Source: an optimization exercise on an open RTL-to-GDS flow (aim: small area and a short achievable clock period). Production flows keep margins and buffers that such runs may drop. At most, simulation tests tie the RTL to the original design; equivalence was not proved. Some runs may be left out. An edit can pass the tests and still lose a function that they never use. No functional check of the RTL was part of runs 1 and 4 to 9. Power figures rest on the tool's default switching activity, not on a simulated workload.

$ cat flow/run.sh
#!/bin/bash
# synth_recipe.tcl (not shown) runs the flow's synth.tcl, then flattens the netlist and writes it again
# the make line also repeats each setting of config.mk as NAME=value (left out here)
make -C /OpenROAD-flow-scripts/flow DESIGN_CONFIG=/design/flow/config.mk WORK_HOME=/design/flow/orfs CLKGATE_MAP_FILE= SYNTH_SCRIPT=/design/flow/synth_recipe.tcl finish
$ cat flow/config.mk
export PLATFORM = sky130hd
export DESIGN_NAME = fpu
export DESIGN_NICKNAME = fpu
export VERILOG_FILES = /design/flow/design.v
export SDC_FILE = /design/flow/constraint.sdc
export NUM_CORES = 4
export LEC_CHECK = 0
export CAP_MARGIN = 20
export CORE_MARGIN = 2
export CORE_UTILIZATION = 40
export SETUP_SLACK_MARGIN = 5
export SLEW_MARGIN = 20
export SYNTH_HIERARCHICAL = 1
export SYNTH_MINIMUM_KEEP_SIZE = 0
$ cat flow/constraint.sdc
create_clock -name core_clock -period 8.5 [get_ports {clk}]
set_input_delay 1.7000 -clock core_clock [delete_from_list [all_inputs] [get_ports {clk}]]
set_output_delay 1.7000 -clock core_clock [all_outputs]
set_load 0.01 [all_outputs]
$ cat flow/design.v
module fp_mul_tree (
    input  wire [14:0] fa,
    input  wire [14:0] fb,
    output wire [31:0] r0,
    output wire [31:0] r1
);
    wire pp [0:14][0:14];
    genvar i, j;
    generate for (i = 0; i < 15; i = i + 1) begin : g_i
        for (j = 0; j < 15; j = j + 1) begin : g_j
            assign pp[i][j] = fa[i] & fb[j];
        end
    end endgenerate
    wire s1;
    wire c2;
    wire s3;
    wire c4;
    wire s5;
    wire c6;
    wire s7;
    wire c8;
    wire s9;
    wire c10;
    wire s11;
    wire c12;
    wire s13;
    wire c14;
    wire s15;
    wire c16;
    wire s17;
    wire c18;
    wire s19;
    wire c20;
    wire s21;
    wire c22;
    wire s23;
    wire c24;
    wire s25;
    wire c26;
    wire s27;
    wire c28;
    wire s29;
    wire c30;
    wire s31;
    wire c32;
    wire s33;
    wire c34;
    wire s35;
    wire c36;
    wire s37;
    wire c38;
    wire s39;
    wire c40;
    wire s41;
    wire c42;
    wire s43;
    wire c44;
    wire s45;
    wire c46;
    wire s47;
    wire c48;
    wire s49;
    wire c50;
    wire s51;
    wire c52;
    wire s53;
    wire c54;
    wire s55;
    wire c56;
    wire s57;
    wire c58;
    wire s59;
    wire c60;
    wire s61;
    wire c62;
    wire s63;
    wire c64;
    wire s65;
    wire c66;
    wire s67;
    wire c68;
    wire s69;
    wire c70;
    wire s71;
    wire c72;
    wire s73;
    wire c74;
    wire s75;
    wire c76;
    wire s77;
    wire c78;
    wire s79;
    wire c80;
    wire s81;
    wire c82;
    wire s83;
    wire c84;
    wire s85;
    wire c86;
    wire s87;
    wire c88;
    wire s89;
    wire c90;
    wire s91;
    wire c92;
    wire s93;
    wire c94;
    wire s95;
    wire c96;
    wire s97;
    wire c98;
    wire s99;
    wire c100;
    wire s101;
    wire c102;
    wire s103;
    wire c104;
    wire s105;
    wire c106;
    wire s107;
    wire c108;
    wire s109;
    wire c110;
    wire s111;
    wire c112;
    wire s113;
    wire c114;
    wire s115;
    wire c116;
    wire s117;
    wire c118;
    wire s119;
    wire c120;
    wire s121;
    wire c122;
    wire s123;
    wire c124;
    wire s125;
    wire c126;
    wire s127;
    wire c128;
    wire s129;
    wire c130;
    wire s131;
    wire c132;
    wire s133;
    wire c134;
    wire s135;
    wire c136;
    wire s137;
    wire c138;
    wire s139;
    wire c140;
    wire s141;
    wire c142;
    wire s143;
    wire c144;
    wire s145;
    wire c146;
    wire s147;
    wire c148;
    wire s149;
    wire c150;
    wire s151;
    wire c152;
    wire s153;
    wire c154;
    wire s155;
    wire c156;
    wire s157;
    wire c158;
    wire s159;
    wire c160;
    wire s161;
    wire c162;
    wire s163;
    wire c164;
    wire s165;
    wire c166;
    wire s167;
    wire c168;
    wire s169;
    wire c170;
    wire s171;
    wire c172;
    wire s173;
    wire c174;
    wire s175;
    wire c176;
    wire s177;
    wire c178;
    wire s179;
    wire c180;
    wire s181;
    wire c182;
    wire s183;
    wire c184;
    wire s185;
    wire c186;
    wire s187;
    wire c188;
    wire s189;
    wire c190;
    wire s191;
    wire c192;
    wire s193;
    wire c194;
    wire s195;
    wire c196;
    wire s197;
    wire c198;
    wire s199;
    wire c200;
    wire s201;
    wire c202;
    wire s203;
    wire c204;
    wire s205;
    wire c206;
    wire s207;
    wire c208;
    wire s209;
    wire c210;
    wire s211;
    wire c212;
    wire s213;
    wire c214;
    wire s215;
    wire c216;
    wire s217;
    wire c218;
    wire s219;
    wire c220;
    wire s221;
    wire c222;
    wire s223;
    wire c224;
    wire s225;
    wire c226;
    wire s227;
    wire c228;
    wire s229;
    wire c230;
    wire s231;
    wire c232;
    wire s233;
    wire c234;
    wire s235;
    wire c236;
    wire s237;
    wire c238;
    wire s239;
    wire c240;
    wire s241;
    wire c242;
    wire s243;
    wire c244;
    wire s245;
    wire c246;
    wire s247;
    wire c248;
    wire s249;
    wire c250;
    wire s251;
    wire c252;
    wire s253;
    wire c254;
    wire s255;
    wire c256;
    wire s257;
    wire c258;
    wire s259;
    wire c260;
    wire s261;
    wire c262;
    wire s263;
    wire c264;
    wire s265;
    wire c266;
    wire s267;
    wire c268;
    wire s269;
    wire c270;
    wire s271;
    wire c272;
    wire s273;
    wire c274;
    wire s275;
    wire c276;
    wire s277;
    wire c278;
    wire s279;
    wire c280;
    wire s281;
    wire c282;
    wire s283;
    wire c284;
    wire s285;
    wire c286;
    wire s287;
    wire c288;
    wire s289;
    wire c290;
    wire s291;
    wire c292;
    wire s293;
    wire c294;
    wire s295;
    wire c296;
    wire s297;
    wire c298;
    wire s299;
    wire c300;
    wire s301;
    wire c302;
    wire s303;
    wire c304;
    wire s305;
    wire c306;
    wire s307;
    wire c308;
    wire s309;
    wire c310;
    wire s311;
    wire c312;
    wire s313;
    wire c314;
    wire s315;
    wire c316;
    wire s317;
    wire c318;
    wire s319;
    wire c320;
    wire s321;
    wire c322;
    wire s323;
    wire c324;
    wire s325;
    wire c326;
    wire s327;
    wire c328;
    wire s329;
    wire c330;
    wire s331;
    wire c332;
    wire s333;
    wire c334;
    wire s335;
    wire c336;
    wire s337;
    wire c338;
    wire s339;
    wire c340;
    wire s341;
    wire c342;
    wire s343;
    wire c344;
    wire s345;
    wire c346;
    wire s347;
    wire c348;
    wire s349;
    wire c350;
    wire s351;
    wire c352;
    wire s353;
    wire c354;
    wire s355;
    wire c356;
    wire s357;
    wire c358;
    wire s359;
    wire c360;
    wire s361;
    wire c362;
    wire s363;
    wire c364;
    wire s365;
    wire c366;
    wire s367;
    wire c368;
    wire s369;
    wire c370;
    wire s371;
    wire c372;
    wire s373;
    wire c374;
    wire s375;
    wire c376;
    wire s377;
    wire c378;
    wire s379;
    wire c380;
    wire s381;
    wire c382;
    wire s383;
    wire c384;
    wire s385;
    wire c386;
    wire s387;
    wire c388;
    wire s389;
    wire c390;
    wire s391;
    wire c392;
    wire s393;
    wire c394;
    wire s395;
    wire c396;
    wire s397;
    wire c398;
    wire s399;
    wire c400;
    wire s401;
    wire c402;
    wire s403;
    wire c404;
    wire s405;
    wire c406;
    wire s407;
    wire c408;
    wire s409;
    wire c410;
    wire s411;
    wire c412;
    wire s413;
    wire c414;
    wire s415;
    wire c416;
    wire s417;
    wire c418;
    wire s419;
    wire c420;
    fp_ha u_s1 (.a(pp[0][13]), .b(pp[1][12]), .s(s1), .co(c2));
    fp_fa u_s3 (.a(pp[0][14]), .b(pp[1][13]), .c(pp[2][12]), .s(s3), .co(c4));
    fp_ha u_s5 (.a(pp[3][11]), .b(pp[4][10]), .s(s5), .co(c6));
    fp_fa u_s7 (.a(pp[1][14]), .b(pp[2][13]), .c(pp[3][12]), .s(s7), .co(c8));
    fp_fa u_s9 (.a(pp[4][11]), .b(pp[5][10]), .c(pp[6][9]), .s(s9), .co(c10));
    fp_ha u_s11 (.a(pp[7][8]), .b(pp[8][7]), .s(s11), .co(c12));
    fp_fa u_s13 (.a(pp[2][14]), .b(pp[3][13]), .c(pp[4][12]), .s(s13), .co(c14));
    fp_fa u_s15 (.a(pp[5][11]), .b(pp[6][10]), .c(pp[7][9]), .s(s15), .co(c16));
    fp_ha u_s17 (.a(pp[8][8]), .b(pp[9][7]), .s(s17), .co(c18));
    fp_fa u_s19 (.a(pp[3][14]), .b(pp[4][13]), .c(pp[5][12]), .s(s19), .co(c20));
    fp_fa u_s21 (.a(pp[6][11]), .b(pp[7][10]), .c(pp[8][9]), .s(s21), .co(c22));
    fp_fa u_s23 (.a(pp[4][14]), .b(pp[5][13]), .c(pp[6][12]), .s(s23), .co(c24));
    fp_ha u_s25 (.a(pp[0][9]), .b(pp[1][8]), .s(s25), .co(c26));
    fp_fa u_s27 (.a(pp[0][10]), .b(pp[1][9]), .c(pp[2][8]), .s(s27), .co(c28));
    fp_ha u_s29 (.a(pp[3][7]), .b(pp[4][6]), .s(s29), .co(c30));
    fp_fa u_s31 (.a(pp[0][11]), .b(pp[1][10]), .c(pp[2][9]), .s(s31), .co(c32));
    fp_fa u_s33 (.a(pp[3][8]), .b(pp[4][7]), .c(pp[5][6]), .s(s33), .co(c34));
    fp_ha u_s35 (.a(pp[6][5]), .b(pp[7][4]), .s(s35), .co(c36));
    fp_fa u_s37 (.a(pp[0][12]), .b(pp[1][11]), .c(pp[2][10]), .s(s37), .co(c38));
    fp_fa u_s39 (.a(pp[3][9]), .b(pp[4][8]), .c(pp[5][7]), .s(s39), .co(c40));
    fp_fa u_s41 (.a(pp[6][6]), .b(pp[7][5]), .c(pp[8][4]), .s(s41), .co(c42));
    fp_ha u_s43 (.a(pp[9][3]), .b(pp[10][2]), .s(s43), .co(c44));
    fp_fa u_s45 (.a(pp[2][11]), .b(pp[3][10]), .c(pp[4][9]), .s(s45), .co(c46));
    fp_fa u_s47 (.a(pp[5][8]), .b(pp[6][7]), .c(pp[7][6]), .s(s47), .co(c48));
    fp_fa u_s49 (.a(pp[8][5]), .b(pp[9][4]), .c(pp[10][3]), .s(s49), .co(c50));
    fp_fa u_s51 (.a(pp[11][2]), .b(pp[12][1]), .c(pp[13][0]), .s(s51), .co(c52));
    fp_fa u_s53 (.a(pp[5][9]), .b(pp[6][8]), .c(pp[7][7]), .s(s53), .co(c54));
    fp_fa u_s55 (.a(pp[8][6]), .b(pp[9][5]), .c(pp[10][4]), .s(s55), .co(c56));
    fp_fa u_s57 (.a(pp[11][3]), .b(pp[12][2]), .c(pp[13][1]), .s(s57), .co(c58));
    fp_fa u_s59 (.a(pp[14][0]), .b(c2), .c(s3), .s(s59), .co(c60));
    fp_fa u_s61 (.a(pp[9][6]), .b(pp[10][5]), .c(pp[11][4]), .s(s61), .co(c62));
    fp_fa u_s63 (.a(pp[12][3]), .b(pp[13][2]), .c(pp[14][1]), .s(s63), .co(c64));
    fp_fa u_s65 (.a(fa[0]), .b(fb[0]), .c(c4), .s(s65), .co(c66));
    fp_fa u_s67 (.a(c6), .b(s7), .c(s9), .s(s67), .co(c68));
    fp_fa u_s69 (.a(pp[10][6]), .b(pp[11][5]), .c(pp[12][4]), .s(s69), .co(c70));
    fp_fa u_s71 (.a(pp[13][3]), .b(pp[14][2]), .c(fa[1]), .s(s71), .co(c72));
    fp_fa u_s73 (.a(fb[1]), .b(c8), .c(c10), .s(s73), .co(c74));
    fp_fa u_s75 (.a(c12), .b(s13), .c(s15), .s(s75), .co(c76));
    fp_fa u_s77 (.a(pp[9][8]), .b(pp[10][7]), .c(pp[11][6]), .s(s77), .co(c78));
    fp_fa u_s79 (.a(pp[12][5]), .b(pp[13][4]), .c(pp[14][3]), .s(s79), .co(c80));
    fp_fa u_s81 (.a(fa[2]), .b(fb[2]), .c(c14), .s(s81), .co(c82));
    fp_fa u_s83 (.a(c16), .b(c18), .c(s19), .s(s83), .co(c84));
    fp_fa u_s85 (.a(pp[7][11]), .b(pp[8][10]), .c(pp[9][9]), .s(s85), .co(c86));
    fp_fa u_s87 (.a(pp[10][8]), .b(pp[11][7]), .c(pp[12][6]), .s(s87), .co(c88));
    fp_fa u_s89 (.a(pp[13][5]), .b(pp[14][4]), .c(fa[3]), .s(s89), .co(c90));
    fp_fa u_s91 (.a(fb[3]), .b(c20), .c(c22), .s(s91), .co(c92));
    fp_fa u_s93 (.a(pp[5][14]), .b(pp[6][13]), .c(pp[7][12]), .s(s93), .co(c94));
    fp_fa u_s95 (.a(pp[8][11]), .b(pp[9][10]), .c(pp[10][9]), .s(s95), .co(c96));
    fp_fa u_s97 (.a(pp[11][8]), .b(pp[12][7]), .c(pp[13][6]), .s(s97), .co(c98));
    fp_fa u_s99 (.a(pp[14][5]), .b(fa[4]), .c(fb[4]), .s(s99), .co(c100));
    fp_fa u_s101 (.a(pp[6][14]), .b(pp[7][13]), .c(pp[8][12]), .s(s101), .co(c102));
    fp_fa u_s103 (.a(pp[9][11]), .b(pp[10][10]), .c(pp[11][9]), .s(s103), .co(c104));
    fp_fa u_s105 (.a(pp[12][8]), .b(pp[13][7]), .c(pp[14][6]), .s(s105), .co(c106));
    fp_fa u_s107 (.a(pp[7][14]), .b(pp[8][13]), .c(pp[9][12]), .s(s107), .co(c108));
    fp_fa u_s109 (.a(pp[10][11]), .b(pp[11][10]), .c(pp[12][9]), .s(s109), .co(c110));
    fp_fa u_s111 (.a(pp[8][14]), .b(pp[9][13]), .c(pp[10][12]), .s(s111), .co(c112));
    fp_ha u_s113 (.a(pp[0][6]), .b(pp[1][5]), .s(s113), .co(c114));
    fp_fa u_s115 (.a(pp[0][7]), .b(pp[1][6]), .c(pp[2][5]), .s(s115), .co(c116));
    fp_ha u_s117 (.a(pp[3][4]), .b(pp[4][3]), .s(s117), .co(c118));
    fp_fa u_s119 (.a(pp[0][8]), .b(pp[1][7]), .c(pp[2][6]), .s(s119), .co(c120));
    fp_fa u_s121 (.a(pp[3][5]), .b(pp[4][4]), .c(pp[5][3]), .s(s121), .co(c122));
    fp_ha u_s123 (.a(pp[6][2]), .b(pp[7][1]), .s(s123), .co(c124));
    fp_fa u_s125 (.a(pp[2][7]), .b(pp[3][6]), .c(pp[4][5]), .s(s125), .co(c126));
    fp_fa u_s127 (.a(pp[5][4]), .b(pp[6][3]), .c(pp[7][2]), .s(s127), .co(c128));
    fp_fa u_s129 (.a(pp[8][1]), .b(pp[9][0]), .c(s25), .s(s129), .co(c130));
    fp_fa u_s131 (.a(pp[5][5]), .b(pp[6][4]), .c(pp[7][3]), .s(s131), .co(c132));
    fp_fa u_s133 (.a(pp[8][2]), .b(pp[9][1]), .c(pp[10][0]), .s(s133), .co(c134));
    fp_fa u_s135 (.a(c26), .b(s27), .c(s29), .s(s135), .co(c136));
    fp_fa u_s137 (.a(pp[8][3]), .b(pp[9][2]), .c(pp[10][1]), .s(s137), .co(c138));
    fp_fa u_s139 (.a(pp[11][0]), .b(c28), .c(c30), .s(s139), .co(c140));
    fp_fa u_s141 (.a(s31), .b(s33), .c(s35), .s(s141), .co(c142));
    fp_fa u_s143 (.a(pp[11][1]), .b(pp[12][0]), .c(c32), .s(s143), .co(c144));
    fp_fa u_s145 (.a(c34), .b(c36), .c(s37), .s(s145), .co(c146));
    fp_fa u_s147 (.a(s39), .b(s41), .c(s43), .s(s147), .co(c148));
    fp_fa u_s149 (.a(s1), .b(c38), .c(c40), .s(s149), .co(c150));
    fp_fa u_s151 (.a(c42), .b(c44), .c(s45), .s(s151), .co(c152));
    fp_fa u_s153 (.a(s47), .b(s49), .c(s51), .s(s153), .co(c154));
    fp_fa u_s155 (.a(s5), .b(c46), .c(c48), .s(s155), .co(c156));
    fp_fa u_s157 (.a(c50), .b(c52), .c(s53), .s(s157), .co(c158));
    fp_fa u_s159 (.a(s55), .b(s57), .c(s59), .s(s159), .co(c160));
    fp_fa u_s161 (.a(s11), .b(c54), .c(c56), .s(s161), .co(c162));
    fp_fa u_s163 (.a(c58), .b(s61), .c(s63), .s(s163), .co(c164));
    fp_fa u_s165 (.a(c60), .b(s65), .c(s67), .s(s165), .co(c166));
    fp_fa u_s167 (.a(s17), .b(c62), .c(c64), .s(s167), .co(c168));
    fp_fa u_s169 (.a(s69), .b(s71), .c(c66), .s(s169), .co(c170));
    fp_fa u_s171 (.a(c68), .b(s73), .c(s75), .s(s171), .co(c172));
    fp_fa u_s173 (.a(s21), .b(c70), .c(c72), .s(s173), .co(c174));
    fp_fa u_s175 (.a(s77), .b(s79), .c(c74), .s(s175), .co(c176));
    fp_fa u_s177 (.a(c76), .b(s81), .c(s83), .s(s177), .co(c178));
    fp_fa u_s179 (.a(s23), .b(c78), .c(c80), .s(s179), .co(c180));
    fp_fa u_s181 (.a(s85), .b(s87), .c(s89), .s(s181), .co(c182));
    fp_fa u_s183 (.a(c82), .b(c84), .c(s91), .s(s183), .co(c184));
    fp_fa u_s185 (.a(c24), .b(c86), .c(c88), .s(s185), .co(c186));
    fp_fa u_s187 (.a(c90), .b(s93), .c(s95), .s(s187), .co(c188));
    fp_fa u_s189 (.a(s97), .b(s99), .c(c92), .s(s189), .co(c190));
    fp_fa u_s191 (.a(fa[5]), .b(fb[5]), .c(c94), .s(s191), .co(c192));
    fp_fa u_s193 (.a(c96), .b(c98), .c(c100), .s(s193), .co(c194));
    fp_fa u_s195 (.a(s101), .b(s103), .c(s105), .s(s195), .co(c196));
    fp_fa u_s197 (.a(pp[13][8]), .b(pp[14][7]), .c(fa[6]), .s(s197), .co(c198));
    fp_fa u_s199 (.a(fb[6]), .b(c102), .c(c104), .s(s199), .co(c200));
    fp_fa u_s201 (.a(c106), .b(s107), .c(s109), .s(s201), .co(c202));
    fp_fa u_s203 (.a(pp[11][11]), .b(pp[12][10]), .c(pp[13][9]), .s(s203), .co(c204));
    fp_fa u_s205 (.a(pp[14][8]), .b(fa[7]), .c(fb[7]), .s(s205), .co(c206));
    fp_fa u_s207 (.a(c108), .b(c110), .c(s111), .s(s207), .co(c208));
    fp_fa u_s209 (.a(pp[9][14]), .b(pp[10][13]), .c(pp[11][12]), .s(s209), .co(c210));
    fp_fa u_s211 (.a(pp[12][11]), .b(pp[13][10]), .c(pp[14][9]), .s(s211), .co(c212));
    fp_fa u_s213 (.a(fa[8]), .b(fb[8]), .c(c112), .s(s213), .co(c214));
    fp_fa u_s215 (.a(pp[10][14]), .b(pp[11][13]), .c(pp[12][12]), .s(s215), .co(c216));
    fp_fa u_s217 (.a(pp[13][11]), .b(pp[14][10]), .c(fa[9]), .s(s217), .co(c218));
    fp_fa u_s219 (.a(pp[11][14]), .b(pp[12][13]), .c(pp[13][12]), .s(s219), .co(c220));
    fp_ha u_s221 (.a(pp[0][4]), .b(pp[1][3]), .s(s221), .co(c222));
    fp_fa u_s223 (.a(pp[0][5]), .b(pp[1][4]), .c(pp[2][3]), .s(s223), .co(c224));
    fp_ha u_s225 (.a(pp[3][2]), .b(pp[4][1]), .s(s225), .co(c226));
    fp_fa u_s227 (.a(pp[2][4]), .b(pp[3][3]), .c(pp[4][2]), .s(s227), .co(c228));
    fp_fa u_s229 (.a(pp[5][1]), .b(pp[6][0]), .c(s113), .s(s229), .co(c230));
    fp_fa u_s231 (.a(pp[5][2]), .b(pp[6][1]), .c(pp[7][0]), .s(s231), .co(c232));
    fp_fa u_s233 (.a(c114), .b(s115), .c(s117), .s(s233), .co(c234));
    fp_fa u_s235 (.a(pp[8][0]), .b(c116), .c(c118), .s(s235), .co(c236));
    fp_fa u_s237 (.a(s119), .b(s121), .c(s123), .s(s237), .co(c238));
    fp_fa u_s239 (.a(c120), .b(c122), .c(c124), .s(s239), .co(c240));
    fp_fa u_s241 (.a(s125), .b(s127), .c(s129), .s(s241), .co(c242));
    fp_fa u_s243 (.a(c126), .b(c128), .c(s131), .s(s243), .co(c244));
    fp_fa u_s245 (.a(s133), .b(c130), .c(s135), .s(s245), .co(c246));
    fp_fa u_s247 (.a(c132), .b(c134), .c(s137), .s(s247), .co(c248));
    fp_fa u_s249 (.a(c136), .b(s139), .c(s141), .s(s249), .co(c250));
    fp_fa u_s251 (.a(c138), .b(c140), .c(c142), .s(s251), .co(c252));
    fp_fa u_s253 (.a(s143), .b(s145), .c(s147), .s(s253), .co(c254));
    fp_fa u_s255 (.a(c144), .b(c146), .c(c148), .s(s255), .co(c256));
    fp_fa u_s257 (.a(s149), .b(s151), .c(s153), .s(s257), .co(c258));
    fp_fa u_s259 (.a(c150), .b(c152), .c(c154), .s(s259), .co(c260));
    fp_fa u_s261 (.a(s155), .b(s157), .c(s159), .s(s261), .co(c262));
    fp_fa u_s263 (.a(c156), .b(c158), .c(s161), .s(s263), .co(c264));
    fp_fa u_s265 (.a(s163), .b(c160), .c(s165), .s(s265), .co(c266));
    fp_fa u_s267 (.a(c162), .b(c164), .c(s167), .s(s267), .co(c268));
    fp_fa u_s269 (.a(c166), .b(s169), .c(s171), .s(s269), .co(c270));
    fp_fa u_s271 (.a(c168), .b(s173), .c(c170), .s(s271), .co(c272));
    fp_fa u_s273 (.a(c172), .b(s175), .c(s177), .s(s273), .co(c274));
    fp_fa u_s275 (.a(c174), .b(s179), .c(s181), .s(s275), .co(c276));
    fp_fa u_s277 (.a(c176), .b(c178), .c(s183), .s(s277), .co(c278));
    fp_fa u_s279 (.a(c180), .b(c182), .c(s185), .s(s279), .co(c280));
    fp_fa u_s281 (.a(s187), .b(c184), .c(s189), .s(s281), .co(c282));
    fp_fa u_s283 (.a(c186), .b(c188), .c(s191), .s(s283), .co(c284));
    fp_fa u_s285 (.a(s193), .b(s195), .c(c190), .s(s285), .co(c286));
    fp_fa u_s287 (.a(s197), .b(c192), .c(c194), .s(s287), .co(c288));
    fp_fa u_s289 (.a(c196), .b(s199), .c(s201), .s(s289), .co(c290));
    fp_fa u_s291 (.a(c198), .b(s203), .c(s205), .s(s291), .co(c292));
    fp_fa u_s293 (.a(c200), .b(c202), .c(s207), .s(s293), .co(c294));
    fp_fa u_s295 (.a(c204), .b(c206), .c(s209), .s(s295), .co(c296));
    fp_fa u_s297 (.a(s211), .b(c208), .c(s213), .s(s297), .co(c298));
    fp_fa u_s299 (.a(fb[9]), .b(c210), .c(c212), .s(s299), .co(c300));
    fp_fa u_s301 (.a(s215), .b(s217), .c(c214), .s(s301), .co(c302));
    fp_fa u_s303 (.a(pp[14][11]), .b(fa[10]), .c(fb[10]), .s(s303), .co(c304));
    fp_fa u_s305 (.a(c216), .b(c218), .c(s219), .s(s305), .co(c306));
    fp_fa u_s307 (.a(pp[12][14]), .b(pp[13][13]), .c(pp[14][12]), .s(s307), .co(c308));
    fp_fa u_s309 (.a(fa[11]), .b(fb[11]), .c(c220), .s(s309), .co(c310));
    fp_fa u_s311 (.a(pp[13][14]), .b(pp[14][13]), .c(fa[12]), .s(s311), .co(c312));
    fp_ha u_s313 (.a(pp[0][3]), .b(pp[1][2]), .s(s313), .co(c314));
    fp_fa u_s315 (.a(pp[2][2]), .b(pp[3][1]), .c(pp[4][0]), .s(s315), .co(c316));
    fp_fa u_s317 (.a(pp[5][0]), .b(c222), .c(s223), .s(s317), .co(c318));
    fp_fa u_s319 (.a(c224), .b(c226), .c(s227), .s(s319), .co(c320));
    fp_fa u_s321 (.a(c228), .b(s231), .c(c230), .s(s321), .co(c322));
    fp_fa u_s323 (.a(c232), .b(c234), .c(s235), .s(s323), .co(c324));
    fp_fa u_s325 (.a(c236), .b(c238), .c(s239), .s(s325), .co(c326));
    fp_fa u_s327 (.a(c240), .b(s243), .c(c242), .s(s327), .co(c328));
    fp_fa u_s329 (.a(c244), .b(s247), .c(c246), .s(s329), .co(c330));
    fp_fa u_s331 (.a(c248), .b(c250), .c(s251), .s(s331), .co(c332));
    fp_fa u_s333 (.a(c252), .b(c254), .c(s255), .s(s333), .co(c334));
    fp_fa u_s335 (.a(c256), .b(c258), .c(s259), .s(s335), .co(c336));
    fp_fa u_s337 (.a(c260), .b(s263), .c(c262), .s(s337), .co(c338));
    fp_fa u_s339 (.a(c264), .b(s267), .c(c266), .s(s339), .co(c340));
    fp_fa u_s341 (.a(c268), .b(c270), .c(s271), .s(s341), .co(c342));
    fp_fa u_s343 (.a(s275), .b(c272), .c(c274), .s(s343), .co(c344));
    fp_fa u_s345 (.a(c276), .b(s279), .c(c278), .s(s345), .co(c346));
    fp_fa u_s347 (.a(c280), .b(s283), .c(c282), .s(s347), .co(c348));
    fp_fa u_s349 (.a(c284), .b(s287), .c(s289), .s(s349), .co(c350));
    fp_fa u_s351 (.a(s291), .b(c288), .c(c290), .s(s351), .co(c352));
    fp_fa u_s353 (.a(c292), .b(s295), .c(c294), .s(s353), .co(c354));
    fp_fa u_s355 (.a(c296), .b(s299), .c(c298), .s(s355), .co(c356));
    fp_fa u_s357 (.a(s303), .b(c300), .c(s305), .s(s357), .co(c358));
    fp_fa u_s359 (.a(c304), .b(s307), .c(c306), .s(s359), .co(c360));
    fp_fa u_s361 (.a(fb[12]), .b(c308), .c(s311), .s(s361), .co(c362));
    fp_fa u_s363 (.a(pp[14][14]), .b(fa[13]), .c(fb[13]), .s(s363), .co(c364));
    fp_ha u_s365 (.a(pp[0][2]), .b(pp[1][1]), .s(s365), .co(c366));
    fp_fa u_s367 (.a(pp[2][1]), .b(pp[3][0]), .c(s313), .s(s367), .co(c368));
    fp_fa u_s369 (.a(s221), .b(c314), .c(s315), .s(s369), .co(c370));
    fp_fa u_s371 (.a(s225), .b(c316), .c(s317), .s(s371), .co(c372));
    fp_fa u_s373 (.a(s229), .b(c318), .c(s319), .s(s373), .co(c374));
    fp_fa u_s375 (.a(s233), .b(c320), .c(s321), .s(s375), .co(c376));
    fp_fa u_s377 (.a(s237), .b(c322), .c(s323), .s(s377), .co(c378));
    fp_fa u_s379 (.a(s241), .b(c324), .c(s325), .s(s379), .co(c380));
    fp_fa u_s381 (.a(s245), .b(c326), .c(s327), .s(s381), .co(c382));
    fp_fa u_s383 (.a(s249), .b(c328), .c(s329), .s(s383), .co(c384));
    fp_fa u_s385 (.a(s253), .b(c330), .c(s331), .s(s385), .co(c386));
    fp_fa u_s387 (.a(s257), .b(c332), .c(s333), .s(s387), .co(c388));
    fp_fa u_s389 (.a(s261), .b(c334), .c(s335), .s(s389), .co(c390));
    fp_fa u_s391 (.a(s265), .b(c336), .c(s337), .s(s391), .co(c392));
    fp_fa u_s393 (.a(s269), .b(c338), .c(s339), .s(s393), .co(c394));
    fp_fa u_s395 (.a(s273), .b(c340), .c(s341), .s(s395), .co(c396));
    fp_fa u_s397 (.a(s277), .b(c342), .c(s343), .s(s397), .co(c398));
    fp_fa u_s399 (.a(s281), .b(c344), .c(s345), .s(s399), .co(c400));
    fp_fa u_s401 (.a(s285), .b(c346), .c(s347), .s(s401), .co(c402));
    fp_fa u_s403 (.a(c286), .b(s349), .c(c348), .s(s403), .co(c404));
    fp_fa u_s405 (.a(s293), .b(c350), .c(s351), .s(s405), .co(c406));
    fp_fa u_s407 (.a(s297), .b(c352), .c(s353), .s(s407), .co(c408));
    fp_fa u_s409 (.a(s301), .b(c354), .c(s355), .s(s409), .co(c410));
    fp_fa u_s411 (.a(c302), .b(s357), .c(c356), .s(s411), .co(c412));
    fp_fa u_s413 (.a(s309), .b(c358), .c(s359), .s(s413), .co(c414));
    fp_fa u_s415 (.a(c310), .b(s361), .c(c360), .s(s415), .co(c416));
    fp_fa u_s417 (.a(c312), .b(s363), .c(c362), .s(s417), .co(c418));
    fp_fa u_s419 (.a(fa[14]), .b(fb[14]), .c(c364), .s(s419), .co(c420));
    assign r0[0] = pp[0][0];
    assign r1[0] = 1'b0;
    assign r0[1] = pp[0][1];
    assign r1[1] = pp[1][0];
    assign r0[2] = pp[2][0];
    assign r1[2] = s365;
    assign r0[3] = c366;
    assign r1[3] = s367;
    assign r0[4] = c368;
    assign r1[4] = s369;
    assign r0[5] = c370;
    assign r1[5] = s371;
    assign r0[6] = c372;
    assign r1[6] = s373;
    assign r0[7] = c374;
    assign r1[7] = s375;
    assign r0[8] = c376;
    assign r1[8] = s377;
    assign r0[9] = c378;
    assign r1[9] = s379;
    assign r0[10] = c380;
    assign r1[10] = s381;
    assign r0[11] = c382;
    assign r1[11] = s383;
    assign r0[12] = c384;
    assign r1[12] = s385;
    assign r0[13] = c386;
    assign r1[13] = s387;
    assign r0[14] = c388;
    assign r1[14] = s389;
    assign r0[15] = c390;
    assign r1[15] = s391;
    assign r0[16] = c392;
    assign r1[16] = s393;
    assign r0[17] = c394;
    assign r1[17] = s395;
    assign r0[18] = c396;
    assign r1[18] = s397;
    assign r0[19] = c398;
    assign r1[19] = s399;
    assign r0[20] = c400;
    assign r1[20] = s401;
    assign r0[21] = c402;
    assign r1[21] = s403;
    assign r0[22] = c404;
    assign r1[22] = s405;
    assign r0[23] = c406;
    assign r1[23] = s407;
    assign r0[24] = c408;
    assign r1[24] = s409;
    assign r0[25] = c410;
    assign r1[25] = s411;
    assign r0[26] = c412;
    assign r1[26] = s413;
    assign r0[27] = c414;
    assign r1[27] = s415;
    assign r0[28] = c416;
    assign r1[28] = s417;
    assign r0[29] = c418;
    assign r1[29] = s419;
    assign r0[30] = c420;
    assign r1[30] = 1'b0;
    assign r0[31] = 1'b0;
    assign r1[31] = 1'b0;
endmodule
module fp_fa (input wire a, input wire b, input wire c, output wire s, output wire co);
    assign s  = a ^ b ^ c;
    assign co = (a & b) | (a & c) | (b & c);
endmodule
module fp_ha (input wire a, input wire b, output wire s, output wire co);
    assign s  = a ^ b;
    assign co = a & b;
endmodule
module fpu #(
    parameter WIDTH = 24
)(
    input   logic clk,
    input   wire logic [WIDTH - 1:0] a,
    input   wire logic [WIDTH - 1:0] b,
    input   wire logic [3:0]         opcode,
    output  logic [WIDTH - 1:0] result
);
    function automatic [17:0] add17(input [16:0] x, input [16:0] y, input ci);
        logic [17:0] g, p, gn, pn, p0;
        g[0] = ci;
        p[0] = 1'b0;
        for (int i = 0; i < 17; i++) begin
            g[i + 1] = x[i] & y[i];
            p[i + 1] = x[i] ^ y[i];
        end
        p0 = p;
        for (int l = 0; l < 5; l++) begin
            gn = g;
            pn = p;
            for (int i = 0; i < 18; i++)
                if (((i >> l) & 1) == 1) begin
                    gn[i] = g[i] | (p[i] & g[((i >> l) << l) - 1]);
                    pn[i] = p[i] & p[((i >> l) << l) - 1];
                end
            g = gn;
            p = pn;
        end
        for (int i = 0; i < 17; i++)
            add17[i] = p0[i + 1] ^ g[i];
        add17[17] = g[17];
    endfunction
    wire       abig  = a[22:0] > b[22:0];
    wire [3:0] dab   = a[18:15] - b[18:15];
    logic [23:0] a1, b1;
    logic [3:0]  op1;
    logic        abig1;
    logic [3:0]  sh1;      
    always_ff @(posedge clk) begin
        a1    <= a;
        b1    <= b;
        op1   <= opcode;
        abig1 <= abig;
        sh1   <= abig ? dab : 4'd0 - dab;
    end
    wire is_as   = (op1 == 4'b0000) || (op1 == 4'b0100);
    wire is_max  = (op1 == 4'b0001);
    wire is_min  = (op1 == 4'b0010);
    wire is_fl   = (op1 == 4'b1000);
    wire is_ce   = (op1 == 4'b1001);
    wire is_mul  = (op1 == 4'b0011);
    wire is_abs  = (op1 == 4'b0101);
    wire is_neg  = (op1 == 4'b0110);
    wire        sa = a1[23];
    wire [7:0]  ea = a1[22:15];
    wire [14:0] fa = a1[14:0];
    wire        sb = b1[23];
    wire [7:0]  eb = b1[22:15];
    wire [14:0] fb = b1[14:0];
    wire [15:0] ma     = {ea != 8'd0, fa};
    wire [15:0] mb     = {eb != 8'd0, fb};
    wire        sbx    = sb ^ op1[2];
    wire [15:0] maxm   = abig1 ? ma : mb;
    wire [15:0] minm   = abig1 ? mb : ma;
    wire [7:0]  maxe   = abig1 ? ea : eb;
    wire [15:0] shm    = minm >> sh1;
    wire        effsub = sa ^ sbx;
    wire        ssign  = abig1 ? sa : sbx;
    wire [17:0] sum    = add17({1'b0, maxm}, {1'b0, effsub ? ~shm : shm}, effsub);
    wire        a_gt = (sa == sb) ? (abig1 ^ sa) : sb;
    wire [23:0] mm   = (a_gt ^ is_min) ? a1 : b1;
    wire [22:0] th;
    genvar k;
    generate for (k = 0; k < 23; k = k + 1) begin : g_th
        assign th[k] = ea >= 8'(128 + k);
    end endgenerate
    wire [14:0] fmask;     
    wire [14:0] cm;        
    wire [14:0] hm;        
    generate for (k = 0; k < 15; k = k + 1) begin : g_masks
        assign fmask[k] = th[14 - k];
        assign cm[k]    = th[8 + k];
        assign hm[k]    = th[22 - k];
    end endgenerate
    wire [14:0] rf   = fa & fmask;
    wire        fhf  = |(fa & ~fmask);
    wire        frz  = ~|rf;
    wire        lt1  = ~th[0] & (ea != 8'd127);
    wire        fup  = sa & fhf;
    wire [23:0] fl_r = {sa, lt1 ? 8'd0 : (fup & frz) ? ea + 8'd1 : ea,
                        rf[14:1], rf[0] | (fup & ~frz)};
    wire        chf  = ~th[22] & |(fa & cm);
    wire [14:0] cx   = fa | ~hm;
    wire [15:0] cpa;                       
    assign cpa[0] = 1'b1;
    generate for (k = 0; k < 15; k = k + 1) begin : g_cpa
        assign cpa[k + 1] = cpa[k] & cx[k];
    end endgenerate
    wire [23:0] ce_r = ~chf ? a1 :
                       sa   ? {1'b1, ea, fa & ~cm} :
                              {1'b0, ea + {7'd0, cpa[15]}, fa ^ (hm & cpa[14:0])};
    wire [23:0] pass_r =
        (is_max | is_min) ? mm :
        is_fl  ? fl_r :
        is_ce  ? ce_r :
        is_abs ? {1'b0, a1[22:0]} :
        is_neg ? {~sa, a1[22:0]} :
        (sa ? 24'hbf8000 : 24'h3f8000);
    wire [31:0] r0, r1;
    fp_mul_tree u_tree (.fa(fa), .fb(fb), .r0(r0), .r1(r1));
    wire [17:0] lo    = add17({2'b0, r0[14:0]}, {2'b0, r1[14:0]}, 1'b0);
    wire [8:0]  sum9  = {1'b0, ea} + {1'b0, eb};
    wire [8:0]  e9    = sum9 - 9'd127;
    wire        mzero = (ea == 8'd0) || (eb == 8'd0) || (sum9 < 9'd128);
    wire        movf  = sum9 >= 9'd382;
    wire        meq   = sum9 == 9'd381;
    wire        msign = sa ^ sb;
    logic        k_mul, k_as, k_sub;
    logic [43:0] d2;
    always_ff @(posedge clk) begin
        k_mul <= is_mul;
        k_as  <= is_as;
        k_sub <= effsub;
        if (is_mul)
            d2 <= {meq, movf, mzero, msign, e9[7:0], lo[15], r1[29:15], r0[30:15]};
        else if (is_as)
            d2 <= {18'd0, ssign, maxe, sum[16:0]};
        else
            d2 <= {20'd0, pass_r};
    end
    wire [16:0] m  = d2[16:0];
    wire [7:0]  me = d2[24:17];
    wire        ms = d2[25];
    logic [3:0] lz;
    always_comb begin
        lz = 4'd15;
        for (int i = 0; i < 16; i++)
            if (m[i]) lz = 4'(15 - i);
    end
    wire [15:0] nsh   = m[15:0] << lz;
    wire [23:0] add_r = m[16] ? {ms, me + 8'd1, m[15:1]} : {ms, me, m[14:0]};
    wire [23:0] sub_r = (m[15:0] == 16'd0) ? {ms, 23'd0} : {ms, me - {4'd0, lz}, nsh[14:0]};
    wire [17:0] p     = add17({1'b0, d2[15:0]}, {2'b01, d2[30:16]}, d2[31]);
    wire [7:0]  pe    = d2[39:32] + {7'd0, p[16]};
    wire [14:0] pm    = p[16] ? p[15:1] : p[14:0];
    wire        povf  = d2[42] | (d2[43] & p[16]);
    wire [23:0] mul_r = d2[41] ? 24'd0 : povf ? 24'h7f8000 : {d2[40], pe, pm};
    always_ff @(posedge clk) begin
        if (k_mul)
            result <= mul_r;
        else if (k_as)
            result <= k_sub ? sub_r : add_r;
        else
            result <= d2[23:0];
    end
endmodule
run_1/layer_met3.png
Drawn at 1.5 px/um. Cells faint in the background.
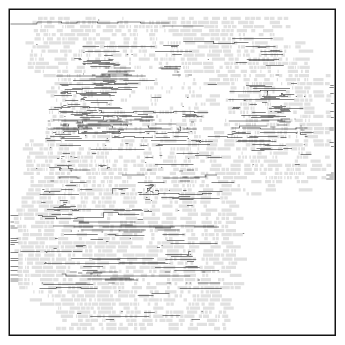
longest straight run: 107 um
nets with wire on the layer: 275
wire length on this layer: 5,080 um
share of all routed wire: 7.7%
main direction: horizontal
routed wire length: 65.9 mm
met3 GRT Util: 5.18%
Vias: 15,994

run_1/flops_by_reg.png
Drawn at 3 px/um. Other sequential cells in the stronger gray, the rest of the logic in the fainter gray.
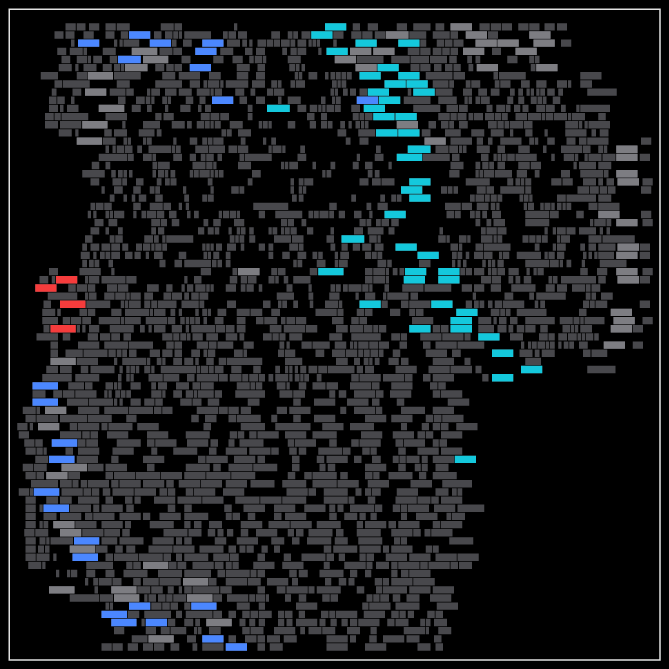
| signal | color | flops |
|---|---|---|
| `d2` | cyan | 44 |
| `b1` | blue | 24 |
| `sh1` | red | 4 |
not colored: 56
fraction of area in registers: 12.3%
Reg area: 2690 sq um
utilization after layout: 49.3%
Seq. pwr: 0.000883 W

==> flow_metrics.py, run 1 <==
metrics = {
    "power": {
        "p_comb_share_pct": 68.2,
        "p_per_area_nw_per_um2": 236,
        "clock_power_share_pct": 14.7,
        "seqPwrFrac_pct": 17.0,
        "ir_drop_uv": 164,
        "p_switching_w": 0.00239,
        "p_sw_share_pct": 46.1,
        "power.total_w": 0.00518,
        "p_int_w": 0.00279,
        "p_leak_nw": 8.94,
    },
    "placement": {
        "hpwl_mm": 43.2,
        "numPortBuffers": 76,
        "dp_slack_ns": 3.28,
        "place_inst": 2473,
    },
    "timing": {
        "setup_viol": 0,
        "clock_skew_ns": 0.0263,
        "tns_ns": 0,
        "drv_slew": 0,
        "slew_headroom_pct": 37.8,
        "fin_crit_sh_pct": 52.7,
        "layout_min_cycle_time_ns": 4.48,
        "hold_violations": 0,
        "fmax_ghz": 0.223,
        "tightest_slew_ns": 0.932,
        "rsz0062_at_grt": "yes",
        "setup_slack_ns": 4.02,
    },
    "critical_path": {
        "cp_top_family": "compound AO/OA/AOI/OAI gates",
        "critPathSlowestCell": "dfxtp_1",
        "crit_chain": "nor4_2 > buf_4 > nand3_2 > nand2_2 > or3_4 > mux2_4 > mux2i_1 > xnor2_1 > ha_1 > a21o_1 > a2111oi_4 > o41ai_2 > a21oi_1 > o21ai_2 > a41o_1 > o21a_1 > nor2_2 > fa_1 > nand2_1 > o21ai_1 > a211oi_2",
        "cp_max_fo": 4,
        "cpPeakStageDelay_ns": 0.48,
        "cp-end-kind": "register",
        "cp.arrival_ns": 4.89,
        "worstSetupStartpointType": "register",
        "critical_path_class": "reg -> reg",
        "critPathBufInv": 1,
    },
    "global_routing": {
        "grt.total_usage_pct": 28.1,
        "grt_pass1_vias": 16333,
        "overflow": 0,
        "antenna_found_initial": 3,
        "grt_max_degree": 35,
        "grt_pass1_wl_mm": 99.3,
    },
    "final_layout": {
        "bufAreaShareNonClock_pct": 11.5,
        "diodes": 1,
        "n_all_buffers": 229,
        "inv_count": 78,
        "syn_to_final_growth_pct": 21.4,
        "nFillCells": 4081,
        "multi_input_comb_cells": 1570,
        "multi_input_area_share_pct": 68.7,
        "multi_input_area_sq_um": 15100,
        "clock_buffers": 17,
        "final_cells": 2630,
        "clockNetworkAreaShare_pct": 2.71,
        "biggestCellCategory": "multi-input combinational cells",
        "fin_nets": 2389,
    },
    "worst_hold_path": {
        "min_path_type": "reg -> reg",
    },
    "routing": {
        "dr.pass1.iters": 7,
        "detail_route.wl_per_cell_um": 25.0,
        "ant_nets": 0,
        "vias_per_cell": 6.08,
        "drc": 0,
        "initialDrtViolationCount": 1824,
    },
    "synthesis": {
        "syn_inst": 1962,
        "yosys_warnings": 8,
        "synth_area_sq_um": 18000,
        "syn_avg_cell_area_sq_um": 9.20,
    },
    "cts": {
        "clockRootBuffer": "clkbuf_16",
        "h-tree-depth": 4,
        "ctsHoldBuffers": 0,
        "clock_latency_ns": 0.49,
        "clk_pin_slew_worst_paths_ns": 0.07,
        "cts.path.max_buffers": 2,
        "cts_tree": "built",
    },
    "status": {
        "status": "complete, no violations",
    },
    "floorplanning": {
        "rows": 77,
        "initial_core_util_pct": 40.6,
        "boundaryPins": 77,
        "die_area_sq_um": 46800,
        "tap_cells": 592,
        "dieWidth_um": 216,
        "core-area_sq_um": 44400,
    },
}
run_1/clock_tree.png
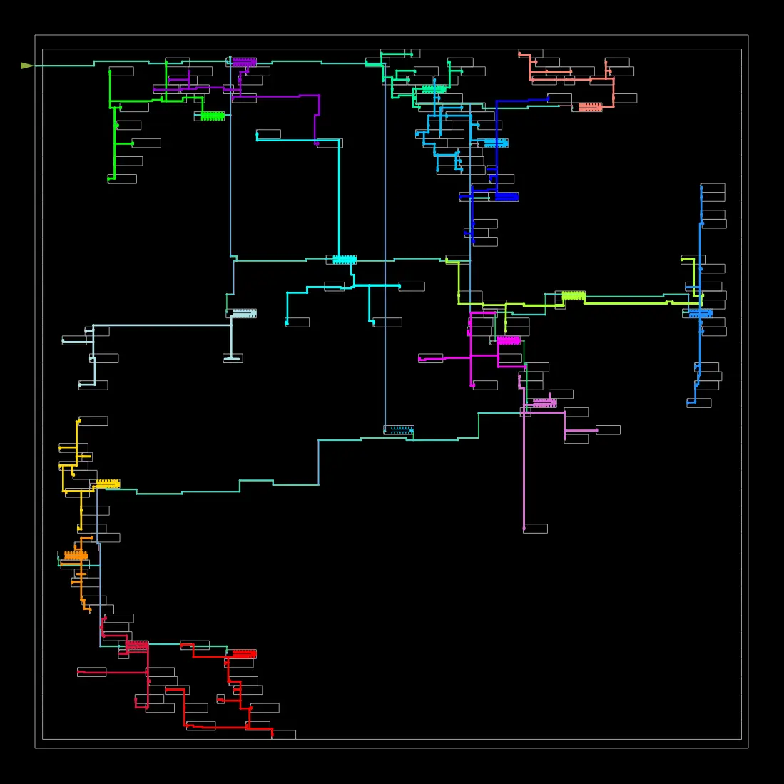
clock buffer count from CTS: 17
sequential cell count: 128
clock sinks: 128

==> run 1: final timing paths <==
| path | slack (ns) | startpoint | cells past startpoint | endpoint |
|---|---|---|---|---|
| setup / recovery | 4.02 | b1[15] | 21 | d2[15] |
| hold / removal | 0.49 | d2[40] | 2 | result[23] |
| hold reg to reg | 0.49 | d2[40] | 2 | result[23] |
| setup reg to reg | 4.02 | b1[15] | 21 | d2[15] |
==> run 1: registers in the layout (all words and copies together) (netlist names) <==
signal  count
k_sub       1
op1         4
result     24
abig1       1
sh1         4
b1         24
d2         44
a1         24
k_as        1
k_mul       1
==> run 1: worst min-delay path, cell delays in order, from the launching register on <==
cell	delay [ns]
dfxtp_1	0.32
nand2_2	0.07
o21ai_2	0.06
==> run 1: through the flow <==
step / instance area [sq um] / hold slack (ns) / util (%)
floorplan: 18400 / 0.401 / -
global placement: 18900 / 0.488 / 42.5
detailed placement: 18900 / 0.489 / 42.5
CTS: 21300 / 0.471 / 48.0
global route: 21900 / 0.503 / 49.3
finish: 21900 / 0.494 / 49.3
==> run 1: power by group through the flow <==
stage | Combinational, W | Sequential (W) | Clock, W
6_report | 0.00353 | 0.000883 | 0.000762
5_1_grt | 0.00381 | 0.000897 | 0.000800
4_1_cts | 0.00336 | 0.000878 | 0.000774
3_5_place_dp | 0.00297 | 0.000917 | 0
3_3_place_gp | 0.00293 | 0.000914 | 0
2_1_floorplan | 0.00252 | 0.000808 | 0
==> run 1: per-layer routing <==
layer	global-route usage (%)	part of all wire [%]
met5	0	0
met4	13.4	5.3
met3	5.18	7.7
met2	44.1	45
met1	37.5	42
==> run 1: layout by cell type, fill, tap and decap left out, types with 13 or more instances in the layout <==
cell type,count
fa_1,152
and2_2,127
nor2_1,113
and2_1,99
a21oi_1,95
nand2_1,93
ha_1,92
dfxtp_1,90
buf_4,88
inv_1,68
o21ai_0,61
clkdlybuf4s50_1,60
fa_2,54
mux2i_1,49
xnor2_1,47
nand3_1,39
dfxtp_4,32
nor3_1,31
a21o_1,30
o21ai_1,26
buf_6,26
mux2_2,23
buf_12,23
mux4_2,20
xor2_1,20
o221ai_1,19
o211ai_1,18
clkbuf_16,18
nand2b_1,17
nor2b_1,16
a31oi_1,16
and2_4,14
nor4_1,13
==> run 1: what timing repair did <==
item	4_1_cts	5_1_grt
buffers inserted	92	26
gates cloned	5	1
resized for setup	239	74
pin swaps	108	45
endpoints found under the setup margin	55	54
run_1/wires.png
Drawn at 2 px/um.
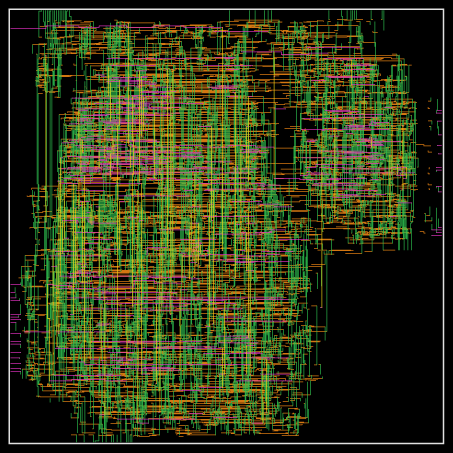

==> inputs of run 2 (changes only) <==
--- a/flow/design.v
+++ b/flow/design.v
@@ -714,6 +714,292 @@
     assign s  = a ^ b;
     assign co = a & b;
 endmodule
+module fp_add17 (
+    input  wire [16:0] x,
+    input  wire [16:0] y,
+    input  wire ci,
+    output wire [16:0] s,
+    output wire co
+);
+    wire [17:0] g0, p0;
+    assign g0[0] = ci;
+    assign p0[0] = 1'b0;
+    assign g0[17:1] = x & y;
+    assign p0[17:1] = x ^ y;
+    wire g1_1;
+    fp_gc u_0_1 (.gh(g0[1]), .ph(p0[1]), .gl(g0[0]), .g(g1_1));
+    wire g1_3, p1_3;
+    fp_pgc u_0_3 (.gh(g0[3]), .ph(p0[3]), .gl(g0[2]), .pl(p0[2]), .g(g1_3), .p(p1_3));
+    wire g1_5, p1_5;
+    fp_pgc u_0_5 (.gh(g0[5]), .ph(p0[5]), .gl(g0[4]), .pl(p0[4]), .g(g1_5), .p(p1_5));
+    wire g1_7, p1_7;
+    fp_pgc u_0_7 (.gh(g0[7]), .ph(p0[7]), .gl(g0[6]), .pl(p0[6]), .g(g1_7), .p(p1_7));
+    wire g1_9, p1_9;
+    fp_pgc u_0_9 (.gh(g0[9]), .ph(p0[9]), .gl(g0[8]), .pl(p0[8]), .g(g1_9), .p(p1_9));
+    wire g1_11, p1_11;
+    fp_pgc u_0_11 (.gh(g0[11]), .ph(p0[11]), .gl(g0[10]), .pl(p0[10]), .g(g1_11), .p(p1_11));
+    wire g1_13, p1_13;
+    fp_pgc u_0_13 (.gh(g0[13]), .ph(p0[13]), .gl(g0[12]), .pl(p0[12]), .g(g1_13), .p(p1_13));
+    wire g1_15, p1_15;
+    fp_pgc u_0_15 (.gh(g0[15]), .ph(p0[15]), .gl(g0[14]), .pl(p0[14]), .g(g1_15), .p(p1_15));
+    wire g1_17, p1_17;
+    fp_pgc u_0_17 (.gh(g0[17]), .ph(p0[17]), .gl(g0[16]), .pl(p0[16]), .g(g1_17), .p(p1_17));
+    wire g2_2;
+    fp_gc u_1_2 (.gh(g0[2]), .ph(p0[2]), .gl(g1_1), .g(g2_2));
+    wire g2_3;
+    fp_gc u_1_3 (.gh(g1_3), .ph(p1_3), .gl(g1_1), .g(g2_3));
+    wire g2_6, p2_6;
+    fp_pgc u_1_6 (.gh(g0[6]), .ph(p0[6]), .gl(g1_5), .pl(p1_5), .g(g2_6), .p(p2_6));
+    wire g2_7, p2_7;
+    fp_pgc u_1_7 (.gh(g1_7), .ph(p1_7), .gl(g1_5), .pl(p1_5), .g(g2_7), .p(p2_7));
+    wire g2_10, p2_10;
+    fp_pgc u_1_10 (.gh(g0[10]), .ph(p0[10]), .gl(g1_9), .pl(p1_9), .g(g2_10), .p(p2_10));
+    wire g2_11, p2_11;
+    fp_pgc u_1_11 (.gh(g1_11), .ph(p1_11), .gl(g1_9), .pl(p1_9), .g(g2_11), .p(p2_11));
+    wire g2_14, p2_14;
+    fp_pgc u_1_14 (.gh(g0[14]), .ph(p0[14]), .gl(g1_13), .pl(p1_13), .g(g2_14), .p(p2_14));
+    wire g2_15, p2_15;
+    fp_pgc u_1_15 (.gh(g1_15), .ph(p1_15), .gl(g1_13), .pl(p1_13), .g(g2_15), .p(p2_15));
+    wire g3_4;
+    fp_gc u_2_4 (.gh(g0[4]), .ph(p0[4]), .gl(g2_3), .g(g3_4));
+    wire g3_5;
+    fp_gc u_2_5 (.gh(g1_5), .ph(p1_5), .gl(g2_3), .g(g3_5));
+    wire g3_6;
+    fp_gc u_2_6 (.gh(g2_6), .ph(p2_6), .gl(g2_3), .g(g3_6));
+    wire g3_7;
+    fp_gc u_2_7 (.gh(g2_7), .ph(p2_7), .gl(g2_3), .g(g3_7));
+    wire g3_12, p3_12;
+    fp_pgc u_2_12 (.gh(g0[12]), .ph(p0[12]), .gl(g2_11), .pl(p2_11), .g(g3_12), .p(p3_12));
+    wire g3_13, p3_13;
+    fp_pgc u_2_13 (.gh(g1_13), .ph(p1_13), .gl(g2_11), .pl(p2_11), .g(g3_13), .p(p3_13));
+    wire g3_14, p3_14;
+    fp_pgc u_2_14 (.gh(g2_14), .ph(p2_14), .gl(g2_11), .pl(p2_11), .g(g3_14), .p(p3_14));
+    wire g3_15, p3_15;
+    fp_pgc u_2_15 (.gh(g2_15), .ph(p2_15), .gl(g2_11), .pl(p2_11), .g(g3_15), .p(p3_15));
+    wire g4_8;
+    fp_gc u_3_8 (.gh(g0[8]), .ph(p0[8]), .gl(g3_7), .g(g4_8));
+    wire g4_9;
+    fp_gc u_3_9 (.gh(g1_9), .ph(p1_9), .gl(g3_7), .g(g4_9));
+    wire g4_10;
+    fp_gc u_3_10 (.gh(g2_10), .ph(p2_10), .gl(g3_7), .g(g4_10));
+    wire g4_11;
+    fp_gc u_3_11 (.gh(g2_11), .ph(p2_11), .gl(g3_7), .g(g4_11));
+    wire g4_12;
+    fp_gc u_3_12 (.gh(g3_12), .ph(p3_12), .gl(g3_7), .g(g4_12));
+    wire g4_13;
+    fp_gc u_3_13 (.gh(g3_13), .ph(p3_13), .gl(g3_7), .g(g4_13));
+    wire g4_14;
+    fp_gc u_3_14 (.gh(g3_14), .ph(p3_14), .gl(g3_7), .g(g4_14));
+    wire g4_15;
+    fp_gc u_3_15 (.gh(g3_15), .ph(p3_15), .gl(g3_7), .g(g4_15));
+    wire g5_16;
+    fp_gc u_4_16 (.gh(g0[16]), .ph(p0[16]), .gl(g4_15), .g(g5_16));
+    wire g5_17;
+    fp_gc u_4_17 (.gh(g1_17), .ph(p1_17), .gl(g4_15), .g(g5_17));
+    assign s[0] = p0[1] ^ g0[0];
+    assign s[1] = p0[2] ^ g1_1;
+    assign s[2] = p0[3] ^ g2_2;
+    assign s[3] = p0[4] ^ g2_3;
+    assign s[4] = p0[5] ^ g3_4;
+    assign s[5] = p0[6] ^ g3_5;
+    assign s[6] = p0[7] ^ g3_6;
+    assign s[7] = p0[8] ^ g3_7;
+    assign s[8] = p0[9] ^ g4_8;
+    assign s[9] = p0[10] ^ g4_9;
+    assign s[10] = p0[11] ^ g4_10;
+    assign s[11] = p0[12] ^ g4_11;
+    assign s[12] = p0[13] ^ g4_12;
+    assign s[13] = p0[14] ^ g4_13;
+    assign s[14] = p0[15] ^ g4_14;
+    assign s[15] = p0[16] ^ g4_15;
+    assign s[16] = p0[17] ^ g5_16;
+    assign co = g5_17;
+endmodule
+module fp_add22 (
+    input  wire [21:0] x,
+    input  wire [21:0] y,
+    input  wire ci,
+    output wire [21:0] s,
+    output wire co
+);
+    wire [22:0] g0, p0;
+    assign g0[0] = ci;
+    assign p0[0] = 1'b0;
+    assign g0[22:1] = x & y;
+    assign p0[22:1] = x ^ y;
+    wire g1_1;
+    fp_gc u_0_1 (.gh(g0[1]), .ph(p0[1]), .gl(g0[0]), .g(g1_1));
+    wire g1_3, p1_3;
+    fp_pgc u_0_3 (.gh(g0[3]), .ph(p0[3]), .gl(g0[2]), .pl(p0[2]), .g(g1_3), .p(p1_3));
+    wire g1_5, p1_5;
+    fp_pgc u_0_5 (.gh(g0[5]), .ph(p0[5]), .gl(g0[4]), .pl(p0[4]), .g(g1_5), .p(p1_5));
+    wire g1_7, p1_7;
+    fp_pgc u_0_7 (.gh(g0[7]), .ph(p0[7]), .gl(g0[6]), .pl(p0[6]), .g(g1_7), .p(p1_7));
+    wire g1_9, p1_9;
+    fp_pgc u_0_9 (.gh(g0[9]), .ph(p0[9]), .gl(g0[8]), .pl(p0[8]), .g(g1_9), .p(p1_9));
+    wire g1_11, p1_11;
+    fp_pgc u_0_11 (.gh(g0[11]), .ph(p0[11]), .gl(g0[10]), .pl(p0[10]), .g(g1_11), .p(p1_11));
+    wire g1_13, p1_13;
+    fp_pgc u_0_13 (.gh(g0[13]), .ph(p0[13]), .gl(g0[12]), .pl(p0[12]), .g(g1_13), .p(p1_13));
+    wire g1_15, p1_15;
+    fp_pgc u_0_15 (.gh(g0[15]), .ph(p0[15]), .gl(g0[14]), .pl(p0[14]), .g(g1_15), .p(p1_15));
+    wire g1_17, p1_17;
+    fp_pgc u_0_17 (.gh(g0[17]), .ph(p0[17]), .gl(g0[16]), .pl(p0[16]), .g(g1_17), .p(p1_17));
+    wire g1_19, p1_19;
+    fp_pgc u_0_19 (.gh(g0[19]), .ph(p0[19]), .gl(g0[18]), .pl(p0[18]), .g(g1_19), .p(p1_19));
+    wire g1_21, p1_21;
+    fp_pgc u_0_21 (.gh(g0[21]), .ph(p0[21]), .gl(g0[20]), .pl(p0[20]), .g(g1_21), .p(p1_21));
+    wire g2_2;
+    fp_gc u_1_2 (.gh(g0[2]), .ph(p0[2]), .gl(g1_1), .g(g2_2));
+    wire g2_3;
+    fp_gc u_1_3 (.gh(g1_3), .ph(p1_3), .gl(g1_1), .g(g2_3));
+    wire g2_6, p2_6;
+    fp_pgc u_1_6 (.gh(g0[6]), .ph(p0[6]), .gl(g1_5), .pl(p1_5), .g(g2_6), .p(p2_6));
+    wire g2_7, p2_7;
+    fp_pgc u_1_7 (.gh(g1_7), .ph(p1_7), .gl(g1_5), .pl(p1_5), .g(g2_7), .p(p2_7));
+    wire g2_10, p2_10;
+    fp_pgc u_1_10 (.gh(g0[10]), .ph(p0[10]), .gl(g1_9), .pl(p1_9), .g(g2_10), .p(p2_10));
+    wire g2_11, p2_11;
+    fp_pgc u_1_11 (.gh(g1_11), .ph(p1_11), .gl(g1_9), .pl(p1_9), .g(g2_11), .p(p2_11));
+    wire g2_14, p2_14;
+    fp_pgc u_1_14 (.gh(g0[14]), .ph(p0[14]), .gl(g1_13), .pl(p1_13), .g(g2_14), .p(p2_14));
+    wire g2_15, p2_15;
+    fp_pgc u_1_15 (.gh(g1_15), .ph(p1_15), .gl(g1_13), .pl(p1_13), .g(g2_15), .p(p2_15));
+    wire g2_18, p2_18;
+    fp_pgc u_1_18 (.gh(g0[18]), .ph(p0[18]), .gl(g1_17), .pl(p1_17), .g(g2_18), .p(p2_18));
+    wire g2_19, p2_19;
+    fp_pgc u_1_19 (.gh(g1_19), .ph(p1_19), .gl(g1_17), .pl(p1_17), .g(g2_19), .p(p2_19));
+    wire g2_22, p2_22;
+    fp_pgc u_1_22 (.gh(g0[22]), .ph(p0[22]), .gl(g1_21), .pl(p1_21), .g(g2_22), .p(p2_22));
+    wire g3_4;
+    fp_gc u_2_4 (.gh(g0[4]), .ph(p0[4]), .gl(g2_3), .g(g3_4));
+    wire g3_5;
+    fp_gc u_2_5 (.gh(g1_5), .ph(p1_5), .gl(g2_3), .g(g3_5));
+    wire g3_6;
+    fp_gc u_2_6 (.gh(g2_6), .ph(p2_6), .gl(g2_3), .g(g3_6));
+    wire g3_7;
+    fp_gc u_2_7 (.gh(g2_7), .ph(p2_7), .gl(g2_3), .g(g3_7));
+    wire g3_12, p3_12;
+    fp_pgc u_2_12 (.gh(g0[12]), .ph(p0[12]), .gl(g2_11), .pl(p2_11), .g(g3_12), .p(p3_12));
+    wire g3_13, p3_13;
+    fp_pgc u_2_13 (.gh(g1_13), .ph(p1_13), .gl(g2_11), .pl(p2_11), .g(g3_13), .p(p3_13));
+    wire g3_14, p3_14;
+    fp_pgc u_2_14 (.gh(g2_14), .ph(p2_14), .gl(g2_11), .pl(p2_11), .g(g3_14), .p(p3_14));
+    wire g3_15, p3_15;
+    fp_pgc u_2_15 (.gh(g2_15), .ph(p2_15), .gl(g2_11), .pl(p2_11), .g(g3_15), .p(p3_15));
+    wire g3_20, p3_20;
+    fp_pgc u_2_20 (.gh(g0[20]), .ph(p0[20]), .gl(g2_19), .pl(p2_19), .g(g3_20), .p(p3_20));
+    wire g3_21, p3_21;
+    fp_pgc u_2_21 (.gh(g1_21), .ph(p1_21), .gl(g2_19), .pl(p2_19), .g(g3_21), .p(p3_21));
+    wire g3_22, p3_22;
+    fp_pgc u_2_22 (.gh(g2_22), .ph(p2_22), .gl(g2_19), .pl(p2_19), .g(g3_22), .p(p3_22));
+    wire g4_8;
+    fp_gc u_3_8 (.gh(g0[8]), .ph(p0[8]), .gl(g3_7), .g(g4_8));
+    wire g4_9;
+    fp_gc u_3_9 (.gh(g1_9), .ph(p1_9), .gl(g3_7), .g(g4_9));
+    wire g4_10;
+    fp_gc u_3_10 (.gh(g2_10), .ph(p2_10), .gl(g3_7), .g(g4_10));
+    wire g4_11;
+    fp_gc u_3_11 (.gh(g2_11), .ph(p2_11), .gl(g3_7), .g(g4_11));
+    wire g4_12;
+    fp_gc u_3_12 (.gh(g3_12), .ph(p3_12), .gl(g3_7), .g(g4_12));
+    wire g4_13;
+    fp_gc u_3_13 (.gh(g3_13), .ph(p3_13), .gl(g3_7), .g(g4_13));
+    wire g4_14;
+    fp_gc u_3_14 (.gh(g3_14), .ph(p3_14), .gl(g3_7), .g(g4_14));
+    wire g4_15;
+    fp_gc u_3_15 (.gh(g3_15), .ph(p3_15), .gl(g3_7), .g(g4_15));
+    wire g5_16;
+    fp_gc u_4_16 (.gh(g0[16]), .ph(p0[16]), .gl(g4_15), .g(g5_16));
+    wire g5_17;
+    fp_gc u_4_17 (.gh(g1_17), .ph(p1_17), .gl(g4_15), .g(g5_17));
+    wire g5_18;
+    fp_gc u_4_18 (.gh(g2_18), .ph(p2_18), .gl(g4_15), .g(g5_18));
+    wire g5_19;
+    fp_gc u_4_19 (.gh(g2_19), .ph(p2_19), .gl(g4_15), .g(g5_19));
+    wire g5_20;
+    fp_gc u_4_20 (.gh(g3_20), .ph(p3_20), .gl(g4_15), .g(g5_20));
+    wire g5_21;
+    fp_gc u_4_21 (.gh(g3_21), .ph(p3_21), .gl(g4_15), .g(g5_21));
+    wire g5_22;
+    fp_gc u_4_22 (.gh(g3_22), .ph(p3_22), .gl(g4_15), .g(g5_22));
+    assign s[0] = p0[1] ^ g0[0];
+    assign s[1] = p0[2] ^ g1_1;
+    assign s[2] = p0[3] ^ g2_2;
+    assign s[3] = p0[4] ^ g2_3;
+    assign s[4] = p0[5] ^ g3_4;
+    assign s[5] = p0[6] ^ g3_5;
+    assign s[6] = p0[7] ^ g3_6;
+    assign s[7] = p0[8] ^ g3_7;
+    assign s[8] = p0[9] ^ g4_8;
+    assign s[9] = p0[10] ^ g4_9;
+    assign s[10] = p0[11] ^ g4_10;
+    assign s[11] = p0[12] ^ g4_11;
+    assign s[12] = p0[13] ^ g4_12;
+    assign s[13] = p0[14] ^ g4_13;
+    assign s[14] = p0[15] ^ g4_14;
+    assign s[15] = p0[16] ^ g4_15;
+    assign s[16] = p0[17] ^ g5_16;
+    assign s[17] = p0[18] ^ g5_17;
+    assign s[18] = p0[19] ^ g5_18;
+    assign s[19] = p0[20] ^ g5_19;
+    assign s[20] = p0[21] ^ g5_20;
+    assign s[21] = p0[22] ^ g5_21;
+    assign co = g5_22;
+endmodule
+module fp_cy10 (
+    input  wire [9:0] x,
+    input  wire [9:0] y,
+    output wire co
+);
+    wire [10:0] g0, p0;
+    assign g0[0] = 1'b0;
+    assign p0[0] = 1'b0;
+    assign g0[10:1] = x & y;
+    assign p0[10:1] = x ^ y;
+    wire g1_1;
+    fp_gc u_0_1 (.gh(g0[1]), .ph(p0[1]), .gl(g0[0]), .g(g1_1));
+    wire g1_3, p1_3;
+    fp_pgc u_0_3 (.gh(g0[3]), .ph(p0[3]), .gl(g0[2]), .pl(p0[2]), .g(g1_3), .p(p1_3));
+    wire g1_5, p1_5;
+    fp_pgc u_0_5 (.gh(g0[5]), .ph(p0[5]), .gl(g0[4]), .pl(p0[4]), .g(g1_5), .p(p1_5));
+    wire g1_7, p1_7;
+    fp_pgc u_0_7 (.gh(g0[7]), .ph(p0[7]), .gl(g0[6]), .pl(p0[6]), .g(g1_7), .p(p1_7));
+    wire g1_9, p1_9;
+    fp_pgc u_0_9 (.gh(g0[9]), .ph(p0[9]), .gl(g0[8]), .pl(p0[8]), .g(g1_9), .p(p1_9));
+    wire g2_2;
+    fp_gc u_1_2 (.gh(g0[2]), .ph(p0[2]), .gl(g1_1), .g(g2_2));
+    wire g2_3;
+    fp_gc u_1_3 (.gh(g1_3), .ph(p1_3), .gl(g1_1), .g(g2_3));
+    wire g2_6, p2_6;
+    fp_pgc u_1_6 (.gh(g0[6]), .ph(p0[6]), .gl(g1_5), .pl(p1_5), .g(g2_6), .p(p2_6));
+    wire g2_7, p2_7;
+    fp_pgc u_1_7 (.gh(g1_7), .ph(p1_7), .gl(g1_5), .pl(p1_5), .g(g2_7), .p(p2_7));
+    wire g2_10, p2_10;
+    fp_pgc u_1_10 (.gh(g0[10]), .ph(p0[10]), .gl(g1_9), .pl(p1_9), .g(g2_10), .p(p2_10));
+    wire g3_4;
+    fp_gc u_2_4 (.gh(g0[4]), .ph(p0[4]), .gl(g2_3), .g(g3_4));
+    wire g3_5;
+    fp_gc u_2_5 (.gh(g1_5), .ph(p1_5), .gl(g2_3), .g(g3_5));
+    wire g3_6;
+    fp_gc u_2_6 (.gh(g2_6), .ph(p2_6), .gl(g2_3), .g(g3_6));
+    wire g3_7;
+    fp_gc u_2_7 (.gh(g2_7), .ph(p2_7), .gl(g2_3), .g(g3_7));
+    wire g4_8;
+    fp_gc u_3_8 (.gh(g0[8]), .ph(p0[8]), .gl(g3_7), .g(g4_8));
+    wire g4_9;
+    fp_gc u_3_9 (.gh(g1_9), .ph(p1_9), .gl(g3_7), .g(g4_9));
+    wire g4_10;
+    fp_gc u_3_10 (.gh(g2_10), .ph(p2_10), .gl(g3_7), .g(g4_10));
+    assign co = g4_10;
+endmodule
+module fp_gc (input wire gh, input wire ph, input wire gl, output wire g);
+    assign g = gh | (ph & gl);
+endmodule
+module fp_pgc (input wire gh, input wire ph, input wire gl, input wire pl, output wire g, output wire p);
+    assign g = gh | (ph & gl);
+    assign p = ph & pl;
+endmodule
 module fpu #(
     parameter WIDTH = 24
 )(
@@ -723,42 +1009,21 @@
     input   wire logic [3:0]         opcode,
     output  logic [WIDTH - 1:0] result
 );
-    function automatic [17:0] add17(input [16:0] x, input [16:0] y, input ci);
-        logic [17:0] g, p, gn, pn, p0;
-        g[0] = ci;
-        p[0] = 1'b0;
-        for (int i = 0; i < 17; i++) begin
-            g[i + 1] = x[i] & y[i];
-            p[i + 1] = x[i] ^ y[i];
-        end
-        p0 = p;
-        for (int l = 0; l < 5; l++) begin
-            gn = g;
-            pn = p;
-            for (int i = 0; i < 18; i++)
-                if (((i >> l) & 1) == 1) begin
-                    gn[i] = g[i] | (p[i] & g[((i >> l) << l) - 1]);
-                    pn[i] = p[i] & p[((i >> l) << l) - 1];
-                end
-            g = gn;
-            p = pn;
-        end
-        for (int i = 0; i < 17; i++)
-            add17[i] = p0[i + 1] ^ g[i];
-        add17[17] = g[17];
-    endfunction
     wire       abig  = a[22:0] > b[22:0];
     wire [3:0] dab   = a[18:15] - b[18:15];
     logic [23:0] a1, b1;
     logic [3:0]  op1;
     logic        abig1;
     logic [3:0]  sh1;      
+    logic        ha1, hb1;  
     always_ff @(posedge clk) begin
         a1    <= a;
         b1    <= b;
         op1   <= opcode;
         abig1 <= abig;
         sh1   <= abig ? dab : 4'd0 - dab;
+        ha1   <= a[22:15] != 8'd0;
+        hb1   <= b[22:15] != 8'd0;
     end
     wire is_as   = (op1 == 4'b0000) || (op1 == 4'b0100);
     wire is_max  = (op1 == 4'b0001);
@@ -774,8 +1039,8 @@
     wire        sb = b1[23];
     wire [7:0]  eb = b1[22:15];
     wire [14:0] fb = b1[14:0];
-    wire [15:0] ma     = {ea != 8'd0, fa};
-    wire [15:0] mb     = {eb != 8'd0, fb};
+    wire [15:0] ma     = {ha1, fa};
+    wire [15:0] mb     = {hb1, fb};
     wire        sbx    = sb ^ op1[2];
     wire [15:0] maxm   = abig1 ? ma : mb;
     wire [15:0] minm   = abig1 ? mb : ma;
@@ -783,7 +1048,10 @@
     wire [15:0] shm    = minm >> sh1;
     wire        effsub = sa ^ sbx;
     wire        ssign  = abig1 ? sa : sbx;
-    wire [17:0] sum    = add17({1'b0, maxm}, {1'b0, effsub ? ~shm : shm}, effsub);
+    wire [16:0] sum;
+    wire        sum_co;
+    fp_add17 u_add (.x({1'b0, maxm}), .y({1'b0, effsub ? ~shm : shm}), .ci(effsub),
+                    .s(sum), .co(sum_co));
     wire        a_gt = (sa == sb) ? (abig1 ^ sa) : sb;
     wire [23:0] mm   = (a_gt ^ is_min) ? a1 : b1;
     wire [22:0] th;
@@ -825,25 +1093,26 @@
         (sa ? 24'hbf8000 : 24'h3f8000);
     wire [31:0] r0, r1;
     fp_mul_tree u_tree (.fa(fa), .fb(fb), .r0(r0), .r1(r1));
-    wire [17:0] lo    = add17({2'b0, r0[14:0]}, {2'b0, r1[14:0]}, 1'b0);
+    wire        lo_co;     
+    fp_cy10 u_lo (.x(r0[9:0]), .y(r1[9:0]), .co(lo_co));
     wire [8:0]  sum9  = {1'b0, ea} + {1'b0, eb};
     wire [8:0]  e9    = sum9 - 9'd127;
-    wire        mzero = (ea == 8'd0) || (eb == 8'd0) || (sum9 < 9'd128);
+    wire        mzero = ~ha1 || ~hb1 || (sum9 < 9'd128);
     wire        movf  = sum9 >= 9'd382;
     wire        meq   = sum9 == 9'd381;
     wire        msign = sa ^ sb;
     logic        k_mul, k_as, k_sub;
-    logic [43:0] d2;
+    logic [53:0] d2;
     always_ff @(posedge clk) begin
         k_mul <= is_mul;
         k_as  <= is_as;
         k_sub <= effsub;
         if (is_mul)
-            d2 <= {meq, movf, mzero, msign, e9[7:0], lo[15], r1[29:15], r0[30:15]};
+            d2 <= {meq, movf, mzero, msign, e9[7:0], lo_co, r1[29:10], r0[30:10]};
         else if (is_as)
-            d2 <= {18'd0, ssign, maxe, sum[16:0]};
+            d2 <= {28'd0, ssign, maxe, sum};
         else
-            d2 <= {20'd0, pass_r};
+            d2 <= {30'd0, pass_r};
     end
     wire [16:0] m  = d2[16:0];
     wire [7:0]  me = d2[24:17];
@@ -857,11 +1126,17 @@
     wire [15:0] nsh   = m[15:0] << lz;
     wire [23:0] add_r = m[16] ? {ms, me + 8'd1, m[15:1]} : {ms, me, m[14:0]};
     wire [23:0] sub_r = (m[15:0] == 16'd0) ? {ms, 23'd0} : {ms, me - {4'd0, lz}, nsh[14:0]};
-    wire [17:0] p     = add17({1'b0, d2[15:0]}, {2'b01, d2[30:16]}, d2[31]);
-    wire [7:0]  pe    = d2[39:32] + {7'd0, p[16]};
+    wire [21:0] ps;                        
+    wire        ps_co;
+    fp_add22 u_cpa (.x({1'b0, d2[20:0]}), .y({2'b01, d2[40:21]}), .ci(d2[41]),
+                    .s(ps), .co(ps_co));
+    wire [16:0] p     = ps[21:5];          
+    wire [7:0]  pe0   = d2[49:42];
+    wire [7:0]  pe1   = d2[49:42] + 8'd1;
+    wire [7:0]  pe    = p[16] ? pe1 : pe0;
     wire [14:0] pm    = p[16] ? p[15:1] : p[14:0];
-    wire        povf  = d2[42] | (d2[43] & p[16]);
-    wire [23:0] mul_r = d2[41] ? 24'd0 : povf ? 24'h7f8000 : {d2[40], pe, pm};
+    wire        povf  = d2[52] | (d2[53] & p[16]);
+    wire [23:0] mul_r = d2[51] ? 24'd0 : povf ? 24'h7f8000 : {d2[50], pe, pm};
     always_ff @(posedge clk) begin
         if (k_mul)
             result <= mul_r;
--- a/flow/config.mk
+++ b/flow/config.mk
@@ -8,7 +8,7 @@
 export CAP_MARGIN = 20
 export CORE_MARGIN = 2
 export CORE_UTILIZATION = 40
-export SETUP_SLACK_MARGIN = 5
+export SETUP_SLACK_MARGIN = 4
 export SLEW_MARGIN = 20
 export SYNTH_HIERARCHICAL = 1
 export SYNTH_MINIMUM_KEEP_SIZE = 0
run_2/wires.png
Drawn at 2 px/um.
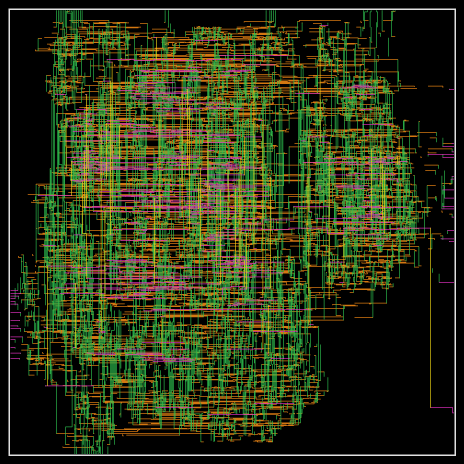
| layer | color | wire length |
|---|---|---|
| metal 3 | magenta | 4,520 um |
| metal 2 | green | 29.0 mm |
| metal 1 | orange | 27.2 mm |
| metal 4 | yellow | 2,110 um |
Avg WL per Cell: 23.8 um
Vias: 15,861
GR Util All Layers: 25.8%

run_2/clock_tree.png
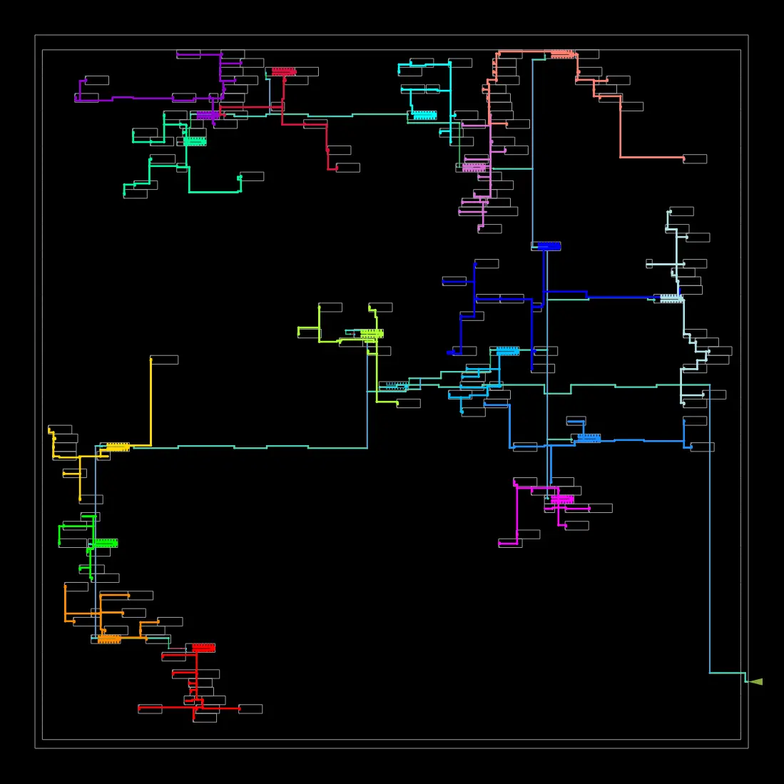
clock sinks: 140
sequential cell count: 140
CTS HTree Levels: 4
clock tree root driver cell: clkbuf_16

==> flow_metrics.py, run 2 <==
metrics = {
    "routing": {
        "ant_nets": 0,
        "vias_per_cell": 6.00,
        "initialDrtViolationCount": 1481,
        "routed_wl_mm": 62.8,
        "dr.pass1.iters": 6,
        "drc": 0,
    },
    "global_routing": {
        "overflow": 0,
        "antenna_found_initial": 1,
        "grt_pass1_vias": 16271,
        "grt_max_degree": 45,
        "grt_pass1_wl_mm": 97.9,
    },
    "critical_path": {
        "cp-end-kind": "register",
        "crit_end": "d2[10]",
        "cp.arrival_ns": 4.80,
        "r2r_start": "a1[5]",
        "cp_max_fo": 28,
        "cp-startpoint": "a1[5]",
        "critical_path_class": "reg -> reg",
        "required_ns": 8.84,
        "rrSetupSlack_ns": 4.04,
        "worstSetupStartpointType": "register",
        "r2r-end": "d2[10]",
        "worst_r2r_path_depth": 10,
    },
    "final_layout": {
        "syn_to_final_growth_pct": 7.41,
        "diodes": 0,
        "regMostFlops": "d2",
        "fin_area_sq_um": 20500,
        "mostFrequentLayoutCells": "196 x fa_1, 162 x and2_1, 134 x and2_2",
        "drive_gt1_share_pct": 14.5,
        "layout_commonest_cell": "fa_1",
        "fin_nets": 2386,
        "largest_register_ff_count": 54,
    },
    "timing": {
        "hold_violations": 0,
        "tightest_slew_ns": 1.15,
        "rsz0062_at_grt": "yes",
        "clock_skew_ns": 0.0192,
        "drv_slew": 0,
        "fin_crit_sh_pct": 52.5,
        "setup_viol": 0,
        "setup_slack_ns": 4.04,
        "tns_ns": 0,
        "layout_min_cycle_time_ns": 4.46,
        "slew_headroom_pct": 22.8,
        "fmax_ghz": 0.224,
    },
    "power": {
        "p_per_area_nw_per_um2": 214,
        "p_switching_w": 0.00201,
        "p_comb_share_pct": 60.9,
        "p_sw_share_pct": 45.9,
        "p_int_w": 0.00238,
        "p_leak_nw": 9.02,
        "ir_drop_uv": 132,
        "seqPwrFrac_pct": 21.4,
        "clock_power_share_pct": 17.7,
    },
    "floorplanning": {
        "boundaryPins": 77,
        "die_h_um": 222,
        "die_area_sq_um": 49400,
        "initial_core_util_pct": 40.7,
        "dieWidth_um": 222,
        "rows": 79,
        "core-area_sq_um": 46800,
    },
    "cts": {
        "ctsHoldBuffers": 0,
        "cts.path.max_buffers": 2,
        "cts_tree": "built",
        "clock_latency_ns": 0.49,
        "numCtsBuffers": 17,
        "clk_pin_slew_worst_paths_ns": 0.08,
    },
    "placement": {
        "place_area_sq_um": 19700,
        "hpwl_mm": 45.8,
        "numPortBuffers": 76,
        "dp_slack_ns": 3.67,
        "gp_congestion": 0.970,
    },
    "status": {
        "status": "complete, no violations",
    },
    "job": {
        "maxCapViolCount": 0,
    },
    "synthesis": {
        "syn_inst": 2087,
        "yosys_warnings": 8,
        "syn_avg_cell_area_sq_um": 9.13,
        "synth_area_sq_um": 19000,
    },
    "worst_hold_path": {
        "min_path_type": "reg -> reg",
    },
}
run_2/flops_by_reg.png
Drawn at 3 px/um. Other sequential cells in the stronger gray, the rest of the logic in the fainter gray.
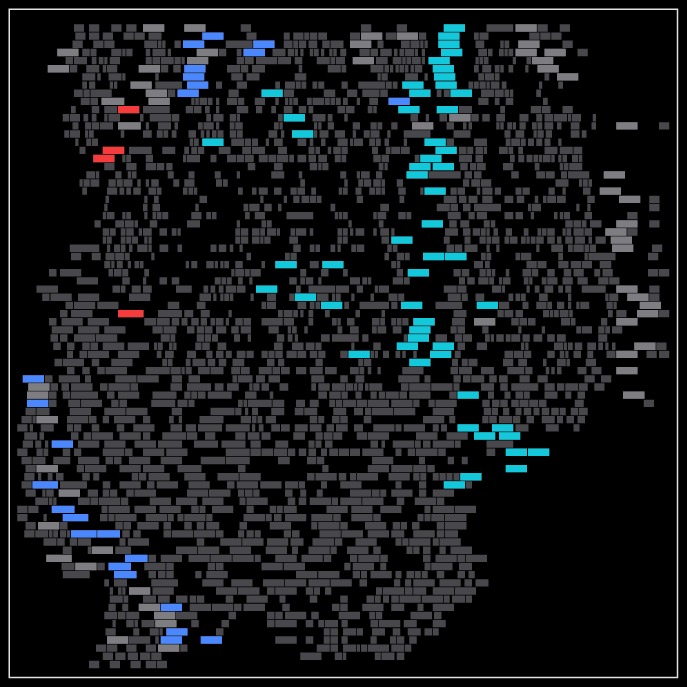
| signal | color | flops |
|---|---|---|
| `b1` | blue | 24 |
| `d2` | cyan | 54 |
| `sh1` | red | 4 |
Seq. pwr: 0.000939 W
utilization after layout: 43.8%

-- run 2: cell type report --
type | instances | area, sq um
clock inverters | 15 | 175
well taps | 607 | 759
flip-flops and latches | 140 | 2830
repair buffers | 116 | 1150
multi-input cells | 1686 | 14900
fillers | 4595 | 26300
clock buffers | 17 | 425
inverters | 63 | 236
-- run 2: worst max-delay path, cell delays in order, from the launching register on --
cell	delay, ns
dfxtp_1	0.31
buf_6	0.19
and2_2	0.24
fa_1	0.56
fa_1	0.46
fa_1	0.43
fa_1	0.45
fa_1	0.44
fa_2	0.41
a222oi_1	0.66
o211ai_1	0.16
-- run 2: worst min path at each step --
stage / start / endpoint / cells past startpoint / slack (ns)
final: d2[50] / result[23] / 2 / 0.53
after global routing: d2[50] / result[23] / 2 / 0.54
after CTS: d2[50] / result[23] / 2 / 0.53
after detailed placement: d2[50] / result[23] / 2 / 0.52
after global placement: d2[50] / result[23] / 2 / 0.53
after floorplan: d2[50] / result[23] / 2 / 0.44
-- run 2: what timing repair did --
action | 4_1_cts | 5_1_grt
hold endpoints to repair | 0 | 0
setup buffers | 0 | 1
endpoints found under the setup margin | 10 | 8
pin swaps | 1 | 3
gates resized for setup | 15 | 24
cloned | 0 | 1
-- run 2: per-stage QoR --
stage | total power [W] | util (%) | cells | hold WS, ns
2_1_floorplan | 0.00299 | - | 2090 | 0.437
3_3_place_gp | 0.00353 | 42.2 | 2610 | 0.533
3_5_place_dp | 0.00355 | 42.2 | 2610 | 0.523
4_1_cts | 0.00435 | 43.5 | 2642 | 0.529
5_1_grt | 0.00468 | 43.8 | 2644 | 0.539
6_report | 0.00439 | 43.8 | 2644 | 0.529
-- run 2: layer usage --
| layer | vias to the layer above | track usage, % | part of all wire (%) |
|---|---|---|---|
| li1 | 7133 | - | - |
| met1 | 7912 | 34.7 | 43 |
| met2 | 692 | 41.6 | 46 |
| met3 | 124 | 4.77 | 7.2 |
| met4 | 0 | 9.20 | 3.4 |
| met5 | - | 0 | 0 |
-- run 2: power by group through the flow --
stage	clock network, W	registers [W]	logic [W]
after floorplan	0	0.000846	0.00215
after global placement	0	0.000945	0.00258
after detailed placement	0	0.000948	0.00261
after CTS	0.000792	0.000932	0.00262
after global routing	0.000821	0.000952	0.00291
final	0.000776	0.000939	0.00267
run_2/layer_met3.png
Drawn at 1.5 px/um. Cells faint in the background.
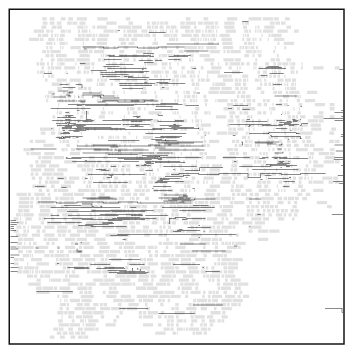

==> inputs of run 3 (changes only) <==
--- a/flow/config.mk
+++ b/flow/config.mk
@@ -8,7 +8,7 @@
 export CAP_MARGIN = 20
 export CORE_MARGIN = 2
 export CORE_UTILIZATION = 40
-export SETUP_SLACK_MARGIN = 4
+export SETUP_SLACK_MARGIN = 5
 export SLEW_MARGIN = 20
 export SYNTH_HIERARCHICAL = 1
 export SYNTH_MINIMUM_KEEP_SIZE = 0
run_3/layer_met3.png
Drawn at 1.5 px/um. Cells faint in the background.
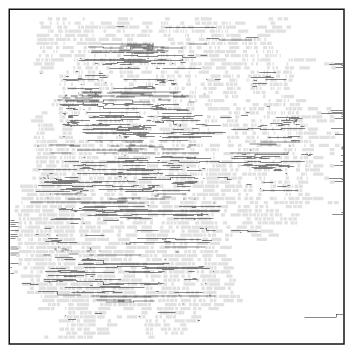
met3 GRT Util: 6.77%
Vias: 16,855
routed wire length: 69.4 mm

run_3/clock_tree.png
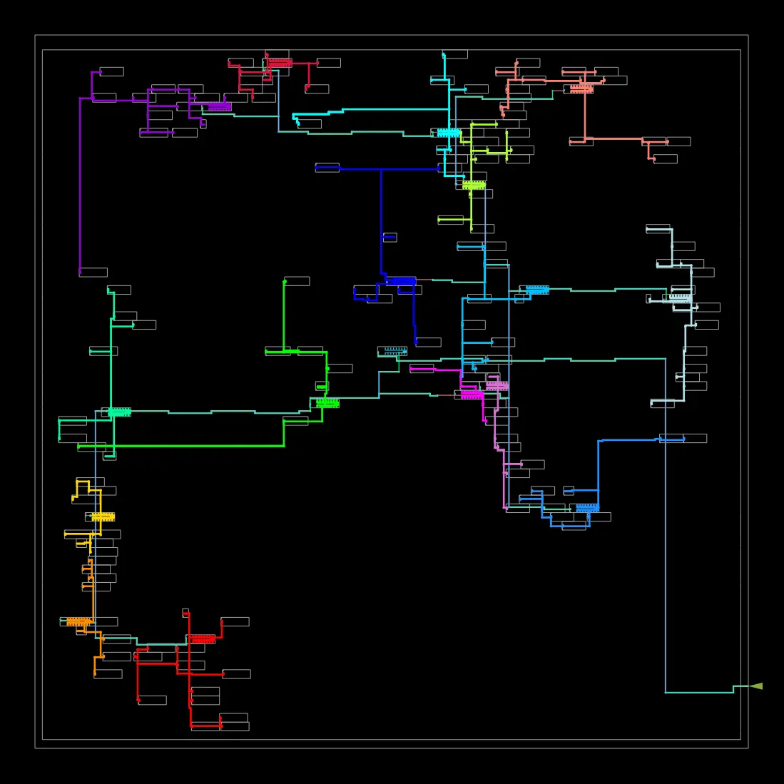

==> flow_metrics.py, run 3 <==
metrics = {
    "routing": {
        "ant_nets": 0,
        "initialDrtViolationCount": 1751,
        "drc": 0,
        "dr.pass1.iters": 6,
        "vias_per_cell": 6.08,
    },
    "cts": {
        "clk_pin_slew_worst_paths_ns": 0.07,
        "cts_tree": "built",
        "clock_latency_ns": 0.49,
        "cts.path.max_buffers": 2,
        "numCtsBuffers": 17,
        "cts.sinks": 140,
        "clockRootBuffer": "clkbuf_16",
        "ctsHoldBuffers": 0,
        "h-tree-depth": 4,
    },
    "floorplanning": {
        "dieWidth_um": 222,
        "core-area_sq_um": 46800,
        "die_area_sq_um": 49400,
        "initial_core_util_pct": 40.7,
        "boundaryPins": 77,
        "rows": 79,
        "die_h_um": 222,
    },
    "timing": {
        "slew_headroom_pct": 33.3,
        "hold_violations": 0,
        "setup_slack_ns": 4.55,
        "fin_crit_sh_pct": 46.4,
        "rsz0062_at_grt": "yes",
        "clock_skew_ns": 0.0218,
        "layout_min_cycle_time_ns": 3.95,
        "drv_slew": 0,
        "fmax_ghz": 0.253,
        "tightest_slew_ns": 1.00,
        "setup_viol": 0,
        "tns_ns": 0,
    },
    "final_layout": {
        "mostFrequentLayoutCells": "143 x and2_1, 132 x fa_1, 122 x and2_2",
        "layout_commonest_cell": "and2_1",
        "fin_nets": 2513,
        "regMostFlops": "d2",
        "syn_to_final_growth_pct": 18.2,
        "largest_register_ff_count": 54,
        "nFillCells": 4351,
        "drive_gt1_share_pct": 28.9,
        "final_util_pct": 48.2,
        "fin_area_sq_um": 22500,
    },
    "critical_path": {
        "required_ns": 8.85,
        "worstSetupStartpointType": "register",
        "critical_path_class": "reg -> reg",
        "rrSetupSlack_ns": 4.55,
        "cp_max_fo": 5,
        "cp.arrival_ns": 4.30,
        "cp-end-kind": "register",
    },
    "synthesis": {
        "synth_area_sq_um": 19000,
        "yosys_warnings": 8,
        "syn_inst": 2087,
        "syn_avg_cell_area_sq_um": 9.13,
    },
    "placement": {
        "hpwl_mm": 45.3,
        "gp_congestion": 0.984,
        "place_area_sq_um": 19800,
        "dp_slack_ns": 3.97,
        "numPortBuffers": 76,
    },
    "job": {
        "maxCapViolCount": 0,
    },
    "power": {
        "power.total_w": 0.00472,
        "ir_drop_uv": 150,
        "p_per_area_nw_per_um2": 210,
        "p_leak_nw": 9.85,
    },
    "global_routing": {
        "grt_pass1_vias": 17043,
        "grt_pass1_wl_mm": 105,
        "overflow": 0,
        "antenna_found_initial": 1,
        "grt_max_degree": 38,
    },
    "worst_hold_path": {
        "min_path_type": "reg -> reg",
    },
    "status": {
        "status": "complete, no violations",
    },
}
run_3/wires.png
Drawn at 2 px/um.
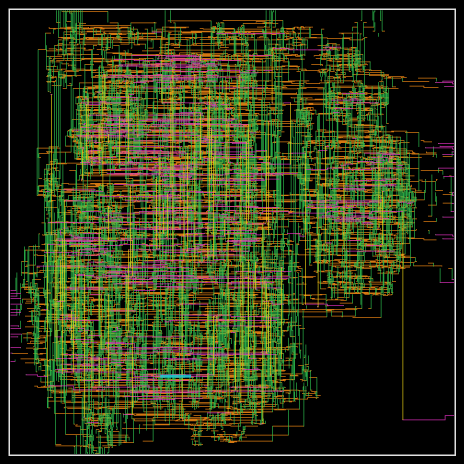
GR Util All Layers: 28.2%
Avg WL per Cell: 25.0 um

[run 3: cell count changes in the layout (fill, tap and decap cells not counted), moves of 22 or more]
cell,delta
fa_1,-64
buf_6,+23
clkdlybuf4s50_1,-38
buf_4,+78
dfxtp_1,-39
dfxtp_4,+27
and2_4,+31
dlygate4sd2_1,+22
fa_2,+64
[run 3: worst paths after layout]
kind / from / to / cells past startpoint
max: a1[0] / d2[6] / 10
max reg2reg: a1[0] / d2[6] / 10
min reg2reg: d2[50] / result[23] / 2
min: d2[50] / result[23] / 2
[run 3: area by class of cell]
class / instances / area (sq um) / share of cell area, %
multi-input combinational: 1687 / 15600 / 69.2
sequential: 140 / 2950 / 13.1
timing repair buffer: 242 / 2400 / 10.7
tap: 607 / 759 / 3.37
clock buffer: 18 / 429 / 1.91
inverter: 63 / 246 / 1.09
clock inverter: 14 / 153 / 0.678
antenna: 1 / 2.50 / 0.0111
[run 3: where the power goes]
group / internal, W / switching [W] / leakage (nW)
Clock: 0.000415 / 0.000358 / 0.287
Sequential: 0.000754 / 0.000184 / 1.18
Combinational: 0.00143 / 0.00158 / 8.38
[run 3: repair_timing]
| item | in CTS | in global routing |
|---|---|---|
| buffers inserted | 123 | 18 |
| resized for setup | 213 | 98 |
| gates cloned | 4 | 0 |
| endpoints found under the setup margin | 62 | 56 |
| pin swaps | 93 | 72 |
[run 3: routing by layer]
layer,track usage [%],up-vias,routed length (um)
met5,0,-,13
met1,36.1,8300,28300
li1,-,7409,-
met4,14.2,2,3560
met2,44.3,923,31300
met3,6.77,221,6280
[run 3: worst max-delay path: stages (launching register included)]
cell and delay [ns]:
dfxtp_4 0.35, buf_12 0.13, and2_4 0.13, fa_1 0.56, fa_1 0.43, fa_1 0.47, fa_2 0.35, fa_1 0.48
fa_2 0.36, a222oi_1 0.39, o211ai_1 0.16
[run 3: per-stage QoR]
step / hold slack [ns] / instances
after CTS: 0.524 / 2753
after global routing: 0.538 / 2771
after detailed placement: 0.515 / 2594
after global placement: 0.524 / 2594
final: 0.515 / 2772
after floorplan: 0.437 / 2090
run_3/sizes.png
Drawn at 2 px/um.
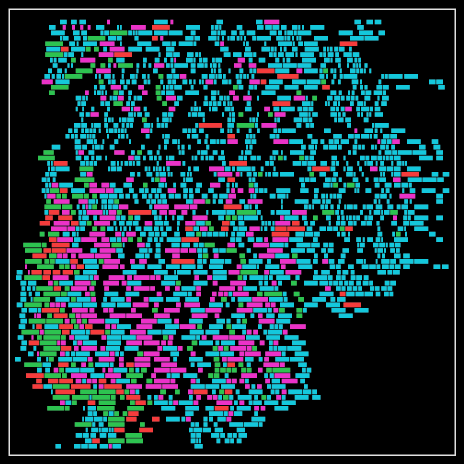

--- run 4 (changed files replaced; the others as in run 3) ---
==> flow/design.v <==
module fp_mul_tree (
    input  wire [14:0] fa,
    input  wire [14:0] fb,
    output wire [31:0] r0,
    output wire [31:0] r1
);
    wire [17:0] y = {2'b01, fb, 1'b0};    
    wire [16:0] x = {1'b1, fa, 1'b0};     
    wire [7:0] neg, one, two;
    wire [6:0] nneg;
    wire [16:0] pp0, pp1, pp2, pp3, pp4, pp5, pp6, pp7;
    genvar k;
    generate for (k = 0; k < 8; k = k + 1) begin : g_enc
        assign neg[k] = y[2 * k + 2];
        assign one[k] = y[2 * k + 1] ^ y[2 * k];
        assign two[k] = (y[2 * k + 2] & ~y[2 * k + 1] & ~y[2 * k]) | (~y[2 * k + 2] & y[2 * k + 1] & y[2 * k]);
    end endgenerate
    generate for (k = 0; k < 7; k = k + 1) begin : g_nneg
        assign nneg[k] = ~neg[k];
    end endgenerate
    fp_booth_row u_row0 (.x(x), .one(one[0]), .two(two[0]), .neg(neg[0]), .pp(pp0));
    fp_booth_row u_row1 (.x(x), .one(one[1]), .two(two[1]), .neg(neg[1]), .pp(pp1));
    fp_booth_row u_row2 (.x(x), .one(one[2]), .two(two[2]), .neg(neg[2]), .pp(pp2));
    fp_booth_row u_row3 (.x(x), .one(one[3]), .two(two[3]), .neg(neg[3]), .pp(pp3));
    fp_booth_row u_row4 (.x(x), .one(one[4]), .two(two[4]), .neg(neg[4]), .pp(pp4));
    fp_booth_row u_row5 (.x(x), .one(one[5]), .two(two[5]), .neg(neg[5]), .pp(pp5));
    fp_booth_row u_row6 (.x(x), .one(one[6]), .two(two[6]), .neg(neg[6]), .pp(pp6));
    fp_booth_row u_row7 (.x(x), .one(one[7]), .two(two[7]), .neg(neg[7]), .pp(pp7));
    wire s1;
    wire c1;
    wire s2;
    wire c2;
    wire s3;
    wire c3;
    wire s4;
    wire c4;
    wire s5;
    wire c5;
    wire s6;
    wire c6;
    wire s7;
    wire c7;
    wire s8;
    wire c8;
    wire s9;
    wire c9;
    wire s10;
    wire c10;
    wire s11;
    wire c11;
    wire s12;
    wire c12;
    wire s13;
    wire c13;
    wire s14;
    wire c14;
    wire s15;
    wire c15;
    wire s16;
    wire c16;
    wire s17;
    wire c17;
    wire s18;
    wire c18;
    wire s19;
    wire c19;
    wire s20;
    wire c20;
    wire s21;
    wire c21;
    wire s22;
    wire c22;
    wire s23;
    wire c23;
    wire s24;
    wire c24;
    wire s25;
    wire c25;
    wire s26;
    wire c26;
    wire s27;
    wire c27;
    wire s28;
    wire c28;
    wire s29;
    wire c29;
    wire s30;
    wire c30;
    wire s31;
    wire c31;
    wire s32;
    wire c32;
    wire s33;
    wire c33;
    wire s34;
    wire c34;
    wire s35;
    wire c35;
    wire s36;
    wire c36;
    wire s37;
    wire c37;
    wire s38;
    wire c38;
    wire s39;
    wire c39;
    wire s40;
    wire c40;
    wire s41;
    wire c41;
    wire s42;
    wire c42;
    wire s43;
    wire c43;
    wire s44;
    wire c44;
    wire s45;
    wire c45;
    wire s46;
    wire c46;
    wire s47;
    wire c47;
    wire s48;
    wire c48;
    wire s49;
    wire c49;
    wire s50;
    wire c50;
    wire s51;
    wire c51;
    wire s52;
    wire c52;
    wire s53;
    wire c53;
    wire s54;
    wire c54;
    wire s55;
    wire c55;
    wire s56;
    wire c56;
    wire s57;
    wire c57;
    wire s58;
    wire c58;
    wire s59;
    wire c59;
    wire s60;
    wire c60;
    wire s61;
    wire c61;
    wire s62;
    wire c62;
    wire s63;
    wire c63;
    wire s64;
    wire c64;
    wire s65;
    wire c65;
    wire s66;
    wire c66;
    wire s67;
    wire c67;
    wire s68;
    wire c68;
    wire s69;
    wire c69;
    wire s70;
    wire c70;
    wire s71;
    wire c71;
    wire s72;
    wire c72;
    wire s73;
    wire c73;
    wire s74;
    wire c74;
    wire s75;
    wire c75;
    wire s76;
    wire c76;
    wire s77;
    wire c77;
    wire s78;
    wire c78;
    wire s79;
    wire c79;
    wire s80;
    wire c80;
    wire s81;
    wire c81;
    wire s82;
    wire c82;
    wire s83;
    wire c83;
    wire s84;
    wire c84;
    wire s85;
    wire c85;
    wire s86;
    wire c86;
    wire s87;
    wire c87;
    wire s88;
    wire c88;
    wire s89;
    wire c89;
    wire s90;
    wire c90;
    wire s91;
    wire c91;
    wire s92;
    wire c92;
    wire s93;
    wire c93;
    wire s94;
    wire c94;
    wire s95;
    wire c95;
    wire s96;
    wire c96;
    wire s97;
    wire c97;
    wire s98;
    wire c98;
    wire s99;
    wire c99;
    wire s100;
    wire c100;
    wire s101;
    wire c101;
    wire s102;
    wire c102;
    wire s103;
    wire c103;
    wire s104;
    wire c104;
    wire s105;
    wire c105;
    wire s106;
    wire c106;
    wire s107;
    wire c107;
    wire s108;
    wire c108;
    wire s109;
    wire c109;
    wire s110;
    wire c110;
    wire s111;
    wire c111;
    wire s112;
    wire c112;
    wire s113;
    wire c113;
    wire s114;
    wire c114;
    wire s115;
    wire c115;
    wire s116;
    wire c116;
    wire s117;
    wire c117;
    wire s118;
    wire c118;
    wire s119;
    wire c119;
    wire s120;
    wire c120;
    wire s121;
    wire c121;
    wire s122;
    wire c122;
    wire s123;
    wire c123;
    wire s124;
    wire c124;
    wire s125;
    wire c125;
    wire s126;
    wire c126;
    wire s127;
    wire c127;
    wire s128;
    wire c128;
    wire s129;
    wire c129;
    wire s130;
    wire c130;
    wire s131;
    wire c131;
    wire s132;
    wire c132;
    fp_ha u_s1 (.a(pp0[10]), .b(pp1[8]), .s(s1), .co(c1));
    fp_ha u_s2 (.a(pp0[11]), .b(pp1[9]), .s(s2), .co(c2));
    fp_fa u_s3 (.a(pp0[12]), .b(pp1[10]), .c(pp2[8]), .s(s3), .co(c3));
    fp_ha u_s4 (.a(pp3[6]), .b(pp4[4]), .s(s4), .co(c4));
    fp_fa u_s5 (.a(pp0[13]), .b(pp1[11]), .c(pp2[9]), .s(s5), .co(c5));
    fp_ha u_s6 (.a(pp3[7]), .b(pp4[5]), .s(s6), .co(c6));
    fp_fa u_s7 (.a(pp0[14]), .b(pp1[12]), .c(pp2[10]), .s(s7), .co(c7));
    fp_fa u_s8 (.a(pp3[8]), .b(pp4[6]), .c(pp5[4]), .s(s8), .co(c8));
    fp_ha u_s9 (.a(pp6[2]), .b(pp7[0]), .s(s9), .co(c9));
    fp_fa u_s10 (.a(pp0[15]), .b(pp1[13]), .c(pp2[11]), .s(s10), .co(c10));
    fp_fa u_s11 (.a(pp3[9]), .b(pp4[7]), .c(pp5[5]), .s(s11), .co(c11));
    fp_ha u_s12 (.a(pp6[3]), .b(pp7[1]), .s(s12), .co(c12));
    fp_fa u_s13 (.a(pp0[16]), .b(pp1[14]), .c(pp2[12]), .s(s13), .co(c13));
    fp_fa u_s14 (.a(pp3[10]), .b(pp4[8]), .c(pp5[6]), .s(s14), .co(c14));
    fp_fa u_s15 (.a(pp6[4]), .b(pp7[2]), .c(fa[0]), .s(s15), .co(c15));
    fp_fa u_s16 (.a(pp1[15]), .b(pp2[13]), .c(pp3[11]), .s(s16), .co(c16));
    fp_fa u_s17 (.a(pp4[9]), .b(pp5[7]), .c(pp6[5]), .s(s17), .co(c17));
    fp_fa u_s18 (.a(pp7[3]), .b(neg[0]), .c(fa[1]), .s(s18), .co(c18));
    fp_fa u_s19 (.a(pp1[16]), .b(pp2[14]), .c(pp3[12]), .s(s19), .co(c19));
    fp_fa u_s20 (.a(pp4[10]), .b(pp5[8]), .c(pp6[6]), .s(s20), .co(c20));
    fp_fa u_s21 (.a(pp7[4]), .b(neg[0]), .c(fa[2]), .s(s21), .co(c21));
    fp_fa u_s22 (.a(nneg[1]), .b(pp2[15]), .c(pp3[13]), .s(s22), .co(c22));
    fp_fa u_s23 (.a(pp4[11]), .b(pp5[9]), .c(pp6[7]), .s(s23), .co(c23));
    fp_fa u_s24 (.a(pp7[5]), .b(nneg[0]), .c(fa[3]), .s(s24), .co(c24));
    fp_fa u_s25 (.a(pp2[16]), .b(pp3[14]), .c(pp4[12]), .s(s25), .co(c25));
    fp_fa u_s26 (.a(pp5[10]), .b(pp6[8]), .c(pp7[6]), .s(s26), .co(c26));
    fp_ha u_s27 (.a(fa[4]), .b(1'b1), .s(s27), .co(c27));
    fp_fa u_s28 (.a(nneg[2]), .b(pp3[15]), .c(pp4[13]), .s(s28), .co(c28));
    fp_fa u_s29 (.a(pp5[11]), .b(pp6[9]), .c(pp7[7]), .s(s29), .co(c29));
    fp_fa u_s30 (.a(pp3[16]), .b(pp4[14]), .c(pp5[12]), .s(s30), .co(c30));
    fp_ha u_s31 (.a(pp6[10]), .b(pp7[8]), .s(s31), .co(c31));
    fp_fa u_s32 (.a(nneg[3]), .b(pp4[15]), .c(pp5[13]), .s(s32), .co(c32));
    fp_ha u_s33 (.a(pp4[16]), .b(pp5[14]), .s(s33), .co(c33));
    fp_ha u_s34 (.a(pp0[6]), .b(pp1[4]), .s(s34), .co(c34));
    fp_ha u_s35 (.a(pp0[7]), .b(pp1[5]), .s(s35), .co(c35));
    fp_fa u_s36 (.a(pp0[8]), .b(pp1[6]), .c(pp2[4]), .s(s36), .co(c36));
    fp_ha u_s37 (.a(pp3[2]), .b(pp4[0]), .s(s37), .co(c37));
    fp_fa u_s38 (.a(pp0[9]), .b(pp1[7]), .c(pp2[5]), .s(s38), .co(c38));
    fp_ha u_s39 (.a(pp3[3]), .b(pp4[1]), .s(s39), .co(c39));
    fp_fa u_s40 (.a(pp2[6]), .b(pp3[4]), .c(pp4[2]), .s(s40), .co(c40));
    fp_fa u_s41 (.a(pp5[0]), .b(neg[5]), .c(s1), .s(s41), .co(c41));
    fp_fa u_s42 (.a(pp2[7]), .b(pp3[5]), .c(pp4[3]), .s(s42), .co(c42));
    fp_fa u_s43 (.a(pp5[1]), .b(c1), .c(s2), .s(s43), .co(c43));
    fp_fa u_s44 (.a(pp5[2]), .b(pp6[0]), .c(neg[6]), .s(s44), .co(c44));
    fp_fa u_s45 (.a(c2), .b(s3), .c(s4), .s(s45), .co(c45));
    fp_fa u_s46 (.a(pp5[3]), .b(pp6[1]), .c(c3), .s(s46), .co(c46));
    fp_fa u_s47 (.a(c4), .b(s5), .c(s6), .s(s47), .co(c47));
    fp_fa1 u_s48 (.a(c5), .b(c6), .s(s48), .co(c48));
    fp_fa u_s49 (.a(s7), .b(s8), .c(s9), .s(s49), .co(c49));
    fp_fa u_s50 (.a(c7), .b(c8), .c(c9), .s(s50), .co(c50));
    fp_fa u_s51 (.a(s10), .b(s11), .c(s12), .s(s51), .co(c51));
    fp_fa u_s52 (.a(c10), .b(c11), .c(c12), .s(s52), .co(c52));
    fp_fa u_s53 (.a(s13), .b(s14), .c(s15), .s(s53), .co(c53));
    fp_fa u_s54 (.a(c13), .b(c14), .c(c15), .s(s54), .co(c54));
    fp_fa u_s55 (.a(s16), .b(s17), .c(s18), .s(s55), .co(c55));
    fp_fa u_s56 (.a(c16), .b(c17), .c(c18), .s(s56), .co(c56));
    fp_fa u_s57 (.a(s19), .b(s20), .c(s21), .s(s57), .co(c57));
    fp_fa u_s58 (.a(c19), .b(c20), .c(c21), .s(s58), .co(c58));
    fp_fa u_s59 (.a(s22), .b(s23), .c(s24), .s(s59), .co(c59));
    fp_fa u_s60 (.a(c22), .b(c23), .c(c24), .s(s60), .co(c60));
    fp_fa u_s61 (.a(s25), .b(s26), .c(s27), .s(s61), .co(c61));
    fp_fa u_s62 (.a(fa[5]), .b(c25), .c(c26), .s(s62), .co(c62));
    fp_fa u_s63 (.a(c27), .b(s28), .c(s29), .s(s63), .co(c63));
    fp_fa u_s64 (.a(fa[6]), .b(1'b1), .c(c28), .s(s64), .co(c64));
    fp_fa u_s65 (.a(c29), .b(s30), .c(s31), .s(s65), .co(c65));
    fp_fa u_s66 (.a(pp6[11]), .b(pp7[9]), .c(fa[7]), .s(s66), .co(c66));
    fp_fa u_s67 (.a(c30), .b(c31), .c(s32), .s(s67), .co(c67));
    fp_fa u_s68 (.a(pp6[12]), .b(pp7[10]), .c(fa[8]), .s(s68), .co(c68));
    fp_fa1 u_s69 (.a(c32), .b(s33), .s(s69), .co(c69));
    fp_fa u_s70 (.a(nneg[4]), .b(pp5[15]), .c(pp6[13]), .s(s70), .co(c70));
    fp_fa u_s71 (.a(pp7[11]), .b(fa[9]), .c(c33), .s(s71), .co(c71));
    fp_fa u_s72 (.a(pp5[16]), .b(pp6[14]), .c(pp7[12]), .s(s72), .co(c72));
    fp_ha u_s73 (.a(fa[10]), .b(1'b1), .s(s73), .co(c73));
    fp_fa u_s74 (.a(nneg[5]), .b(pp6[15]), .c(pp7[13]), .s(s74), .co(c74));
    fp_ha u_s75 (.a(pp6[16]), .b(pp7[14]), .s(s75), .co(c75));
    fp_ha u_s76 (.a(pp0[4]), .b(pp1[2]), .s(s76), .co(c76));
    fp_ha u_s77 (.a(pp0[5]), .b(pp1[3]), .s(s77), .co(c77));
    fp_fa u_s78 (.a(pp2[2]), .b(pp3[0]), .c(neg[3]), .s(s78), .co(c78));
    fp_fa u_s79 (.a(pp2[3]), .b(pp3[1]), .c(c34), .s(s79), .co(c79));
    fp_fa u_s80 (.a(neg[4]), .b(c35), .c(s36), .s(s80), .co(c80));
    fp_fa u_s81 (.a(c36), .b(c37), .c(s38), .s(s81), .co(c81));
    fp_fa u_s82 (.a(c38), .b(c39), .c(s40), .s(s82), .co(c82));
    fp_fa u_s83 (.a(c40), .b(s42), .c(c41), .s(s83), .co(c83));
    fp_fa u_s84 (.a(c42), .b(s44), .c(c43), .s(s84), .co(c84));
    fp_fa u_s85 (.a(c44), .b(c45), .c(s46), .s(s85), .co(c85));
    fp_fa u_s86 (.a(c46), .b(c47), .c(s48), .s(s86), .co(c86));
    fp_fa u_s87 (.a(c48), .b(c49), .c(s50), .s(s87), .co(c87));
    fp_fa u_s88 (.a(c50), .b(c51), .c(s52), .s(s88), .co(c88));
    fp_fa u_s89 (.a(c52), .b(c53), .c(s54), .s(s89), .co(c89));
    fp_fa u_s90 (.a(c54), .b(c55), .c(s56), .s(s90), .co(c90));
    fp_fa u_s91 (.a(c56), .b(c57), .c(s58), .s(s91), .co(c91));
    fp_fa u_s92 (.a(c58), .b(c59), .c(s60), .s(s92), .co(c92));
    fp_fa u_s93 (.a(c60), .b(c61), .c(s62), .s(s93), .co(c93));
    fp_fa u_s94 (.a(c62), .b(c63), .c(s64), .s(s94), .co(c94));
    fp_fa u_s95 (.a(s66), .b(c64), .c(c65), .s(s95), .co(c95));
    fp_fa u_s96 (.a(c66), .b(s68), .c(c67), .s(s96), .co(c96));
    fp_fa u_s97 (.a(c68), .b(s70), .c(c69), .s(s97), .co(c97));
    fp_fa u_s98 (.a(c70), .b(s72), .c(s73), .s(s98), .co(c98));
    fp_fa u_s99 (.a(fa[11]), .b(c72), .c(c73), .s(s99), .co(c99));
    fp_fa u_s100 (.a(fa[12]), .b(1'b1), .c(c74), .s(s100), .co(c100));
    fp_fa u_s101 (.a(nneg[6]), .b(pp7[15]), .c(fa[13]), .s(s101), .co(c101));
    fp_ha u_s102 (.a(pp7[16]), .b(fa[14]), .s(s102), .co(c102));
    fp_ha u_s103 (.a(pp0[2]), .b(pp1[0]), .s(s103), .co(c103));
    fp_ha u_s104 (.a(pp0[3]), .b(pp1[1]), .s(s104), .co(c104));
    fp_fa u_s105 (.a(pp2[0]), .b(neg[2]), .c(s76), .s(s105), .co(c105));
    fp_fa u_s106 (.a(pp2[1]), .b(c76), .c(s77), .s(s106), .co(c106));
    fp_fa u_s107 (.a(s34), .b(c77), .c(s78), .s(s107), .co(c107));
    fp_fa u_s108 (.a(s35), .b(c78), .c(s79), .s(s108), .co(c108));
    fp_fa u_s109 (.a(s37), .b(c79), .c(s80), .s(s109), .co(c109));
    fp_fa u_s110 (.a(s39), .b(c80), .c(s81), .s(s110), .co(c110));
    fp_fa u_s111 (.a(s41), .b(c81), .c(s82), .s(s111), .co(c111));
    fp_fa u_s112 (.a(s43), .b(c82), .c(s83), .s(s112), .co(c112));
    fp_fa u_s113 (.a(s45), .b(c83), .c(s84), .s(s113), .co(c113));
    fp_fa u_s114 (.a(s47), .b(c84), .c(s85), .s(s114), .co(c114));
    fp_fa u_s115 (.a(s49), .b(c85), .c(s86), .s(s115), .co(c115));
    fp_fa u_s116 (.a(s51), .b(c86), .c(s87), .s(s116), .co(c116));
    fp_fa u_s117 (.a(s53), .b(c87), .c(s88), .s(s117), .co(c117));
    fp_fa u_s118 (.a(s55), .b(c88), .c(s89), .s(s118), .co(c118));
    fp_fa u_s119 (.a(s57), .b(c89), .c(s90), .s(s119), .co(c119));
    fp_fa u_s120 (.a(s59), .b(c90), .c(s91), .s(s120), .co(c120));
    fp_fa u_s121 (.a(s61), .b(c91), .c(s92), .s(s121), .co(c121));
    fp_fa u_s122 (.a(s63), .b(c92), .c(s93), .s(s122), .co(c122));
    fp_fa u_s123 (.a(s65), .b(c93), .c(s94), .s(s123), .co(c123));
    fp_fa u_s124 (.a(s67), .b(c94), .c(s95), .s(s124), .co(c124));
    fp_fa u_s125 (.a(s69), .b(c95), .c(s96), .s(s125), .co(c125));
    fp_fa u_s126 (.a(s71), .b(c96), .c(s97), .s(s126), .co(c126));
    fp_fa u_s127 (.a(c71), .b(s98), .c(c97), .s(s127), .co(c127));
    fp_fa u_s128 (.a(s74), .b(c98), .c(s99), .s(s128), .co(c128));
    fp_fa u_s129 (.a(s75), .b(c99), .c(s100), .s(s129), .co(c129));
    fp_fa u_s130 (.a(c75), .b(s101), .c(c100), .s(s130), .co(c130));
    fp_fa1 u_s131 (.a(c101), .b(s102), .s(s131), .co(c131));
    assign s132 = ~c102;
    assign c132 = c102;
    assign r0[0] = pp0[0];
    assign r1[0] = neg[0];
    assign r0[1] = pp0[1];
    assign r1[1] = 1'b0;
    assign r0[2] = neg[1];
    assign r1[2] = s103;
    assign r0[3] = c103;
    assign r1[3] = s104;
    assign r0[4] = c104;
    assign r1[4] = s105;
    assign r0[5] = c105;
    assign r1[5] = s106;
    assign r0[6] = c106;
    assign r1[6] = s107;
    assign r0[7] = c107;
    assign r1[7] = s108;
    assign r0[8] = c108;
    assign r1[8] = s109;
    assign r0[9] = c109;
    assign r1[9] = s110;
    assign r0[10] = c110;
    assign r1[10] = s111;
    assign r0[11] = c111;
    assign r1[11] = s112;
    assign r0[12] = c112;
    assign r1[12] = s113;
    assign r0[13] = c113;
    assign r1[13] = s114;
    assign r0[14] = c114;
    assign r1[14] = s115;
    assign r0[15] = c115;
    assign r1[15] = s116;
    assign r0[16] = c116;
    assign r1[16] = s117;
    assign r0[17] = c117;
    assign r1[17] = s118;
    assign r0[18] = c118;
    assign r1[18] = s119;
    assign r0[19] = c119;
    assign r1[19] = s120;
    assign r0[20] = c120;
    assign r1[20] = s121;
    assign r0[21] = c121;
    assign r1[21] = s122;
    assign r0[22] = c122;
    assign r1[22] = s123;
    assign r0[23] = c123;
    assign r1[23] = s124;
    assign r0[24] = c124;
    assign r1[24] = s125;
    assign r0[25] = c125;
    assign r1[25] = s126;
    assign r0[26] = c126;
    assign r1[26] = s127;
    assign r0[27] = c127;
    assign r1[27] = s128;
    assign r0[28] = c128;
    assign r1[28] = s129;
    assign r0[29] = c129;
    assign r1[29] = s130;
    assign r0[30] = c130;
    assign r1[30] = s131;
    assign r0[31] = c131;
    assign r1[31] = s132;
endmodule
module fp_booth_row (input wire [16:0] x, input wire one, input wire two, input wire neg, output wire [16:0] pp);
    wire [17:0] xe = {1'b0, x};
    genvar j;
    generate for (j = 0; j < 17; j = j + 1) begin : g_pp
        fp_bpp u_pp (.x1(xe[j + 1]), .x0(xe[j]), .one(one), .two(two), .neg(neg), .pp(pp[j]));
    end endgenerate
endmodule
module fp_bpp (input wire x1, input wire x0, input wire one, input wire two, input wire neg, output wire pp);
    assign pp = ((one & x1) | (two & x0)) ^ neg;
endmodule
module fp_fa (input wire a, input wire b, input wire c, output wire s, output wire co);
    assign s  = a ^ b ^ c;
    assign co = (a & b) | (a & c) | (b & c);
endmodule
module fp_fa1 (input wire a, input wire b, output wire s, output wire co);
    assign s  = ~(a ^ b);
    assign co = a | b;
endmodule
module fp_ha (input wire a, input wire b, output wire s, output wire co);
    assign s  = a ^ b;
    assign co = a & b;
endmodule
module fp_add17 (
    input  wire [16:0] x,
    input  wire [16:0] y,
    input  wire ci,
    output wire [16:0] s,
    output wire co
);
    wire [17:0] g0, p0;
    assign g0[0] = ci;
    assign p0[0] = 1'b0;
    assign g0[17:1] = x & y;
    assign p0[17:1] = x ^ y;
    wire g1_1;
    fp_gc u_0_1 (.gh(g0[1]), .ph(p0[1]), .gl(g0[0]), .g(g1_1));
    wire g1_3, p1_3;
    fp_pgc u_0_3 (.gh(g0[3]), .ph(p0[3]), .gl(g0[2]), .pl(p0[2]), .g(g1_3), .p(p1_3));
    wire g1_5, p1_5;
    fp_pgc u_0_5 (.gh(g0[5]), .ph(p0[5]), .gl(g0[4]), .pl(p0[4]), .g(g1_5), .p(p1_5));
    wire g1_7, p1_7;
    fp_pgc u_0_7 (.gh(g0[7]), .ph(p0[7]), .gl(g0[6]), .pl(p0[6]), .g(g1_7), .p(p1_7));
    wire g1_9, p1_9;
    fp_pgc u_0_9 (.gh(g0[9]), .ph(p0[9]), .gl(g0[8]), .pl(p0[8]), .g(g1_9), .p(p1_9));
    wire g1_11, p1_11;
    fp_pgc u_0_11 (.gh(g0[11]), .ph(p0[11]), .gl(g0[10]), .pl(p0[10]), .g(g1_11), .p(p1_11));
    wire g1_13, p1_13;
    fp_pgc u_0_13 (.gh(g0[13]), .ph(p0[13]), .gl(g0[12]), .pl(p0[12]), .g(g1_13), .p(p1_13));
    wire g1_15, p1_15;
    fp_pgc u_0_15 (.gh(g0[15]), .ph(p0[15]), .gl(g0[14]), .pl(p0[14]), .g(g1_15), .p(p1_15));
    wire g1_17, p1_17;
    fp_pgc u_0_17 (.gh(g0[17]), .ph(p0[17]), .gl(g0[16]), .pl(p0[16]), .g(g1_17), .p(p1_17));
    wire g2_2;
    fp_gc u_1_2 (.gh(g0[2]), .ph(p0[2]), .gl(g1_1), .g(g2_2));
    wire g2_3;
    fp_gc u_1_3 (.gh(g1_3), .ph(p1_3), .gl(g1_1), .g(g2_3));
    wire g2_6, p2_6;
    fp_pgc u_1_6 (.gh(g0[6]), .ph(p0[6]), .gl(g1_5), .pl(p1_5), .g(g2_6), .p(p2_6));
    wire g2_7, p2_7;
    fp_pgc u_1_7 (.gh(g1_7), .ph(p1_7), .gl(g1_5), .pl(p1_5), .g(g2_7), .p(p2_7));
    wire g2_10, p2_10;
    fp_pgc u_1_10 (.gh(g0[10]), .ph(p0[10]), .gl(g1_9), .pl(p1_9), .g(g2_10), .p(p2_10));
    wire g2_11, p2_11;
    fp_pgc u_1_11 (.gh(g1_11), .ph(p1_11), .gl(g1_9), .pl(p1_9), .g(g2_11), .p(p2_11));
    wire g2_14, p2_14;
    fp_pgc u_1_14 (.gh(g0[14]), .ph(p0[14]), .gl(g1_13), .pl(p1_13), .g(g2_14), .p(p2_14));
    wire g2_15, p2_15;
    fp_pgc u_1_15 (.gh(g1_15), .ph(p1_15), .gl(g1_13), .pl(p1_13), .g(g2_15), .p(p2_15));
    wire g3_4;
    fp_gc u_2_4 (.gh(g0[4]), .ph(p0[4]), .gl(g2_3), .g(g3_4));
    wire g3_5;
    fp_gc u_2_5 (.gh(g1_5), .ph(p1_5), .gl(g2_3), .g(g3_5));
    wire g3_6;
    fp_gc u_2_6 (.gh(g2_6), .ph(p2_6), .gl(g2_3), .g(g3_6));
    wire g3_7;
    fp_gc u_2_7 (.gh(g2_7), .ph(p2_7), .gl(g2_3), .g(g3_7));
    wire g3_12, p3_12;
    fp_pgc u_2_12 (.gh(g0[12]), .ph(p0[12]), .gl(g2_11), .pl(p2_11), .g(g3_12), .p(p3_12));
    wire g3_13, p3_13;
    fp_pgc u_2_13 (.gh(g1_13), .ph(p1_13), .gl(g2_11), .pl(p2_11), .g(g3_13), .p(p3_13));
    wire g3_14, p3_14;
    fp_pgc u_2_14 (.gh(g2_14), .ph(p2_14), .gl(g2_11), .pl(p2_11), .g(g3_14), .p(p3_14));
    wire g3_15, p3_15;
    fp_pgc u_2_15 (.gh(g2_15), .ph(p2_15), .gl(g2_11), .pl(p2_11), .g(g3_15), .p(p3_15));
    wire g4_8;
    fp_gc u_3_8 (.gh(g0[8]), .ph(p0[8]), .gl(g3_7), .g(g4_8));
    wire g4_9;
    fp_gc u_3_9 (.gh(g1_9), .ph(p1_9), .gl(g3_7), .g(g4_9));
    wire g4_10;
    fp_gc u_3_10 (.gh(g2_10), .ph(p2_10), .gl(g3_7), .g(g4_10));
    wire g4_11;
    fp_gc u_3_11 (.gh(g2_11), .ph(p2_11), .gl(g3_7), .g(g4_11));
    wire g4_12;
    fp_gc u_3_12 (.gh(g3_12), .ph(p3_12), .gl(g3_7), .g(g4_12));
    wire g4_13;
    fp_gc u_3_13 (.gh(g3_13), .ph(p3_13), .gl(g3_7), .g(g4_13));
    wire g4_14;
    fp_gc u_3_14 (.gh(g3_14), .ph(p3_14), .gl(g3_7), .g(g4_14));
    wire g4_15;
    fp_gc u_3_15 (.gh(g3_15), .ph(p3_15), .gl(g3_7), .g(g4_15));
    wire g5_16;
    fp_gc u_4_16 (.gh(g0[16]), .ph(p0[16]), .gl(g4_15), .g(g5_16));
    wire g5_17;
    fp_gc u_4_17 (.gh(g1_17), .ph(p1_17), .gl(g4_15), .g(g5_17));
    assign s[0] = p0[1] ^ g0[0];
    assign s[1] = p0[2] ^ g1_1;
    assign s[2] = p0[3] ^ g2_2;
    assign s[3] = p0[4] ^ g2_3;
    assign s[4] = p0[5] ^ g3_4;
    assign s[5] = p0[6] ^ g3_5;
    assign s[6] = p0[7] ^ g3_6;
    assign s[7] = p0[8] ^ g3_7;
    assign s[8] = p0[9] ^ g4_8;
    assign s[9] = p0[10] ^ g4_9;
    assign s[10] = p0[11] ^ g4_10;
    assign s[11] = p0[12] ^ g4_11;
    assign s[12] = p0[13] ^ g4_12;
    assign s[13] = p0[14] ^ g4_13;
    assign s[14] = p0[15] ^ g4_14;
    assign s[15] = p0[16] ^ g4_15;
    assign s[16] = p0[17] ^ g5_16;
    assign co = g5_17;
endmodule
module fp_add22 (
    input  wire [21:0] x,
    input  wire [21:0] y,
    input  wire ci,
    output wire [21:0] s,
    output wire co
);
    wire [22:0] g0, p0;
    assign g0[0] = ci;
    assign p0[0] = 1'b0;
    assign g0[22:1] = x & y;
    assign p0[22:1] = x ^ y;
    wire g1_1;
    fp_gc u_0_1 (.gh(g0[1]), .ph(p0[1]), .gl(g0[0]), .g(g1_1));
    wire g1_3, p1_3;
    fp_pgc u_0_3 (.gh(g0[3]), .ph(p0[3]), .gl(g0[2]), .pl(p0[2]), .g(g1_3), .p(p1_3));
    wire g1_5, p1_5;
    fp_pgc u_0_5 (.gh(g0[5]), .ph(p0[5]), .gl(g0[4]), .pl(p0[4]), .g(g1_5), .p(p1_5));
    wire g1_7, p1_7;
    fp_pgc u_0_7 (.gh(g0[7]), .ph(p0[7]), .gl(g0[6]), .pl(p0[6]), .g(g1_7), .p(p1_7));
    wire g1_9, p1_9;
    fp_pgc u_0_9 (.gh(g0[9]), .ph(p0[9]), .gl(g0[8]), .pl(p0[8]), .g(g1_9), .p(p1_9));
    wire g1_11, p1_11;
    fp_pgc u_0_11 (.gh(g0[11]), .ph(p0[11]), .gl(g0[10]), .pl(p0[10]), .g(g1_11), .p(p1_11));
    wire g1_13, p1_13;
    fp_pgc u_0_13 (.gh(g0[13]), .ph(p0[13]), .gl(g0[12]), .pl(p0[12]), .g(g1_13), .p(p1_13));
    wire g1_15, p1_15;
    fp_pgc u_0_15 (.gh(g0[15]), .ph(p0[15]), .gl(g0[14]), .pl(p0[14]), .g(g1_15), .p(p1_15));
    wire g1_17, p1_17;
    fp_pgc u_0_17 (.gh(g0[17]), .ph(p0[17]), .gl(g0[16]), .pl(p0[16]), .g(g1_17), .p(p1_17));
    wire g1_19, p1_19;
    fp_pgc u_0_19 (.gh(g0[19]), .ph(p0[19]), .gl(g0[18]), .pl(p0[18]), .g(g1_19), .p(p1_19));
    wire g1_21, p1_21;
    fp_pgc u_0_21 (.gh(g0[21]), .ph(p0[21]), .gl(g0[20]), .pl(p0[20]), .g(g1_21), .p(p1_21));
    wire g2_2;
    fp_gc u_1_2 (.gh(g0[2]), .ph(p0[2]), .gl(g1_1), .g(g2_2));
    wire g2_3;
    fp_gc u_1_3 (.gh(g1_3), .ph(p1_3), .gl(g1_1), .g(g2_3));
    wire g2_6, p2_6;
    fp_pgc u_1_6 (.gh(g0[6]), .ph(p0[6]), .gl(g1_5), .pl(p1_5), .g(g2_6), .p(p2_6));
    wire g2_7, p2_7;
    fp_pgc u_1_7 (.gh(g1_7), .ph(p1_7), .gl(g1_5), .pl(p1_5), .g(g2_7), .p(p2_7));
    wire g2_10, p2_10;
    fp_pgc u_1_10 (.gh(g0[10]), .ph(p0[10]), .gl(g1_9), .pl(p1_9), .g(g2_10), .p(p2_10));
    wire g2_11, p2_11;
    fp_pgc u_1_11 (.gh(g1_11), .ph(p1_11), .gl(g1_9), .pl(p1_9), .g(g2_11), .p(p2_11));
    wire g2_14, p2_14;
    fp_pgc u_1_14 (.gh(g0[14]), .ph(p0[14]), .gl(g1_13), .pl(p1_13), .g(g2_14), .p(p2_14));
    wire g2_15, p2_15;
    fp_pgc u_1_15 (.gh(g1_15), .ph(p1_15), .gl(g1_13), .pl(p1_13), .g(g2_15), .p(p2_15));
    wire g2_18, p2_18;
    fp_pgc u_1_18 (.gh(g0[18]), .ph(p0[18]), .gl(g1_17), .pl(p1_17), .g(g2_18), .p(p2_18));
    wire g2_19, p2_19;
    fp_pgc u_1_19 (.gh(g1_19), .ph(p1_19), .gl(g1_17), .pl(p1_17), .g(g2_19), .p(p2_19));
    wire g2_22, p2_22;
    fp_pgc u_1_22 (.gh(g0[22]), .ph(p0[22]), .gl(g1_21), .pl(p1_21), .g(g2_22), .p(p2_22));
    wire g3_4;
    fp_gc u_2_4 (.gh(g0[4]), .ph(p0[4]), .gl(g2_3), .g(g3_4));
    wire g3_5;
    fp_gc u_2_5 (.gh(g1_5), .ph(p1_5), .gl(g2_3), .g(g3_5));
    wire g3_6;
    fp_gc u_2_6 (.gh(g2_6), .ph(p2_6), .gl(g2_3), .g(g3_6));
    wire g3_7;
    fp_gc u_2_7 (.gh(g2_7), .ph(p2_7), .gl(g2_3), .g(g3_7));
    wire g3_12, p3_12;
    fp_pgc u_2_12 (.gh(g0[12]), .ph(p0[12]), .gl(g2_11), .pl(p2_11), .g(g3_12), .p(p3_12));
    wire g3_13, p3_13;
    fp_pgc u_2_13 (.gh(g1_13), .ph(p1_13), .gl(g2_11), .pl(p2_11), .g(g3_13), .p(p3_13));
    wire g3_14, p3_14;
    fp_pgc u_2_14 (.gh(g2_14), .ph(p2_14), .gl(g2_11), .pl(p2_11), .g(g3_14), .p(p3_14));
    wire g3_15, p3_15;
    fp_pgc u_2_15 (.gh(g2_15), .ph(p2_15), .gl(g2_11), .pl(p2_11), .g(g3_15), .p(p3_15));
    wire g3_20, p3_20;
    fp_pgc u_2_20 (.gh(g0[20]), .ph(p0[20]), .gl(g2_19), .pl(p2_19), .g(g3_20), .p(p3_20));
    wire g3_21, p3_21;
    fp_pgc u_2_21 (.gh(g1_21), .ph(p1_21), .gl(g2_19), .pl(p2_19), .g(g3_21), .p(p3_21));
    wire g3_22, p3_22;
    fp_pgc u_2_22 (.gh(g2_22), .ph(p2_22), .gl(g2_19), .pl(p2_19), .g(g3_22), .p(p3_22));
    wire g4_8;
    fp_gc u_3_8 (.gh(g0[8]), .ph(p0[8]), .gl(g3_7), .g(g4_8));
    wire g4_9;
    fp_gc u_3_9 (.gh(g1_9), .ph(p1_9), .gl(g3_7), .g(g4_9));
    wire g4_10;
    fp_gc u_3_10 (.gh(g2_10), .ph(p2_10), .gl(g3_7), .g(g4_10));
    wire g4_11;
    fp_gc u_3_11 (.gh(g2_11), .ph(p2_11), .gl(g3_7), .g(g4_11));
    wire g4_12;
    fp_gc u_3_12 (.gh(g3_12), .ph(p3_12), .gl(g3_7), .g(g4_12));
    wire g4_13;
    fp_gc u_3_13 (.gh(g3_13), .ph(p3_13), .gl(g3_7), .g(g4_13));
    wire g4_14;
    fp_gc u_3_14 (.gh(g3_14), .ph(p3_14), .gl(g3_7), .g(g4_14));
    wire g4_15;
    fp_gc u_3_15 (.gh(g3_15), .ph(p3_15), .gl(g3_7), .g(g4_15));
    wire g5_16;
    fp_gc u_4_16 (.gh(g0[16]), .ph(p0[16]), .gl(g4_15), .g(g5_16));
    wire g5_17;
    fp_gc u_4_17 (.gh(g1_17), .ph(p1_17), .gl(g4_15), .g(g5_17));
    wire g5_18;
    fp_gc u_4_18 (.gh(g2_18), .ph(p2_18), .gl(g4_15), .g(g5_18));
    wire g5_19;
    fp_gc u_4_19 (.gh(g2_19), .ph(p2_19), .gl(g4_15), .g(g5_19));
    wire g5_20;
    fp_gc u_4_20 (.gh(g3_20), .ph(p3_20), .gl(g4_15), .g(g5_20));
    wire g5_21;
    fp_gc u_4_21 (.gh(g3_21), .ph(p3_21), .gl(g4_15), .g(g5_21));
    wire g5_22;
    fp_gc u_4_22 (.gh(g3_22), .ph(p3_22), .gl(g4_15), .g(g5_22));
    assign s[0] = p0[1] ^ g0[0];
    assign s[1] = p0[2] ^ g1_1;
    assign s[2] = p0[3] ^ g2_2;
    assign s[3] = p0[4] ^ g2_3;
    assign s[4] = p0[5] ^ g3_4;
    assign s[5] = p0[6] ^ g3_5;
    assign s[6] = p0[7] ^ g3_6;
    assign s[7] = p0[8] ^ g3_7;
    assign s[8] = p0[9] ^ g4_8;
    assign s[9] = p0[10] ^ g4_9;
    assign s[10] = p0[11] ^ g4_10;
    assign s[11] = p0[12] ^ g4_11;
    assign s[12] = p0[13] ^ g4_12;
    assign s[13] = p0[14] ^ g4_13;
    assign s[14] = p0[15] ^ g4_14;
    assign s[15] = p0[16] ^ g4_15;
    assign s[16] = p0[17] ^ g5_16;
    assign s[17] = p0[18] ^ g5_17;
    assign s[18] = p0[19] ^ g5_18;
    assign s[19] = p0[20] ^ g5_19;
    assign s[20] = p0[21] ^ g5_20;
    assign s[21] = p0[22] ^ g5_21;
    assign co = g5_22;
endmodule
module fp_cy10 (
    input  wire [9:0] x,
    input  wire [9:0] y,
    output wire co
);
    wire [10:0] g0, p0;
    assign g0[0] = 1'b0;
    assign p0[0] = 1'b0;
    assign g0[10:1] = x & y;
    assign p0[10:1] = x ^ y;
    wire g1_1;
    fp_gc u_0_1 (.gh(g0[1]), .ph(p0[1]), .gl(g0[0]), .g(g1_1));
    wire g1_3, p1_3;
    fp_pgc u_0_3 (.gh(g0[3]), .ph(p0[3]), .gl(g0[2]), .pl(p0[2]), .g(g1_3), .p(p1_3));
    wire g1_5, p1_5;
    fp_pgc u_0_5 (.gh(g0[5]), .ph(p0[5]), .gl(g0[4]), .pl(p0[4]), .g(g1_5), .p(p1_5));
    wire g1_7, p1_7;
    fp_pgc u_0_7 (.gh(g0[7]), .ph(p0[7]), .gl(g0[6]), .pl(p0[6]), .g(g1_7), .p(p1_7));
    wire g1_9, p1_9;
    fp_pgc u_0_9 (.gh(g0[9]), .ph(p0[9]), .gl(g0[8]), .pl(p0[8]), .g(g1_9), .p(p1_9));
    wire g2_2;
    fp_gc u_1_2 (.gh(g0[2]), .ph(p0[2]), .gl(g1_1), .g(g2_2));
    wire g2_3;
    fp_gc u_1_3 (.gh(g1_3), .ph(p1_3), .gl(g1_1), .g(g2_3));
    wire g2_6, p2_6;
    fp_pgc u_1_6 (.gh(g0[6]), .ph(p0[6]), .gl(g1_5), .pl(p1_5), .g(g2_6), .p(p2_6));
    wire g2_7, p2_7;
    fp_pgc u_1_7 (.gh(g1_7), .ph(p1_7), .gl(g1_5), .pl(p1_5), .g(g2_7), .p(p2_7));
    wire g2_10, p2_10;
    fp_pgc u_1_10 (.gh(g0[10]), .ph(p0[10]), .gl(g1_9), .pl(p1_9), .g(g2_10), .p(p2_10));
    wire g3_4;
    fp_gc u_2_4 (.gh(g0[4]), .ph(p0[4]), .gl(g2_3), .g(g3_4));
    wire g3_5;
    fp_gc u_2_5 (.gh(g1_5), .ph(p1_5), .gl(g2_3), .g(g3_5));
    wire g3_6;
    fp_gc u_2_6 (.gh(g2_6), .ph(p2_6), .gl(g2_3), .g(g3_6));
    wire g3_7;
    fp_gc u_2_7 (.gh(g2_7), .ph(p2_7), .gl(g2_3), .g(g3_7));
    wire g4_8;
    fp_gc u_3_8 (.gh(g0[8]), .ph(p0[8]), .gl(g3_7), .g(g4_8));
    wire g4_9;
    fp_gc u_3_9 (.gh(g1_9), .ph(p1_9), .gl(g3_7), .g(g4_9));
    wire g4_10;
    fp_gc u_3_10 (.gh(g2_10), .ph(p2_10), .gl(g3_7), .g(g4_10));
    assign co = g4_10;
endmodule
module fp_gc (input wire gh, input wire ph, input wire gl, output wire g);
    assign g = gh | (ph & gl);
endmodule
module fp_pgc (input wire gh, input wire ph, input wire gl, input wire pl, output wire g, output wire p);
    assign g = gh | (ph & gl);
    assign p = ph & pl;
endmodule
module fpu #(
    parameter WIDTH = 24
)(
    input   logic clk,
    input   wire logic [WIDTH - 1:0] a,
    input   wire logic [WIDTH - 1:0] b,
    input   wire logic [3:0]         opcode,
    output  logic [WIDTH - 1:0] result
);
    wire       abig  = a[22:0] > b[22:0];
    wire [3:0] dab   = a[18:15] - b[18:15];
    logic [23:0] a1, b1;
    logic [3:0]  op1;
    logic        abig1;
    logic [3:0]  sh1;      
    logic        ha1, hb1;  
    always_ff @(posedge clk) begin
        a1    <= a;
        b1    <= b;
        op1   <= opcode;
        abig1 <= abig;
        sh1   <= abig ? dab : 4'd0 - dab;
        ha1   <= a[22:15] != 8'd0;
        hb1   <= b[22:15] != 8'd0;
    end
    wire is_as   = (op1 == 4'b0000) || (op1 == 4'b0100);
    wire is_max  = (op1 == 4'b0001);
    wire is_min  = (op1 == 4'b0010);
    wire is_fl   = (op1 == 4'b1000);
    wire is_ce   = (op1 == 4'b1001);
    wire is_mul  = (op1 == 4'b0011);
    wire is_abs  = (op1 == 4'b0101);
    wire is_neg  = (op1 == 4'b0110);
    wire        sa = a1[23];
    wire [7:0]  ea = a1[22:15];
    wire [14:0] fa = a1[14:0];
    wire        sb = b1[23];
    wire [7:0]  eb = b1[22:15];
    wire [14:0] fb = b1[14:0];
    wire [15:0] ma     = {ha1, fa};
    wire [15:0] mb     = {hb1, fb};
    wire        sbx    = sb ^ op1[2];
    wire [15:0] maxm   = abig1 ? ma : mb;
    wire [15:0] minm   = abig1 ? mb : ma;
    wire [7:0]  maxe   = abig1 ? ea : eb;
    wire [15:0] shm    = minm >> sh1;
    wire        effsub = sa ^ sbx;
    wire        ssign  = abig1 ? sa : sbx;
    wire [16:0] sum;
    wire        sum_co;
    fp_add17 u_add (.x({1'b0, maxm}), .y({1'b0, effsub ? ~shm : shm}), .ci(effsub),
                    .s(sum), .co(sum_co));
    wire        a_gt = (sa == sb) ? (abig1 ^ sa) : sb;
    wire [23:0] mm   = (a_gt ^ is_min) ? a1 : b1;
    wire [22:0] th;
    genvar k;
    generate for (k = 0; k < 23; k = k + 1) begin : g_th
        assign th[k] = ea >= 8'(128 + k);
    end endgenerate
    wire [14:0] fmask;     
    wire [14:0] cm;        
    wire [14:0] hm;        
    generate for (k = 0; k < 15; k = k + 1) begin : g_masks
        assign fmask[k] = th[14 - k];
        assign cm[k]    = th[8 + k];
        assign hm[k]    = th[22 - k];
    end endgenerate
    wire [14:0] rf   = fa & fmask;
    wire        fhf  = |(fa & ~fmask);
    wire        frz  = ~|rf;
    wire        lt1  = ~th[0] & (ea != 8'd127);
    wire        fup  = sa & fhf;
    wire [23:0] fl_r = {sa, lt1 ? 8'd0 : (fup & frz) ? ea + 8'd1 : ea,
                        rf[14:1], rf[0] | (fup & ~frz)};
    wire        chf  = ~th[22] & |(fa & cm);
    wire [14:0] cx   = fa | ~hm;
    wire [15:0] cpa;                       
    assign cpa[0] = 1'b1;
    generate for (k = 0; k < 15; k = k + 1) begin : g_cpa
        assign cpa[k + 1] = cpa[k] & cx[k];
    end endgenerate
    wire [23:0] ce_r = ~chf ? a1 :
                       sa   ? {1'b1, ea, fa & ~cm} :
                              {1'b0, ea + {7'd0, cpa[15]}, fa ^ (hm & cpa[14:0])};
    wire [23:0] pass_r =
        (is_max | is_min) ? mm :
        is_fl  ? fl_r :
        is_ce  ? ce_r :
        is_abs ? {1'b0, a1[22:0]} :
        is_neg ? {~sa, a1[22:0]} :
        (sa ? 24'hbf8000 : 24'h3f8000);
    wire [31:0] r0, r1;
    fp_mul_tree u_tree (.fa(fa), .fb(fb), .r0(r0), .r1(r1));
    wire        lo_co;     
    fp_cy10 u_lo (.x(r0[9:0]), .y(r1[9:0]), .co(lo_co));
    wire [8:0]  sum9  = {1'b0, ea} + {1'b0, eb};
    wire [8:0]  e9    = sum9 - 9'd127;
    wire        mzero = ~ha1 || ~hb1 || (sum9 < 9'd128);
    wire        movf  = sum9 >= 9'd382;
    wire        meq   = sum9 == 9'd381;
    wire        msign = sa ^ sb;
    logic        k_mul, k_as, k_sub;
    logic [56:0] d2;
    always_ff @(posedge clk) begin
        k_mul <= is_mul;
        k_as  <= is_as;
        k_sub <= effsub;
        if (is_mul)
            d2 <= {meq, movf, mzero, msign, e9[7:0], lo_co, r1[31:10], r0[31:10]};
        else if (is_as)
            d2 <= {31'd0, ssign, maxe, sum};
        else
            d2 <= {33'd0, pass_r};
    end
    wire [16:0] m  = d2[16:0];
    wire [7:0]  me = d2[24:17];
    wire        ms = d2[25];
    logic [3:0] lz;
    always_comb begin
        lz = 4'd15;
        for (int i = 0; i < 16; i++)
            if (m[i]) lz = 4'(15 - i);
    end
    wire [15:0] nsh   = m[15:0] << lz;
    wire [23:0] add_r = m[16] ? {ms, me + 8'd1, m[15:1]} : {ms, me, m[14:0]};
    wire [23:0] sub_r = (m[15:0] == 16'd0) ? {ms, 23'd0} : {ms, me - {4'd0, lz}, nsh[14:0]};
    wire [21:0] ps;                        
    wire        ps_co;
    fp_add22 u_cpa (.x(d2[21:0]), .y(d2[43:22]), .ci(d2[44]),
                    .s(ps), .co(ps_co));
    wire [16:0] p     = ps[21:5];          
    wire [7:0]  pe0   = d2[52:45];
    wire [7:0]  pe1   = d2[52:45] + 8'd1;
    wire [7:0]  pe    = p[16] ? pe1 : pe0;
    wire [14:0] pm    = p[16] ? p[15:1] : p[14:0];
    wire        povf  = d2[55] | (d2[56] & p[16]);
    wire [23:0] mul_r = d2[54] ? 24'd0 : povf ? 24'h7f8000 : {d2[53], pe, pm};
    always_ff @(posedge clk) begin
        if (k_mul)
            result <= mul_r;
        else if (k_as)
            result <= k_sub ? sub_r : add_r;
        else
            result <= d2[23:0];
    end
endmodule
run_4/sizes.png
Drawn at 2 px/um.
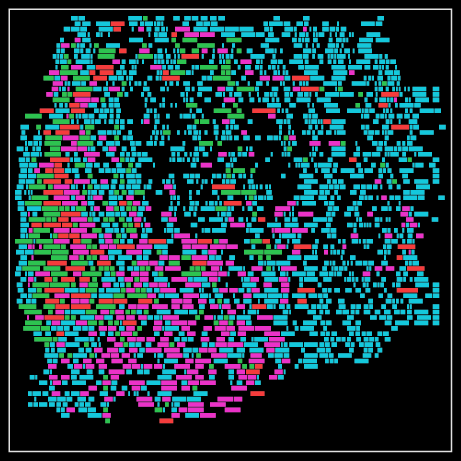
| size | color | cells | share | most used |
|---|---|---|---|---|
| _6 and larger | red | 83 | 3.7% | buf_12 |
| _2 cells | magenta | 327 | 15% | a22oi_2 |
| _3 and _4 cells | green | 243 | 11% | buf_4 |
| _0 and _1 cells | cyan | 1,595 | 71% | xnor2_1 |
Buffers excl. clock: 277
Synth-to-Final Area Change: 25.2%

run_4/wires.png
Drawn at 2 px/um.
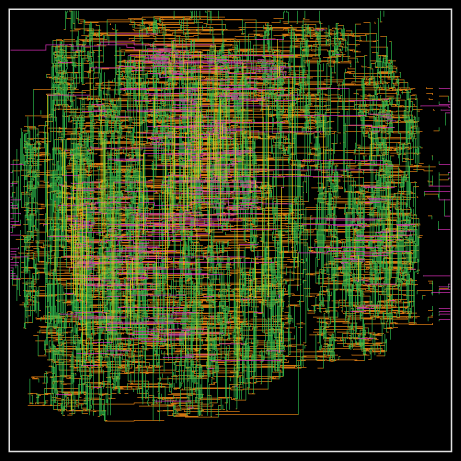
Vias: 17,462
routed wire length: 71.6 mm

run_4/clock_tree.png
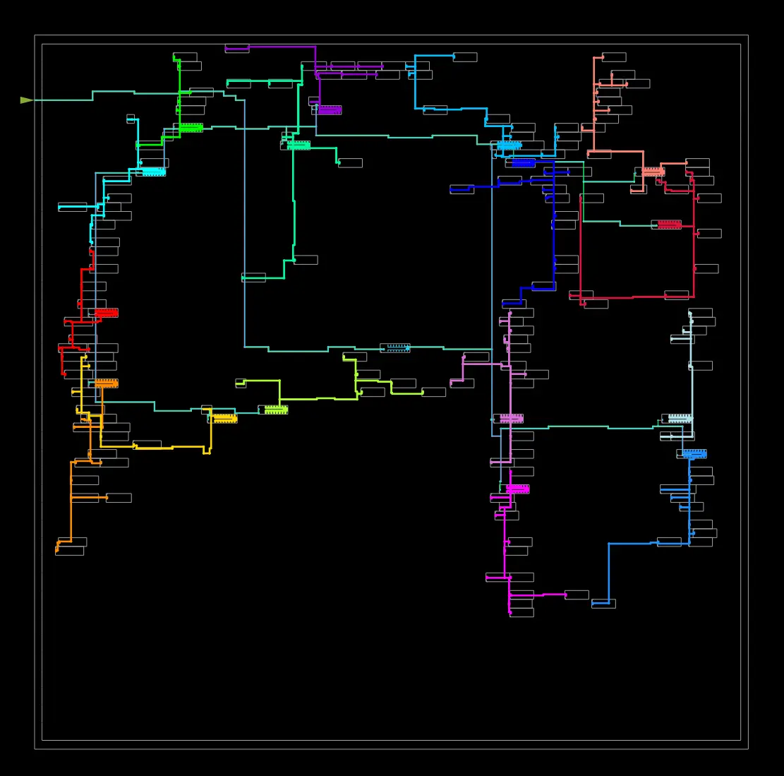
clock sinks: 143
sequential cell count: 143

==> flow_metrics.py, run 4 <==
metrics = {
    "status": {
        "status": "complete, no violations",
    },
    "routing": {
        "detail_route.wl_per_cell_um": 25.1,
        "dr.pass1.iters": 6,
        "vias_per_cell": 6.11,
        "initialDrtViolationCount": 1580,
        "ant_nets": 0,
        "drc": 0,
    },
    "floorplanning": {
        "rows": 79,
        "initial_core_util_pct": 40.4,
        "die_area_sq_um": 48600,
        "dieWidth_um": 220,
        "core-area_sq_um": 46400,
        "die_h_um": 220,
        "boundaryPins": 77,
    },
    "synthesis": {
        "syn_inst": 2050,
        "synth_area_sq_um": 18700,
        "yosys_warnings": 7,
        "syn_avg_cell_area_sq_um": 9.13,
    },
    "placement": {
        "gp_congestion": 0.987,
        "place_area_sq_um": 20200,
        "hpwl_mm": 46.4,
        "numPortBuffers": 76,
    },
    "timing": {
        "tns_ns": 0,
        "fmax_ghz": 0.253,
        "slew_headroom_pct": 30.9,
        "tightest_slew_ns": 1.03,
        "layout_min_cycle_time_ns": 3.95,
        "drv_slew": 0,
        "fin_crit_sh_pct": 46.5,
        "rsz0062_at_grt": "yes",
        "setup_viol": 0,
        "clock_skew_ns": 0.0144,
    },
    "cts": {
        "ctsHoldBuffers": 0,
        "clockRootBuffer": "clkbuf_16",
        "clock_latency_ns": 0.48,
        "cts_tree": "built",
        "numCtsBuffers": 17,
        "h-tree-depth": 4,
        "cts.path.max_buffers": 2,
        "clk_pin_slew_worst_paths_ns": 0.07,
    },
    "final_layout": {
        "largest_register_ff_count": 57,
        "fin_area_sq_um": 23500,
        "mostFrequentLayoutCells": "148 x xnor2_1, 141 x buf_4, 137 x a22oi_2",
        "regMostFlops": "d2",
        "drive_gt1_share_pct": 29.0,
        "layout_commonest_cell": "xnor2_1",
        "fin_nets": 2520,
        "nFillCells": 4233,
    },
    "critical_path": {
        "cp-end-kind": "register",
        "required_ns": 8.87,
        "cp.arrival_ns": 4.32,
        "cpPeakStageDelay_ns": 0.52,
        "cp_max_fo": 5,
        "crit_end": "d2[12]",
        "worst_r2r_path_depth": 15,
        "cp-startpoint": "b1[9]",
        "rrSetupSlack_ns": 4.55,
        "critPathSlowestCell": "mux4_2",
        "critical_path_class": "reg -> reg",
        "worstSetupStartpointType": "register",
        "crit_chain": "buf_4 > mux4_2 > mux2i_2 > mux2_4 > o22ai_1 > xnor2_1 > ha_1 > and2_4 > a21o_1 > a21o_4 > a21o_1 > xor2_1 > a222oi_1 > a21oi_1 > or3_1",
    },
    "global_routing": {
        "grt_max_degree": 42,
        "grt_pass1_vias": 17323,
        "antenna_found_initial": 0,
        "grt.total_usage_pct": 29.4,
        "grt_pass1_wl_mm": 107,
        "overflow": 0,
    },
    "power": {
        "p_leak_nw": 9.78,
        "ir_drop_uv": 133,
        "p_per_area_nw_per_um2": 223,
    },
    "worst_hold_path": {
        "hold_depth": 2,
        "min_path_type": "reg -> reg",
    },
    "job": {
        "maxCapViolCount": 0,
    },
}
==> run 4: how the worst min path moves through the flow <==
stage,endpoint,slack [ns],start
6_report,result[23],0.52,d2[53]
2_1_floorplan,result[23],0.44,d2[53]
5_1_grt,result[23],0.55,d2[53]
3_3_place_gp,result[23],0.51,d2[53]
3_5_place_dp,result[23],0.50,d2[53]
4_1_cts,result[23],0.51,d2[53]
==> run 4: layer usage <==
layer,track usage [%],wire length [um],up-vias
li1,-,-,7808
met1,37.2,29400,8566
met2,47.6,33100,869
met3,6.03,5540,219
met4,14.3,3500,0
met5,0,0,-
==> run 4: timing repair <==
item / 4_1_cts / 5_1_grt
setup buffers: 166 / 14
resized for setup: 144 / 59
pin swaps: 82 / 49
setup endpoints to repair: 67 / 59
gates cloned: 3 / 0
==> run 4: per-stage QoR <==
| step | cells | utilization, % | hold WS, ns | total power, W | setup slack, ns |
|---|---|---|---|---|---|
| 2_1_floorplan | 2095 | - | 0.437 | 0.00356 | 4.61 |
| 6_report | 2856 | 50.6 | 0.523 | 0.00524 | 4.55 |
| 4_1_cts | 2841 | 49.8 | 0.511 | 0.00510 | 4.65 |
| 5_1_grt | 2855 | 50.6 | 0.549 | 0.00554 | 4.37 |
| 3_3_place_gp | 2641 | 43.5 | 0.505 | 0.00398 | 3.90 |
| 3_5_place_dp | 2641 | 43.5 | 0.504 | 0.00402 | 3.88 |
==> run 4: critical path: cells and delay by family (launching register included) <==
family	cells	cell delay, ns
AO/OA/AOI/OAI	6	1.11
multiplexers	3	0.98
AND/OR/NAND/NOR	2	0.49
XOR/XNOR	2	0.43
flip-flops	1	0.36
adder cells (fa/ha/maj)	1	0.31
buffers and inverters	1	0.18
==> run 4: layout make-up <==
cell class              count  area [sq um]  area share, %
well taps                 607           759           3.24
inverters                  91           354           1.51
repair buffers            277          2920           12.4
multi-input cells        1706         15900           67.6
flip-flops and latches    143          2990           12.7
diodes                      1          2.50         0.0107
clock buffers              21           482           2.05
clock inverters            10          98.8          0.421
==> run 4: power by group <==
group	total, W	switching [W]	internal, W	leakage [nW]
Combinational	0.00349	0.00182	0.00167	8.29
Clock	0.000763	0.000326	0.000436	0.290
Sequential	0.000981	0.000210	0.000771	1.20
run_4/layer_met3.png
Drawn at 1.5 px/um. Cells faint in the background.
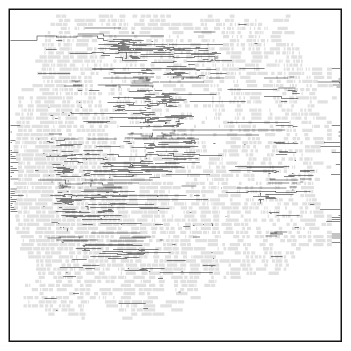

==> inputs of run 5 (changes only) <==
--- a/flow/design.v
+++ b/flow/design.v
@@ -806,6 +806,7 @@
     output  logic [WIDTH - 1:0] result
 );
     wire       abig  = a[22:0] > b[22:0];
+    wire       egt   = a[22:15] > b[22:15];
     wire [3:0] dab   = a[18:15] - b[18:15];
     logic [23:0] a1, b1;
     logic [3:0]  op1;
@@ -817,7 +818,7 @@
         b1    <= b;
         op1   <= opcode;
         abig1 <= abig;
-        sh1   <= abig ? dab : 4'd0 - dab;
+        sh1   <= egt ? dab : 4'd0 - dab;    
         ha1   <= a[22:15] != 8'd0;
         hb1   <= b[22:15] != 8'd0;
     end
run_5/layer_met3.png
Drawn at 1.5 px/um. Cells faint in the background.
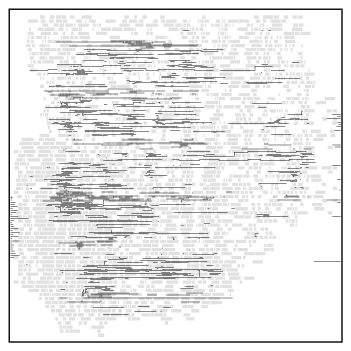
nets with wire on the layer: 357
longest straight run: 99.8 um
share of all routed wire: 9.0%
met3 GRT Util: 5.68%
routed wire length: 74.4 mm
Vias: 18,093

run_5/clock_tree.png
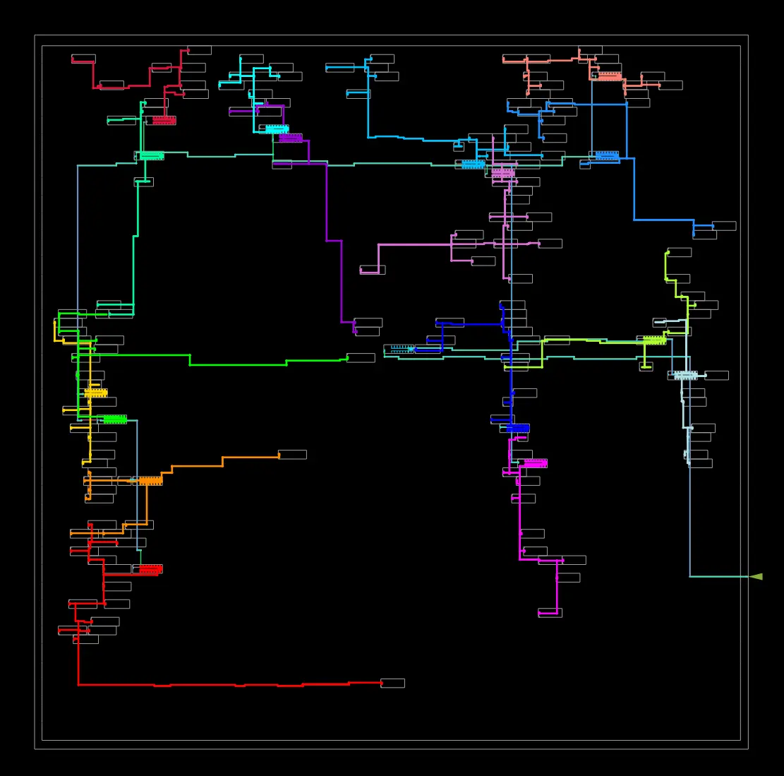

==> flow_metrics.py, run 5 <==
metrics = {
    "status": {
        "status": "complete, no violations",
    },
    "final_layout": {
        "regMostFlops": "d2",
        "drive_gt1_share_pct": 30.9,
        "final_util_pct": 51.8,
    },
    "worst_hold_path": {
        "hold_depth": 2,
    },
    "global_routing": {
        "grt_max_degree": 39,
        "overflow": 0,
        "antenna_found_initial": 2,
        "grt_pass1_wl_mm": 110,
    },
    "critical_path": {
        "cpPeakStageDelay_ns": 0.51,
        "worst_r2r_path_depth": 17,
        "cp-end-kind": "register",
        "required_ns": 8.84,
        "crit_chain": "inv_2 > nor3_1 > a21oi_2 > mux4_2 > xnor2_1 > ha_1 > and2_1 > a21o_1 > a21o_4 > buf_4 > buf_6 > a21o_1 > xor2_1 > a22oi_1 > a31oi_1 > a31oi_1 > o31ai_1",
        "cp_top_family": "compound AO/OA/AOI/OAI gates",
        "worst-path-stages": 17,
        "worstSetupStartpointType": "register",
        "critPathSlowestCell": "mux4_2",
        "cp.arrival_ns": 4.36,
    },
    "cts": {
        "cts_tree": "built",
        "clockRootBuffer": "clkbuf_16",
        "clock_latency_ns": 0.49,
        "numCtsBuffers": 17,
        "ctsHoldBuffers": 0,
        "cts.path.max_buffers": 2,
        "cts.sinks": 143,
        "clk_pin_slew_worst_paths_ns": 0.08,
    },
    "placement": {
        "gp_congestion": 0.983,
        "hpwl_mm": 47.4,
    },
    "timing": {
        "clock_skew_ns": 0.0314,
        "slew_headroom_pct": 35.6,
        "rsz0062_at_grt": "yes",
        "drv_slew": 0,
        "tightest_slew_ns": 0.965,
        "fin_crit_sh_pct": 47.2,
        "tns_ns": 0,
    },
    "power": {
        "p_leak_nw": 9.98,
    },
    "routing": {
        "ant_nets": 0,
        "vias_per_cell": 6.24,
    },
    "floorplanning": {
        "initial_core_util_pct": 40.5,
        "core-area_sq_um": 46500,
        "die_area_sq_um": 48800,
    },
    "synthesis": {
        "syn_avg_cell_area_sq_um": 9.01,
    },
}
run_5/wires.png
Drawn at 2 px/um.
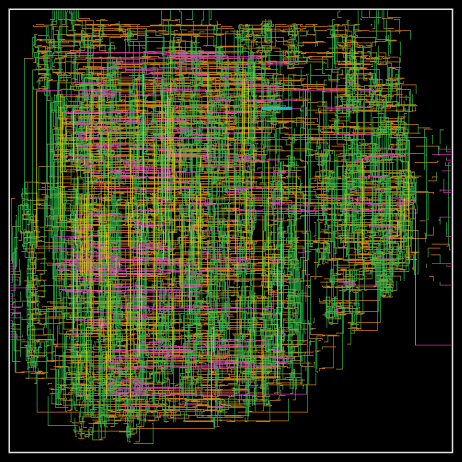
| layer | color | wire length |
|---|---|---|
| metal 1 | orange | 29.7 mm |
| metal 4 | yellow | 4,090 um |
| metal 5 | cyan | 13.8 um |
| metal 3 | magenta | 6,670 um |
| metal 2 | green | 33.9 mm |
GR Util All Layers: 29.3%
Avg WL per Cell: 25.7 um

-- run 5: changes by cell type in the layout (fill, tap and decap cells not counted), sizes merged, moves of 11 or more --
cell	previous run	this run
o221ai	17	28
buf	197	220
nand2	102	77
a21oi	65	83
clkdlybuf4s50	58	74
nor2	88	121
-- run 5: per-layer routing --
layer | vias up | global-route usage, % | routed length, um
met5 | - | 0 | 13
met4 | 2 | 15.3 | 4090
li1 | 7925 | - | -
met2 | 1083 | 46.7 | 33900
met1 | 8828 | 37.6 | 29700
met3 | 255 | 5.68 | 6670
-- run 5: timing repair --
action | in CTS | in global routing
cloned | 2 | 0
resized for setup | 116 | 117
setup endpoints to repair | 63 | 54
pin swaps | 49 | 48
setup buffers | 158 | 43
endpoints found under the hold margin | 0 | 0
-- run 5: path summary, 6_finish.rpt --
kind / endpoint / from / slack, ns
setup reg to reg: d2[9] / sh1[1] / 4.49
hold / removal: result[23] / d2[53] / 0.48
hold reg to reg: result[23] / d2[53] / 0.48
setup / recovery: d2[9] / sh1[1] / 4.49
-- run 5: through the flow --
stage	instances	total power (W)	instance area, sq um	worst slack (ns)
after floorplan	2134	0.00363	19700	4.58
after global placement	2662	0.00401	20400	3.91
after detailed placement	2662	0.00408	20400	3.86
after CTS	2854	0.00519	23200	4.68
after global routing	2897	0.00578	24100	4.35
final	2898	0.00545	24100	4.49
-- run 5: tightest hold or removal path, delay by kind of cell (launching register included) --
kind | cells | cell delay [ns]
flops | 1 | 0.31
compound gates | 1 | 0.07
buf+inv | 1 | 0.05
-- run 5: final cells by class --
type                       instances  area share (%)
inverter                          87            1.41
clock buffer                      18            1.87
multi-input combinational       1730            67.0
clock inverter                    14           0.661
tap                              607            3.16
timing repair buffer             298            13.3
antenna                            1          0.0104
sequential                       143            12.6
-- run 5: where the power goes --
| part | switching [W] | internal [W] | leakage (nW) |
|---|---|---|---|
| logic | 0.00189 | 0.00175 | 8.47 |
| registers | 0.000234 | 0.000783 | 1.21 |
| clock network | 0.000387 | 0.000412 | 0.297 |
run_5/flops_by_reg.png
Drawn at 3 px/um. Other sequential cells in the stronger gray, the rest of the logic in the fainter gray.
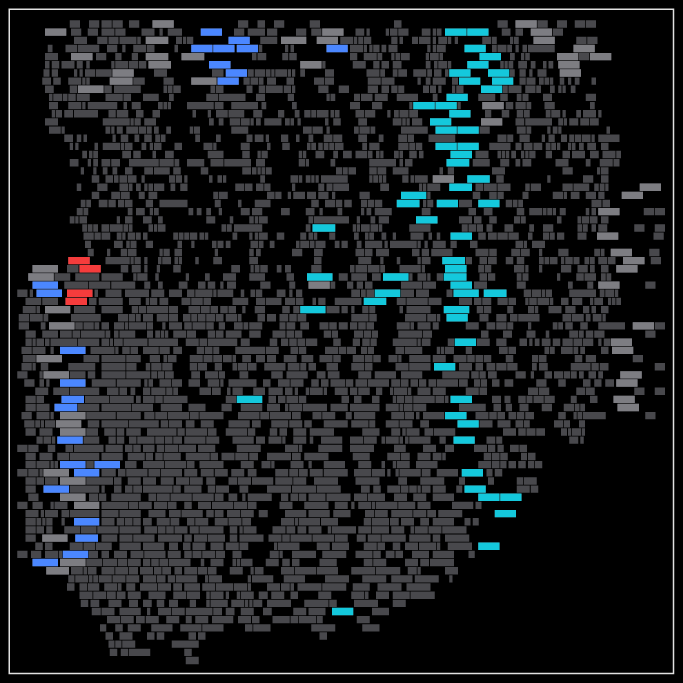

==> inputs of run 6 (changes only) <==
--- a/flow/design.v
+++ b/flow/design.v
@@ -898,18 +898,22 @@
     wire        movf  = sum9 >= 9'd382;
     wire        meq   = sum9 == 9'd381;
     wire        msign = sa ^ sb;
+    wire        is_pass = ~is_mul & ~is_as;
+    wire [56:0] d2_mul  = {meq, movf, mzero, msign, e9[7:0], lo_co, r1[31:10], r0[31:10]};
+    wire [56:0] d2_as   = {31'd0, ssign, maxe, sum};
+    wire [56:0] d2_pass = {33'd0, pass_r & {24{is_pass}}};
+    wire [56:0] d2_in;
+    generate for (k = 0; k < 26; k = k + 1) begin : g_d2
+        fp_sel u_sel (.sa(is_as), .a(d2_as[k]), .sb(is_mul), .b(d2_mul[k]), .c(d2_pass[k]), .y(d2_in[k]));
+    end endgenerate
+    assign d2_in[56:26] = d2_mul[56:26];
     logic        k_mul, k_as, k_sub;
     logic [56:0] d2;
     always_ff @(posedge clk) begin
         k_mul <= is_mul;
         k_as  <= is_as;
         k_sub <= effsub;
-        if (is_mul)
-            d2 <= {meq, movf, mzero, msign, e9[7:0], lo_co, r1[31:10], r0[31:10]};
-        else if (is_as)
-            d2 <= {31'd0, ssign, maxe, sum};
-        else
-            d2 <= {33'd0, pass_r};
+        d2    <= d2_in;
     end
     wire [16:0] m  = d2[16:0];
     wire [7:0]  me = d2[24:17];
@@ -934,12 +938,16 @@
     wire [14:0] pm    = p[16] ? p[15:1] : p[14:0];
     wire        povf  = d2[55] | (d2[56] & p[16]);
     wire [23:0] mul_r = d2[54] ? 24'd0 : povf ? 24'h7f8000 : {d2[53], pe, pm};
+    wire [23:0] as_r = k_sub ? sub_r : add_r;
+    wire [23:0] pass3 = d2[23:0] & {24{~k_mul & ~k_as}};
+    wire [23:0] res_in;
+    generate for (k = 0; k < 24; k = k + 1) begin : g_res
+        fp_sel u_sel (.sa(k_as), .a(as_r[k]), .sb(k_mul), .b(mul_r[k]), .c(pass3[k]), .y(res_in[k]));
+    end endgenerate
     always_ff @(posedge clk) begin
-        if (k_mul)
-            result <= mul_r;
-        else if (k_as)
-            result <= k_sub ? sub_r : add_r;
-        else
-            result <= d2[23:0];
+        result <= res_in;
     end
 endmodule
+module fp_sel (input wire sa, input wire a, input wire sb, input wire b, input wire c, output wire y);
+    assign y = (sa & a) | (sb & b) | c;
+endmodule
run_6/flops_by_reg.png
Drawn at 3 px/um. Other sequential cells in the stronger gray, the rest of the logic in the fainter gray.
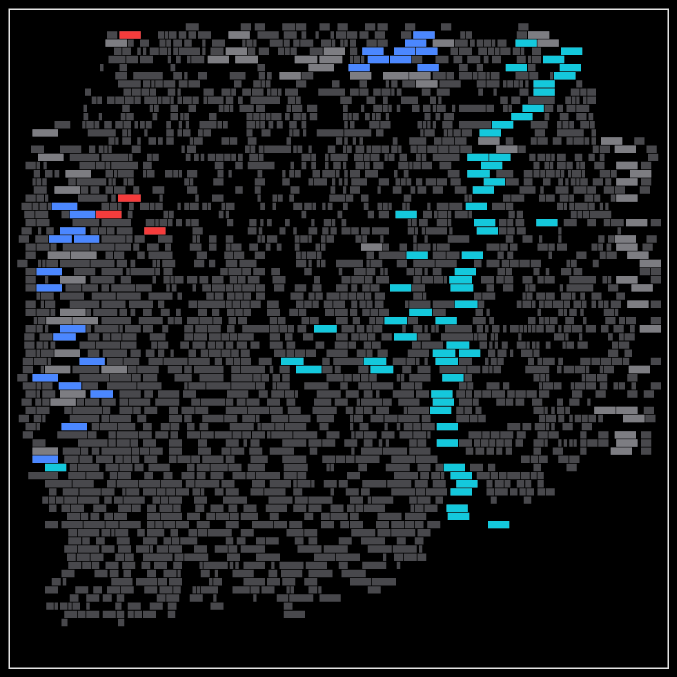
| signal | color | flops |
|---|---|---|
| `b1` | blue | 24 |
| `sh1` | red | 4 |
| `d2` | cyan | 57 |
not colored: 58
Reg area: 3000 sq um
fraction of area in registers: 13.2%
Seq. pwr: 0.00108 W
utilization after layout: 50.1%

run_6/sizes.png
Drawn at 2 px/um.
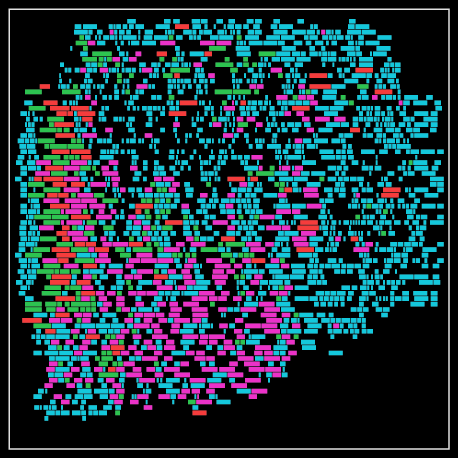
Finished Cell Area: 22,800 sq um
Synth-to-Final Area Change: 23.3%

run_6/clock_tree.png
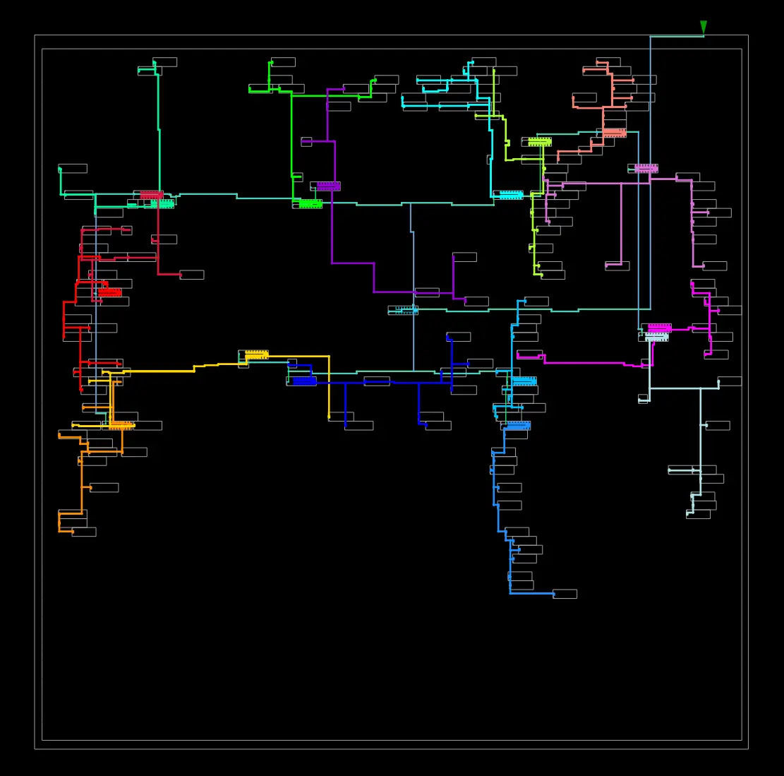

==> flow_metrics.py, run 6 <==
metrics = {
    "global_routing": {
        "grt_max_degree": 48,
        "overflow": 0,
        "grt_pass1_wl_mm": 100,
    },
    "final_layout": {
        "layout_commonest_cell": "xnor2_1",
        "largest_register_ff_count": 57,
        "mostFrequentLayoutCells": "152 x xnor2_1, 136 x a22oi_2, 124 x buf_4",
        "drive_gt1_share_pct": 27.8,
    },
    "routing": {
        "detail_route.wl_per_cell_um": 24.0,
        "dr.pass1.iters": 6,
        "ant_nets": 0,
        "drc": 0,
        "vias_per_cell": 6.05,
        "initialDrtViolationCount": 1523,
    },
    "timing": {
        "slew_headroom_pct": 38.0,
        "setup_slack_ns": 4.91,
        "layout_min_cycle_time_ns": 3.59,
        "setup_viol": 0,
        "tns_ns": 0,
        "clock_skew_ns": 0.0121,
        "fmax_ghz": 0.278,
        "tightest_slew_ns": 0.929,
        "drv_slew": 0,
    },
    "critical_path": {
        "cp.arrival_ns": 3.94,
        "cp_top_family": "compound AO/OA/AOI/OAI gates",
        "r2r-end": "d2[16]",
        "cpPeakStageDelay_ns": 0.55,
        "cp_max_fo": 4,
        "critPathBufInv": 1,
        "cpMostUsedCell": "a21o_1",
        "worst_r2r_path_depth": 15,
        "cp-end-kind": "register",
        "critical_path_class": "reg -> reg",
        "r2r_start": "sh1[0]",
        "required_ns": 8.85,
        "critPathSlowestCell": "mux4_2",
        "crit_chain": "buf_12 > mux4_2 > mux2i_2 > nand2_1 > o21ai_2 > o21ai_1 > xnor2_1 > ha_1 > a21o_1 > a21o_1 > a21o_4 > a21o_1 > a21o_1 > xor2_1 > a221o_1",
    },
    "power": {
        "power.total_w": 0.00594,
        "p_per_area_nw_per_um2": 260,
        "p_leak_nw": 9.42,
        "ir_drop_uv": 134,
    },
    "floorplanning": {
        "rows": 78,
        "core-area_sq_um": 45600,
        "die_area_sq_um": 48000,
        "boundaryPins": 77,
        "dieWidth_um": 219,
        "initial_core_util_pct": 40.6,
    },
    "worst_hold_path": {
        "min_path_type": "reg -> reg",
    },
    "cts": {
        "cts.sinks": 143,
        "h-tree-depth": 4,
        "clockRootBuffer": "clkbuf_16",
        "clk_pin_slew_worst_paths_ns": 0.07,
        "cts_tree": "built",
        "clock_latency_ns": 0.46,
        "numCtsBuffers": 17,
    },
    "status": {
        "status": "complete, no violations",
    },
    "synthesis": {
        "yosys_warnings": 7,
        "syn_inst": 1998,
        "syn_avg_cell_area_sq_um": 9.27,
    },
    "placement": {
        "dp_slack_ns": 4.10,
    },
}
[run 6: cell count changes in the layout (fill, tap and decap cells not counted), sizes merged, moves of 12 or more]
cell / before / now
buf: 220 / 174
nand2: 77 / 89
nor2: 121 / 91
a221o: 5 / 55
o221ai: 28 / 3
o21ai: 105 / 76
[run 6: where the power goes]
group | switching (W) | internal (W)
combinational | 0.00212 | 0.00199
clock | 0.000326 | 0.000430
sequential | 0.000240 | 0.000843
total | 0.00268 | 0.00326
[run 6: worst max-delay path by stage]
stage            from  endpoint  slack, ns  cells past startpoint
6_report       sh1[0]    d2[16]       4.91                     15
2_1_floorplan   b1[3]    d2[44]       4.73                     11
4_1_cts        sh1[0]    d2[16]       4.96                     15
5_1_grt        sh1[0]    d2[16]       4.82                     15
3_3_place_gp    abig1    d2[16]       4.10                     14
3_5_place_dp    abig1    d2[16]       4.10                     14
[run 6: what timing repair did]
item | in CTS | in global routing
setup buffers | 130 | 24
gates resized for setup | 83 | 76
endpoints found under the setup margin | 64 | 46
pin swaps | 41 | 35
[run 6: layout make-up]
| cell class | instances | area, sq um |
|---|---|---|
| clock buffers | 18 | 429 |
| clock inverters | 12 | 136 |
| fillers | 4156 | 22800 |
| inverters | 84 | 325 |
| multi-input cells | 1665 | 15500 |
| flip-flops and latches | 143 | 3000 |
| well taps | 600 | 751 |
| repair buffers | 252 | 2670 |
[run 6: per-layer routing]
layer  up-vias  share of wire [%]  track usage, %
met4         0                4.1            10.9
met2       798                 45            43.2
met3       172                7.8            5.06
li1       7555                  -               -
met5         -                  0               0
met1      8270                 43            37.4
[run 6: metrics by stage]
| step | utilization [%] | area, sq um | hold slack (ns) | cells |
|---|---|---|---|---|
| 6_report | 50.1 | 22800 | 0.613 | 2774 |
| 5_1_grt | 50.1 | 22800 | 0.631 | 2774 |
| 4_1_cts | 49.0 | 22300 | 0.625 | 2750 |
| 3_5_place_dp | 44.0 | 20100 | 0.604 | 2590 |
| 3_3_place_gp | 44.0 | 20100 | 0.602 | 2590 |
| 2_1_floorplan | - | 19200 | 0.448 | 2045 |
[run 6: worst min-delay path, stage by stage, from the launching register on]
cell	delay (ns)
dfxtp_1	0.31
inv_1	0.03
nor2_1	0.09
a221o_1	0.15
run_6/wires.png
Drawn at 2 px/um.
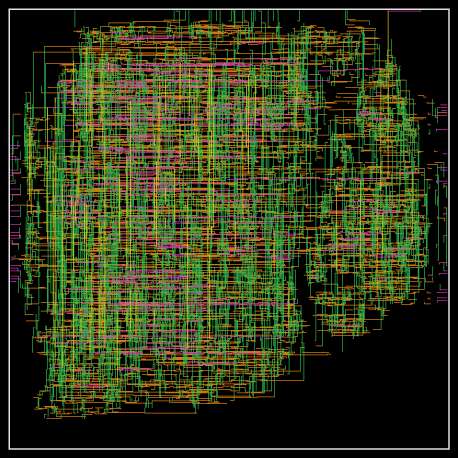

==> run 7: a larger rewrite; changed files in full <==
==> flow/design.v <==
module fp_mul_tree (
    input  wire [14:0] fa,
    input  wire [14:0] fb,
    output wire [31:0] r0,
    output wire [31:0] r1
);
    wire [17:0] y = {2'b01, fb, 1'b0};    
    wire [7:0] neg, one, two;
    wire [6:0] nneg;
    wire [16:0] pp0, pp1, pp2, pp3, pp4, pp5, pp6, pp7;
    genvar k;
    generate for (k = 0; k < 8; k = k + 1) begin : g_enc
        assign neg[k] = y[2 * k + 2];
        assign one[k] = y[2 * k + 1] ^ y[2 * k];
        assign two[k] = (y[2 * k + 2] & ~y[2 * k + 1] & ~y[2 * k]) | (~y[2 * k + 2] & y[2 * k + 1] & y[2 * k]);
    end endgenerate
    generate for (k = 0; k < 7; k = k + 1) begin : g_nneg
        assign nneg[k] = ~neg[k];
    end endgenerate
    fp_booth_row u_row0 (.fa(fa), .one(one[0]), .two(two[0]), .neg(neg[0]), .pp(pp0));
    fp_booth_row u_row1 (.fa(fa), .one(one[1]), .two(two[1]), .neg(neg[1]), .pp(pp1));
    fp_booth_row u_row2 (.fa(fa), .one(one[2]), .two(two[2]), .neg(neg[2]), .pp(pp2));
    fp_booth_row u_row3 (.fa(fa), .one(one[3]), .two(two[3]), .neg(neg[3]), .pp(pp3));
    fp_booth_row u_row4 (.fa(fa), .one(one[4]), .two(two[4]), .neg(neg[4]), .pp(pp4));
    fp_booth_row u_row5 (.fa(fa), .one(one[5]), .two(two[5]), .neg(neg[5]), .pp(pp5));
    fp_booth_row u_row6 (.fa(fa), .one(one[6]), .two(two[6]), .neg(neg[6]), .pp(pp6));
    fp_booth_rown u_row7 (.fa(fa), .one(one[7]), .two(two[7]), .pp(pp7));    
    wire s1;
    wire c1;
    wire s2;
    wire c2;
    wire s3;
    wire c3;
    wire s4;
    wire c4;
    wire s5;
    wire c5;
    wire s6;
    wire c6;
    wire s7;
    wire c7;
    wire s8;
    wire c8;
    wire s9;
    wire c9;
    wire s10;
    wire c10;
    wire s11;
    wire c11;
    wire s12;
    wire c12;
    wire s13;
    wire c13;
    wire s14;
    wire c14;
    wire s15;
    wire c15;
    wire s16;
    wire c16;
    wire s17;
    wire c17;
    wire s18;
    wire c18;
    wire s19;
    wire c19;
    wire s20;
    wire c20;
    wire s21;
    wire c21;
    wire s22;
    wire c22;
    wire s23;
    wire c23;
    wire s24;
    wire c24;
    wire s25;
    wire c25;
    wire s26;
    wire c26;
    wire s27;
    wire c27;
    wire s28;
    wire c28;
    wire s29;
    wire c29;
    wire s30;
    wire c30;
    wire s31;
    wire c31;
    wire s32;
    wire c32;
    wire s33;
    wire c33;
    wire s34;
    wire c34;
    wire s35;
    wire c35;
    wire s36;
    wire c36;
    wire s37;
    wire c37;
    wire s38;
    wire c38;
    wire s39;
    wire c39;
    wire s40;
    wire c40;
    wire s41;
    wire c41;
    wire s42;
    wire c42;
    wire s43;
    wire c43;
    wire s44;
    wire c44;
    wire s45;
    wire c45;
    wire s46;
    wire c46;
    wire s47;
    wire c47;
    wire s48;
    wire c48;
    wire s49;
    wire c49;
    wire s50;
    wire c50;
    wire s51;
    wire c51;
    wire s52;
    wire c52;
    wire s53;
    wire c53;
    wire s54;
    wire c54;
    wire s55;
    wire c55;
    wire s56;
    wire c56;
    wire s57;
    wire c57;
    wire s58;
    wire c58;
    wire s59;
    wire c59;
    wire s60;
    wire c60;
    wire s61;
    wire c61;
    wire s62;
    wire c62;
    wire s63;
    wire c63;
    wire s64;
    wire c64;
    wire s65;
    wire c65;
    wire s66;
    wire c66;
    wire s67;
    wire c67;
    wire s68;
    wire c68;
    wire s69;
    wire c69;
    wire s70;
    wire c70;
    wire s71;
    wire c71;
    wire s72;
    wire c72;
    wire s73;
    wire c73;
    wire s74;
    wire c74;
    wire s75;
    wire c75;
    wire s76;
    wire c76;
    wire s77;
    wire c77;
    wire s78;
    wire c78;
    wire s79;
    wire c79;
    wire s80;
    wire c80;
    wire s81;
    wire c81;
    wire s82;
    wire c82;
    wire s83;
    wire c83;
    wire s84;
    wire c84;
    wire s85;
    wire c85;
    wire s86;
    wire c86;
    wire s87;
    wire c87;
    wire s88;
    wire c88;
    wire s89;
    wire c89;
    wire s90;
    wire c90;
    wire s91;
    wire c91;
    wire s92;
    wire c92;
    wire s93;
    wire c93;
    wire s94;
    wire c94;
    wire s95;
    wire c95;
    wire s96;
    wire c96;
    wire s97;
    wire c97;
    wire s98;
    wire c98;
    wire s99;
    wire c99;
    wire s100;
    wire c100;
    wire s101;
    wire c101;
    wire s102;
    wire c102;
    wire s103;
    wire c103;
    wire s104;
    wire c104;
    wire s105;
    wire c105;
    wire s106;
    wire c106;
    wire s107;
    wire c107;
    wire s108;
    wire c108;
    wire s109;
    wire c109;
    wire s110;
    wire c110;
    wire s111;
    wire c111;
    wire s112;
    wire c112;
    wire s113;
    wire c113;
    wire s114;
    wire c114;
    wire s115;
    wire c115;
    wire s116;
    wire c116;
    wire s117;
    wire c117;
    wire s118;
    wire c118;
    wire s119;
    wire c119;
    wire s120;
    wire c120;
    wire s121;
    wire c121;
    wire s122;
    wire c122;
    wire s123;
    wire c123;
    wire s124;
    wire c124;
    wire s125;
    wire c125;
    wire s126;
    wire c126;
    wire s127;
    wire c127;
    wire s128;
    wire c128;
    wire s129;
    wire c129;
    wire s130;
    wire c130;
    wire s131;
    wire c131;
    wire s132;
    wire c132;
    fp_ha u_s1 (.a(pp0[10]), .b(pp1[8]), .s(s1), .co(c1));
    fp_ha u_s2 (.a(pp0[11]), .b(pp1[9]), .s(s2), .co(c2));
    fp_fa u_s3 (.a(pp0[12]), .b(pp1[10]), .c(pp2[8]), .s(s3), .co(c3));
    fp_ha u_s4 (.a(pp3[6]), .b(pp4[4]), .s(s4), .co(c4));
    fp_fa u_s5 (.a(pp0[13]), .b(pp1[11]), .c(pp2[9]), .s(s5), .co(c5));
    fp_ha u_s6 (.a(pp3[7]), .b(pp4[5]), .s(s6), .co(c6));
    fp_fa u_s7 (.a(pp0[14]), .b(pp1[12]), .c(pp2[10]), .s(s7), .co(c7));
    fp_fa u_s8 (.a(pp3[8]), .b(pp4[6]), .c(pp5[4]), .s(s8), .co(c8));
    fp_ha u_s9 (.a(pp6[2]), .b(pp7[0]), .s(s9), .co(c9));
    fp_fa u_s10 (.a(pp0[15]), .b(pp1[13]), .c(pp2[11]), .s(s10), .co(c10));
    fp_fa u_s11 (.a(pp3[9]), .b(pp4[7]), .c(pp5[5]), .s(s11), .co(c11));
    fp_ha u_s12 (.a(pp6[3]), .b(pp7[1]), .s(s12), .co(c12));
    fp_fa u_s13 (.a(pp0[16]), .b(pp1[14]), .c(pp2[12]), .s(s13), .co(c13));
    fp_fa u_s14 (.a(pp3[10]), .b(pp4[8]), .c(pp5[6]), .s(s14), .co(c14));
    fp_fa u_s15 (.a(pp6[4]), .b(pp7[2]), .c(fa[0]), .s(s15), .co(c15));
    fp_fa u_s16 (.a(pp1[15]), .b(pp2[13]), .c(pp3[11]), .s(s16), .co(c16));
    fp_fa u_s17 (.a(pp4[9]), .b(pp5[7]), .c(pp6[5]), .s(s17), .co(c17));
    fp_fa u_s18 (.a(pp7[3]), .b(neg[0]), .c(fa[1]), .s(s18), .co(c18));
    fp_fa u_s19 (.a(pp1[16]), .b(pp2[14]), .c(pp3[12]), .s(s19), .co(c19));
    fp_fa u_s20 (.a(pp4[10]), .b(pp5[8]), .c(pp6[6]), .s(s20), .co(c20));
    fp_fa u_s21 (.a(pp7[4]), .b(neg[0]), .c(fa[2]), .s(s21), .co(c21));
    fp_fa u_s22 (.a(nneg[1]), .b(pp2[15]), .c(pp3[13]), .s(s22), .co(c22));
    fp_fa u_s23 (.a(pp4[11]), .b(pp5[9]), .c(pp6[7]), .s(s23), .co(c23));
    fp_fa u_s24 (.a(pp7[5]), .b(nneg[0]), .c(fa[3]), .s(s24), .co(c24));
    fp_fa u_s25 (.a(pp2[16]), .b(pp3[14]), .c(pp4[12]), .s(s25), .co(c25));
    fp_fa u_s26 (.a(pp5[10]), .b(pp6[8]), .c(pp7[6]), .s(s26), .co(c26));
    fp_ha u_s27 (.a(fa[4]), .b(1'b1), .s(s27), .co(c27));
    fp_fa u_s28 (.a(nneg[2]), .b(pp3[15]), .c(pp4[13]), .s(s28), .co(c28));
    fp_fa u_s29 (.a(pp5[11]), .b(pp6[9]), .c(pp7[7]), .s(s29), .co(c29));
    fp_fa u_s30 (.a(pp3[16]), .b(pp4[14]), .c(pp5[12]), .s(s30), .co(c30));
    fp_ha u_s31 (.a(pp6[10]), .b(pp7[8]), .s(s31), .co(c31));
    fp_fa u_s32 (.a(nneg[3]), .b(pp4[15]), .c(pp5[13]), .s(s32), .co(c32));
    fp_ha u_s33 (.a(pp4[16]), .b(pp5[14]), .s(s33), .co(c33));
    fp_ha u_s34 (.a(pp0[6]), .b(pp1[4]), .s(s34), .co(c34));
    fp_ha u_s35 (.a(pp0[7]), .b(pp1[5]), .s(s35), .co(c35));
    fp_fa u_s36 (.a(pp0[8]), .b(pp1[6]), .c(pp2[4]), .s(s36), .co(c36));
    fp_ha u_s37 (.a(pp3[2]), .b(pp4[0]), .s(s37), .co(c37));
    fp_fa u_s38 (.a(pp0[9]), .b(pp1[7]), .c(pp2[5]), .s(s38), .co(c38));
    fp_ha u_s39 (.a(pp3[3]), .b(pp4[1]), .s(s39), .co(c39));
    fp_fa u_s40 (.a(pp2[6]), .b(pp3[4]), .c(pp4[2]), .s(s40), .co(c40));
    fp_fa u_s41 (.a(pp5[0]), .b(neg[5]), .c(s1), .s(s41), .co(c41));
    fp_fa u_s42 (.a(pp2[7]), .b(pp3[5]), .c(pp4[3]), .s(s42), .co(c42));
    fp_fa u_s43 (.a(pp5[1]), .b(c1), .c(s2), .s(s43), .co(c43));
    fp_fa u_s44 (.a(pp5[2]), .b(pp6[0]), .c(neg[6]), .s(s44), .co(c44));
    fp_fa u_s45 (.a(c2), .b(s3), .c(s4), .s(s45), .co(c45));
    fp_fa u_s46 (.a(pp5[3]), .b(pp6[1]), .c(c3), .s(s46), .co(c46));
    fp_fa u_s47 (.a(c4), .b(s5), .c(s6), .s(s47), .co(c47));
    fp_fa1 u_s48 (.a(c5), .b(c6), .s(s48), .co(c48));
    fp_fa u_s49 (.a(s7), .b(s8), .c(s9), .s(s49), .co(c49));
    fp_fa u_s50 (.a(c7), .b(c8), .c(c9), .s(s50), .co(c50));
    fp_fa u_s51 (.a(s10), .b(s11), .c(s12), .s(s51), .co(c51));
    fp_fa u_s52 (.a(c10), .b(c11), .c(c12), .s(s52), .co(c52));
    fp_fa u_s53 (.a(s13), .b(s14), .c(s15), .s(s53), .co(c53));
    fp_fa u_s54 (.a(c13), .b(c14), .c(c15), .s(s54), .co(c54));
    fp_fa u_s55 (.a(s16), .b(s17), .c(s18), .s(s55), .co(c55));
    fp_fa u_s56 (.a(c16), .b(c17), .c(c18), .s(s56), .co(c56));
    fp_fa u_s57 (.a(s19), .b(s20), .c(s21), .s(s57), .co(c57));
    fp_fa u_s58 (.a(c19), .b(c20), .c(c21), .s(s58), .co(c58));
    fp_fa u_s59 (.a(s22), .b(s23), .c(s24), .s(s59), .co(c59));
    fp_fa u_s60 (.a(c22), .b(c23), .c(c24), .s(s60), .co(c60));
    fp_fa u_s61 (.a(s25), .b(s26), .c(s27), .s(s61), .co(c61));
    fp_fa u_s62 (.a(fa[5]), .b(c25), .c(c26), .s(s62), .co(c62));
    fp_fa u_s63 (.a(c27), .b(s28), .c(s29), .s(s63), .co(c63));
    fp_fa u_s64 (.a(fa[6]), .b(1'b1), .c(c28), .s(s64), .co(c64));
    fp_fa u_s65 (.a(c29), .b(s30), .c(s31), .s(s65), .co(c65));
    fp_fa u_s66 (.a(pp6[11]), .b(pp7[9]), .c(fa[7]), .s(s66), .co(c66));
    fp_fa u_s67 (.a(c30), .b(c31), .c(s32), .s(s67), .co(c67));
    fp_fa u_s68 (.a(pp6[12]), .b(pp7[10]), .c(fa[8]), .s(s68), .co(c68));
    fp_fa1 u_s69 (.a(c32), .b(s33), .s(s69), .co(c69));
    fp_fa u_s70 (.a(nneg[4]), .b(pp5[15]), .c(pp6[13]), .s(s70), .co(c70));
    fp_fa u_s71 (.a(pp7[11]), .b(fa[9]), .c(c33), .s(s71), .co(c71));
    fp_fa u_s72 (.a(pp5[16]), .b(pp6[14]), .c(pp7[12]), .s(s72), .co(c72));
    fp_ha u_s73 (.a(fa[10]), .b(1'b1), .s(s73), .co(c73));
    fp_fa u_s74 (.a(nneg[5]), .b(pp6[15]), .c(pp7[13]), .s(s74), .co(c74));
    fp_ha u_s75 (.a(pp6[16]), .b(pp7[14]), .s(s75), .co(c75));
    fp_ha u_s76 (.a(pp0[4]), .b(pp1[2]), .s(s76), .co(c76));
    fp_ha u_s77 (.a(pp0[5]), .b(pp1[3]), .s(s77), .co(c77));
    fp_fa u_s78 (.a(pp2[2]), .b(pp3[0]), .c(neg[3]), .s(s78), .co(c78));
    fp_fa u_s79 (.a(pp2[3]), .b(pp3[1]), .c(c34), .s(s79), .co(c79));
    fp_fa u_s80 (.a(neg[4]), .b(c35), .c(s36), .s(s80), .co(c80));
    fp_fa u_s81 (.a(c36), .b(c37), .c(s38), .s(s81), .co(c81));
    fp_fa u_s82 (.a(c38), .b(c39), .c(s40), .s(s82), .co(c82));
    fp_fa u_s83 (.a(c40), .b(s42), .c(c41), .s(s83), .co(c83));
    fp_fa u_s84 (.a(c42), .b(s44), .c(c43), .s(s84), .co(c84));
    fp_fa u_s85 (.a(c44), .b(c45), .c(s46), .s(s85), .co(c85));
    fp_fa u_s86 (.a(c46), .b(c47), .c(s48), .s(s86), .co(c86));
    fp_fa u_s87 (.a(c48), .b(c49), .c(s50), .s(s87), .co(c87));
    fp_fa u_s88 (.a(c50), .b(c51), .c(s52), .s(s88), .co(c88));
    fp_fa u_s89 (.a(c52), .b(c53), .c(s54), .s(s89), .co(c89));
    fp_fa u_s90 (.a(c54), .b(c55), .c(s56), .s(s90), .co(c90));
    fp_fa u_s91 (.a(c56), .b(c57), .c(s58), .s(s91), .co(c91));
    fp_fa u_s92 (.a(c58), .b(c59), .c(s60), .s(s92), .co(c92));
    fp_fa u_s93 (.a(c60), .b(c61), .c(s62), .s(s93), .co(c93));
    fp_fa u_s94 (.a(c62), .b(c63), .c(s64), .s(s94), .co(c94));
    fp_fa u_s95 (.a(s66), .b(c64), .c(c65), .s(s95), .co(c95));
    fp_fa u_s96 (.a(c66), .b(s68), .c(c67), .s(s96), .co(c96));
    fp_fa u_s97 (.a(c68), .b(s70), .c(c69), .s(s97), .co(c97));
    fp_fa u_s98 (.a(c70), .b(s72), .c(s73), .s(s98), .co(c98));
    fp_fa u_s99 (.a(fa[11]), .b(c72), .c(c73), .s(s99), .co(c99));
    fp_fa u_s100 (.a(fa[12]), .b(1'b1), .c(c74), .s(s100), .co(c100));
    fp_fa u_s101 (.a(nneg[6]), .b(pp7[15]), .c(fa[13]), .s(s101), .co(c101));
    fp_ha u_s102 (.a(pp7[16]), .b(fa[14]), .s(s102), .co(c102));
    fp_ha u_s103 (.a(pp0[2]), .b(pp1[0]), .s(s103), .co(c103));
    fp_ha u_s104 (.a(pp0[3]), .b(pp1[1]), .s(s104), .co(c104));
    fp_fa u_s105 (.a(pp2[0]), .b(neg[2]), .c(s76), .s(s105), .co(c105));
    fp_fa u_s106 (.a(pp2[1]), .b(c76), .c(s77), .s(s106), .co(c106));
    fp_fa u_s107 (.a(s34), .b(c77), .c(s78), .s(s107), .co(c107));
    fp_fa u_s108 (.a(s35), .b(c78), .c(s79), .s(s108), .co(c108));
    fp_fa u_s109 (.a(s37), .b(c79), .c(s80), .s(s109), .co(c109));
    fp_fa u_s110 (.a(s39), .b(c80), .c(s81), .s(s110), .co(c110));
    fp_fa u_s111 (.a(s41), .b(c81), .c(s82), .s(s111), .co(c111));
    fp_fa u_s112 (.a(s43), .b(c82), .c(s83), .s(s112), .co(c112));
    fp_fa u_s113 (.a(s45), .b(c83), .c(s84), .s(s113), .co(c113));
    fp_fa u_s114 (.a(s47), .b(c84), .c(s85), .s(s114), .co(c114));
    fp_fa u_s115 (.a(s49), .b(c85), .c(s86), .s(s115), .co(c115));
    fp_fa u_s116 (.a(s51), .b(c86), .c(s87), .s(s116), .co(c116));
    fp_fa u_s117 (.a(s53), .b(c87), .c(s88), .s(s117), .co(c117));
    fp_fa u_s118 (.a(s55), .b(c88), .c(s89), .s(s118), .co(c118));
    fp_fa u_s119 (.a(s57), .b(c89), .c(s90), .s(s119), .co(c119));
    fp_fa u_s120 (.a(s59), .b(c90), .c(s91), .s(s120), .co(c120));
    fp_fa u_s121 (.a(s61), .b(c91), .c(s92), .s(s121), .co(c121));
    fp_fa u_s122 (.a(s63), .b(c92), .c(s93), .s(s122), .co(c122));
    fp_fa u_s123 (.a(s65), .b(c93), .c(s94), .s(s123), .co(c123));
    fp_fa u_s124 (.a(s67), .b(c94), .c(s95), .s(s124), .co(c124));
    fp_fa u_s125 (.a(s69), .b(c95), .c(s96), .s(s125), .co(c125));
    fp_fa u_s126 (.a(s71), .b(c96), .c(s97), .s(s126), .co(c126));
    fp_fa u_s127 (.a(c71), .b(s98), .c(c97), .s(s127), .co(c127));
    fp_fa u_s128 (.a(s74), .b(c98), .c(s99), .s(s128), .co(c128));
    fp_fa u_s129 (.a(s75), .b(c99), .c(s100), .s(s129), .co(c129));
    fp_fa u_s130 (.a(c75), .b(s101), .c(c100), .s(s130), .co(c130));
    fp_fa1 u_s131 (.a(c101), .b(s102), .s(s131), .co(c131));
    assign s132 = ~c102;
    assign c132 = c102;
    assign r0[0] = pp0[0];
    assign r1[0] = neg[0];
    assign r0[1] = pp0[1];
    assign r1[1] = 1'b0;
    assign r0[2] = neg[1];
    assign r1[2] = s103;
    assign r0[3] = c103;
    assign r1[3] = s104;
    assign r0[4] = c104;
    assign r1[4] = s105;
    assign r0[5] = c105;
    assign r1[5] = s106;
    assign r0[6] = c106;
    assign r1[6] = s107;
    assign r0[7] = c107;
    assign r1[7] = s108;
    assign r0[8] = c108;
    assign r1[8] = s109;
    assign r0[9] = c109;
    assign r1[9] = s110;
    assign r0[10] = c110;
    assign r1[10] = s111;
    assign r0[11] = c111;
    assign r1[11] = s112;
    assign r0[12] = c112;
    assign r1[12] = s113;
    assign r0[13] = c113;
    assign r1[13] = s114;
    assign r0[14] = c114;
    assign r1[14] = s115;
    assign r0[15] = c115;
    assign r1[15] = s116;
    assign r0[16] = c116;
    assign r1[16] = s117;
    assign r0[17] = c117;
    assign r1[17] = s118;
    assign r0[18] = c118;
    assign r1[18] = s119;
    assign r0[19] = c119;
    assign r1[19] = s120;
    assign r0[20] = c120;
    assign r1[20] = s121;
    assign r0[21] = c121;
    assign r1[21] = s122;
    assign r0[22] = c122;
    assign r1[22] = s123;
    assign r0[23] = c123;
    assign r1[23] = s124;
    assign r0[24] = c124;
    assign r1[24] = s125;
    assign r0[25] = c125;
    assign r1[25] = s126;
    assign r0[26] = c126;
    assign r1[26] = s127;
    assign r0[27] = c127;
    assign r1[27] = s128;
    assign r0[28] = c128;
    assign r1[28] = s129;
    assign r0[29] = c129;
    assign r1[29] = s130;
    assign r0[30] = c130;
    assign r1[30] = s131;
    assign r0[31] = c131;
    assign r1[31] = s132;
endmodule
module fp_booth_row (input wire [14:0] fa, input wire one, input wire two, input wire neg, output wire [16:0] pp);
    genvar j;
    assign pp[0] = (one & fa[0]) ^ neg;
    generate for (j = 1; j < 15; j = j + 1) begin : g_pp
        fp_bpp u_pp (.x1(fa[j]), .x0(fa[j - 1]), .one(one), .two(two), .neg(neg), .pp(pp[j]));
    end endgenerate
    assign pp[15] = (one | (two & fa[14])) ^ neg;
    assign pp[16] = two ^ neg;
endmodule
module fp_booth_rown (input wire [14:0] fa, input wire one, input wire two, output wire [16:0] pp);
    genvar j;
    assign pp[0] = ~(one & fa[0]);
    generate for (j = 1; j < 15; j = j + 1) begin : g_pp
        fp_bppn u_pp (.x1(fa[j]), .x0(fa[j - 1]), .one(one), .two(two), .pp(pp[j]));
    end endgenerate
    assign pp[15] = ~(one | (two & fa[14]));
    assign pp[16] = ~two;
endmodule
module fp_bppn (input wire x1, input wire x0, input wire one, input wire two, output wire pp);
    assign pp = ~((one & x1) | (two & x0));
endmodule
module fp_bpp (input wire x1, input wire x0, input wire one, input wire two, input wire neg, output wire pp);
    assign pp = ((one & x1) | (two & x0)) ^ neg;
endmodule
module fp_fa (input wire a, input wire b, input wire c, output wire s, output wire co);
    assign s  = a ^ b ^ c;
    assign co = (a & b) | (a & c) | (b & c);
endmodule
module fp_fa1 (input wire a, input wire b, output wire s, output wire co);
    assign s  = ~(a ^ b);
    assign co = a | b;
endmodule
module fp_ha (input wire a, input wire b, output wire s, output wire co);
    assign s  = a ^ b;
    assign co = a & b;
endmodule
module fp_add16 (
    input  wire [15:0] x,
    input  wire [15:0] y,
    input  wire ci,
    output wire [15:0] s,
    output wire co
);
    wire [16:0] g0, p0;
    assign g0[0] = ci;
    assign p0[0] = 1'b0;
    assign g0[16:1] = x & y;
    assign p0[16:1] = x ^ y;
    wire g1;
    wire g2;
    wire p3;
    wire g4;
    wire p5;
    wire g6;
    wire p7;
    wire g8;
    wire p9;
    wire g10;
    wire p11;
    wire g12;
    wire p13;
    wire g14;
    wire p15;
    wire n16;
    wire g17;
    wire g18;
    wire n19;
    wire n20;
    wire g21;
    wire p22;
    wire g23;
    wire p24;
    wire n25;
    wire n26;
    wire g27;
    wire p28;
    wire g29;
    wire p30;
    wire n31;
    wire n32;
    wire g33;
    wire p34;
    wire g35;
    wire p36;
    wire g37;
    wire n38;
    wire g39;
    wire g40;
    wire g41;
    wire g42;
    wire p43;
    wire n44;
    wire n45;
    wire g46;
    wire p47;
    wire g48;
    wire p49;
    wire g50;
    wire p51;
    wire n52;
    wire g53;
    wire g54;
    wire g55;
    wire g56;
    wire g57;
    wire g58;
    wire g59;
    wire g60;
    wire g61;
    fp_aoi u1 (.a(g0[1]), .b(p0[1]), .c(g0[0]), .y(g1));
    fp_aoi u2 (.a(g0[3]), .b(p0[3]), .c(g0[2]), .y(g2));
    fp_nand u3 (.a(p0[3]), .b(p0[2]), .y(p3));
    fp_aoi u4 (.a(g0[5]), .b(p0[5]), .c(g0[4]), .y(g4));
    fp_nand u5 (.a(p0[5]), .b(p0[4]), .y(p5));
    fp_aoi u6 (.a(g0[7]), .b(p0[7]), .c(g0[6]), .y(g6));
    fp_nand u7 (.a(p0[7]), .b(p0[6]), .y(p7));
    fp_aoi u8 (.a(g0[9]), .b(p0[9]), .c(g0[8]), .y(g8));
    fp_nand u9 (.a(p0[9]), .b(p0[8]), .y(p9));
    fp_aoi u10 (.a(g0[11]), .b(p0[11]), .c(g0[10]), .y(g10));
    fp_nand u11 (.a(p0[11]), .b(p0[10]), .y(p11));
    fp_aoi u12 (.a(g0[13]), .b(p0[13]), .c(g0[12]), .y(g12));
    fp_nand u13 (.a(p0[13]), .b(p0[12]), .y(p13));
    fp_aoi u14 (.a(g0[15]), .b(p0[15]), .c(g0[14]), .y(g14));
    fp_nand u15 (.a(p0[15]), .b(p0[14]), .y(p15));
    assign n16 = ~g1;
    fp_aoi u17 (.a(g0[2]), .b(p0[2]), .c(n16), .y(g17));
    fp_oai u18 (.a(g2), .b(p3), .c(g1), .y(g18));
    assign n19 = ~g4;
    assign n20 = ~p5;
    fp_aoi u21 (.a(g0[6]), .b(p0[6]), .c(n19), .y(g21));
    fp_nand u22 (.a(p0[6]), .b(n20), .y(p22));
    fp_oai u23 (.a(g6), .b(p7), .c(g4), .y(g23));
    fp_nor u24 (.a(p7), .b(p5), .y(p24));
    assign n25 = ~g8;
    assign n26 = ~p9;
    fp_aoi u27 (.a(g0[10]), .b(p0[10]), .c(n25), .y(g27));
    fp_nand u28 (.a(p0[10]), .b(n26), .y(p28));
    fp_oai u29 (.a(g10), .b(p11), .c(g8), .y(g29));
    fp_nor u30 (.a(p11), .b(p9), .y(p30));
    assign n31 = ~g12;
    assign n32 = ~p13;
    fp_aoi u33 (.a(g0[14]), .b(p0[14]), .c(n31), .y(g33));
    fp_nand u34 (.a(p0[14]), .b(n32), .y(p34));
    fp_oai u35 (.a(g14), .b(p15), .c(g12), .y(g35));
    fp_nor u36 (.a(p15), .b(p13), .y(p36));
    fp_aoi u37 (.a(g0[4]), .b(p0[4]), .c(g18), .y(g37));
    assign n38 = ~g18;
    fp_oai u39 (.a(g4), .b(p5), .c(n38), .y(g39));
    fp_oai u40 (.a(g21), .b(p22), .c(n38), .y(g40));
    fp_aoi u41 (.a(g23), .b(p24), .c(g18), .y(g41));
    fp_aoi u42 (.a(g0[12]), .b(p0[12]), .c(g29), .y(g42));
    fp_nand u43 (.a(p0[12]), .b(p30), .y(p43));
    assign n44 = ~g29;
    assign n45 = ~p30;
    fp_oai u46 (.a(g12), .b(p13), .c(n44), .y(g46));
    fp_nor u47 (.a(p13), .b(n45), .y(p47));
    fp_oai u48 (.a(g33), .b(p34), .c(n44), .y(g48));
    fp_nor u49 (.a(p34), .b(n45), .y(p49));
    fp_aoi u50 (.a(g35), .b(p36), .c(g29), .y(g50));
    fp_nand u51 (.a(p36), .b(p30), .y(p51));
    assign n52 = ~g41;
    fp_aoi u53 (.a(g0[8]), .b(p0[8]), .c(n52), .y(g53));
    fp_oai u54 (.a(g8), .b(p9), .c(g41), .y(g54));
    fp_oai u55 (.a(g27), .b(p28), .c(g41), .y(g55));
    fp_aoi u56 (.a(g29), .b(p30), .c(n52), .y(g56));
    fp_oai u57 (.a(g42), .b(p43), .c(g41), .y(g57));
    fp_aoi u58 (.a(g46), .b(p47), .c(n52), .y(g58));
    fp_aoi u59 (.a(g48), .b(p49), .c(n52), .y(g59));
    fp_oai u60 (.a(g50), .b(p51), .c(g41), .y(g60));
    fp_aoi u61 (.a(g0[16]), .b(p0[16]), .c(g60), .y(g61));
    assign s[0] = p0[1] ^ g0[0];
    assign s[1] = p0[2] ^ ~g1;
    assign s[2] = p0[3] ^ ~g17;
    assign s[3] = p0[4] ^ g18;
    assign s[4] = p0[5] ^ ~g37;
    assign s[5] = p0[6] ^ g39;
    assign s[6] = p0[7] ^ g40;
    assign s[7] = p0[8] ^ ~g41;
    assign s[8] = p0[9] ^ ~g53;
    assign s[9] = p0[10] ^ g54;
    assign s[10] = p0[11] ^ g55;
    assign s[11] = p0[12] ^ ~g56;
    assign s[12] = p0[13] ^ g57;
    assign s[13] = p0[14] ^ ~g58;
    assign s[14] = p0[15] ^ ~g59;
    assign s[15] = p0[16] ^ g60;
    assign co = ~g61;
endmodule
module fp_add22 (
    input  wire [21:0] x,
    input  wire [21:0] y,
    input  wire ci,
    output wire [21:0] s,
    output wire co
);
    wire [22:0] g0, p0;
    assign g0[0] = ci;
    assign p0[0] = 1'b0;
    assign g0[22:1] = x & y;
    assign p0[22:1] = x ^ y;
    wire g1;
    wire g2;
    wire p3;
    wire g4;
    wire p5;
    wire g6;
    wire p7;
    wire g8;
    wire p9;
    wire g10;
    wire p11;
    wire g12;
    wire p13;
    wire g14;
    wire p15;
    wire g16;
    wire p17;
    wire g18;
    wire p19;
    wire g20;
    wire p21;
    wire n22;
    wire g23;
    wire g24;
    wire n25;
    wire n26;
    wire g27;
    wire p28;
    wire g29;
    wire p30;
    wire n31;
    wire n32;
    wire g33;
    wire p34;
    wire g35;
    wire p36;
    wire n37;
    wire n38;
    wire g39;
    wire p40;
    wire g41;
    wire p42;
    wire n43;
    wire n44;
    wire g45;
    wire p46;
    wire g47;
    wire p48;
    wire n49;
    wire n50;
    wire g51;
    wire p52;
    wire g53;
    wire n54;
    wire g55;
    wire g56;
    wire g57;
    wire g58;
    wire p59;
    wire n60;
    wire n61;
    wire g62;
    wire p63;
    wire g64;
    wire p65;
    wire g66;
    wire p67;
    wire g68;
    wire p69;
    wire n70;
    wire n71;
    wire g72;
    wire p73;
    wire g74;
    wire p75;
    wire n76;
    wire g77;
    wire g78;
    wire g79;
    wire g80;
    wire g81;
    wire g82;
    wire g83;
    wire g84;
    wire g85;
    wire n86;
    wire g87;
    wire g88;
    wire g89;
    wire g90;
    wire g91;
    wire g92;
    fp_aoi u1 (.a(g0[1]), .b(p0[1]), .c(g0[0]), .y(g1));
    fp_aoi u2 (.a(g0[3]), .b(p0[3]), .c(g0[2]), .y(g2));
    fp_nand u3 (.a(p0[3]), .b(p0[2]), .y(p3));
    fp_aoi u4 (.a(g0[5]), .b(p0[5]), .c(g0[4]), .y(g4));
    fp_nand u5 (.a(p0[5]), .b(p0[4]), .y(p5));
    fp_aoi u6 (.a(g0[7]), .b(p0[7]), .c(g0[6]), .y(g6));
    fp_nand u7 (.a(p0[7]), .b(p0[6]), .y(p7));
    fp_aoi u8 (.a(g0[9]), .b(p0[9]), .c(g0[8]), .y(g8));
    fp_nand u9 (.a(p0[9]), .b(p0[8]), .y(p9));
    fp_aoi u10 (.a(g0[11]), .b(p0[11]), .c(g0[10]), .y(g10));
    fp_nand u11 (.a(p0[11]), .b(p0[10]), .y(p11));
    fp_aoi u12 (.a(g0[13]), .b(p0[13]), .c(g0[12]), .y(g12));
    fp_nand u13 (.a(p0[13]), .b(p0[12]), .y(p13));
    fp_aoi u14 (.a(g0[15]), .b(p0[15]), .c(g0[14]), .y(g14));
    fp_nand u15 (.a(p0[15]), .b(p0[14]), .y(p15));
    fp_aoi u16 (.a(g0[17]), .b(p0[17]), .c(g0[16]), .y(g16));
    fp_nand u17 (.a(p0[17]), .b(p0[16]), .y(p17));
    fp_aoi u18 (.a(g0[19]), .b(p0[19]), .c(g0[18]), .y(g18));
    fp_nand u19 (.a(p0[19]), .b(p0[18]), .y(p19));
    fp_aoi u20 (.a(g0[21]), .b(p0[21]), .c(g0[20]), .y(g20));
    fp_nand u21 (.a(p0[21]), .b(p0[20]), .y(p21));
    assign n22 = ~g1;
    fp_aoi u23 (.a(g0[2]), .b(p0[2]), .c(n22), .y(g23));
    fp_oai u24 (.a(g2), .b(p3), .c(g1), .y(g24));
    assign n25 = ~g4;
    assign n26 = ~p5;
    fp_aoi u27 (.a(g0[6]), .b(p0[6]), .c(n25), .y(g27));
    fp_nand u28 (.a(p0[6]), .b(n26), .y(p28));
    fp_oai u29 (.a(g6), .b(p7), .c(g4), .y(g29));
    fp_nor u30 (.a(p7), .b(p5), .y(p30));
    assign n31 = ~g8;
    assign n32 = ~p9;
    fp_aoi u33 (.a(g0[10]), .b(p0[10]), .c(n31), .y(g33));
    fp_nand u34 (.a(p0[10]), .b(n32), .y(p34));
    fp_oai u35 (.a(g10), .b(p11), .c(g8), .y(g35));
    fp_nor u36 (.a(p11), .b(p9), .y(p36));
    assign n37 = ~g12;
    assign n38 = ~p13;
    fp_aoi u39 (.a(g0[14]), .b(p0[14]), .c(n37), .y(g39));
    fp_nand u40 (.a(p0[14]), .b(n38), .y(p40));
    fp_oai u41 (.a(g14), .b(p15), .c(g12), .y(g41));
    fp_nor u42 (.a(p15), .b(p13), .y(p42));
    assign n43 = ~g16;
    assign n44 = ~p17;
    fp_aoi u45 (.a(g0[18]), .b(p0[18]), .c(n43), .y(g45));
    fp_nand u46 (.a(p0[18]), .b(n44), .y(p46));
    fp_oai u47 (.a(g18), .b(p19), .c(g16), .y(g47));
    fp_nor u48 (.a(p19), .b(p17), .y(p48));
    assign n49 = ~g20;
    assign n50 = ~p21;
    fp_aoi u51 (.a(g0[22]), .b(p0[22]), .c(n49), .y(g51));
    fp_nand u52 (.a(p0[22]), .b(n50), .y(p52));
    fp_aoi u53 (.a(g0[4]), .b(p0[4]), .c(g24), .y(g53));
    assign n54 = ~g24;
    fp_oai u55 (.a(g4), .b(p5), .c(n54), .y(g55));
    fp_oai u56 (.a(g27), .b(p28), .c(n54), .y(g56));
    fp_aoi u57 (.a(g29), .b(p30), .c(g24), .y(g57));
    fp_aoi u58 (.a(g0[12]), .b(p0[12]), .c(g35), .y(g58));
    fp_nand u59 (.a(p0[12]), .b(p36), .y(p59));
    assign n60 = ~g35;
    assign n61 = ~p36;
    fp_oai u62 (.a(g12), .b(p13), .c(n60), .y(g62));
    fp_nor u63 (.a(p13), .b(n61), .y(p63));
    fp_oai u64 (.a(g39), .b(p40), .c(n60), .y(g64));
    fp_nor u65 (.a(p40), .b(n61), .y(p65));
    fp_aoi u66 (.a(g41), .b(p42), .c(g35), .y(g66));
    fp_nand u67 (.a(p42), .b(p36), .y(p67));
    fp_aoi u68 (.a(g0[20]), .b(p0[20]), .c(g47), .y(g68));
    fp_nand u69 (.a(p0[20]), .b(p48), .y(p69));
    assign n70 = ~g47;
    assign n71 = ~p48;
    fp_oai u72 (.a(g20), .b(p21), .c(n70), .y(g72));
    fp_nor u73 (.a(p21), .b(n71), .y(p73));
    fp_oai u74 (.a(g51), .b(p52), .c(n70), .y(g74));
    fp_nor u75 (.a(p52), .b(n71), .y(p75));
    assign n76 = ~g57;
    fp_aoi u77 (.a(g0[8]), .b(p0[8]), .c(n76), .y(g77));
    fp_oai u78 (.a(g8), .b(p9), .c(g57), .y(g78));
    fp_oai u79 (.a(g33), .b(p34), .c(g57), .y(g79));
    fp_aoi u80 (.a(g35), .b(p36), .c(n76), .y(g80));
    fp_oai u81 (.a(g58), .b(p59), .c(g57), .y(g81));
    fp_aoi u82 (.a(g62), .b(p63), .c(n76), .y(g82));
    fp_aoi u83 (.a(g64), .b(p65), .c(n76), .y(g83));
    fp_oai u84 (.a(g66), .b(p67), .c(g57), .y(g84));
    fp_aoi u85 (.a(g0[16]), .b(p0[16]), .c(g84), .y(g85));
    assign n86 = ~g84;
    fp_oai u87 (.a(g16), .b(p17), .c(n86), .y(g87));
    fp_oai u88 (.a(g45), .b(p46), .c(n86), .y(g88));
    fp_aoi u89 (.a(g47), .b(p48), .c(g84), .y(g89));
    fp_oai u90 (.a(g68), .b(p69), .c(n86), .y(g90));
    fp_aoi u91 (.a(g72), .b(p73), .c(g84), .y(g91));
    fp_aoi u92 (.a(g74), .b(p75), .c(g84), .y(g92));
    assign s[0] = p0[1] ^ g0[0];
    assign s[1] = p0[2] ^ ~g1;
    assign s[2] = p0[3] ^ ~g23;
    assign s[3] = p0[4] ^ g24;
    assign s[4] = p0[5] ^ ~g53;
    assign s[5] = p0[6] ^ g55;
    assign s[6] = p0[7] ^ g56;
    assign s[7] = p0[8] ^ ~g57;
    assign s[8] = p0[9] ^ ~g77;
    assign s[9] = p0[10] ^ g78;
    assign s[10] = p0[11] ^ g79;
    assign s[11] = p0[12] ^ ~g80;
    assign s[12] = p0[13] ^ g81;
    assign s[13] = p0[14] ^ ~g82;
    assign s[14] = p0[15] ^ ~g83;
    assign s[15] = p0[16] ^ g84;
    assign s[16] = p0[17] ^ ~g85;
    assign s[17] = p0[18] ^ g87;
    assign s[18] = p0[19] ^ g88;
    assign s[19] = p0[20] ^ ~g89;
    assign s[20] = p0[21] ^ g90;
    assign s[21] = p0[22] ^ ~g91;
    assign co = ~g92;
endmodule
module fp_cy10 (
    input  wire [9:0] x,
    input  wire [9:0] y,
    output wire co
);
    wire [10:0] g0, p0;
    assign g0[0] = 1'b0;
    assign p0[0] = 1'b0;
    assign g0[10:1] = x & y;
    assign p0[10:1] = x ^ y;
    wire g1;
    wire p2;
    wire g3;
    wire p4;
    wire g5;
    wire p6;
    wire g7;
    wire p8;
    wire g9;
    wire n10;
    wire g11;
    wire n12;
    wire n13;
    wire g14;
    wire p15;
    wire g16;
    wire p17;
    wire n18;
    wire n19;
    wire g20;
    wire p21;
    wire g22;
    wire n23;
    wire g24;
    wire g25;
    wire g26;
    wire n27;
    wire g28;
    wire g29;
    wire g30;
    fp_aoi u1 (.a(g0[3]), .b(p0[3]), .c(g0[2]), .y(g1));
    fp_nand u2 (.a(p0[3]), .b(p0[2]), .y(p2));
    fp_aoi u3 (.a(g0[5]), .b(p0[5]), .c(g0[4]), .y(g3));
    fp_nand u4 (.a(p0[5]), .b(p0[4]), .y(p4));
    fp_aoi u5 (.a(g0[7]), .b(p0[7]), .c(g0[6]), .y(g5));
    fp_nand u6 (.a(p0[7]), .b(p0[6]), .y(p6));
    fp_aoi u7 (.a(g0[9]), .b(p0[9]), .c(g0[8]), .y(g7));
    fp_nand u8 (.a(p0[9]), .b(p0[8]), .y(p8));
    fp_aoi u9 (.a(g0[2]), .b(p0[2]), .c(g0[1]), .y(g9));
    assign n10 = ~g0[1];
    fp_oai u11 (.a(g1), .b(p2), .c(n10), .y(g11));
    assign n12 = ~g3;
    assign n13 = ~p4;
    fp_aoi u14 (.a(g0[6]), .b(p0[6]), .c(n12), .y(g14));
    fp_nand u15 (.a(p0[6]), .b(n13), .y(p15));
    fp_oai u16 (.a(g5), .b(p6), .c(g3), .y(g16));
    fp_nor u17 (.a(p6), .b(p4), .y(p17));
    assign n18 = ~g7;
    assign n19 = ~p8;
    fp_aoi u20 (.a(g0[10]), .b(p0[10]), .c(n18), .y(g20));
    fp_nand u21 (.a(p0[10]), .b(n19), .y(p21));
    fp_aoi u22 (.a(g0[4]), .b(p0[4]), .c(g11), .y(g22));
    assign n23 = ~g11;
    fp_oai u24 (.a(g3), .b(p4), .c(n23), .y(g24));
    fp_oai u25 (.a(g14), .b(p15), .c(n23), .y(g25));
    fp_aoi u26 (.a(g16), .b(p17), .c(g11), .y(g26));
    assign n27 = ~g26;
    fp_aoi u28 (.a(g0[8]), .b(p0[8]), .c(n27), .y(g28));
    fp_oai u29 (.a(g7), .b(p8), .c(g26), .y(g29));
    fp_oai u30 (.a(g20), .b(p21), .c(g26), .y(g30));
    assign co = g30;
endmodule
module fp_aoi (input wire a, input wire b, input wire c, output wire y);
    assign y = ~(a | (b & c));
endmodule
module fp_oai (input wire a, input wire b, input wire c, output wire y);
    assign y = ~(a & (b | c));
endmodule
module fp_nand (input wire a, input wire b, output wire y);
    assign y = ~(a & b);
endmodule
module fp_nor (input wire a, input wire b, output wire y);
    assign y = ~(a | b);
endmodule
module fpu #(
    parameter WIDTH = 24
)(
    input   logic clk,
    input   wire logic [WIDTH - 1:0] a,
    input   wire logic [WIDTH - 1:0] b,
    input   wire logic [3:0]         opcode,
    output  logic [WIDTH - 1:0] result
);
    wire       abig  = a[22:0] > b[22:0];
    wire       egt   = a[22:15] > b[22:15];
    wire [3:0] dab   = a[18:15] - b[18:15];
    logic [23:0] a1, b1;
    logic [3:0]  op1;
    logic        abig1, abig1m;    
    logic        eff1;              
    logic [3:0]  sh1;      
    logic        ha1, hb1;  
    always_ff @(posedge clk) begin
        a1    <= a;
        b1    <= b;
        op1   <= opcode;
        abig1 <= abig;
        abig1m <= abig;
        eff1  <= a[23] ^ b[23] ^ opcode[2];
        sh1   <= egt ? dab : 4'd0 - dab;    
        ha1   <= a[22:15] != 8'd0;
        hb1   <= b[22:15] != 8'd0;
    end
    wire is_as   = (op1 == 4'b0000) || (op1 == 4'b0100);
    wire is_max  = (op1 == 4'b0001);
    wire is_min  = (op1 == 4'b0010);
    wire is_fl   = (op1 == 4'b1000);
    wire is_ce   = (op1 == 4'b1001);
    wire is_mul  = (op1 == 4'b0011);
    wire is_abs  = (op1 == 4'b0101);
    wire is_neg  = (op1 == 4'b0110);
    wire        sa = a1[23];
    wire [7:0]  ea = a1[22:15];
    wire [14:0] fa = a1[14:0];
    wire        sb = b1[23];
    wire [7:0]  eb = b1[22:15];
    wire [14:0] fb = b1[14:0];
    wire [15:0] ma     = {ha1, fa};
    wire [15:0] mb     = {hb1, fb};
    wire        sbx    = sb ^ op1[2];
    wire        effsub = eff1;
    wire [15:0] max_   = ma ^ {16{effsub}};
    wire [15:0] mbx    = mb ^ {16{effsub}};
    wire [15:0] maxm   = abig1 ? ma : mb;
    wire [15:0] minx   = abig1 ? mbx : max_;
    wire [7:0]  maxe   = abig1m ? ea : eb;
    wire [31:0] shx    = {{16{effsub}}, minx} >> sh1;
    wire        ssign  = abig1m ? sa : sbx;
    wire [16:0] sum;
    fp_add16 u_add (.x(maxm), .y(shx[15:0]), .ci(effsub), .s(sum[15:0]), .co(sum[16]));
    wire        a_gt = (sa == sb) ? (abig1m ^ sa) : sb;
    wire [23:0] mm   = (a_gt ^ is_min) ? a1 : b1;
    wire [22:0] th;
    genvar k;
    generate for (k = 0; k < 23; k = k + 1) begin : g_th
        assign th[k] = ea >= 8'(128 + k);
    end endgenerate
    wire [14:0] fmask;     
    wire [14:0] cm;        
    wire [14:0] hm;        
    generate for (k = 0; k < 15; k = k + 1) begin : g_masks
        assign fmask[k] = th[14 - k];
        assign cm[k]    = th[8 + k];
        assign hm[k]    = th[22 - k];
    end endgenerate
    wire [14:0] rf   = fa & fmask;
    wire        fhf  = |(fa & ~fmask);
    wire        frz  = ~|rf;
    wire        lt1  = ~th[0] & (ea != 8'd127);
    wire        fup  = sa & fhf;
    wire [23:0] fl_r = {sa, lt1 ? 8'd0 : (fup & frz) ? ea + 8'd1 : ea,
                        rf[14:1], rf[0] | (fup & ~frz)};
    wire        chf  = ~th[22] & |(fa & cm);
    wire [14:0] cx   = fa | ~hm;
    wire [15:0] cpa;                       
    assign cpa[0] = 1'b1;
    generate for (k = 0; k < 15; k = k + 1) begin : g_cpa
        assign cpa[k + 1] = cpa[k] & cx[k];
    end endgenerate
    wire [23:0] ce_r = ~chf ? a1 :
                       sa   ? {1'b1, ea, fa & ~cm} :
                              {1'b0, ea + {7'd0, cpa[15]}, fa ^ (hm & cpa[14:0])};
    wire [23:0] pass_r =
        (is_max | is_min) ? mm :
        is_fl  ? fl_r :
        is_ce  ? ce_r :
        is_abs ? {1'b0, a1[22:0]} :
        is_neg ? {~sa, a1[22:0]} :
        (sa ? 24'hbf8000 : 24'h3f8000);
    wire [31:0] r0, r1;
    fp_mul_tree u_tree (.fa(fa), .fb(fb), .r0(r0), .r1(r1));
    wire        lo_co;     
    fp_cy10 u_lo (.x(r0[9:0]), .y(r1[9:0]), .co(lo_co));
    wire [8:0]  sum9  = {1'b0, ea} + {1'b0, eb};
    wire [8:0]  e9    = sum9 - 9'd127;
    wire        mzero = ~ha1 || ~hb1 || (sum9 < 9'd128);
    wire        movf  = sum9 >= 9'd382;
    wire        meq   = sum9 == 9'd381;
    wire        msign = sa ^ sb;
    wire        is_pass = ~is_mul & ~is_as;
    wire [56:0] d2_mul  = {meq, movf, mzero, msign, e9[7:0], lo_co, r1[31:10], r0[31:10]};
    wire [56:0] d2_as   = {31'd0, ssign, maxe, sum};
    wire [56:0] d2_pass = {33'd0, pass_r & {24{is_pass}}};
    wire [56:0] d2_in;
    generate for (k = 0; k < 24; k = k + 1) begin : g_d2
        fp_sel u_sel (.sa(is_as), .a(d2_as[k]), .sb(is_mul), .b(d2_mul[k]), .c(d2_pass[k]), .y(d2_in[k]));
    end endgenerate
    assign d2_in[25:24] = is_mul ? d2_mul[25:24] : d2_as[25:24];
    assign d2_in[56:26] = d2_mul[56:26];
    logic        k_mul, k_as, k_sub;
    logic [56:0] d2;
    always_ff @(posedge clk) begin
        k_mul <= is_mul;
        k_as  <= is_as;
        k_sub <= effsub;
        d2    <= d2_in;
    end
    wire [16:0] m  = d2[16:0];
    wire [7:0]  me = d2[24:17];
    wire        ms = d2[25];
    logic [3:0] lz;
    always_comb begin
        lz = 4'd15;
        for (int i = 0; i < 16; i++)
            if (m[i]) lz = 4'(15 - i);
    end
    wire [15:0] nsh   = m[15:0] << lz;
    wire [23:0] add_r = m[16] ? {ms, me + 8'd1, m[15:1]} : {ms, me, m[14:0]};
    wire [23:0] sub_r = (m[15:0] == 16'd0) ? {ms, 23'd0} : {ms, me - {4'd0, lz}, nsh[14:0]};
    wire [21:0] ps;                        
    wire        ps_co;
    fp_add22 u_cpa (.x(d2[21:0]), .y(d2[43:22]), .ci(d2[44]),
                    .s(ps), .co(ps_co));
    wire [16:0] p     = ps[21:5];          
    wire [7:0]  pe0   = d2[52:45];
    wire [7:0]  pe1   = d2[52:45] + 8'd1;
    wire [7:0]  pe    = p[16] ? pe1 : pe0;
    wire [14:0] pm    = p[16] ? p[15:1] : p[14:0];
    wire        povf  = d2[55] | (d2[56] & p[16]);
    wire [23:0] mul_r = d2[54] ? 24'd0 : povf ? 24'h7f8000 : {d2[53], pe, pm};
    wire [23:0] as_r = k_sub ? sub_r : add_r;
    wire [23:0] pass3 = d2[23:0] & {24{~k_mul & ~k_as}};
    wire [23:0] res_in;
    generate for (k = 0; k < 24; k = k + 1) begin : g_res
        fp_sel u_sel (.sa(k_as), .a(as_r[k]), .sb(k_mul), .b(mul_r[k]), .c(pass3[k]), .y(res_in[k]));
    end endgenerate
    always_ff @(posedge clk) begin
        result <= res_in;
    end
endmodule
module fp_sel (input wire sa, input wire a, input wire sb, input wire b, input wire c, output wire y);
    assign y = (sa & a) | (sb & b) | c;
endmodule
run_7/wires.png
Drawn at 2 px/um.
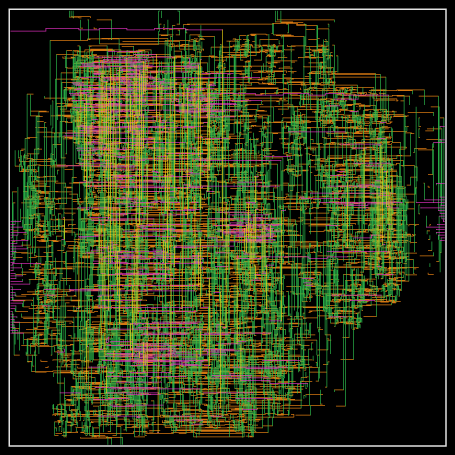
| layer | color | wire length |
|---|---|---|
| metal 1 | orange | 27.3 mm |
| metal 3 | magenta | 6,070 um |
| metal 4 | yellow | 3,940 um |
| metal 2 | green | 32.0 mm |
GR Util All Layers: 28.5%
Avg WL per Cell: 24.8 um

run_7/sizes.png
Drawn at 2 px/um.
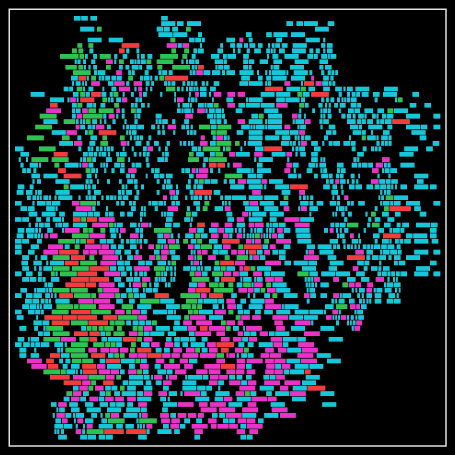
Synth-to-Final Area Change: 23.9%
Final Worst Setup Slack: 4.70 ns
Finished Cell Area: 22,600 sq um

run_7/flops_by_reg.png
Drawn at 3 px/um. Other sequential cells in the stronger gray, the rest of the logic in the fainter gray.
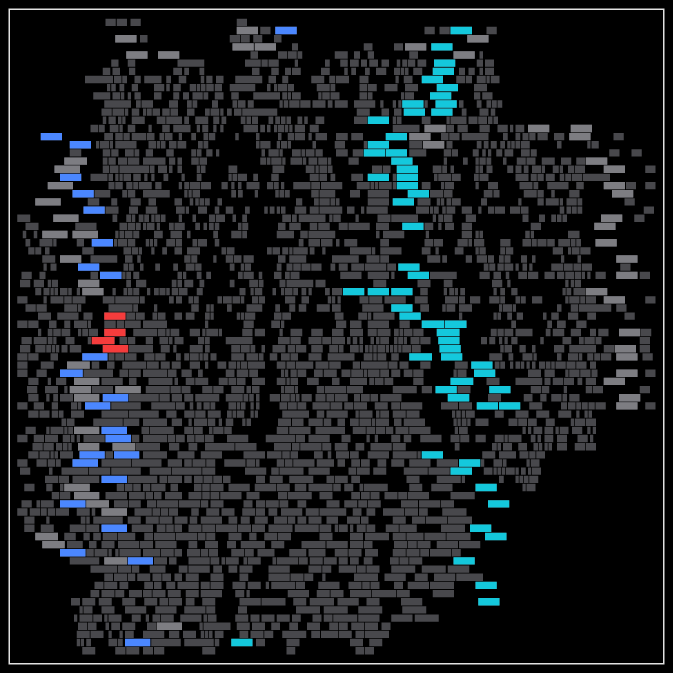
Reg area: 3010 sq um
utilization after layout: 50.1%
fraction of area in registers: 13.3%

==> flow_metrics.py, run 7 <==
metrics = {
    "status": {
        "status": "complete, no violations",
    },
    "placement": {
        "place_area_sq_um": 19700,
        "numPortBuffers": 76,
        "gp_congestion": 0.991,
    },
    "critical_path": {
        "worstSetupStartpointType": "register",
        "cp.arrival_ns": 4.17,
        "cp-end-kind": "register",
        "cpPeakStageDelay_ns": 0.53,
        "crit_chain": "inv_6 > ha_4 > nor4b_4 > a21oi_2 > o21a_2 > or4_4 > or4_4 > a21oi_4 > ha_4 > nand2_4 > nor3_4 > nand3_1 > a32oi_1 > o311ai_1 > a221o_1",
        "rrSetupSlack_ns": 4.70,
        "critical_path_class": "reg -> reg",
        "required_ns": 8.87,
        "cp_max_fo": 5,
    },
    "floorplanning": {
        "die_area_sq_um": 47400,
        "core-area_sq_um": 45200,
        "dieWidth_um": 218,
        "rows": 78,
        "boundaryPins": 77,
        "die_h_um": 218,
        "initial_core_util_pct": 40.4,
    },
    "power": {
        "power.total_w": 0.00591,
        "p_sw_share_pct": 47.7,
        "seqPwrFrac_pct": 18.1,
        "p_comb_share_pct": 68.7,
        "p_leak_nw": 8.70,
        "p_switching_w": 0.00282,
        "p_int_w": 0.00309,
    },
    "global_routing": {
        "overflow": 0,
        "antenna_found_initial": 1,
        "grt_max_degree": 45,
        "grt_pass1_vias": 17012,
        "met1_usage_pct": 35.9,
        "top_usage_layer": "met2",
        "grt_pass1_wl_mm": 103,
        "met2_usage_pct": 46.9,
        "grt_use_met3_pct": 5.55,
    },
    "timing": {
        "layout_min_cycle_time_ns": 3.80,
        "setup_viol": 0,
        "hold_violations": 0,
        "fmax_ghz": 0.263,
        "fin_crit_sh_pct": 44.7,
        "drv_slew": 0,
        "tns_ns": 0,
        "rsz0062_at_grt": "yes",
        "tightest_slew_ns": 0.854,
    },
    "cts": {
        "numCtsBuffers": 17,
        "cts.sinks": 144,
        "clockRootBuffer": "clkbuf_16",
        "cts_tree": "built",
        "clock_latency_ns": 0.49,
    },
    "routing": {
        "initialDrtViolationCount": 2083,
        "drc": 0,
        "vias": 17521,
    },
    "final_layout": {
        "mostFrequentLayoutCells": "146 x xnor2_1, 134 x nand2_1, 121 x buf_4",
        "largest_register_ff_count": 57,
        "regMostFlops": "d2",
    },
    "synthesis": {
        "syn_avg_cell_area_sq_um": 8.88,
        "syn_inst": 2057,
    },
    "worst_hold_path": {
        "min_path_type": "reg -> reg",
    },
}
-- run 7: repair_timing --
action                     4_1_cts  5_1_grt
setup endpoints to repair       59       29
resized for setup              106       98
gates cloned                     1        2
hold buffers                     0        0
setup buffers                  116       28
pin swaps                       27       34
-- run 7: metrics by stage --
step | hold WS (ns) | instances | setup slack (ns)
2_1_floorplan | 0.384 | 2060 | 4.83
3_3_place_gp | 0.610 | 2610 | 4.11
3_5_place_dp | 0.599 | 2610 | 4.03
4_1_cts | 0.617 | 2759 | 4.76
5_1_grt | 0.633 | 2789 | 4.63
6_report | 0.623 | 2789 | 4.70
-- run 7: final timing paths --
| check | startpoint | end | depth (start not counted) |
|---|---|---|---|
| setup / recovery | a1[16] | d2[17] | 15 |
| hold / removal | b1[23] | d2[53] | 1 |
| setup reg to reg | a1[16] | d2[17] | 15 |
| hold reg to reg | b1[23] | d2[53] | 1 |
-- run 7: cell type report --
class | count | area (sq um)
fillers | 4150 | 22600
multi-input cells | 1649 | 15100
flip-flops and latches | 144 | 3010
repair buffers | 250 | 2690
well taps | 600 | 751
clock buffers | 20 | 468
inverters | 113 | 435
clock inverters | 12 | 120
repair inverters | 1 | 5.00
-- run 7: power groups by stage --
stage          Combinational [W]  Clock [W]  Sequential, W
6_report                 0.00406   0.000786        0.00107
5_1_grt                  0.00437   0.000836        0.00109
4_1_cts                  0.00378   0.000811        0.00106
3_5_place_dp             0.00357          0        0.00110
3_3_place_gp             0.00351          0        0.00110
2_1_floorplan            0.00305          0       0.000990
-- run 7: layer usage --
metal  vias to the layer above  wire, um
li1                       7694         -
met1                      8530     27300
met2                      1032     32000
met3                       265      6070
met4                         0      3940
met5                         -         0
run_7/layer_met3.png
Drawn at 1.5 px/um. Cells faint in the background.
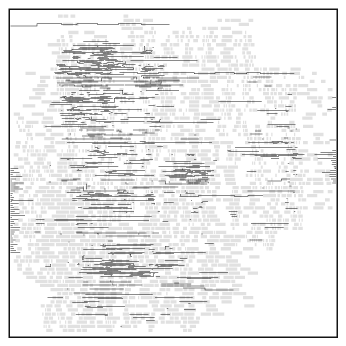

==> inputs of run 8 (changes only) <==
--- a/flow/design.v
+++ b/flow/design.v
@@ -991,6 +991,7 @@
     wire       abig  = a[22:0] > b[22:0];
     wire       egt   = a[22:15] > b[22:15];
     wire [3:0] dab   = a[18:15] - b[18:15];
+    wire [3:0] dba   = b[18:15] - a[18:15];
     logic [23:0] a1, b1;
     logic [3:0]  op1;
     logic        abig1, abig1m;    
@@ -1004,7 +1005,7 @@
         abig1 <= abig;
         abig1m <= abig;
         eff1  <= a[23] ^ b[23] ^ opcode[2];
-        sh1   <= egt ? dab : 4'd0 - dab;    
+        sh1   <= egt ? dab : dba;    
         ha1   <= a[22:15] != 8'd0;
         hb1   <= b[22:15] != 8'd0;
     end
@@ -1055,7 +1056,8 @@
     wire        frz  = ~|rf;
     wire        lt1  = ~th[0] & (ea != 8'd127);
     wire        fup  = sa & fhf;
-    wire [23:0] fl_r = {sa, lt1 ? 8'd0 : (fup & frz) ? ea + 8'd1 : ea,
+    wire [7:0]  fl_ei = ea[7] ? {ea[7:4], ea[3:0] + 4'd1} : 8'd128;
+    wire [23:0] fl_r = {sa, lt1 ? 8'd0 : (fup & frz) ? fl_ei : ea,
                         rf[14:1], rf[0] | (fup & ~frz)};
     wire        chf  = ~th[22] & |(fa & cm);
     wire [14:0] cx   = fa | ~hm;
@@ -1066,7 +1068,7 @@
     end endgenerate
     wire [23:0] ce_r = ~chf ? a1 :
                        sa   ? {1'b1, ea, fa & ~cm} :
-                              {1'b0, ea + {7'd0, cpa[15]}, fa ^ (hm & cpa[14:0])};
+                              {1'b0, ea[7:5], ea[4:0] + {4'd0, cpa[15]}, fa ^ (hm & cpa[14:0])};
     wire [23:0] pass_r =
         (is_max | is_min) ? mm :
         is_fl  ? fl_r :
run_8/layer_met3.png
Drawn at 1.5 px/um. Cells faint in the background.
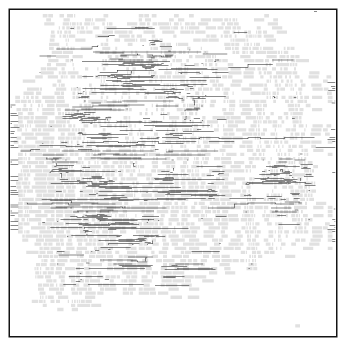
wire length on this layer: 5,330 um
longest straight run: 95.7 um
Vias: 16,750
met3 GRT Util: 5.10%
routed wire length: 65.1 mm

run_8/clock_tree.png
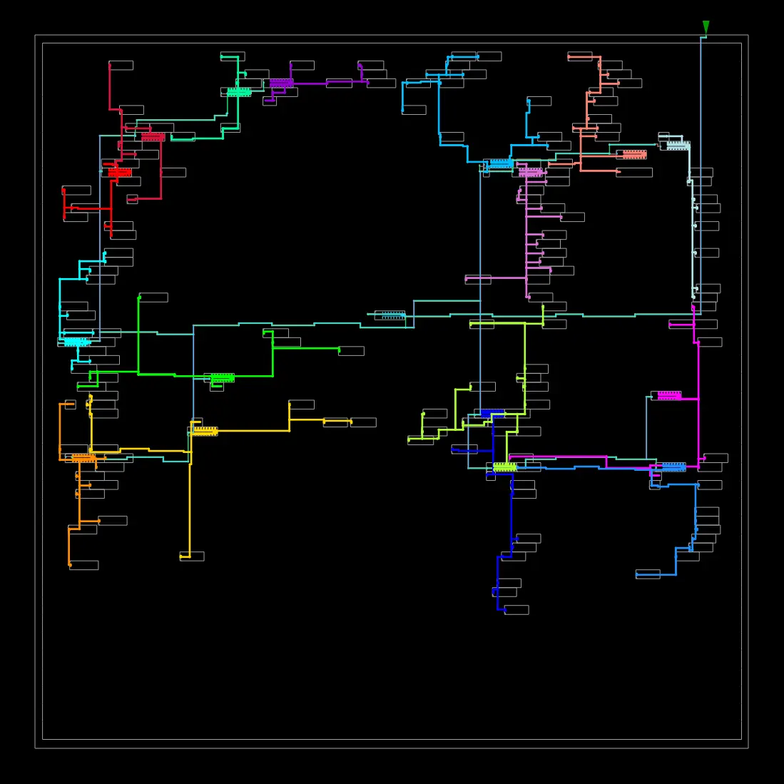
clock sinks: 144
sequential cell count: 144

==> flow_metrics.py, run 8 <==
metrics = {
    "timing": {
        "slew_headroom_pct": 20.4,
        "drv_slew": 0,
        "fin_crit_sh_pct": 41.3,
        "rsz0062_at_grt": "yes",
        "fmax_ghz": 0.285,
        "clock_skew_ns": 0.0147,
        "tightest_slew_ns": 1.19,
        "hold_violations": 0,
        "setup_viol": 0,
        "layout_min_cycle_time_ns": 3.51,
        "tns_ns": 0,
    },
    "worst_hold_path": {
        "hp-start": "b1[22]",
        "min_path_type": "reg -> reg",
        "hold_depth": 2,
        "hold_end": "d2[24]",
    },
    "floorplanning": {
        "core-area_sq_um": 45200,
        "die_h_um": 217,
        "initial_core_util_pct": 40.3,
        "die_area_sq_um": 47200,
        "boundaryPins": 77,
        "dieWidth_um": 217,
        "rows": 78,
    },
    "placement": {
        "dp_slack_ns": 4.21,
        "hpwl_mm": 43.4,
        "numPortBuffers": 76,
        "place_area_sq_um": 19500,
        "gp_congestion": 0.986,
        "place_inst": 2580,
    },
    "status": {
        "status": "complete, no violations",
    },
    "global_routing": {
        "grt_pass1_wl_mm": 98.0,
        "grt_max_degree": 34,
        "antenna_found_initial": 3,
        "overflow": 0,
        "grt_pass1_vias": 16592,
        "grt.total_usage_pct": 27.0,
    },
    "cts": {
        "clk_pin_slew_worst_paths_ns": 0.07,
        "clockRootBuffer": "clkbuf_16",
        "ctsHoldBuffers": 0,
        "cts.path.max_buffers": 2,
        "numCtsBuffers": 17,
        "clock_latency_ns": 0.48,
        "cts_tree": "built",
        "h-tree-depth": 4,
    },
    "critical_path": {
        "cp-end-kind": "register",
        "required_ns": 8.87,
        "worstSetupStartpointType": "register",
        "r2r_start": "b1[11]",
        "worst_r2r_path_depth": 11,
        "critical_path_class": "reg -> reg",
        "cp.arrival_ns": 3.88,
        "cp_max_fo": 5,
        "rrSetupSlack_ns": 4.99,
        "r2r-end": "d2[8]",
    },
    "final_layout": {
        "final_cells": 2740,
        "mostFrequentLayoutCells": "143 x xnor2_1, 132 x nand2_1, 112 x a22oi_2",
        "largest_register_ff_count": 57,
        "drive_gt1_share_pct": 28.3,
        "layout_commonest_cell": "xnor2_1",
        "regMostFlops": "d2",
        "fin_nets": 2410,
    },
    "power": {
        "p_leak_nw": 8.57,
        "p_per_area_nw_per_um2": 257,
        "ir_drop_uv": 196,
    },
    "synthesis": {
        "syn_avg_cell_area_sq_um": 8.97,
        "syn_inst": 2029,
        "synth_area_sq_um": 18200,
        "yosys_warnings": 7,
    },
    "routing": {
        "detail_route.wl_per_cell_um": 23.8,
        "dr.pass1.iters": 5,
        "initialDrtViolationCount": 1796,
        "ant_nets": 0,
        "drc": 0,
        "vias_per_cell": 6.11,
    },
    "job": {
        "maxCapViolCount": 0,
    },
}
run_8/sizes.png
Drawn at 2 px/um.
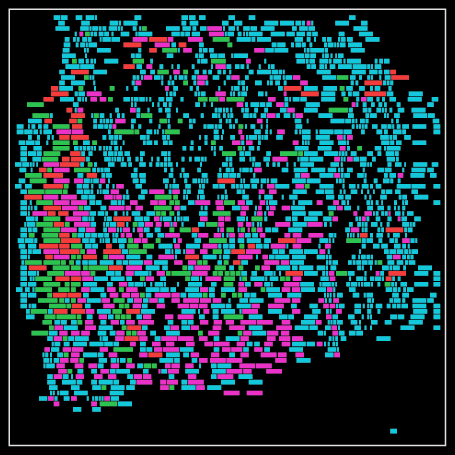
| size | color | cells | share | most used |
|---|---|---|---|---|
| _0 and _1 cells | cyan | 1,534 | 72% | xnor2_1 |
| _3 and _4 cells | green | 185 | 8.6% | buf_4 |
| _6 and larger | red | 71 | 3.3% | clkbuf_16 |
| _2 cells | magenta | 349 | 16% | a22oi_2 |
Final Worst Setup Slack: 4.99 ns
Synth-to-Final Area Change: 21.3%
Finished Cell Area: 22,100 sq um
Buffers excl. clock: 224

-- run 8: cell count changes in the layout (fill, tap and decap cells not counted), sizes merged, moves of 8 or more --
cell   change
nor2       -8
mux2i     +10
a21oi     -17
a31oi      -8
buf       -25
nor3      +10
-- run 8: critical path, stage by stage, from the launching register on --
cell	delay, ns
dfxtp_4	0.36
buf_12	0.14
buf_4	0.14
o21ai_4	0.15
buf_4	0.17
a22oi_2	0.06
xnor2_1	0.17
fa_1	0.54
fa_2	0.41
fa_1	0.51
fa_1	0.44
a221o_1	0.30
-- run 8: cell type report --
class	count	area, sq um
fill	4198	23100
multi-input combinational	1622	14900
sequential	144	3020
timing repair buffer	224	2330
tap	600	751
clock buffer	19	454
inverter	117	440
clock inverter	13	145
antenna	1	2.50
-- run 8: per-layer routing --
metal	global-route usage [%]	vias up	routed length [um]
met5	0	-	0
met4	10.2	0	2230
met3	5.10	151	5330
met2	44.1	808	30500
met1	35.5	8271	27100
li1	-	7520	-
-- run 8: metrics by stage --
stage | hold WS (ns) | util, % | total power, W
finish | 0.641 | 48.9 | 0.00568
global route | 0.681 | 48.9 | 0.00605
CTS | 0.655 | 47.1 | 0.00542
detailed placement | 0.642 | 43.2 | 0.00450
global placement | 0.628 | 43.2 | 0.00442
floorplan | 0.384 | - | 0.00395
-- run 8: how the worst max path moves through the flow --
stage / from / end / slack (ns) / cells past startpoint
6_report: b1[11] / d2[8] / 4.99 / 11
5_1_grt: b1[11] / d2[8] / 4.93 / 11
4_1_cts: a1[2] / d2[15] / 4.99 / 12
3_5_place_dp: sh1[0] / d2[13] / 4.21 / 14
3_3_place_gp: sh1[0] / d2[14] / 4.31 / 14
2_1_floorplan: b1[11] / d2[11] / 4.86 / 9
-- run 8: power by group --
part	switching, W	total (W)	internal (W)
Combinational	0.00207	0.00381	0.00174
Clock	0.000352	0.000783	0.000431
Sequential	0.000245	0.00108	0.000839
-- run 8: timing repair --
action / 4_1_cts / 5_1_grt
setup buffers: 95 / 32
setup endpoints to repair: 62 / 43
pin swaps: 23 / 33
resized for setup: 54 / 116
run_8/flops_by_reg.png
Drawn at 3 px/um. Other sequential cells in the stronger gray, the rest of the logic in the fainter gray.
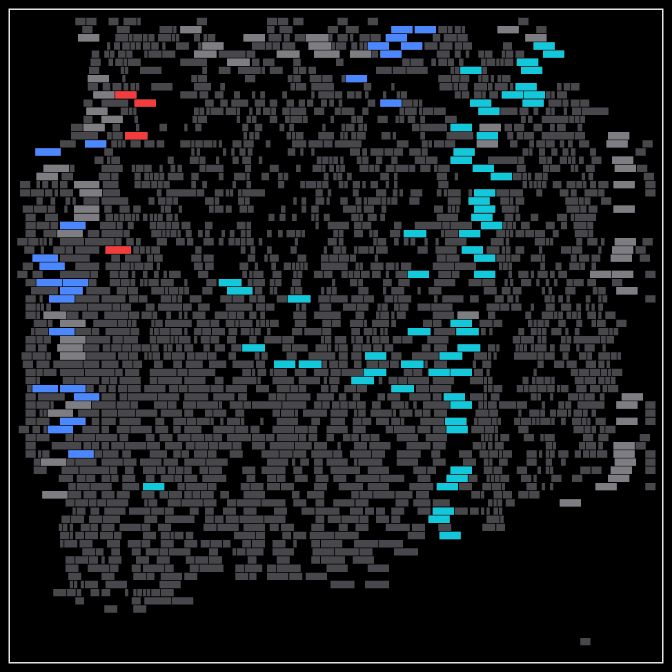

==> inputs of run 9 (changes only) <==
--- a/flow/config.mk
+++ b/flow/config.mk
@@ -7,7 +7,8 @@
 export LEC_CHECK = 0
 export CAP_MARGIN = 20
 export CORE_MARGIN = 2
-export CORE_UTILIZATION = 40
+export CORE_UTILIZATION = 60
+export PLACE_DENSITY = 0.75
 export SETUP_SLACK_MARGIN = 5
 export SLEW_MARGIN = 20
 export SYNTH_HIERARCHICAL = 1
run_9/flops_by_reg.png
Drawn at 4 px/um. Other sequential cells in the stronger gray, the rest of the logic in the fainter gray.
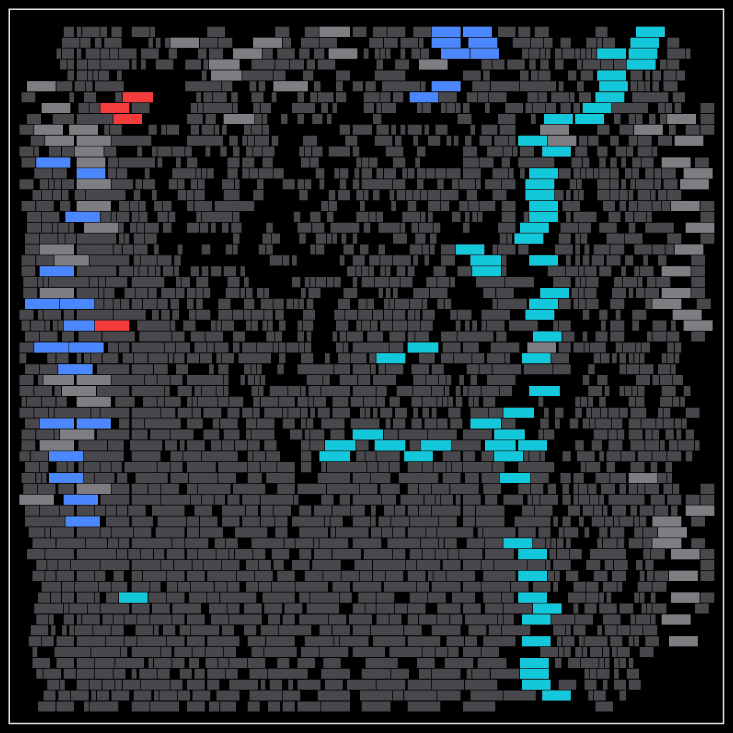
| signal | color | flops |
|---|---|---|
| `b1` | blue | 24 |
| `d2` | cyan | 57 |
| `sh1` | red | 4 |
not colored: 59
utilization after layout: 73.3%
fraction of area in registers: 13.8%
Reg area: 3020 sq um
Seq. pwr: 0.00109 W

run_9/sizes.png
Drawn at 3 px/um.
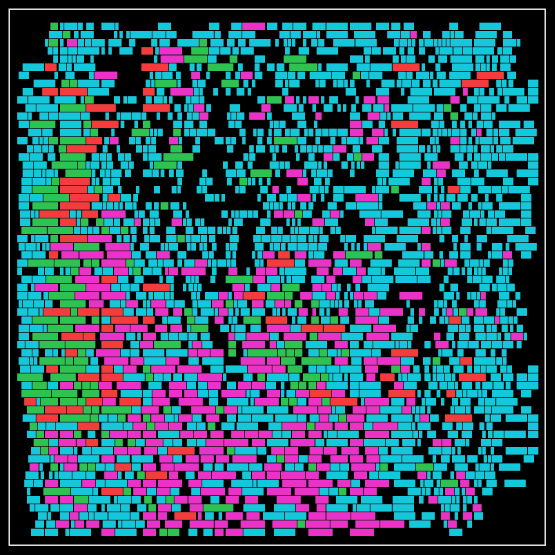
Final Worst Setup Slack: 4.76 ns
Synth-to-Final Area Change: 19.9%

==> flow_metrics.py, run 9 <==
metrics = {
    "cts": {
        "cts.sinks": 144,
        "cts_tree": "built",
        "cts.path.max_buffers": 2,
        "clk_pin_slew_worst_paths_ns": 0.07,
        "h-tree-depth": 4,
        "numCtsBuffers": 17,
        "clockRootBuffer": "clkbuf_16",
        "clock_latency_ns": 0.45,
        "ctsHoldBuffers": 0,
    },
    "global_routing": {
        "overflow": 0,
        "grt.total_usage_pct": 39.1,
        "grt_max_degree": 34,
        "antenna_found_initial": 0,
        "grt_pass1_wl_mm": 94.8,
        "grt_pass1_vias": 16826,
    },
    "final_layout": {
        "mostFrequentLayoutCells": "140 x xnor2_1, 134 x nand2_1, 114 x ha_1",
        "multi_input_area_sq_um": 14900,
        "fin_area_sq_um": 21800,
        "regMostFlops": "d2",
        "layout_commonest_cell": "xnor2_1",
        "drive_gt1_share_pct": 28.1,
        "nFillCells": 2087,
        "fin_nets": 2413,
    },
    "routing": {
        "routed_wl_mm": 65.3,
        "detail_route.wl_per_cell_um": 25.8,
        "ant_nets": 0,
        "initialDrtViolationCount": 2513,
        "vias_per_cell": 6.87,
        "dr.pass1.iters": 7,
        "drc": 0,
    },
    "placement": {
        "hpwl_mm": 41.3,
        "place_area_sq_um": 19200,
        "numPortBuffers": 76,
        "gp_congestion": 1.03,
        "dp_slack_ns": 4.21,
    },
    "critical_path": {
        "worstSetupStartpointType": "register",
        "cpPeakStageDelay_ns": 0.53,
        "rrSetupSlack_ns": 4.76,
        "critical_path_class": "reg -> reg",
        "cp.arrival_ns": 4.08,
        "required_ns": 8.84,
        "cp_max_fo": 7,
        "cpMostUsedCell": "a21oi_2",
        "critPathSlowestCell": "mux4_2",
        "crit_chain": "buf_8 > mux4_2 > mux2i_1 > xnor2_1 > and2_1 > a211oi_2 > a21oi_2 > ha_1 > a21oi_2 > o21ai_2 > a21oi_4 > inv_2 > a21oi_2 > xnor2_1 > a221o_1",
        "cp-end-kind": "register",
    },
    "timing": {
        "setup_viol": 0,
        "layout_min_cycle_time_ns": 3.74,
        "whs_ns": 0.606,
        "tns_ns": 0,
        "hold_violations": 0,
        "clock_skew_ns": 0.0107,
        "slew_headroom_pct": 29.2,
        "fmax_ghz": 0.267,
        "fin_crit_sh_pct": 44.0,
        "rsz0062_at_grt": "yes",
        "drv_slew": 0,
        "tightest_slew_ns": 1.06,
    },
    "job": {
        "maxCapViolCount": 0,
    },
    "power": {
        "p_per_area_nw_per_um2": 258,
        "p_leak_nw": 8.63,
        "ir_drop_uv": 196,
    },
    "synthesis": {
        "syn_avg_cell_area_sq_um": 8.97,
        "yosys_warnings": 7,
        "synth_area_sq_um": 18200,
        "syn_inst": 2029,
    },
    "floorplanning": {
        "rows": 63,
        "core-area_sq_um": 29800,
        "boundaryPins": 77,
        "die_area_sq_um": 31800,
        "initial_core_util_pct": 61.1,
        "die_h_um": 178,
        "dieWidth_um": 178,
    },
    "status": {
        "status": "complete, no violations",
    },
    "worst_hold_path": {
        "min_path_type": "reg -> reg",
    },
}
run_9/layer_met3.png
Drawn at 2 px/um. Cells faint in the background.
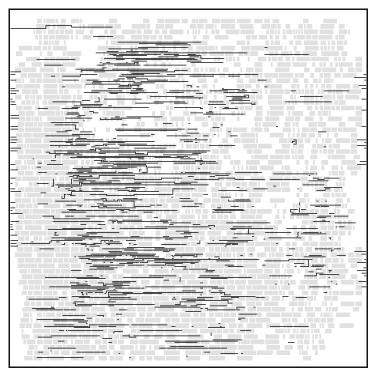
met3 GRT Util: 8.93%
Vias: 17,414

-- run 9: area by class of cell --
class / count / share of cell area [%]
diodes: 1 / 0.0115
clock buffers: 18 / 2.01
clock inverters: 14 / 0.556
inverters: 117 / 2.02
multi-input cells: 1622 / 68.3
flip-flops and latches: 144 / 13.8
well taps: 390 / 2.23
repair buffers: 227 / 11.0
-- run 9: final timing paths --
| check | cells after the start | from | to |
|---|---|---|---|
| worst max-delay path | 15 | sh1[0] | d2[13] |
| worst max register to register | 15 | sh1[0] | d2[13] |
| worst min register to register | 2 | b1[22] | d2[24] |
| worst min-delay path | 2 | b1[22] | d2[24] |
-- run 9: critical path: cells and delay by family (launching register included) --
family,cells,cell delay (ns)
adder cells (fa/ha/maj),1,0.38
flip-flops,1,0.40
XOR/XNOR,2,0.27
AO/OA/AOI/OAI,7,1.30
multiplexers,2,0.83
AND/OR/NAND/NOR,1,0.18
buffers and inverters,2,0.26
-- run 9: power breakdown --
group          leakage (nW)  total [W]  internal, W  switching [W]
clock                 0.285   0.000729     0.000391       0.000338
combinational          7.12    0.00382      0.00172        0.00210
sequential             1.22    0.00109     0.000838       0.000251
-- run 9: what timing repair did --
action                                  in CTS  in global routing
endpoints found under the setup margin      62                 49
gates resized for setup                     56                109
setup buffers                               86                 43
pin swaps                                   20                 58
gates cloned                                 0                  3
-- run 9: metrics by stage --
| step | power (W) | std cells |
|---|---|---|
| finish | 0.00564 | 2533 |
| global route | 0.00595 | 2532 |
| CTS | 0.00531 | 2486 |
| detailed placement | 0.00445 | 2368 |
| global placement | 0.00435 | 2368 |
| floorplan | 0.00395 | 2032 |
-- run 9: layer usage --
metal / vias to the layer above / share of wire (%) / GRT usage, %
met1: 8373 / 38 / 49.5
met2: 1243 / 46 / 62.0
met3: 279 / 10 / 8.93
li1: 7519 / - / -
met5: - / 0 / 0
met4: 0 / 6.0 / 21.2
run_9/clock_tree.png
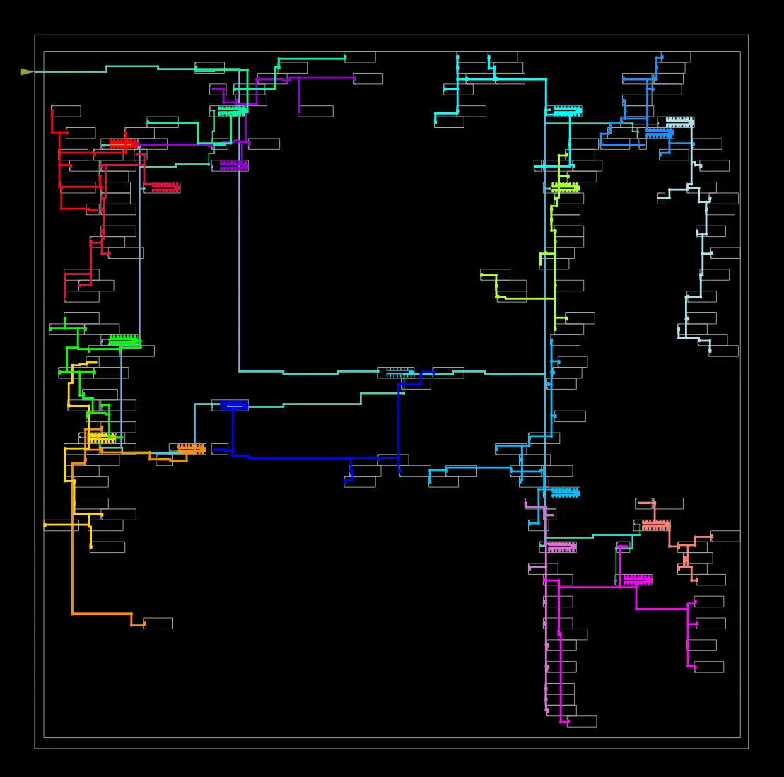

==> inputs of run 10 (changes only) <==
--- a/flow/design.v
+++ b/flow/design.v
@@ -991,7 +991,6 @@
     wire       abig  = a[22:0] > b[22:0];
     wire       egt   = a[22:15] > b[22:15];
     wire [3:0] dab   = a[18:15] - b[18:15];
-    wire [3:0] dba   = b[18:15] - a[18:15];
     logic [23:0] a1, b1;
     logic [3:0]  op1;
     logic        abig1, abig1m;    
@@ -1005,7 +1004,7 @@
         abig1 <= abig;
         abig1m <= abig;
         eff1  <= a[23] ^ b[23] ^ opcode[2];
-        sh1   <= egt ? dab : dba;    
+        sh1   <= egt ? dab : 4'd0 - dab;    
         ha1   <= a[22:15] != 8'd0;
         hb1   <= b[22:15] != 8'd0;
     end
--- a/flow/config.mk
+++ b/flow/config.mk
@@ -7,8 +7,7 @@
 export LEC_CHECK = 0
 export CAP_MARGIN = 20
 export CORE_MARGIN = 2
-export CORE_UTILIZATION = 60
-export PLACE_DENSITY = 0.75
+export CORE_UTILIZATION = 40
 export SETUP_SLACK_MARGIN = 5
 export SLEW_MARGIN = 20
 export SYNTH_HIERARCHICAL = 1
run_10/clock_tree.png
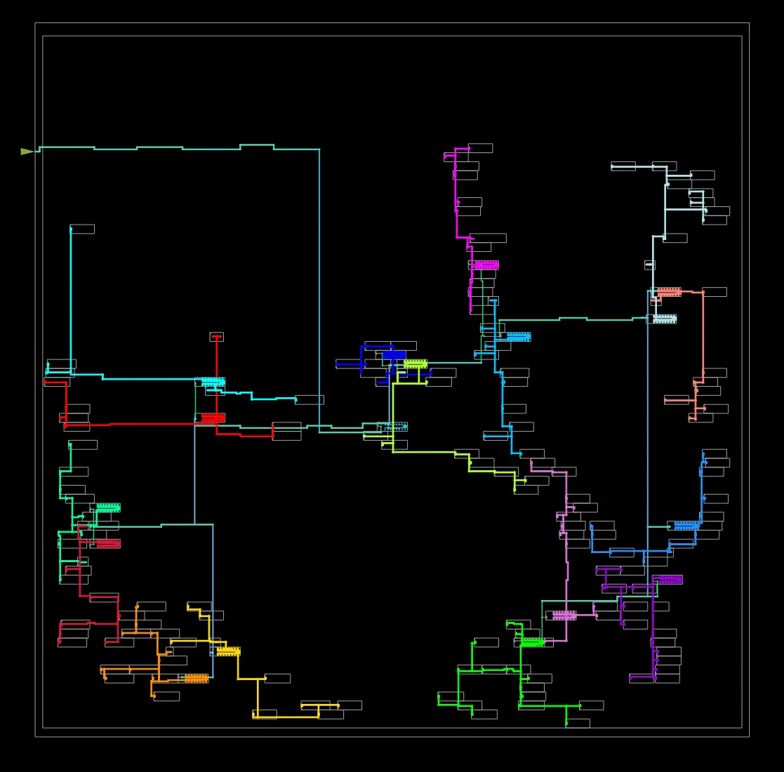

run_10/sizes.png
Drawn at 3 px/um.
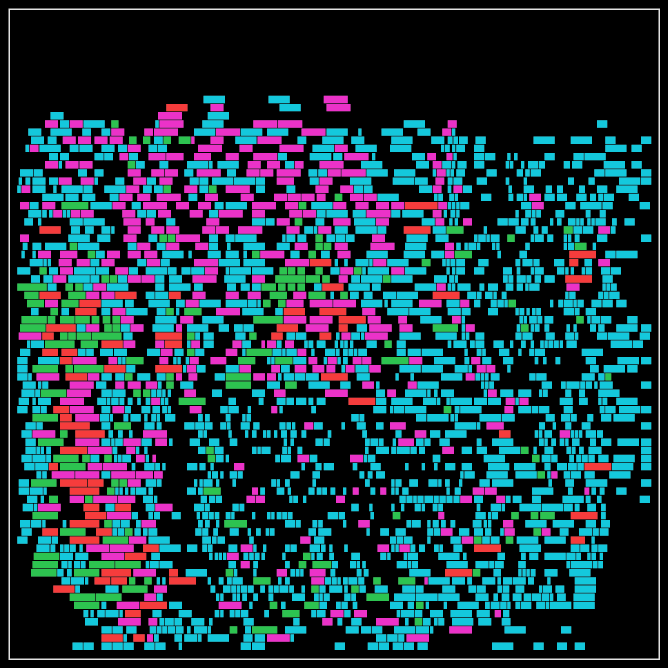
Buffers excl. clock: 211
Final Worst Setup Slack: 4.97 ns
Finished Cell Area: 21,600 sq um
Synth-to-Final Area Change: 19.9%

run_10/layer_met3.png
Drawn at 1.5 px/um. Cells faint in the background.
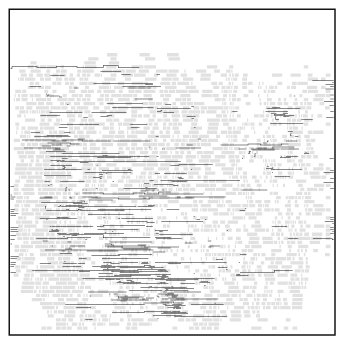
wire length on this layer: 4,370 um
nets with wire on the layer: 251
main direction: horizontal
longest straight run: 80.0 um
routed wire length: 64.7 mm
met3 GRT Util: 4.24%
Vias: 16,221

==> flow_metrics.py, run 10 <==
metrics = {
    "status": {
        "status": "complete, no violations",
    },
    "placement": {
        "place_inst": 2538,
        "numPortBuffers": 76,
        "gp_congestion": 0.947,
        "hpwl_mm": 43.2,
    },
    "routing": {
        "ant_nets": 0,
        "detail_route.wl_per_cell_um": 24.1,
        "drc": 0,
        "vias_per_cell": 6.05,
        "dr.pass1.iters": 6,
    },
    "critical_path": {
        "worstSetupStartpointType": "register",
        "critPathSlowestCell": "dfxtp_2",
        "cp_top_family": "adder cells",
        "cp_max_fo": 10,
        "worst_r2r_path_depth": 11,
        "cp-end-kind": "register",
        "required_ns": 8.84,
        "cpPeakStageDelay_ns": 0.49,
        "cpMostUsedCell": "fa_1",
    },
    "cts": {
        "clock_latency_ns": 0.46,
        "clockRootBuffer": "clkbuf_16",
        "clk_pin_slew_worst_paths_ns": 0.07,
        "cts_tree": "built",
        "cts.path.max_buffers": 2,
    },
    "global_routing": {
        "grt_max_degree": 33,
        "grt_pass1_vias": 16401,
        "antenna_found_initial": 0,
    },
    "timing": {
        "drv_slew": 0,
        "setup_viol": 0,
        "fin_crit_sh_pct": 41.5,
        "rsz0062_at_grt": "yes",
        "tightest_slew_ns": 0.757,
        "slew_headroom_pct": 49.3,
        "whs_ns": 0.543,
    },
    "power": {
        "p_per_area_nw_per_um2": 275,
        "p_switching_w": 0.00285,
        "p_comb_share_pct": 68.6,
        "p_leak_nw": 8.36,
    },
    "floorplanning": {
        "die_h_um": 216,
        "rows": 77,
        "dieWidth_um": 216,
        "initial_core_util_pct": 40.6,
        "die_area_sq_um": 46700,
    },
    "worst_hold_path": {
        "hold_end": "d2[53]",
        "hold_depth": 1,
        "hp-start": "b1[23]",
        "min_path_type": "reg -> reg",
    },
    "job": {
        "maxCapViolCount": 0,
    },
    "final_layout": {
        "final_cells": 2682,
        "multi_input_area_sq_um": 14600,
        "fin_nets": 2359,
        "diodes": 0,
        "regMostFlops": "d2",
        "drive_gt1_share_pct": 27.7,
    },
    "synthesis": {
        "syn_avg_cell_area_sq_um": 9.02,
    },
}
[run 10: worst register-to-register path, cell delays in order, from the launching register on]
cell and delay, ns:
dfxtp_2 0.49, nand3b_1 0.17, o21ai_4 0.10, buf_12 0.16, buf_4 0.15, a22oi_2 0.05
xnor2_1 0.23, fa_1 0.49, fa_2 0.37, fa_1 0.47, fa_1 0.44, a221o_1 0.31
[run 10: power by group through the flow]
stage | clock [W] | combinational (W) | sequential, W
after floorplan | 0 | 0.00311 | 0.000998
after global placement | 0 | 0.00359 | 0.00114
after detailed placement | 0 | 0.00366 | 0.00114
after CTS | 0.000774 | 0.00388 | 0.00109
after global routing | 0.000804 | 0.00442 | 0.00112
final | 0.000760 | 0.00407 | 0.00110
[run 10: worst max path at each step]
stage	startpoint	cells past startpoint	endpoint	slack [ns]
6_report	b1[8]	11	d2[14]	4.97
2_1_floorplan	b1[11]	9	d2[11]	4.86
5_1_grt	sh1[0]	15	d2[6]	4.86
4_1_cts	b1[5]	15	d2[9]	4.96
3_5_place_dp	a1[16]	13	d2[15]	4.09
3_3_place_gp	a1[16]	13	d2[15]	4.18
[run 10: cell type report]
class | count | share of cell area [%]
inverter | 111 | 1.96
clock inverter | 14 | 0.690
multi-input combinational | 1592 | 67.4
tap | 592 | 3.43
clock buffer | 18 | 2.03
timing repair buffer | 211 | 10.5
sequential | 144 | 14.0
[run 10: through the flow]
step	total power [W]	cell area (sq um)	setup slack [ns]	utilization (%)
2_1_floorplan	0.00411	18400	4.86	-
3_3_place_gp	0.00474	19300	4.18	43.4
3_5_place_dp	0.00481	19300	4.09	43.4
4_1_cts	0.00575	21100	4.96	47.6
5_1_grt	0.00634	21600	4.86	48.7
6_report	0.00593	21600	4.97	48.7
[run 10: metal layers]
layer	vias to the layer above	routed length [um]	track usage, %
met3	161	4370	4.24
met5	-	0	0
met2	699	30100	44.8
li1	7337	-	-
met1	8024	27900	36.2
met4	0	2360	10.5
[run 10: timing repair]
item                       4_1_cts  5_1_grt
setup endpoints to repair       67       43
buffers inserted                85       26
gates cloned                     0        1
pin swaps                       23       24
hold endpoints to repair         0        0
gates resized for setup         77       79
run_10/flops_by_reg.png
Drawn at 3 px/um. Other sequential cells in the stronger gray, the rest of the logic in the fainter gray.
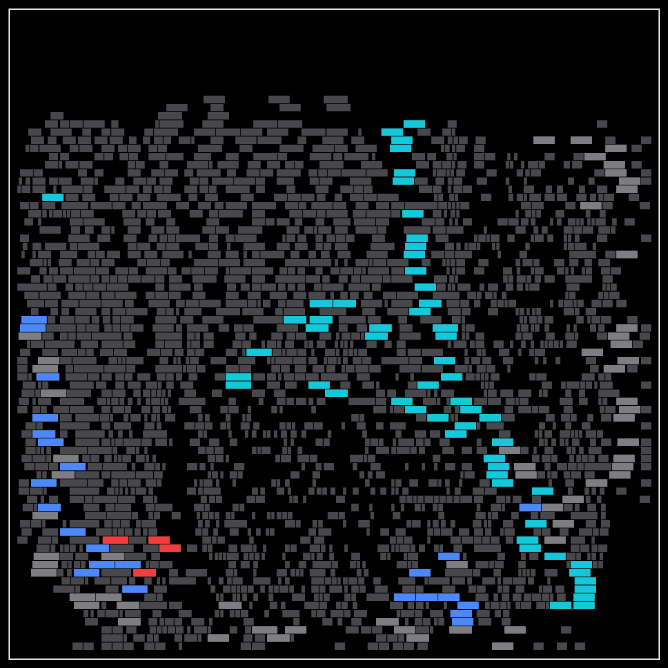

==> inputs of run 11 (changes only) <==
--- a/flow/config.mk
+++ b/flow/config.mk
@@ -8,7 +8,7 @@
 export CAP_MARGIN = 20
 export CORE_MARGIN = 2
 export CORE_UTILIZATION = 40
-export SETUP_SLACK_MARGIN = 5
+export SETUP_SLACK_MARGIN = 4.7
 export SLEW_MARGIN = 20
 export SYNTH_HIERARCHICAL = 1
 export SYNTH_MINIMUM_KEEP_SIZE = 0
run_11/flops_by_reg.png
Drawn at 3 px/um. Other sequential cells in the stronger gray, the rest of the logic in the fainter gray.
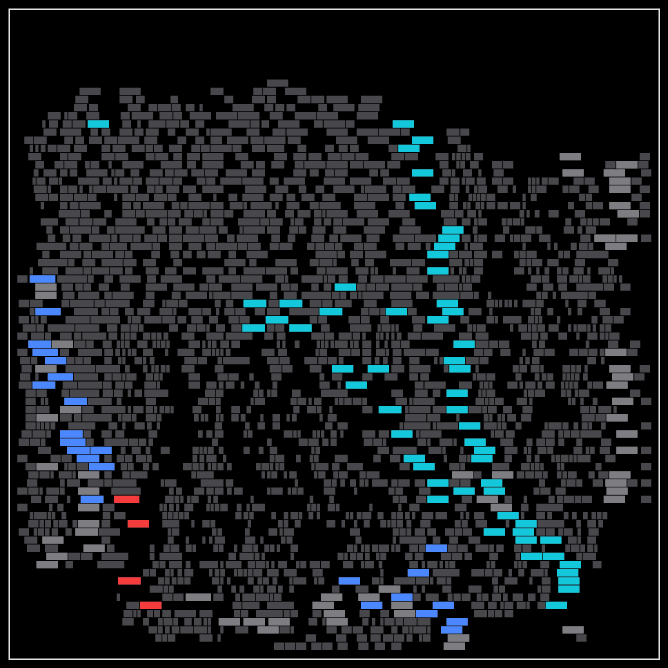
| signal | color | flops |
|---|---|---|
| `b1` | blue | 24 |
| `d2` | cyan | 57 |
| `sh1` | red | 4 |
not colored: 59
utilization after layout: 47.5%
Reg area: 2930 sq um
fraction of area in registers: 13.9%

run_11/wires.png
Drawn at 2 px/um.
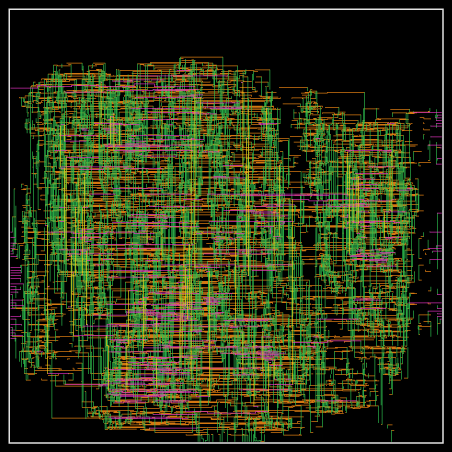
| layer | color | wire length |
|---|---|---|
| metal 3 | magenta | 4,350 um |
| metal 1 | orange | 26.8 mm |
| metal 2 | green | 28.6 mm |
| metal 4 | yellow | 1,860 um |
Avg WL per Cell: 23.0 um
GR Util All Layers: 26.4%
Vias: 16,158
routed wire length: 61.6 mm

run_11/clock_tree.png
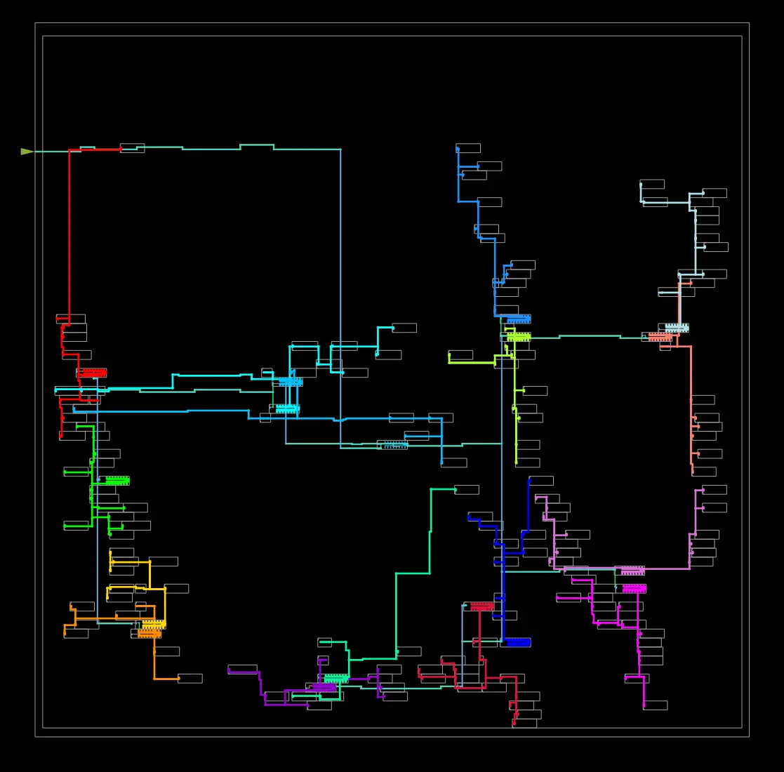

==> flow_metrics.py, run 11 <==
metrics = {
    "timing": {
        "clock_skew_ns": 0.0154,
        "rsz0062_at_grt": "yes",
        "fin_crit_sh_pct": 43.9,
        "drv_slew": 0,
        "fmax_ghz": 0.268,
        "hold_violations": 0,
        "tns_ns": 0,
        "setup_slack_ns": 4.77,
        "setup_viol": 0,
        "slew_headroom_pct": 32.4,
    },
    "status": {
        "status": "complete, no violations",
    },
    "cts": {
        "ctsHoldBuffers": 0,
        "cts.path.max_buffers": 2,
        "cts.sinks": 144,
        "clockRootBuffer": "clkbuf_16",
        "h-tree-depth": 4,
        "clk_pin_slew_worst_paths_ns": 0.08,
    },
    "routing": {
        "ant_nets": 0,
        "initialDrtViolationCount": 1505,
        "dr.pass1.iters": 7,
        "drc": 0,
    },
    "final_layout": {
        "fin_nets": 2361,
        "drive_gt1_share_pct": 22.6,
        "multi_input_area_sq_um": 14200,
        "syn_to_final_growth_pct": 16.8,
        "layout_commonest_cell": "xnor2_1",
        "largest_register_ff_count": 57,
        "nFillCells": 4238,
        "regMostFlops": "d2",
    },
    "placement": {
        "hpwl_mm": 42.7,
        "gp_congestion": 0.966,
    },
    "critical_path": {
        "rrSetupSlack_ns": 4.77,
        "r2r_start": "b1[2]",
        "cp.arrival_ns": 4.09,
        "cp_max_fo": 7,
        "required_ns": 8.86,
        "worst_r2r_path_depth": 10,
        "critical_path_class": "reg -> reg",
    },
    "floorplanning": {
        "rows": 77,
        "core-area_sq_um": 44300,
        "die_h_um": 216,
        "die_area_sq_um": 46700,
        "boundaryPins": 77,
        "initial_core_util_pct": 40.6,
    },
    "worst_hold_path": {
        "hold_end": "d2[53]",
        "min_path_type": "reg -> reg",
        "hold_depth": 1,
    },
    "global_routing": {
        "grt_pass1_vias": 16079,
        "grt_max_degree": 44,
        "antenna_found_initial": 1,
        "grt_pass1_wl_mm": 95.4,
    },
    "power": {
        "ir_drop_uv": 136,
        "p_per_area_nw_per_um2": 269,
    },
    "synthesis": {
        "synth_area_sq_um": 18000,
        "yosys_warnings": 7,
    },
}
-- run 11: per-layer routing --
metal | vias to the layer above | GRT usage, % | wire length, um
li1 | 7349 | - | -
met1 | 7950 | 35.4 | 26800
met2 | 727 | 42.8 | 28600
met3 | 132 | 4.51 | 4350
met4 | 0 | 9.20 | 1860
met5 | - | 0 | 0
-- run 11: worst max path at each step --
stage,end,startpoint
2_1_floorplan,d2[12],b1[13]
3_3_place_gp,d2[15],a1[16]
3_5_place_dp,d2[15],a1[16]
4_1_cts,result[23],d2[4]
5_1_grt,d2[11],sh1[0]
6_report,d2[8],b1[2]
-- run 11: per-stage QoR --
stage / util (%) / hold WS (ns) / instances / instance area, sq um / power (W)
floorplan: - / 0.384 / 1999 / 18200 / 0.00405
global placement: 43.2 / 0.528 / 2548 / 19100 / 0.00464
detailed placement: 43.2 / 0.528 / 2548 / 19100 / 0.00471
CTS: 46.4 / 0.540 / 2644 / 20600 / 0.00556
global route: 47.5 / 0.601 / 2683 / 21000 / 0.00607
finish: 47.5 / 0.543 / 2683 / 21000 / 0.00567
-- run 11: repair_timing --
action / 4_1_cts / 5_1_grt
buffers inserted: 65 / 38
setup endpoints to repair: 56 / 40
resized for setup: 19 / 44
pin swaps: 15 / 2
-- run 11: power by group --
part	internal, W	switching, W	leakage [nW]
registers	0.000846	0.000229	1.21
clock network	0.000415	0.000335	0.277
logic	0.00168	0.00216	6.73
total	0.00294	0.00273	8.22
-- run 11: layout make-up --
| cell class | instances | area share [%] |
|---|---|---|
| Multi-Input combinational cell | 1592 | 67.6 |
| Clock buffer | 19 | 2.11 |
| Clock inverter | 12 | 0.589 |
| Inverter | 111 | 2.00 |
| Sequential cell | 144 | 13.9 |
| Tap cell | 592 | 3.52 |
| Timing Repair Buffer | 213 | 10.3 |
-- run 11: worst max-delay path: stages (launching register included) --
cell      delay [ns]
dfxtp_2         0.43
nand2b_1        0.22
o21ai_4         0.26
buf_4           0.20
a22oi_2         0.06
xnor2_1         0.25
fa_1            0.48
fa_1            0.45
fa_1            0.45
fa_1            0.47
a221o_1         0.32

==> static timing again, ports no longer ideal <==
How much do the figures lean on ideal ports? The routed layouts below were timed once more, with nothing changed but the port constraints.
Step 1 assumes that a clkbuf_16 drives the clock port and a buf_2 every other input.
Step 2, shift: input delay + t, output delay - t, t = (earliest + latest rising clock arrival at the registers) / 2. This alone moves slack from input paths to output paths.
Three values: ideal, step 1, step 2; two values: the first two.
run	t, ns	slack for setup (ns)	worst hold slack (ns)	clock arrival spread, ns	pins driven straight from the clock port
run 1	0.544	4.022 / 4.022 / 4.022	0.494 / 0.494 / 0.494	0.027 / 0.027	1
run 2	0.537	4.040 / 4.040 / 3.984	0.529 / 0.529 / 0.529	0.019 / 0.020	1
run 3	0.542	4.552 / 4.552 / 4.552	0.515 / 0.515 / 0.515	0.023 / 0.023	1
run 4	0.530	4.545 / 4.545 / 4.531	0.523 / 0.523 / 0.523	0.014 / 0.014	1
run 5	0.528	4.486 / 4.486 / 4.486	0.479 / 0.479 / 0.479	0.032 / 0.031	1
run 6	0.503	4.908 / 4.908 / 4.578	0.613 / 0.613 / 0.613	0.012 / 0.012	1
run 7	0.534	4.702 / 4.702 / 4.655	0.623 / 0.623 / 0.623	0.035 / 0.035	1
run 8	0.524	4.989 / 4.989 / 4.627	0.641 / 0.641 / 0.641	0.014 / 0.015	1
run 9	0.502	4.756 / 4.756 / 4.604	0.606 / 0.606 / 0.606	0.011 / 0.011	1
run 10	0.514	4.971 / 4.971 / 4.554	0.543 / 0.543 / 0.543	0.013 / 0.013	1
run 11	0.522	4.769 / 4.769 / 4.548	0.543 / 0.543 / 0.543	0.016 / 0.015	1
After both steps every run listed still meets setup and hold. The setup slack of run 10, which loses most, moves by 0.000 ns with the drivers and by -0.417 ns with both steps.
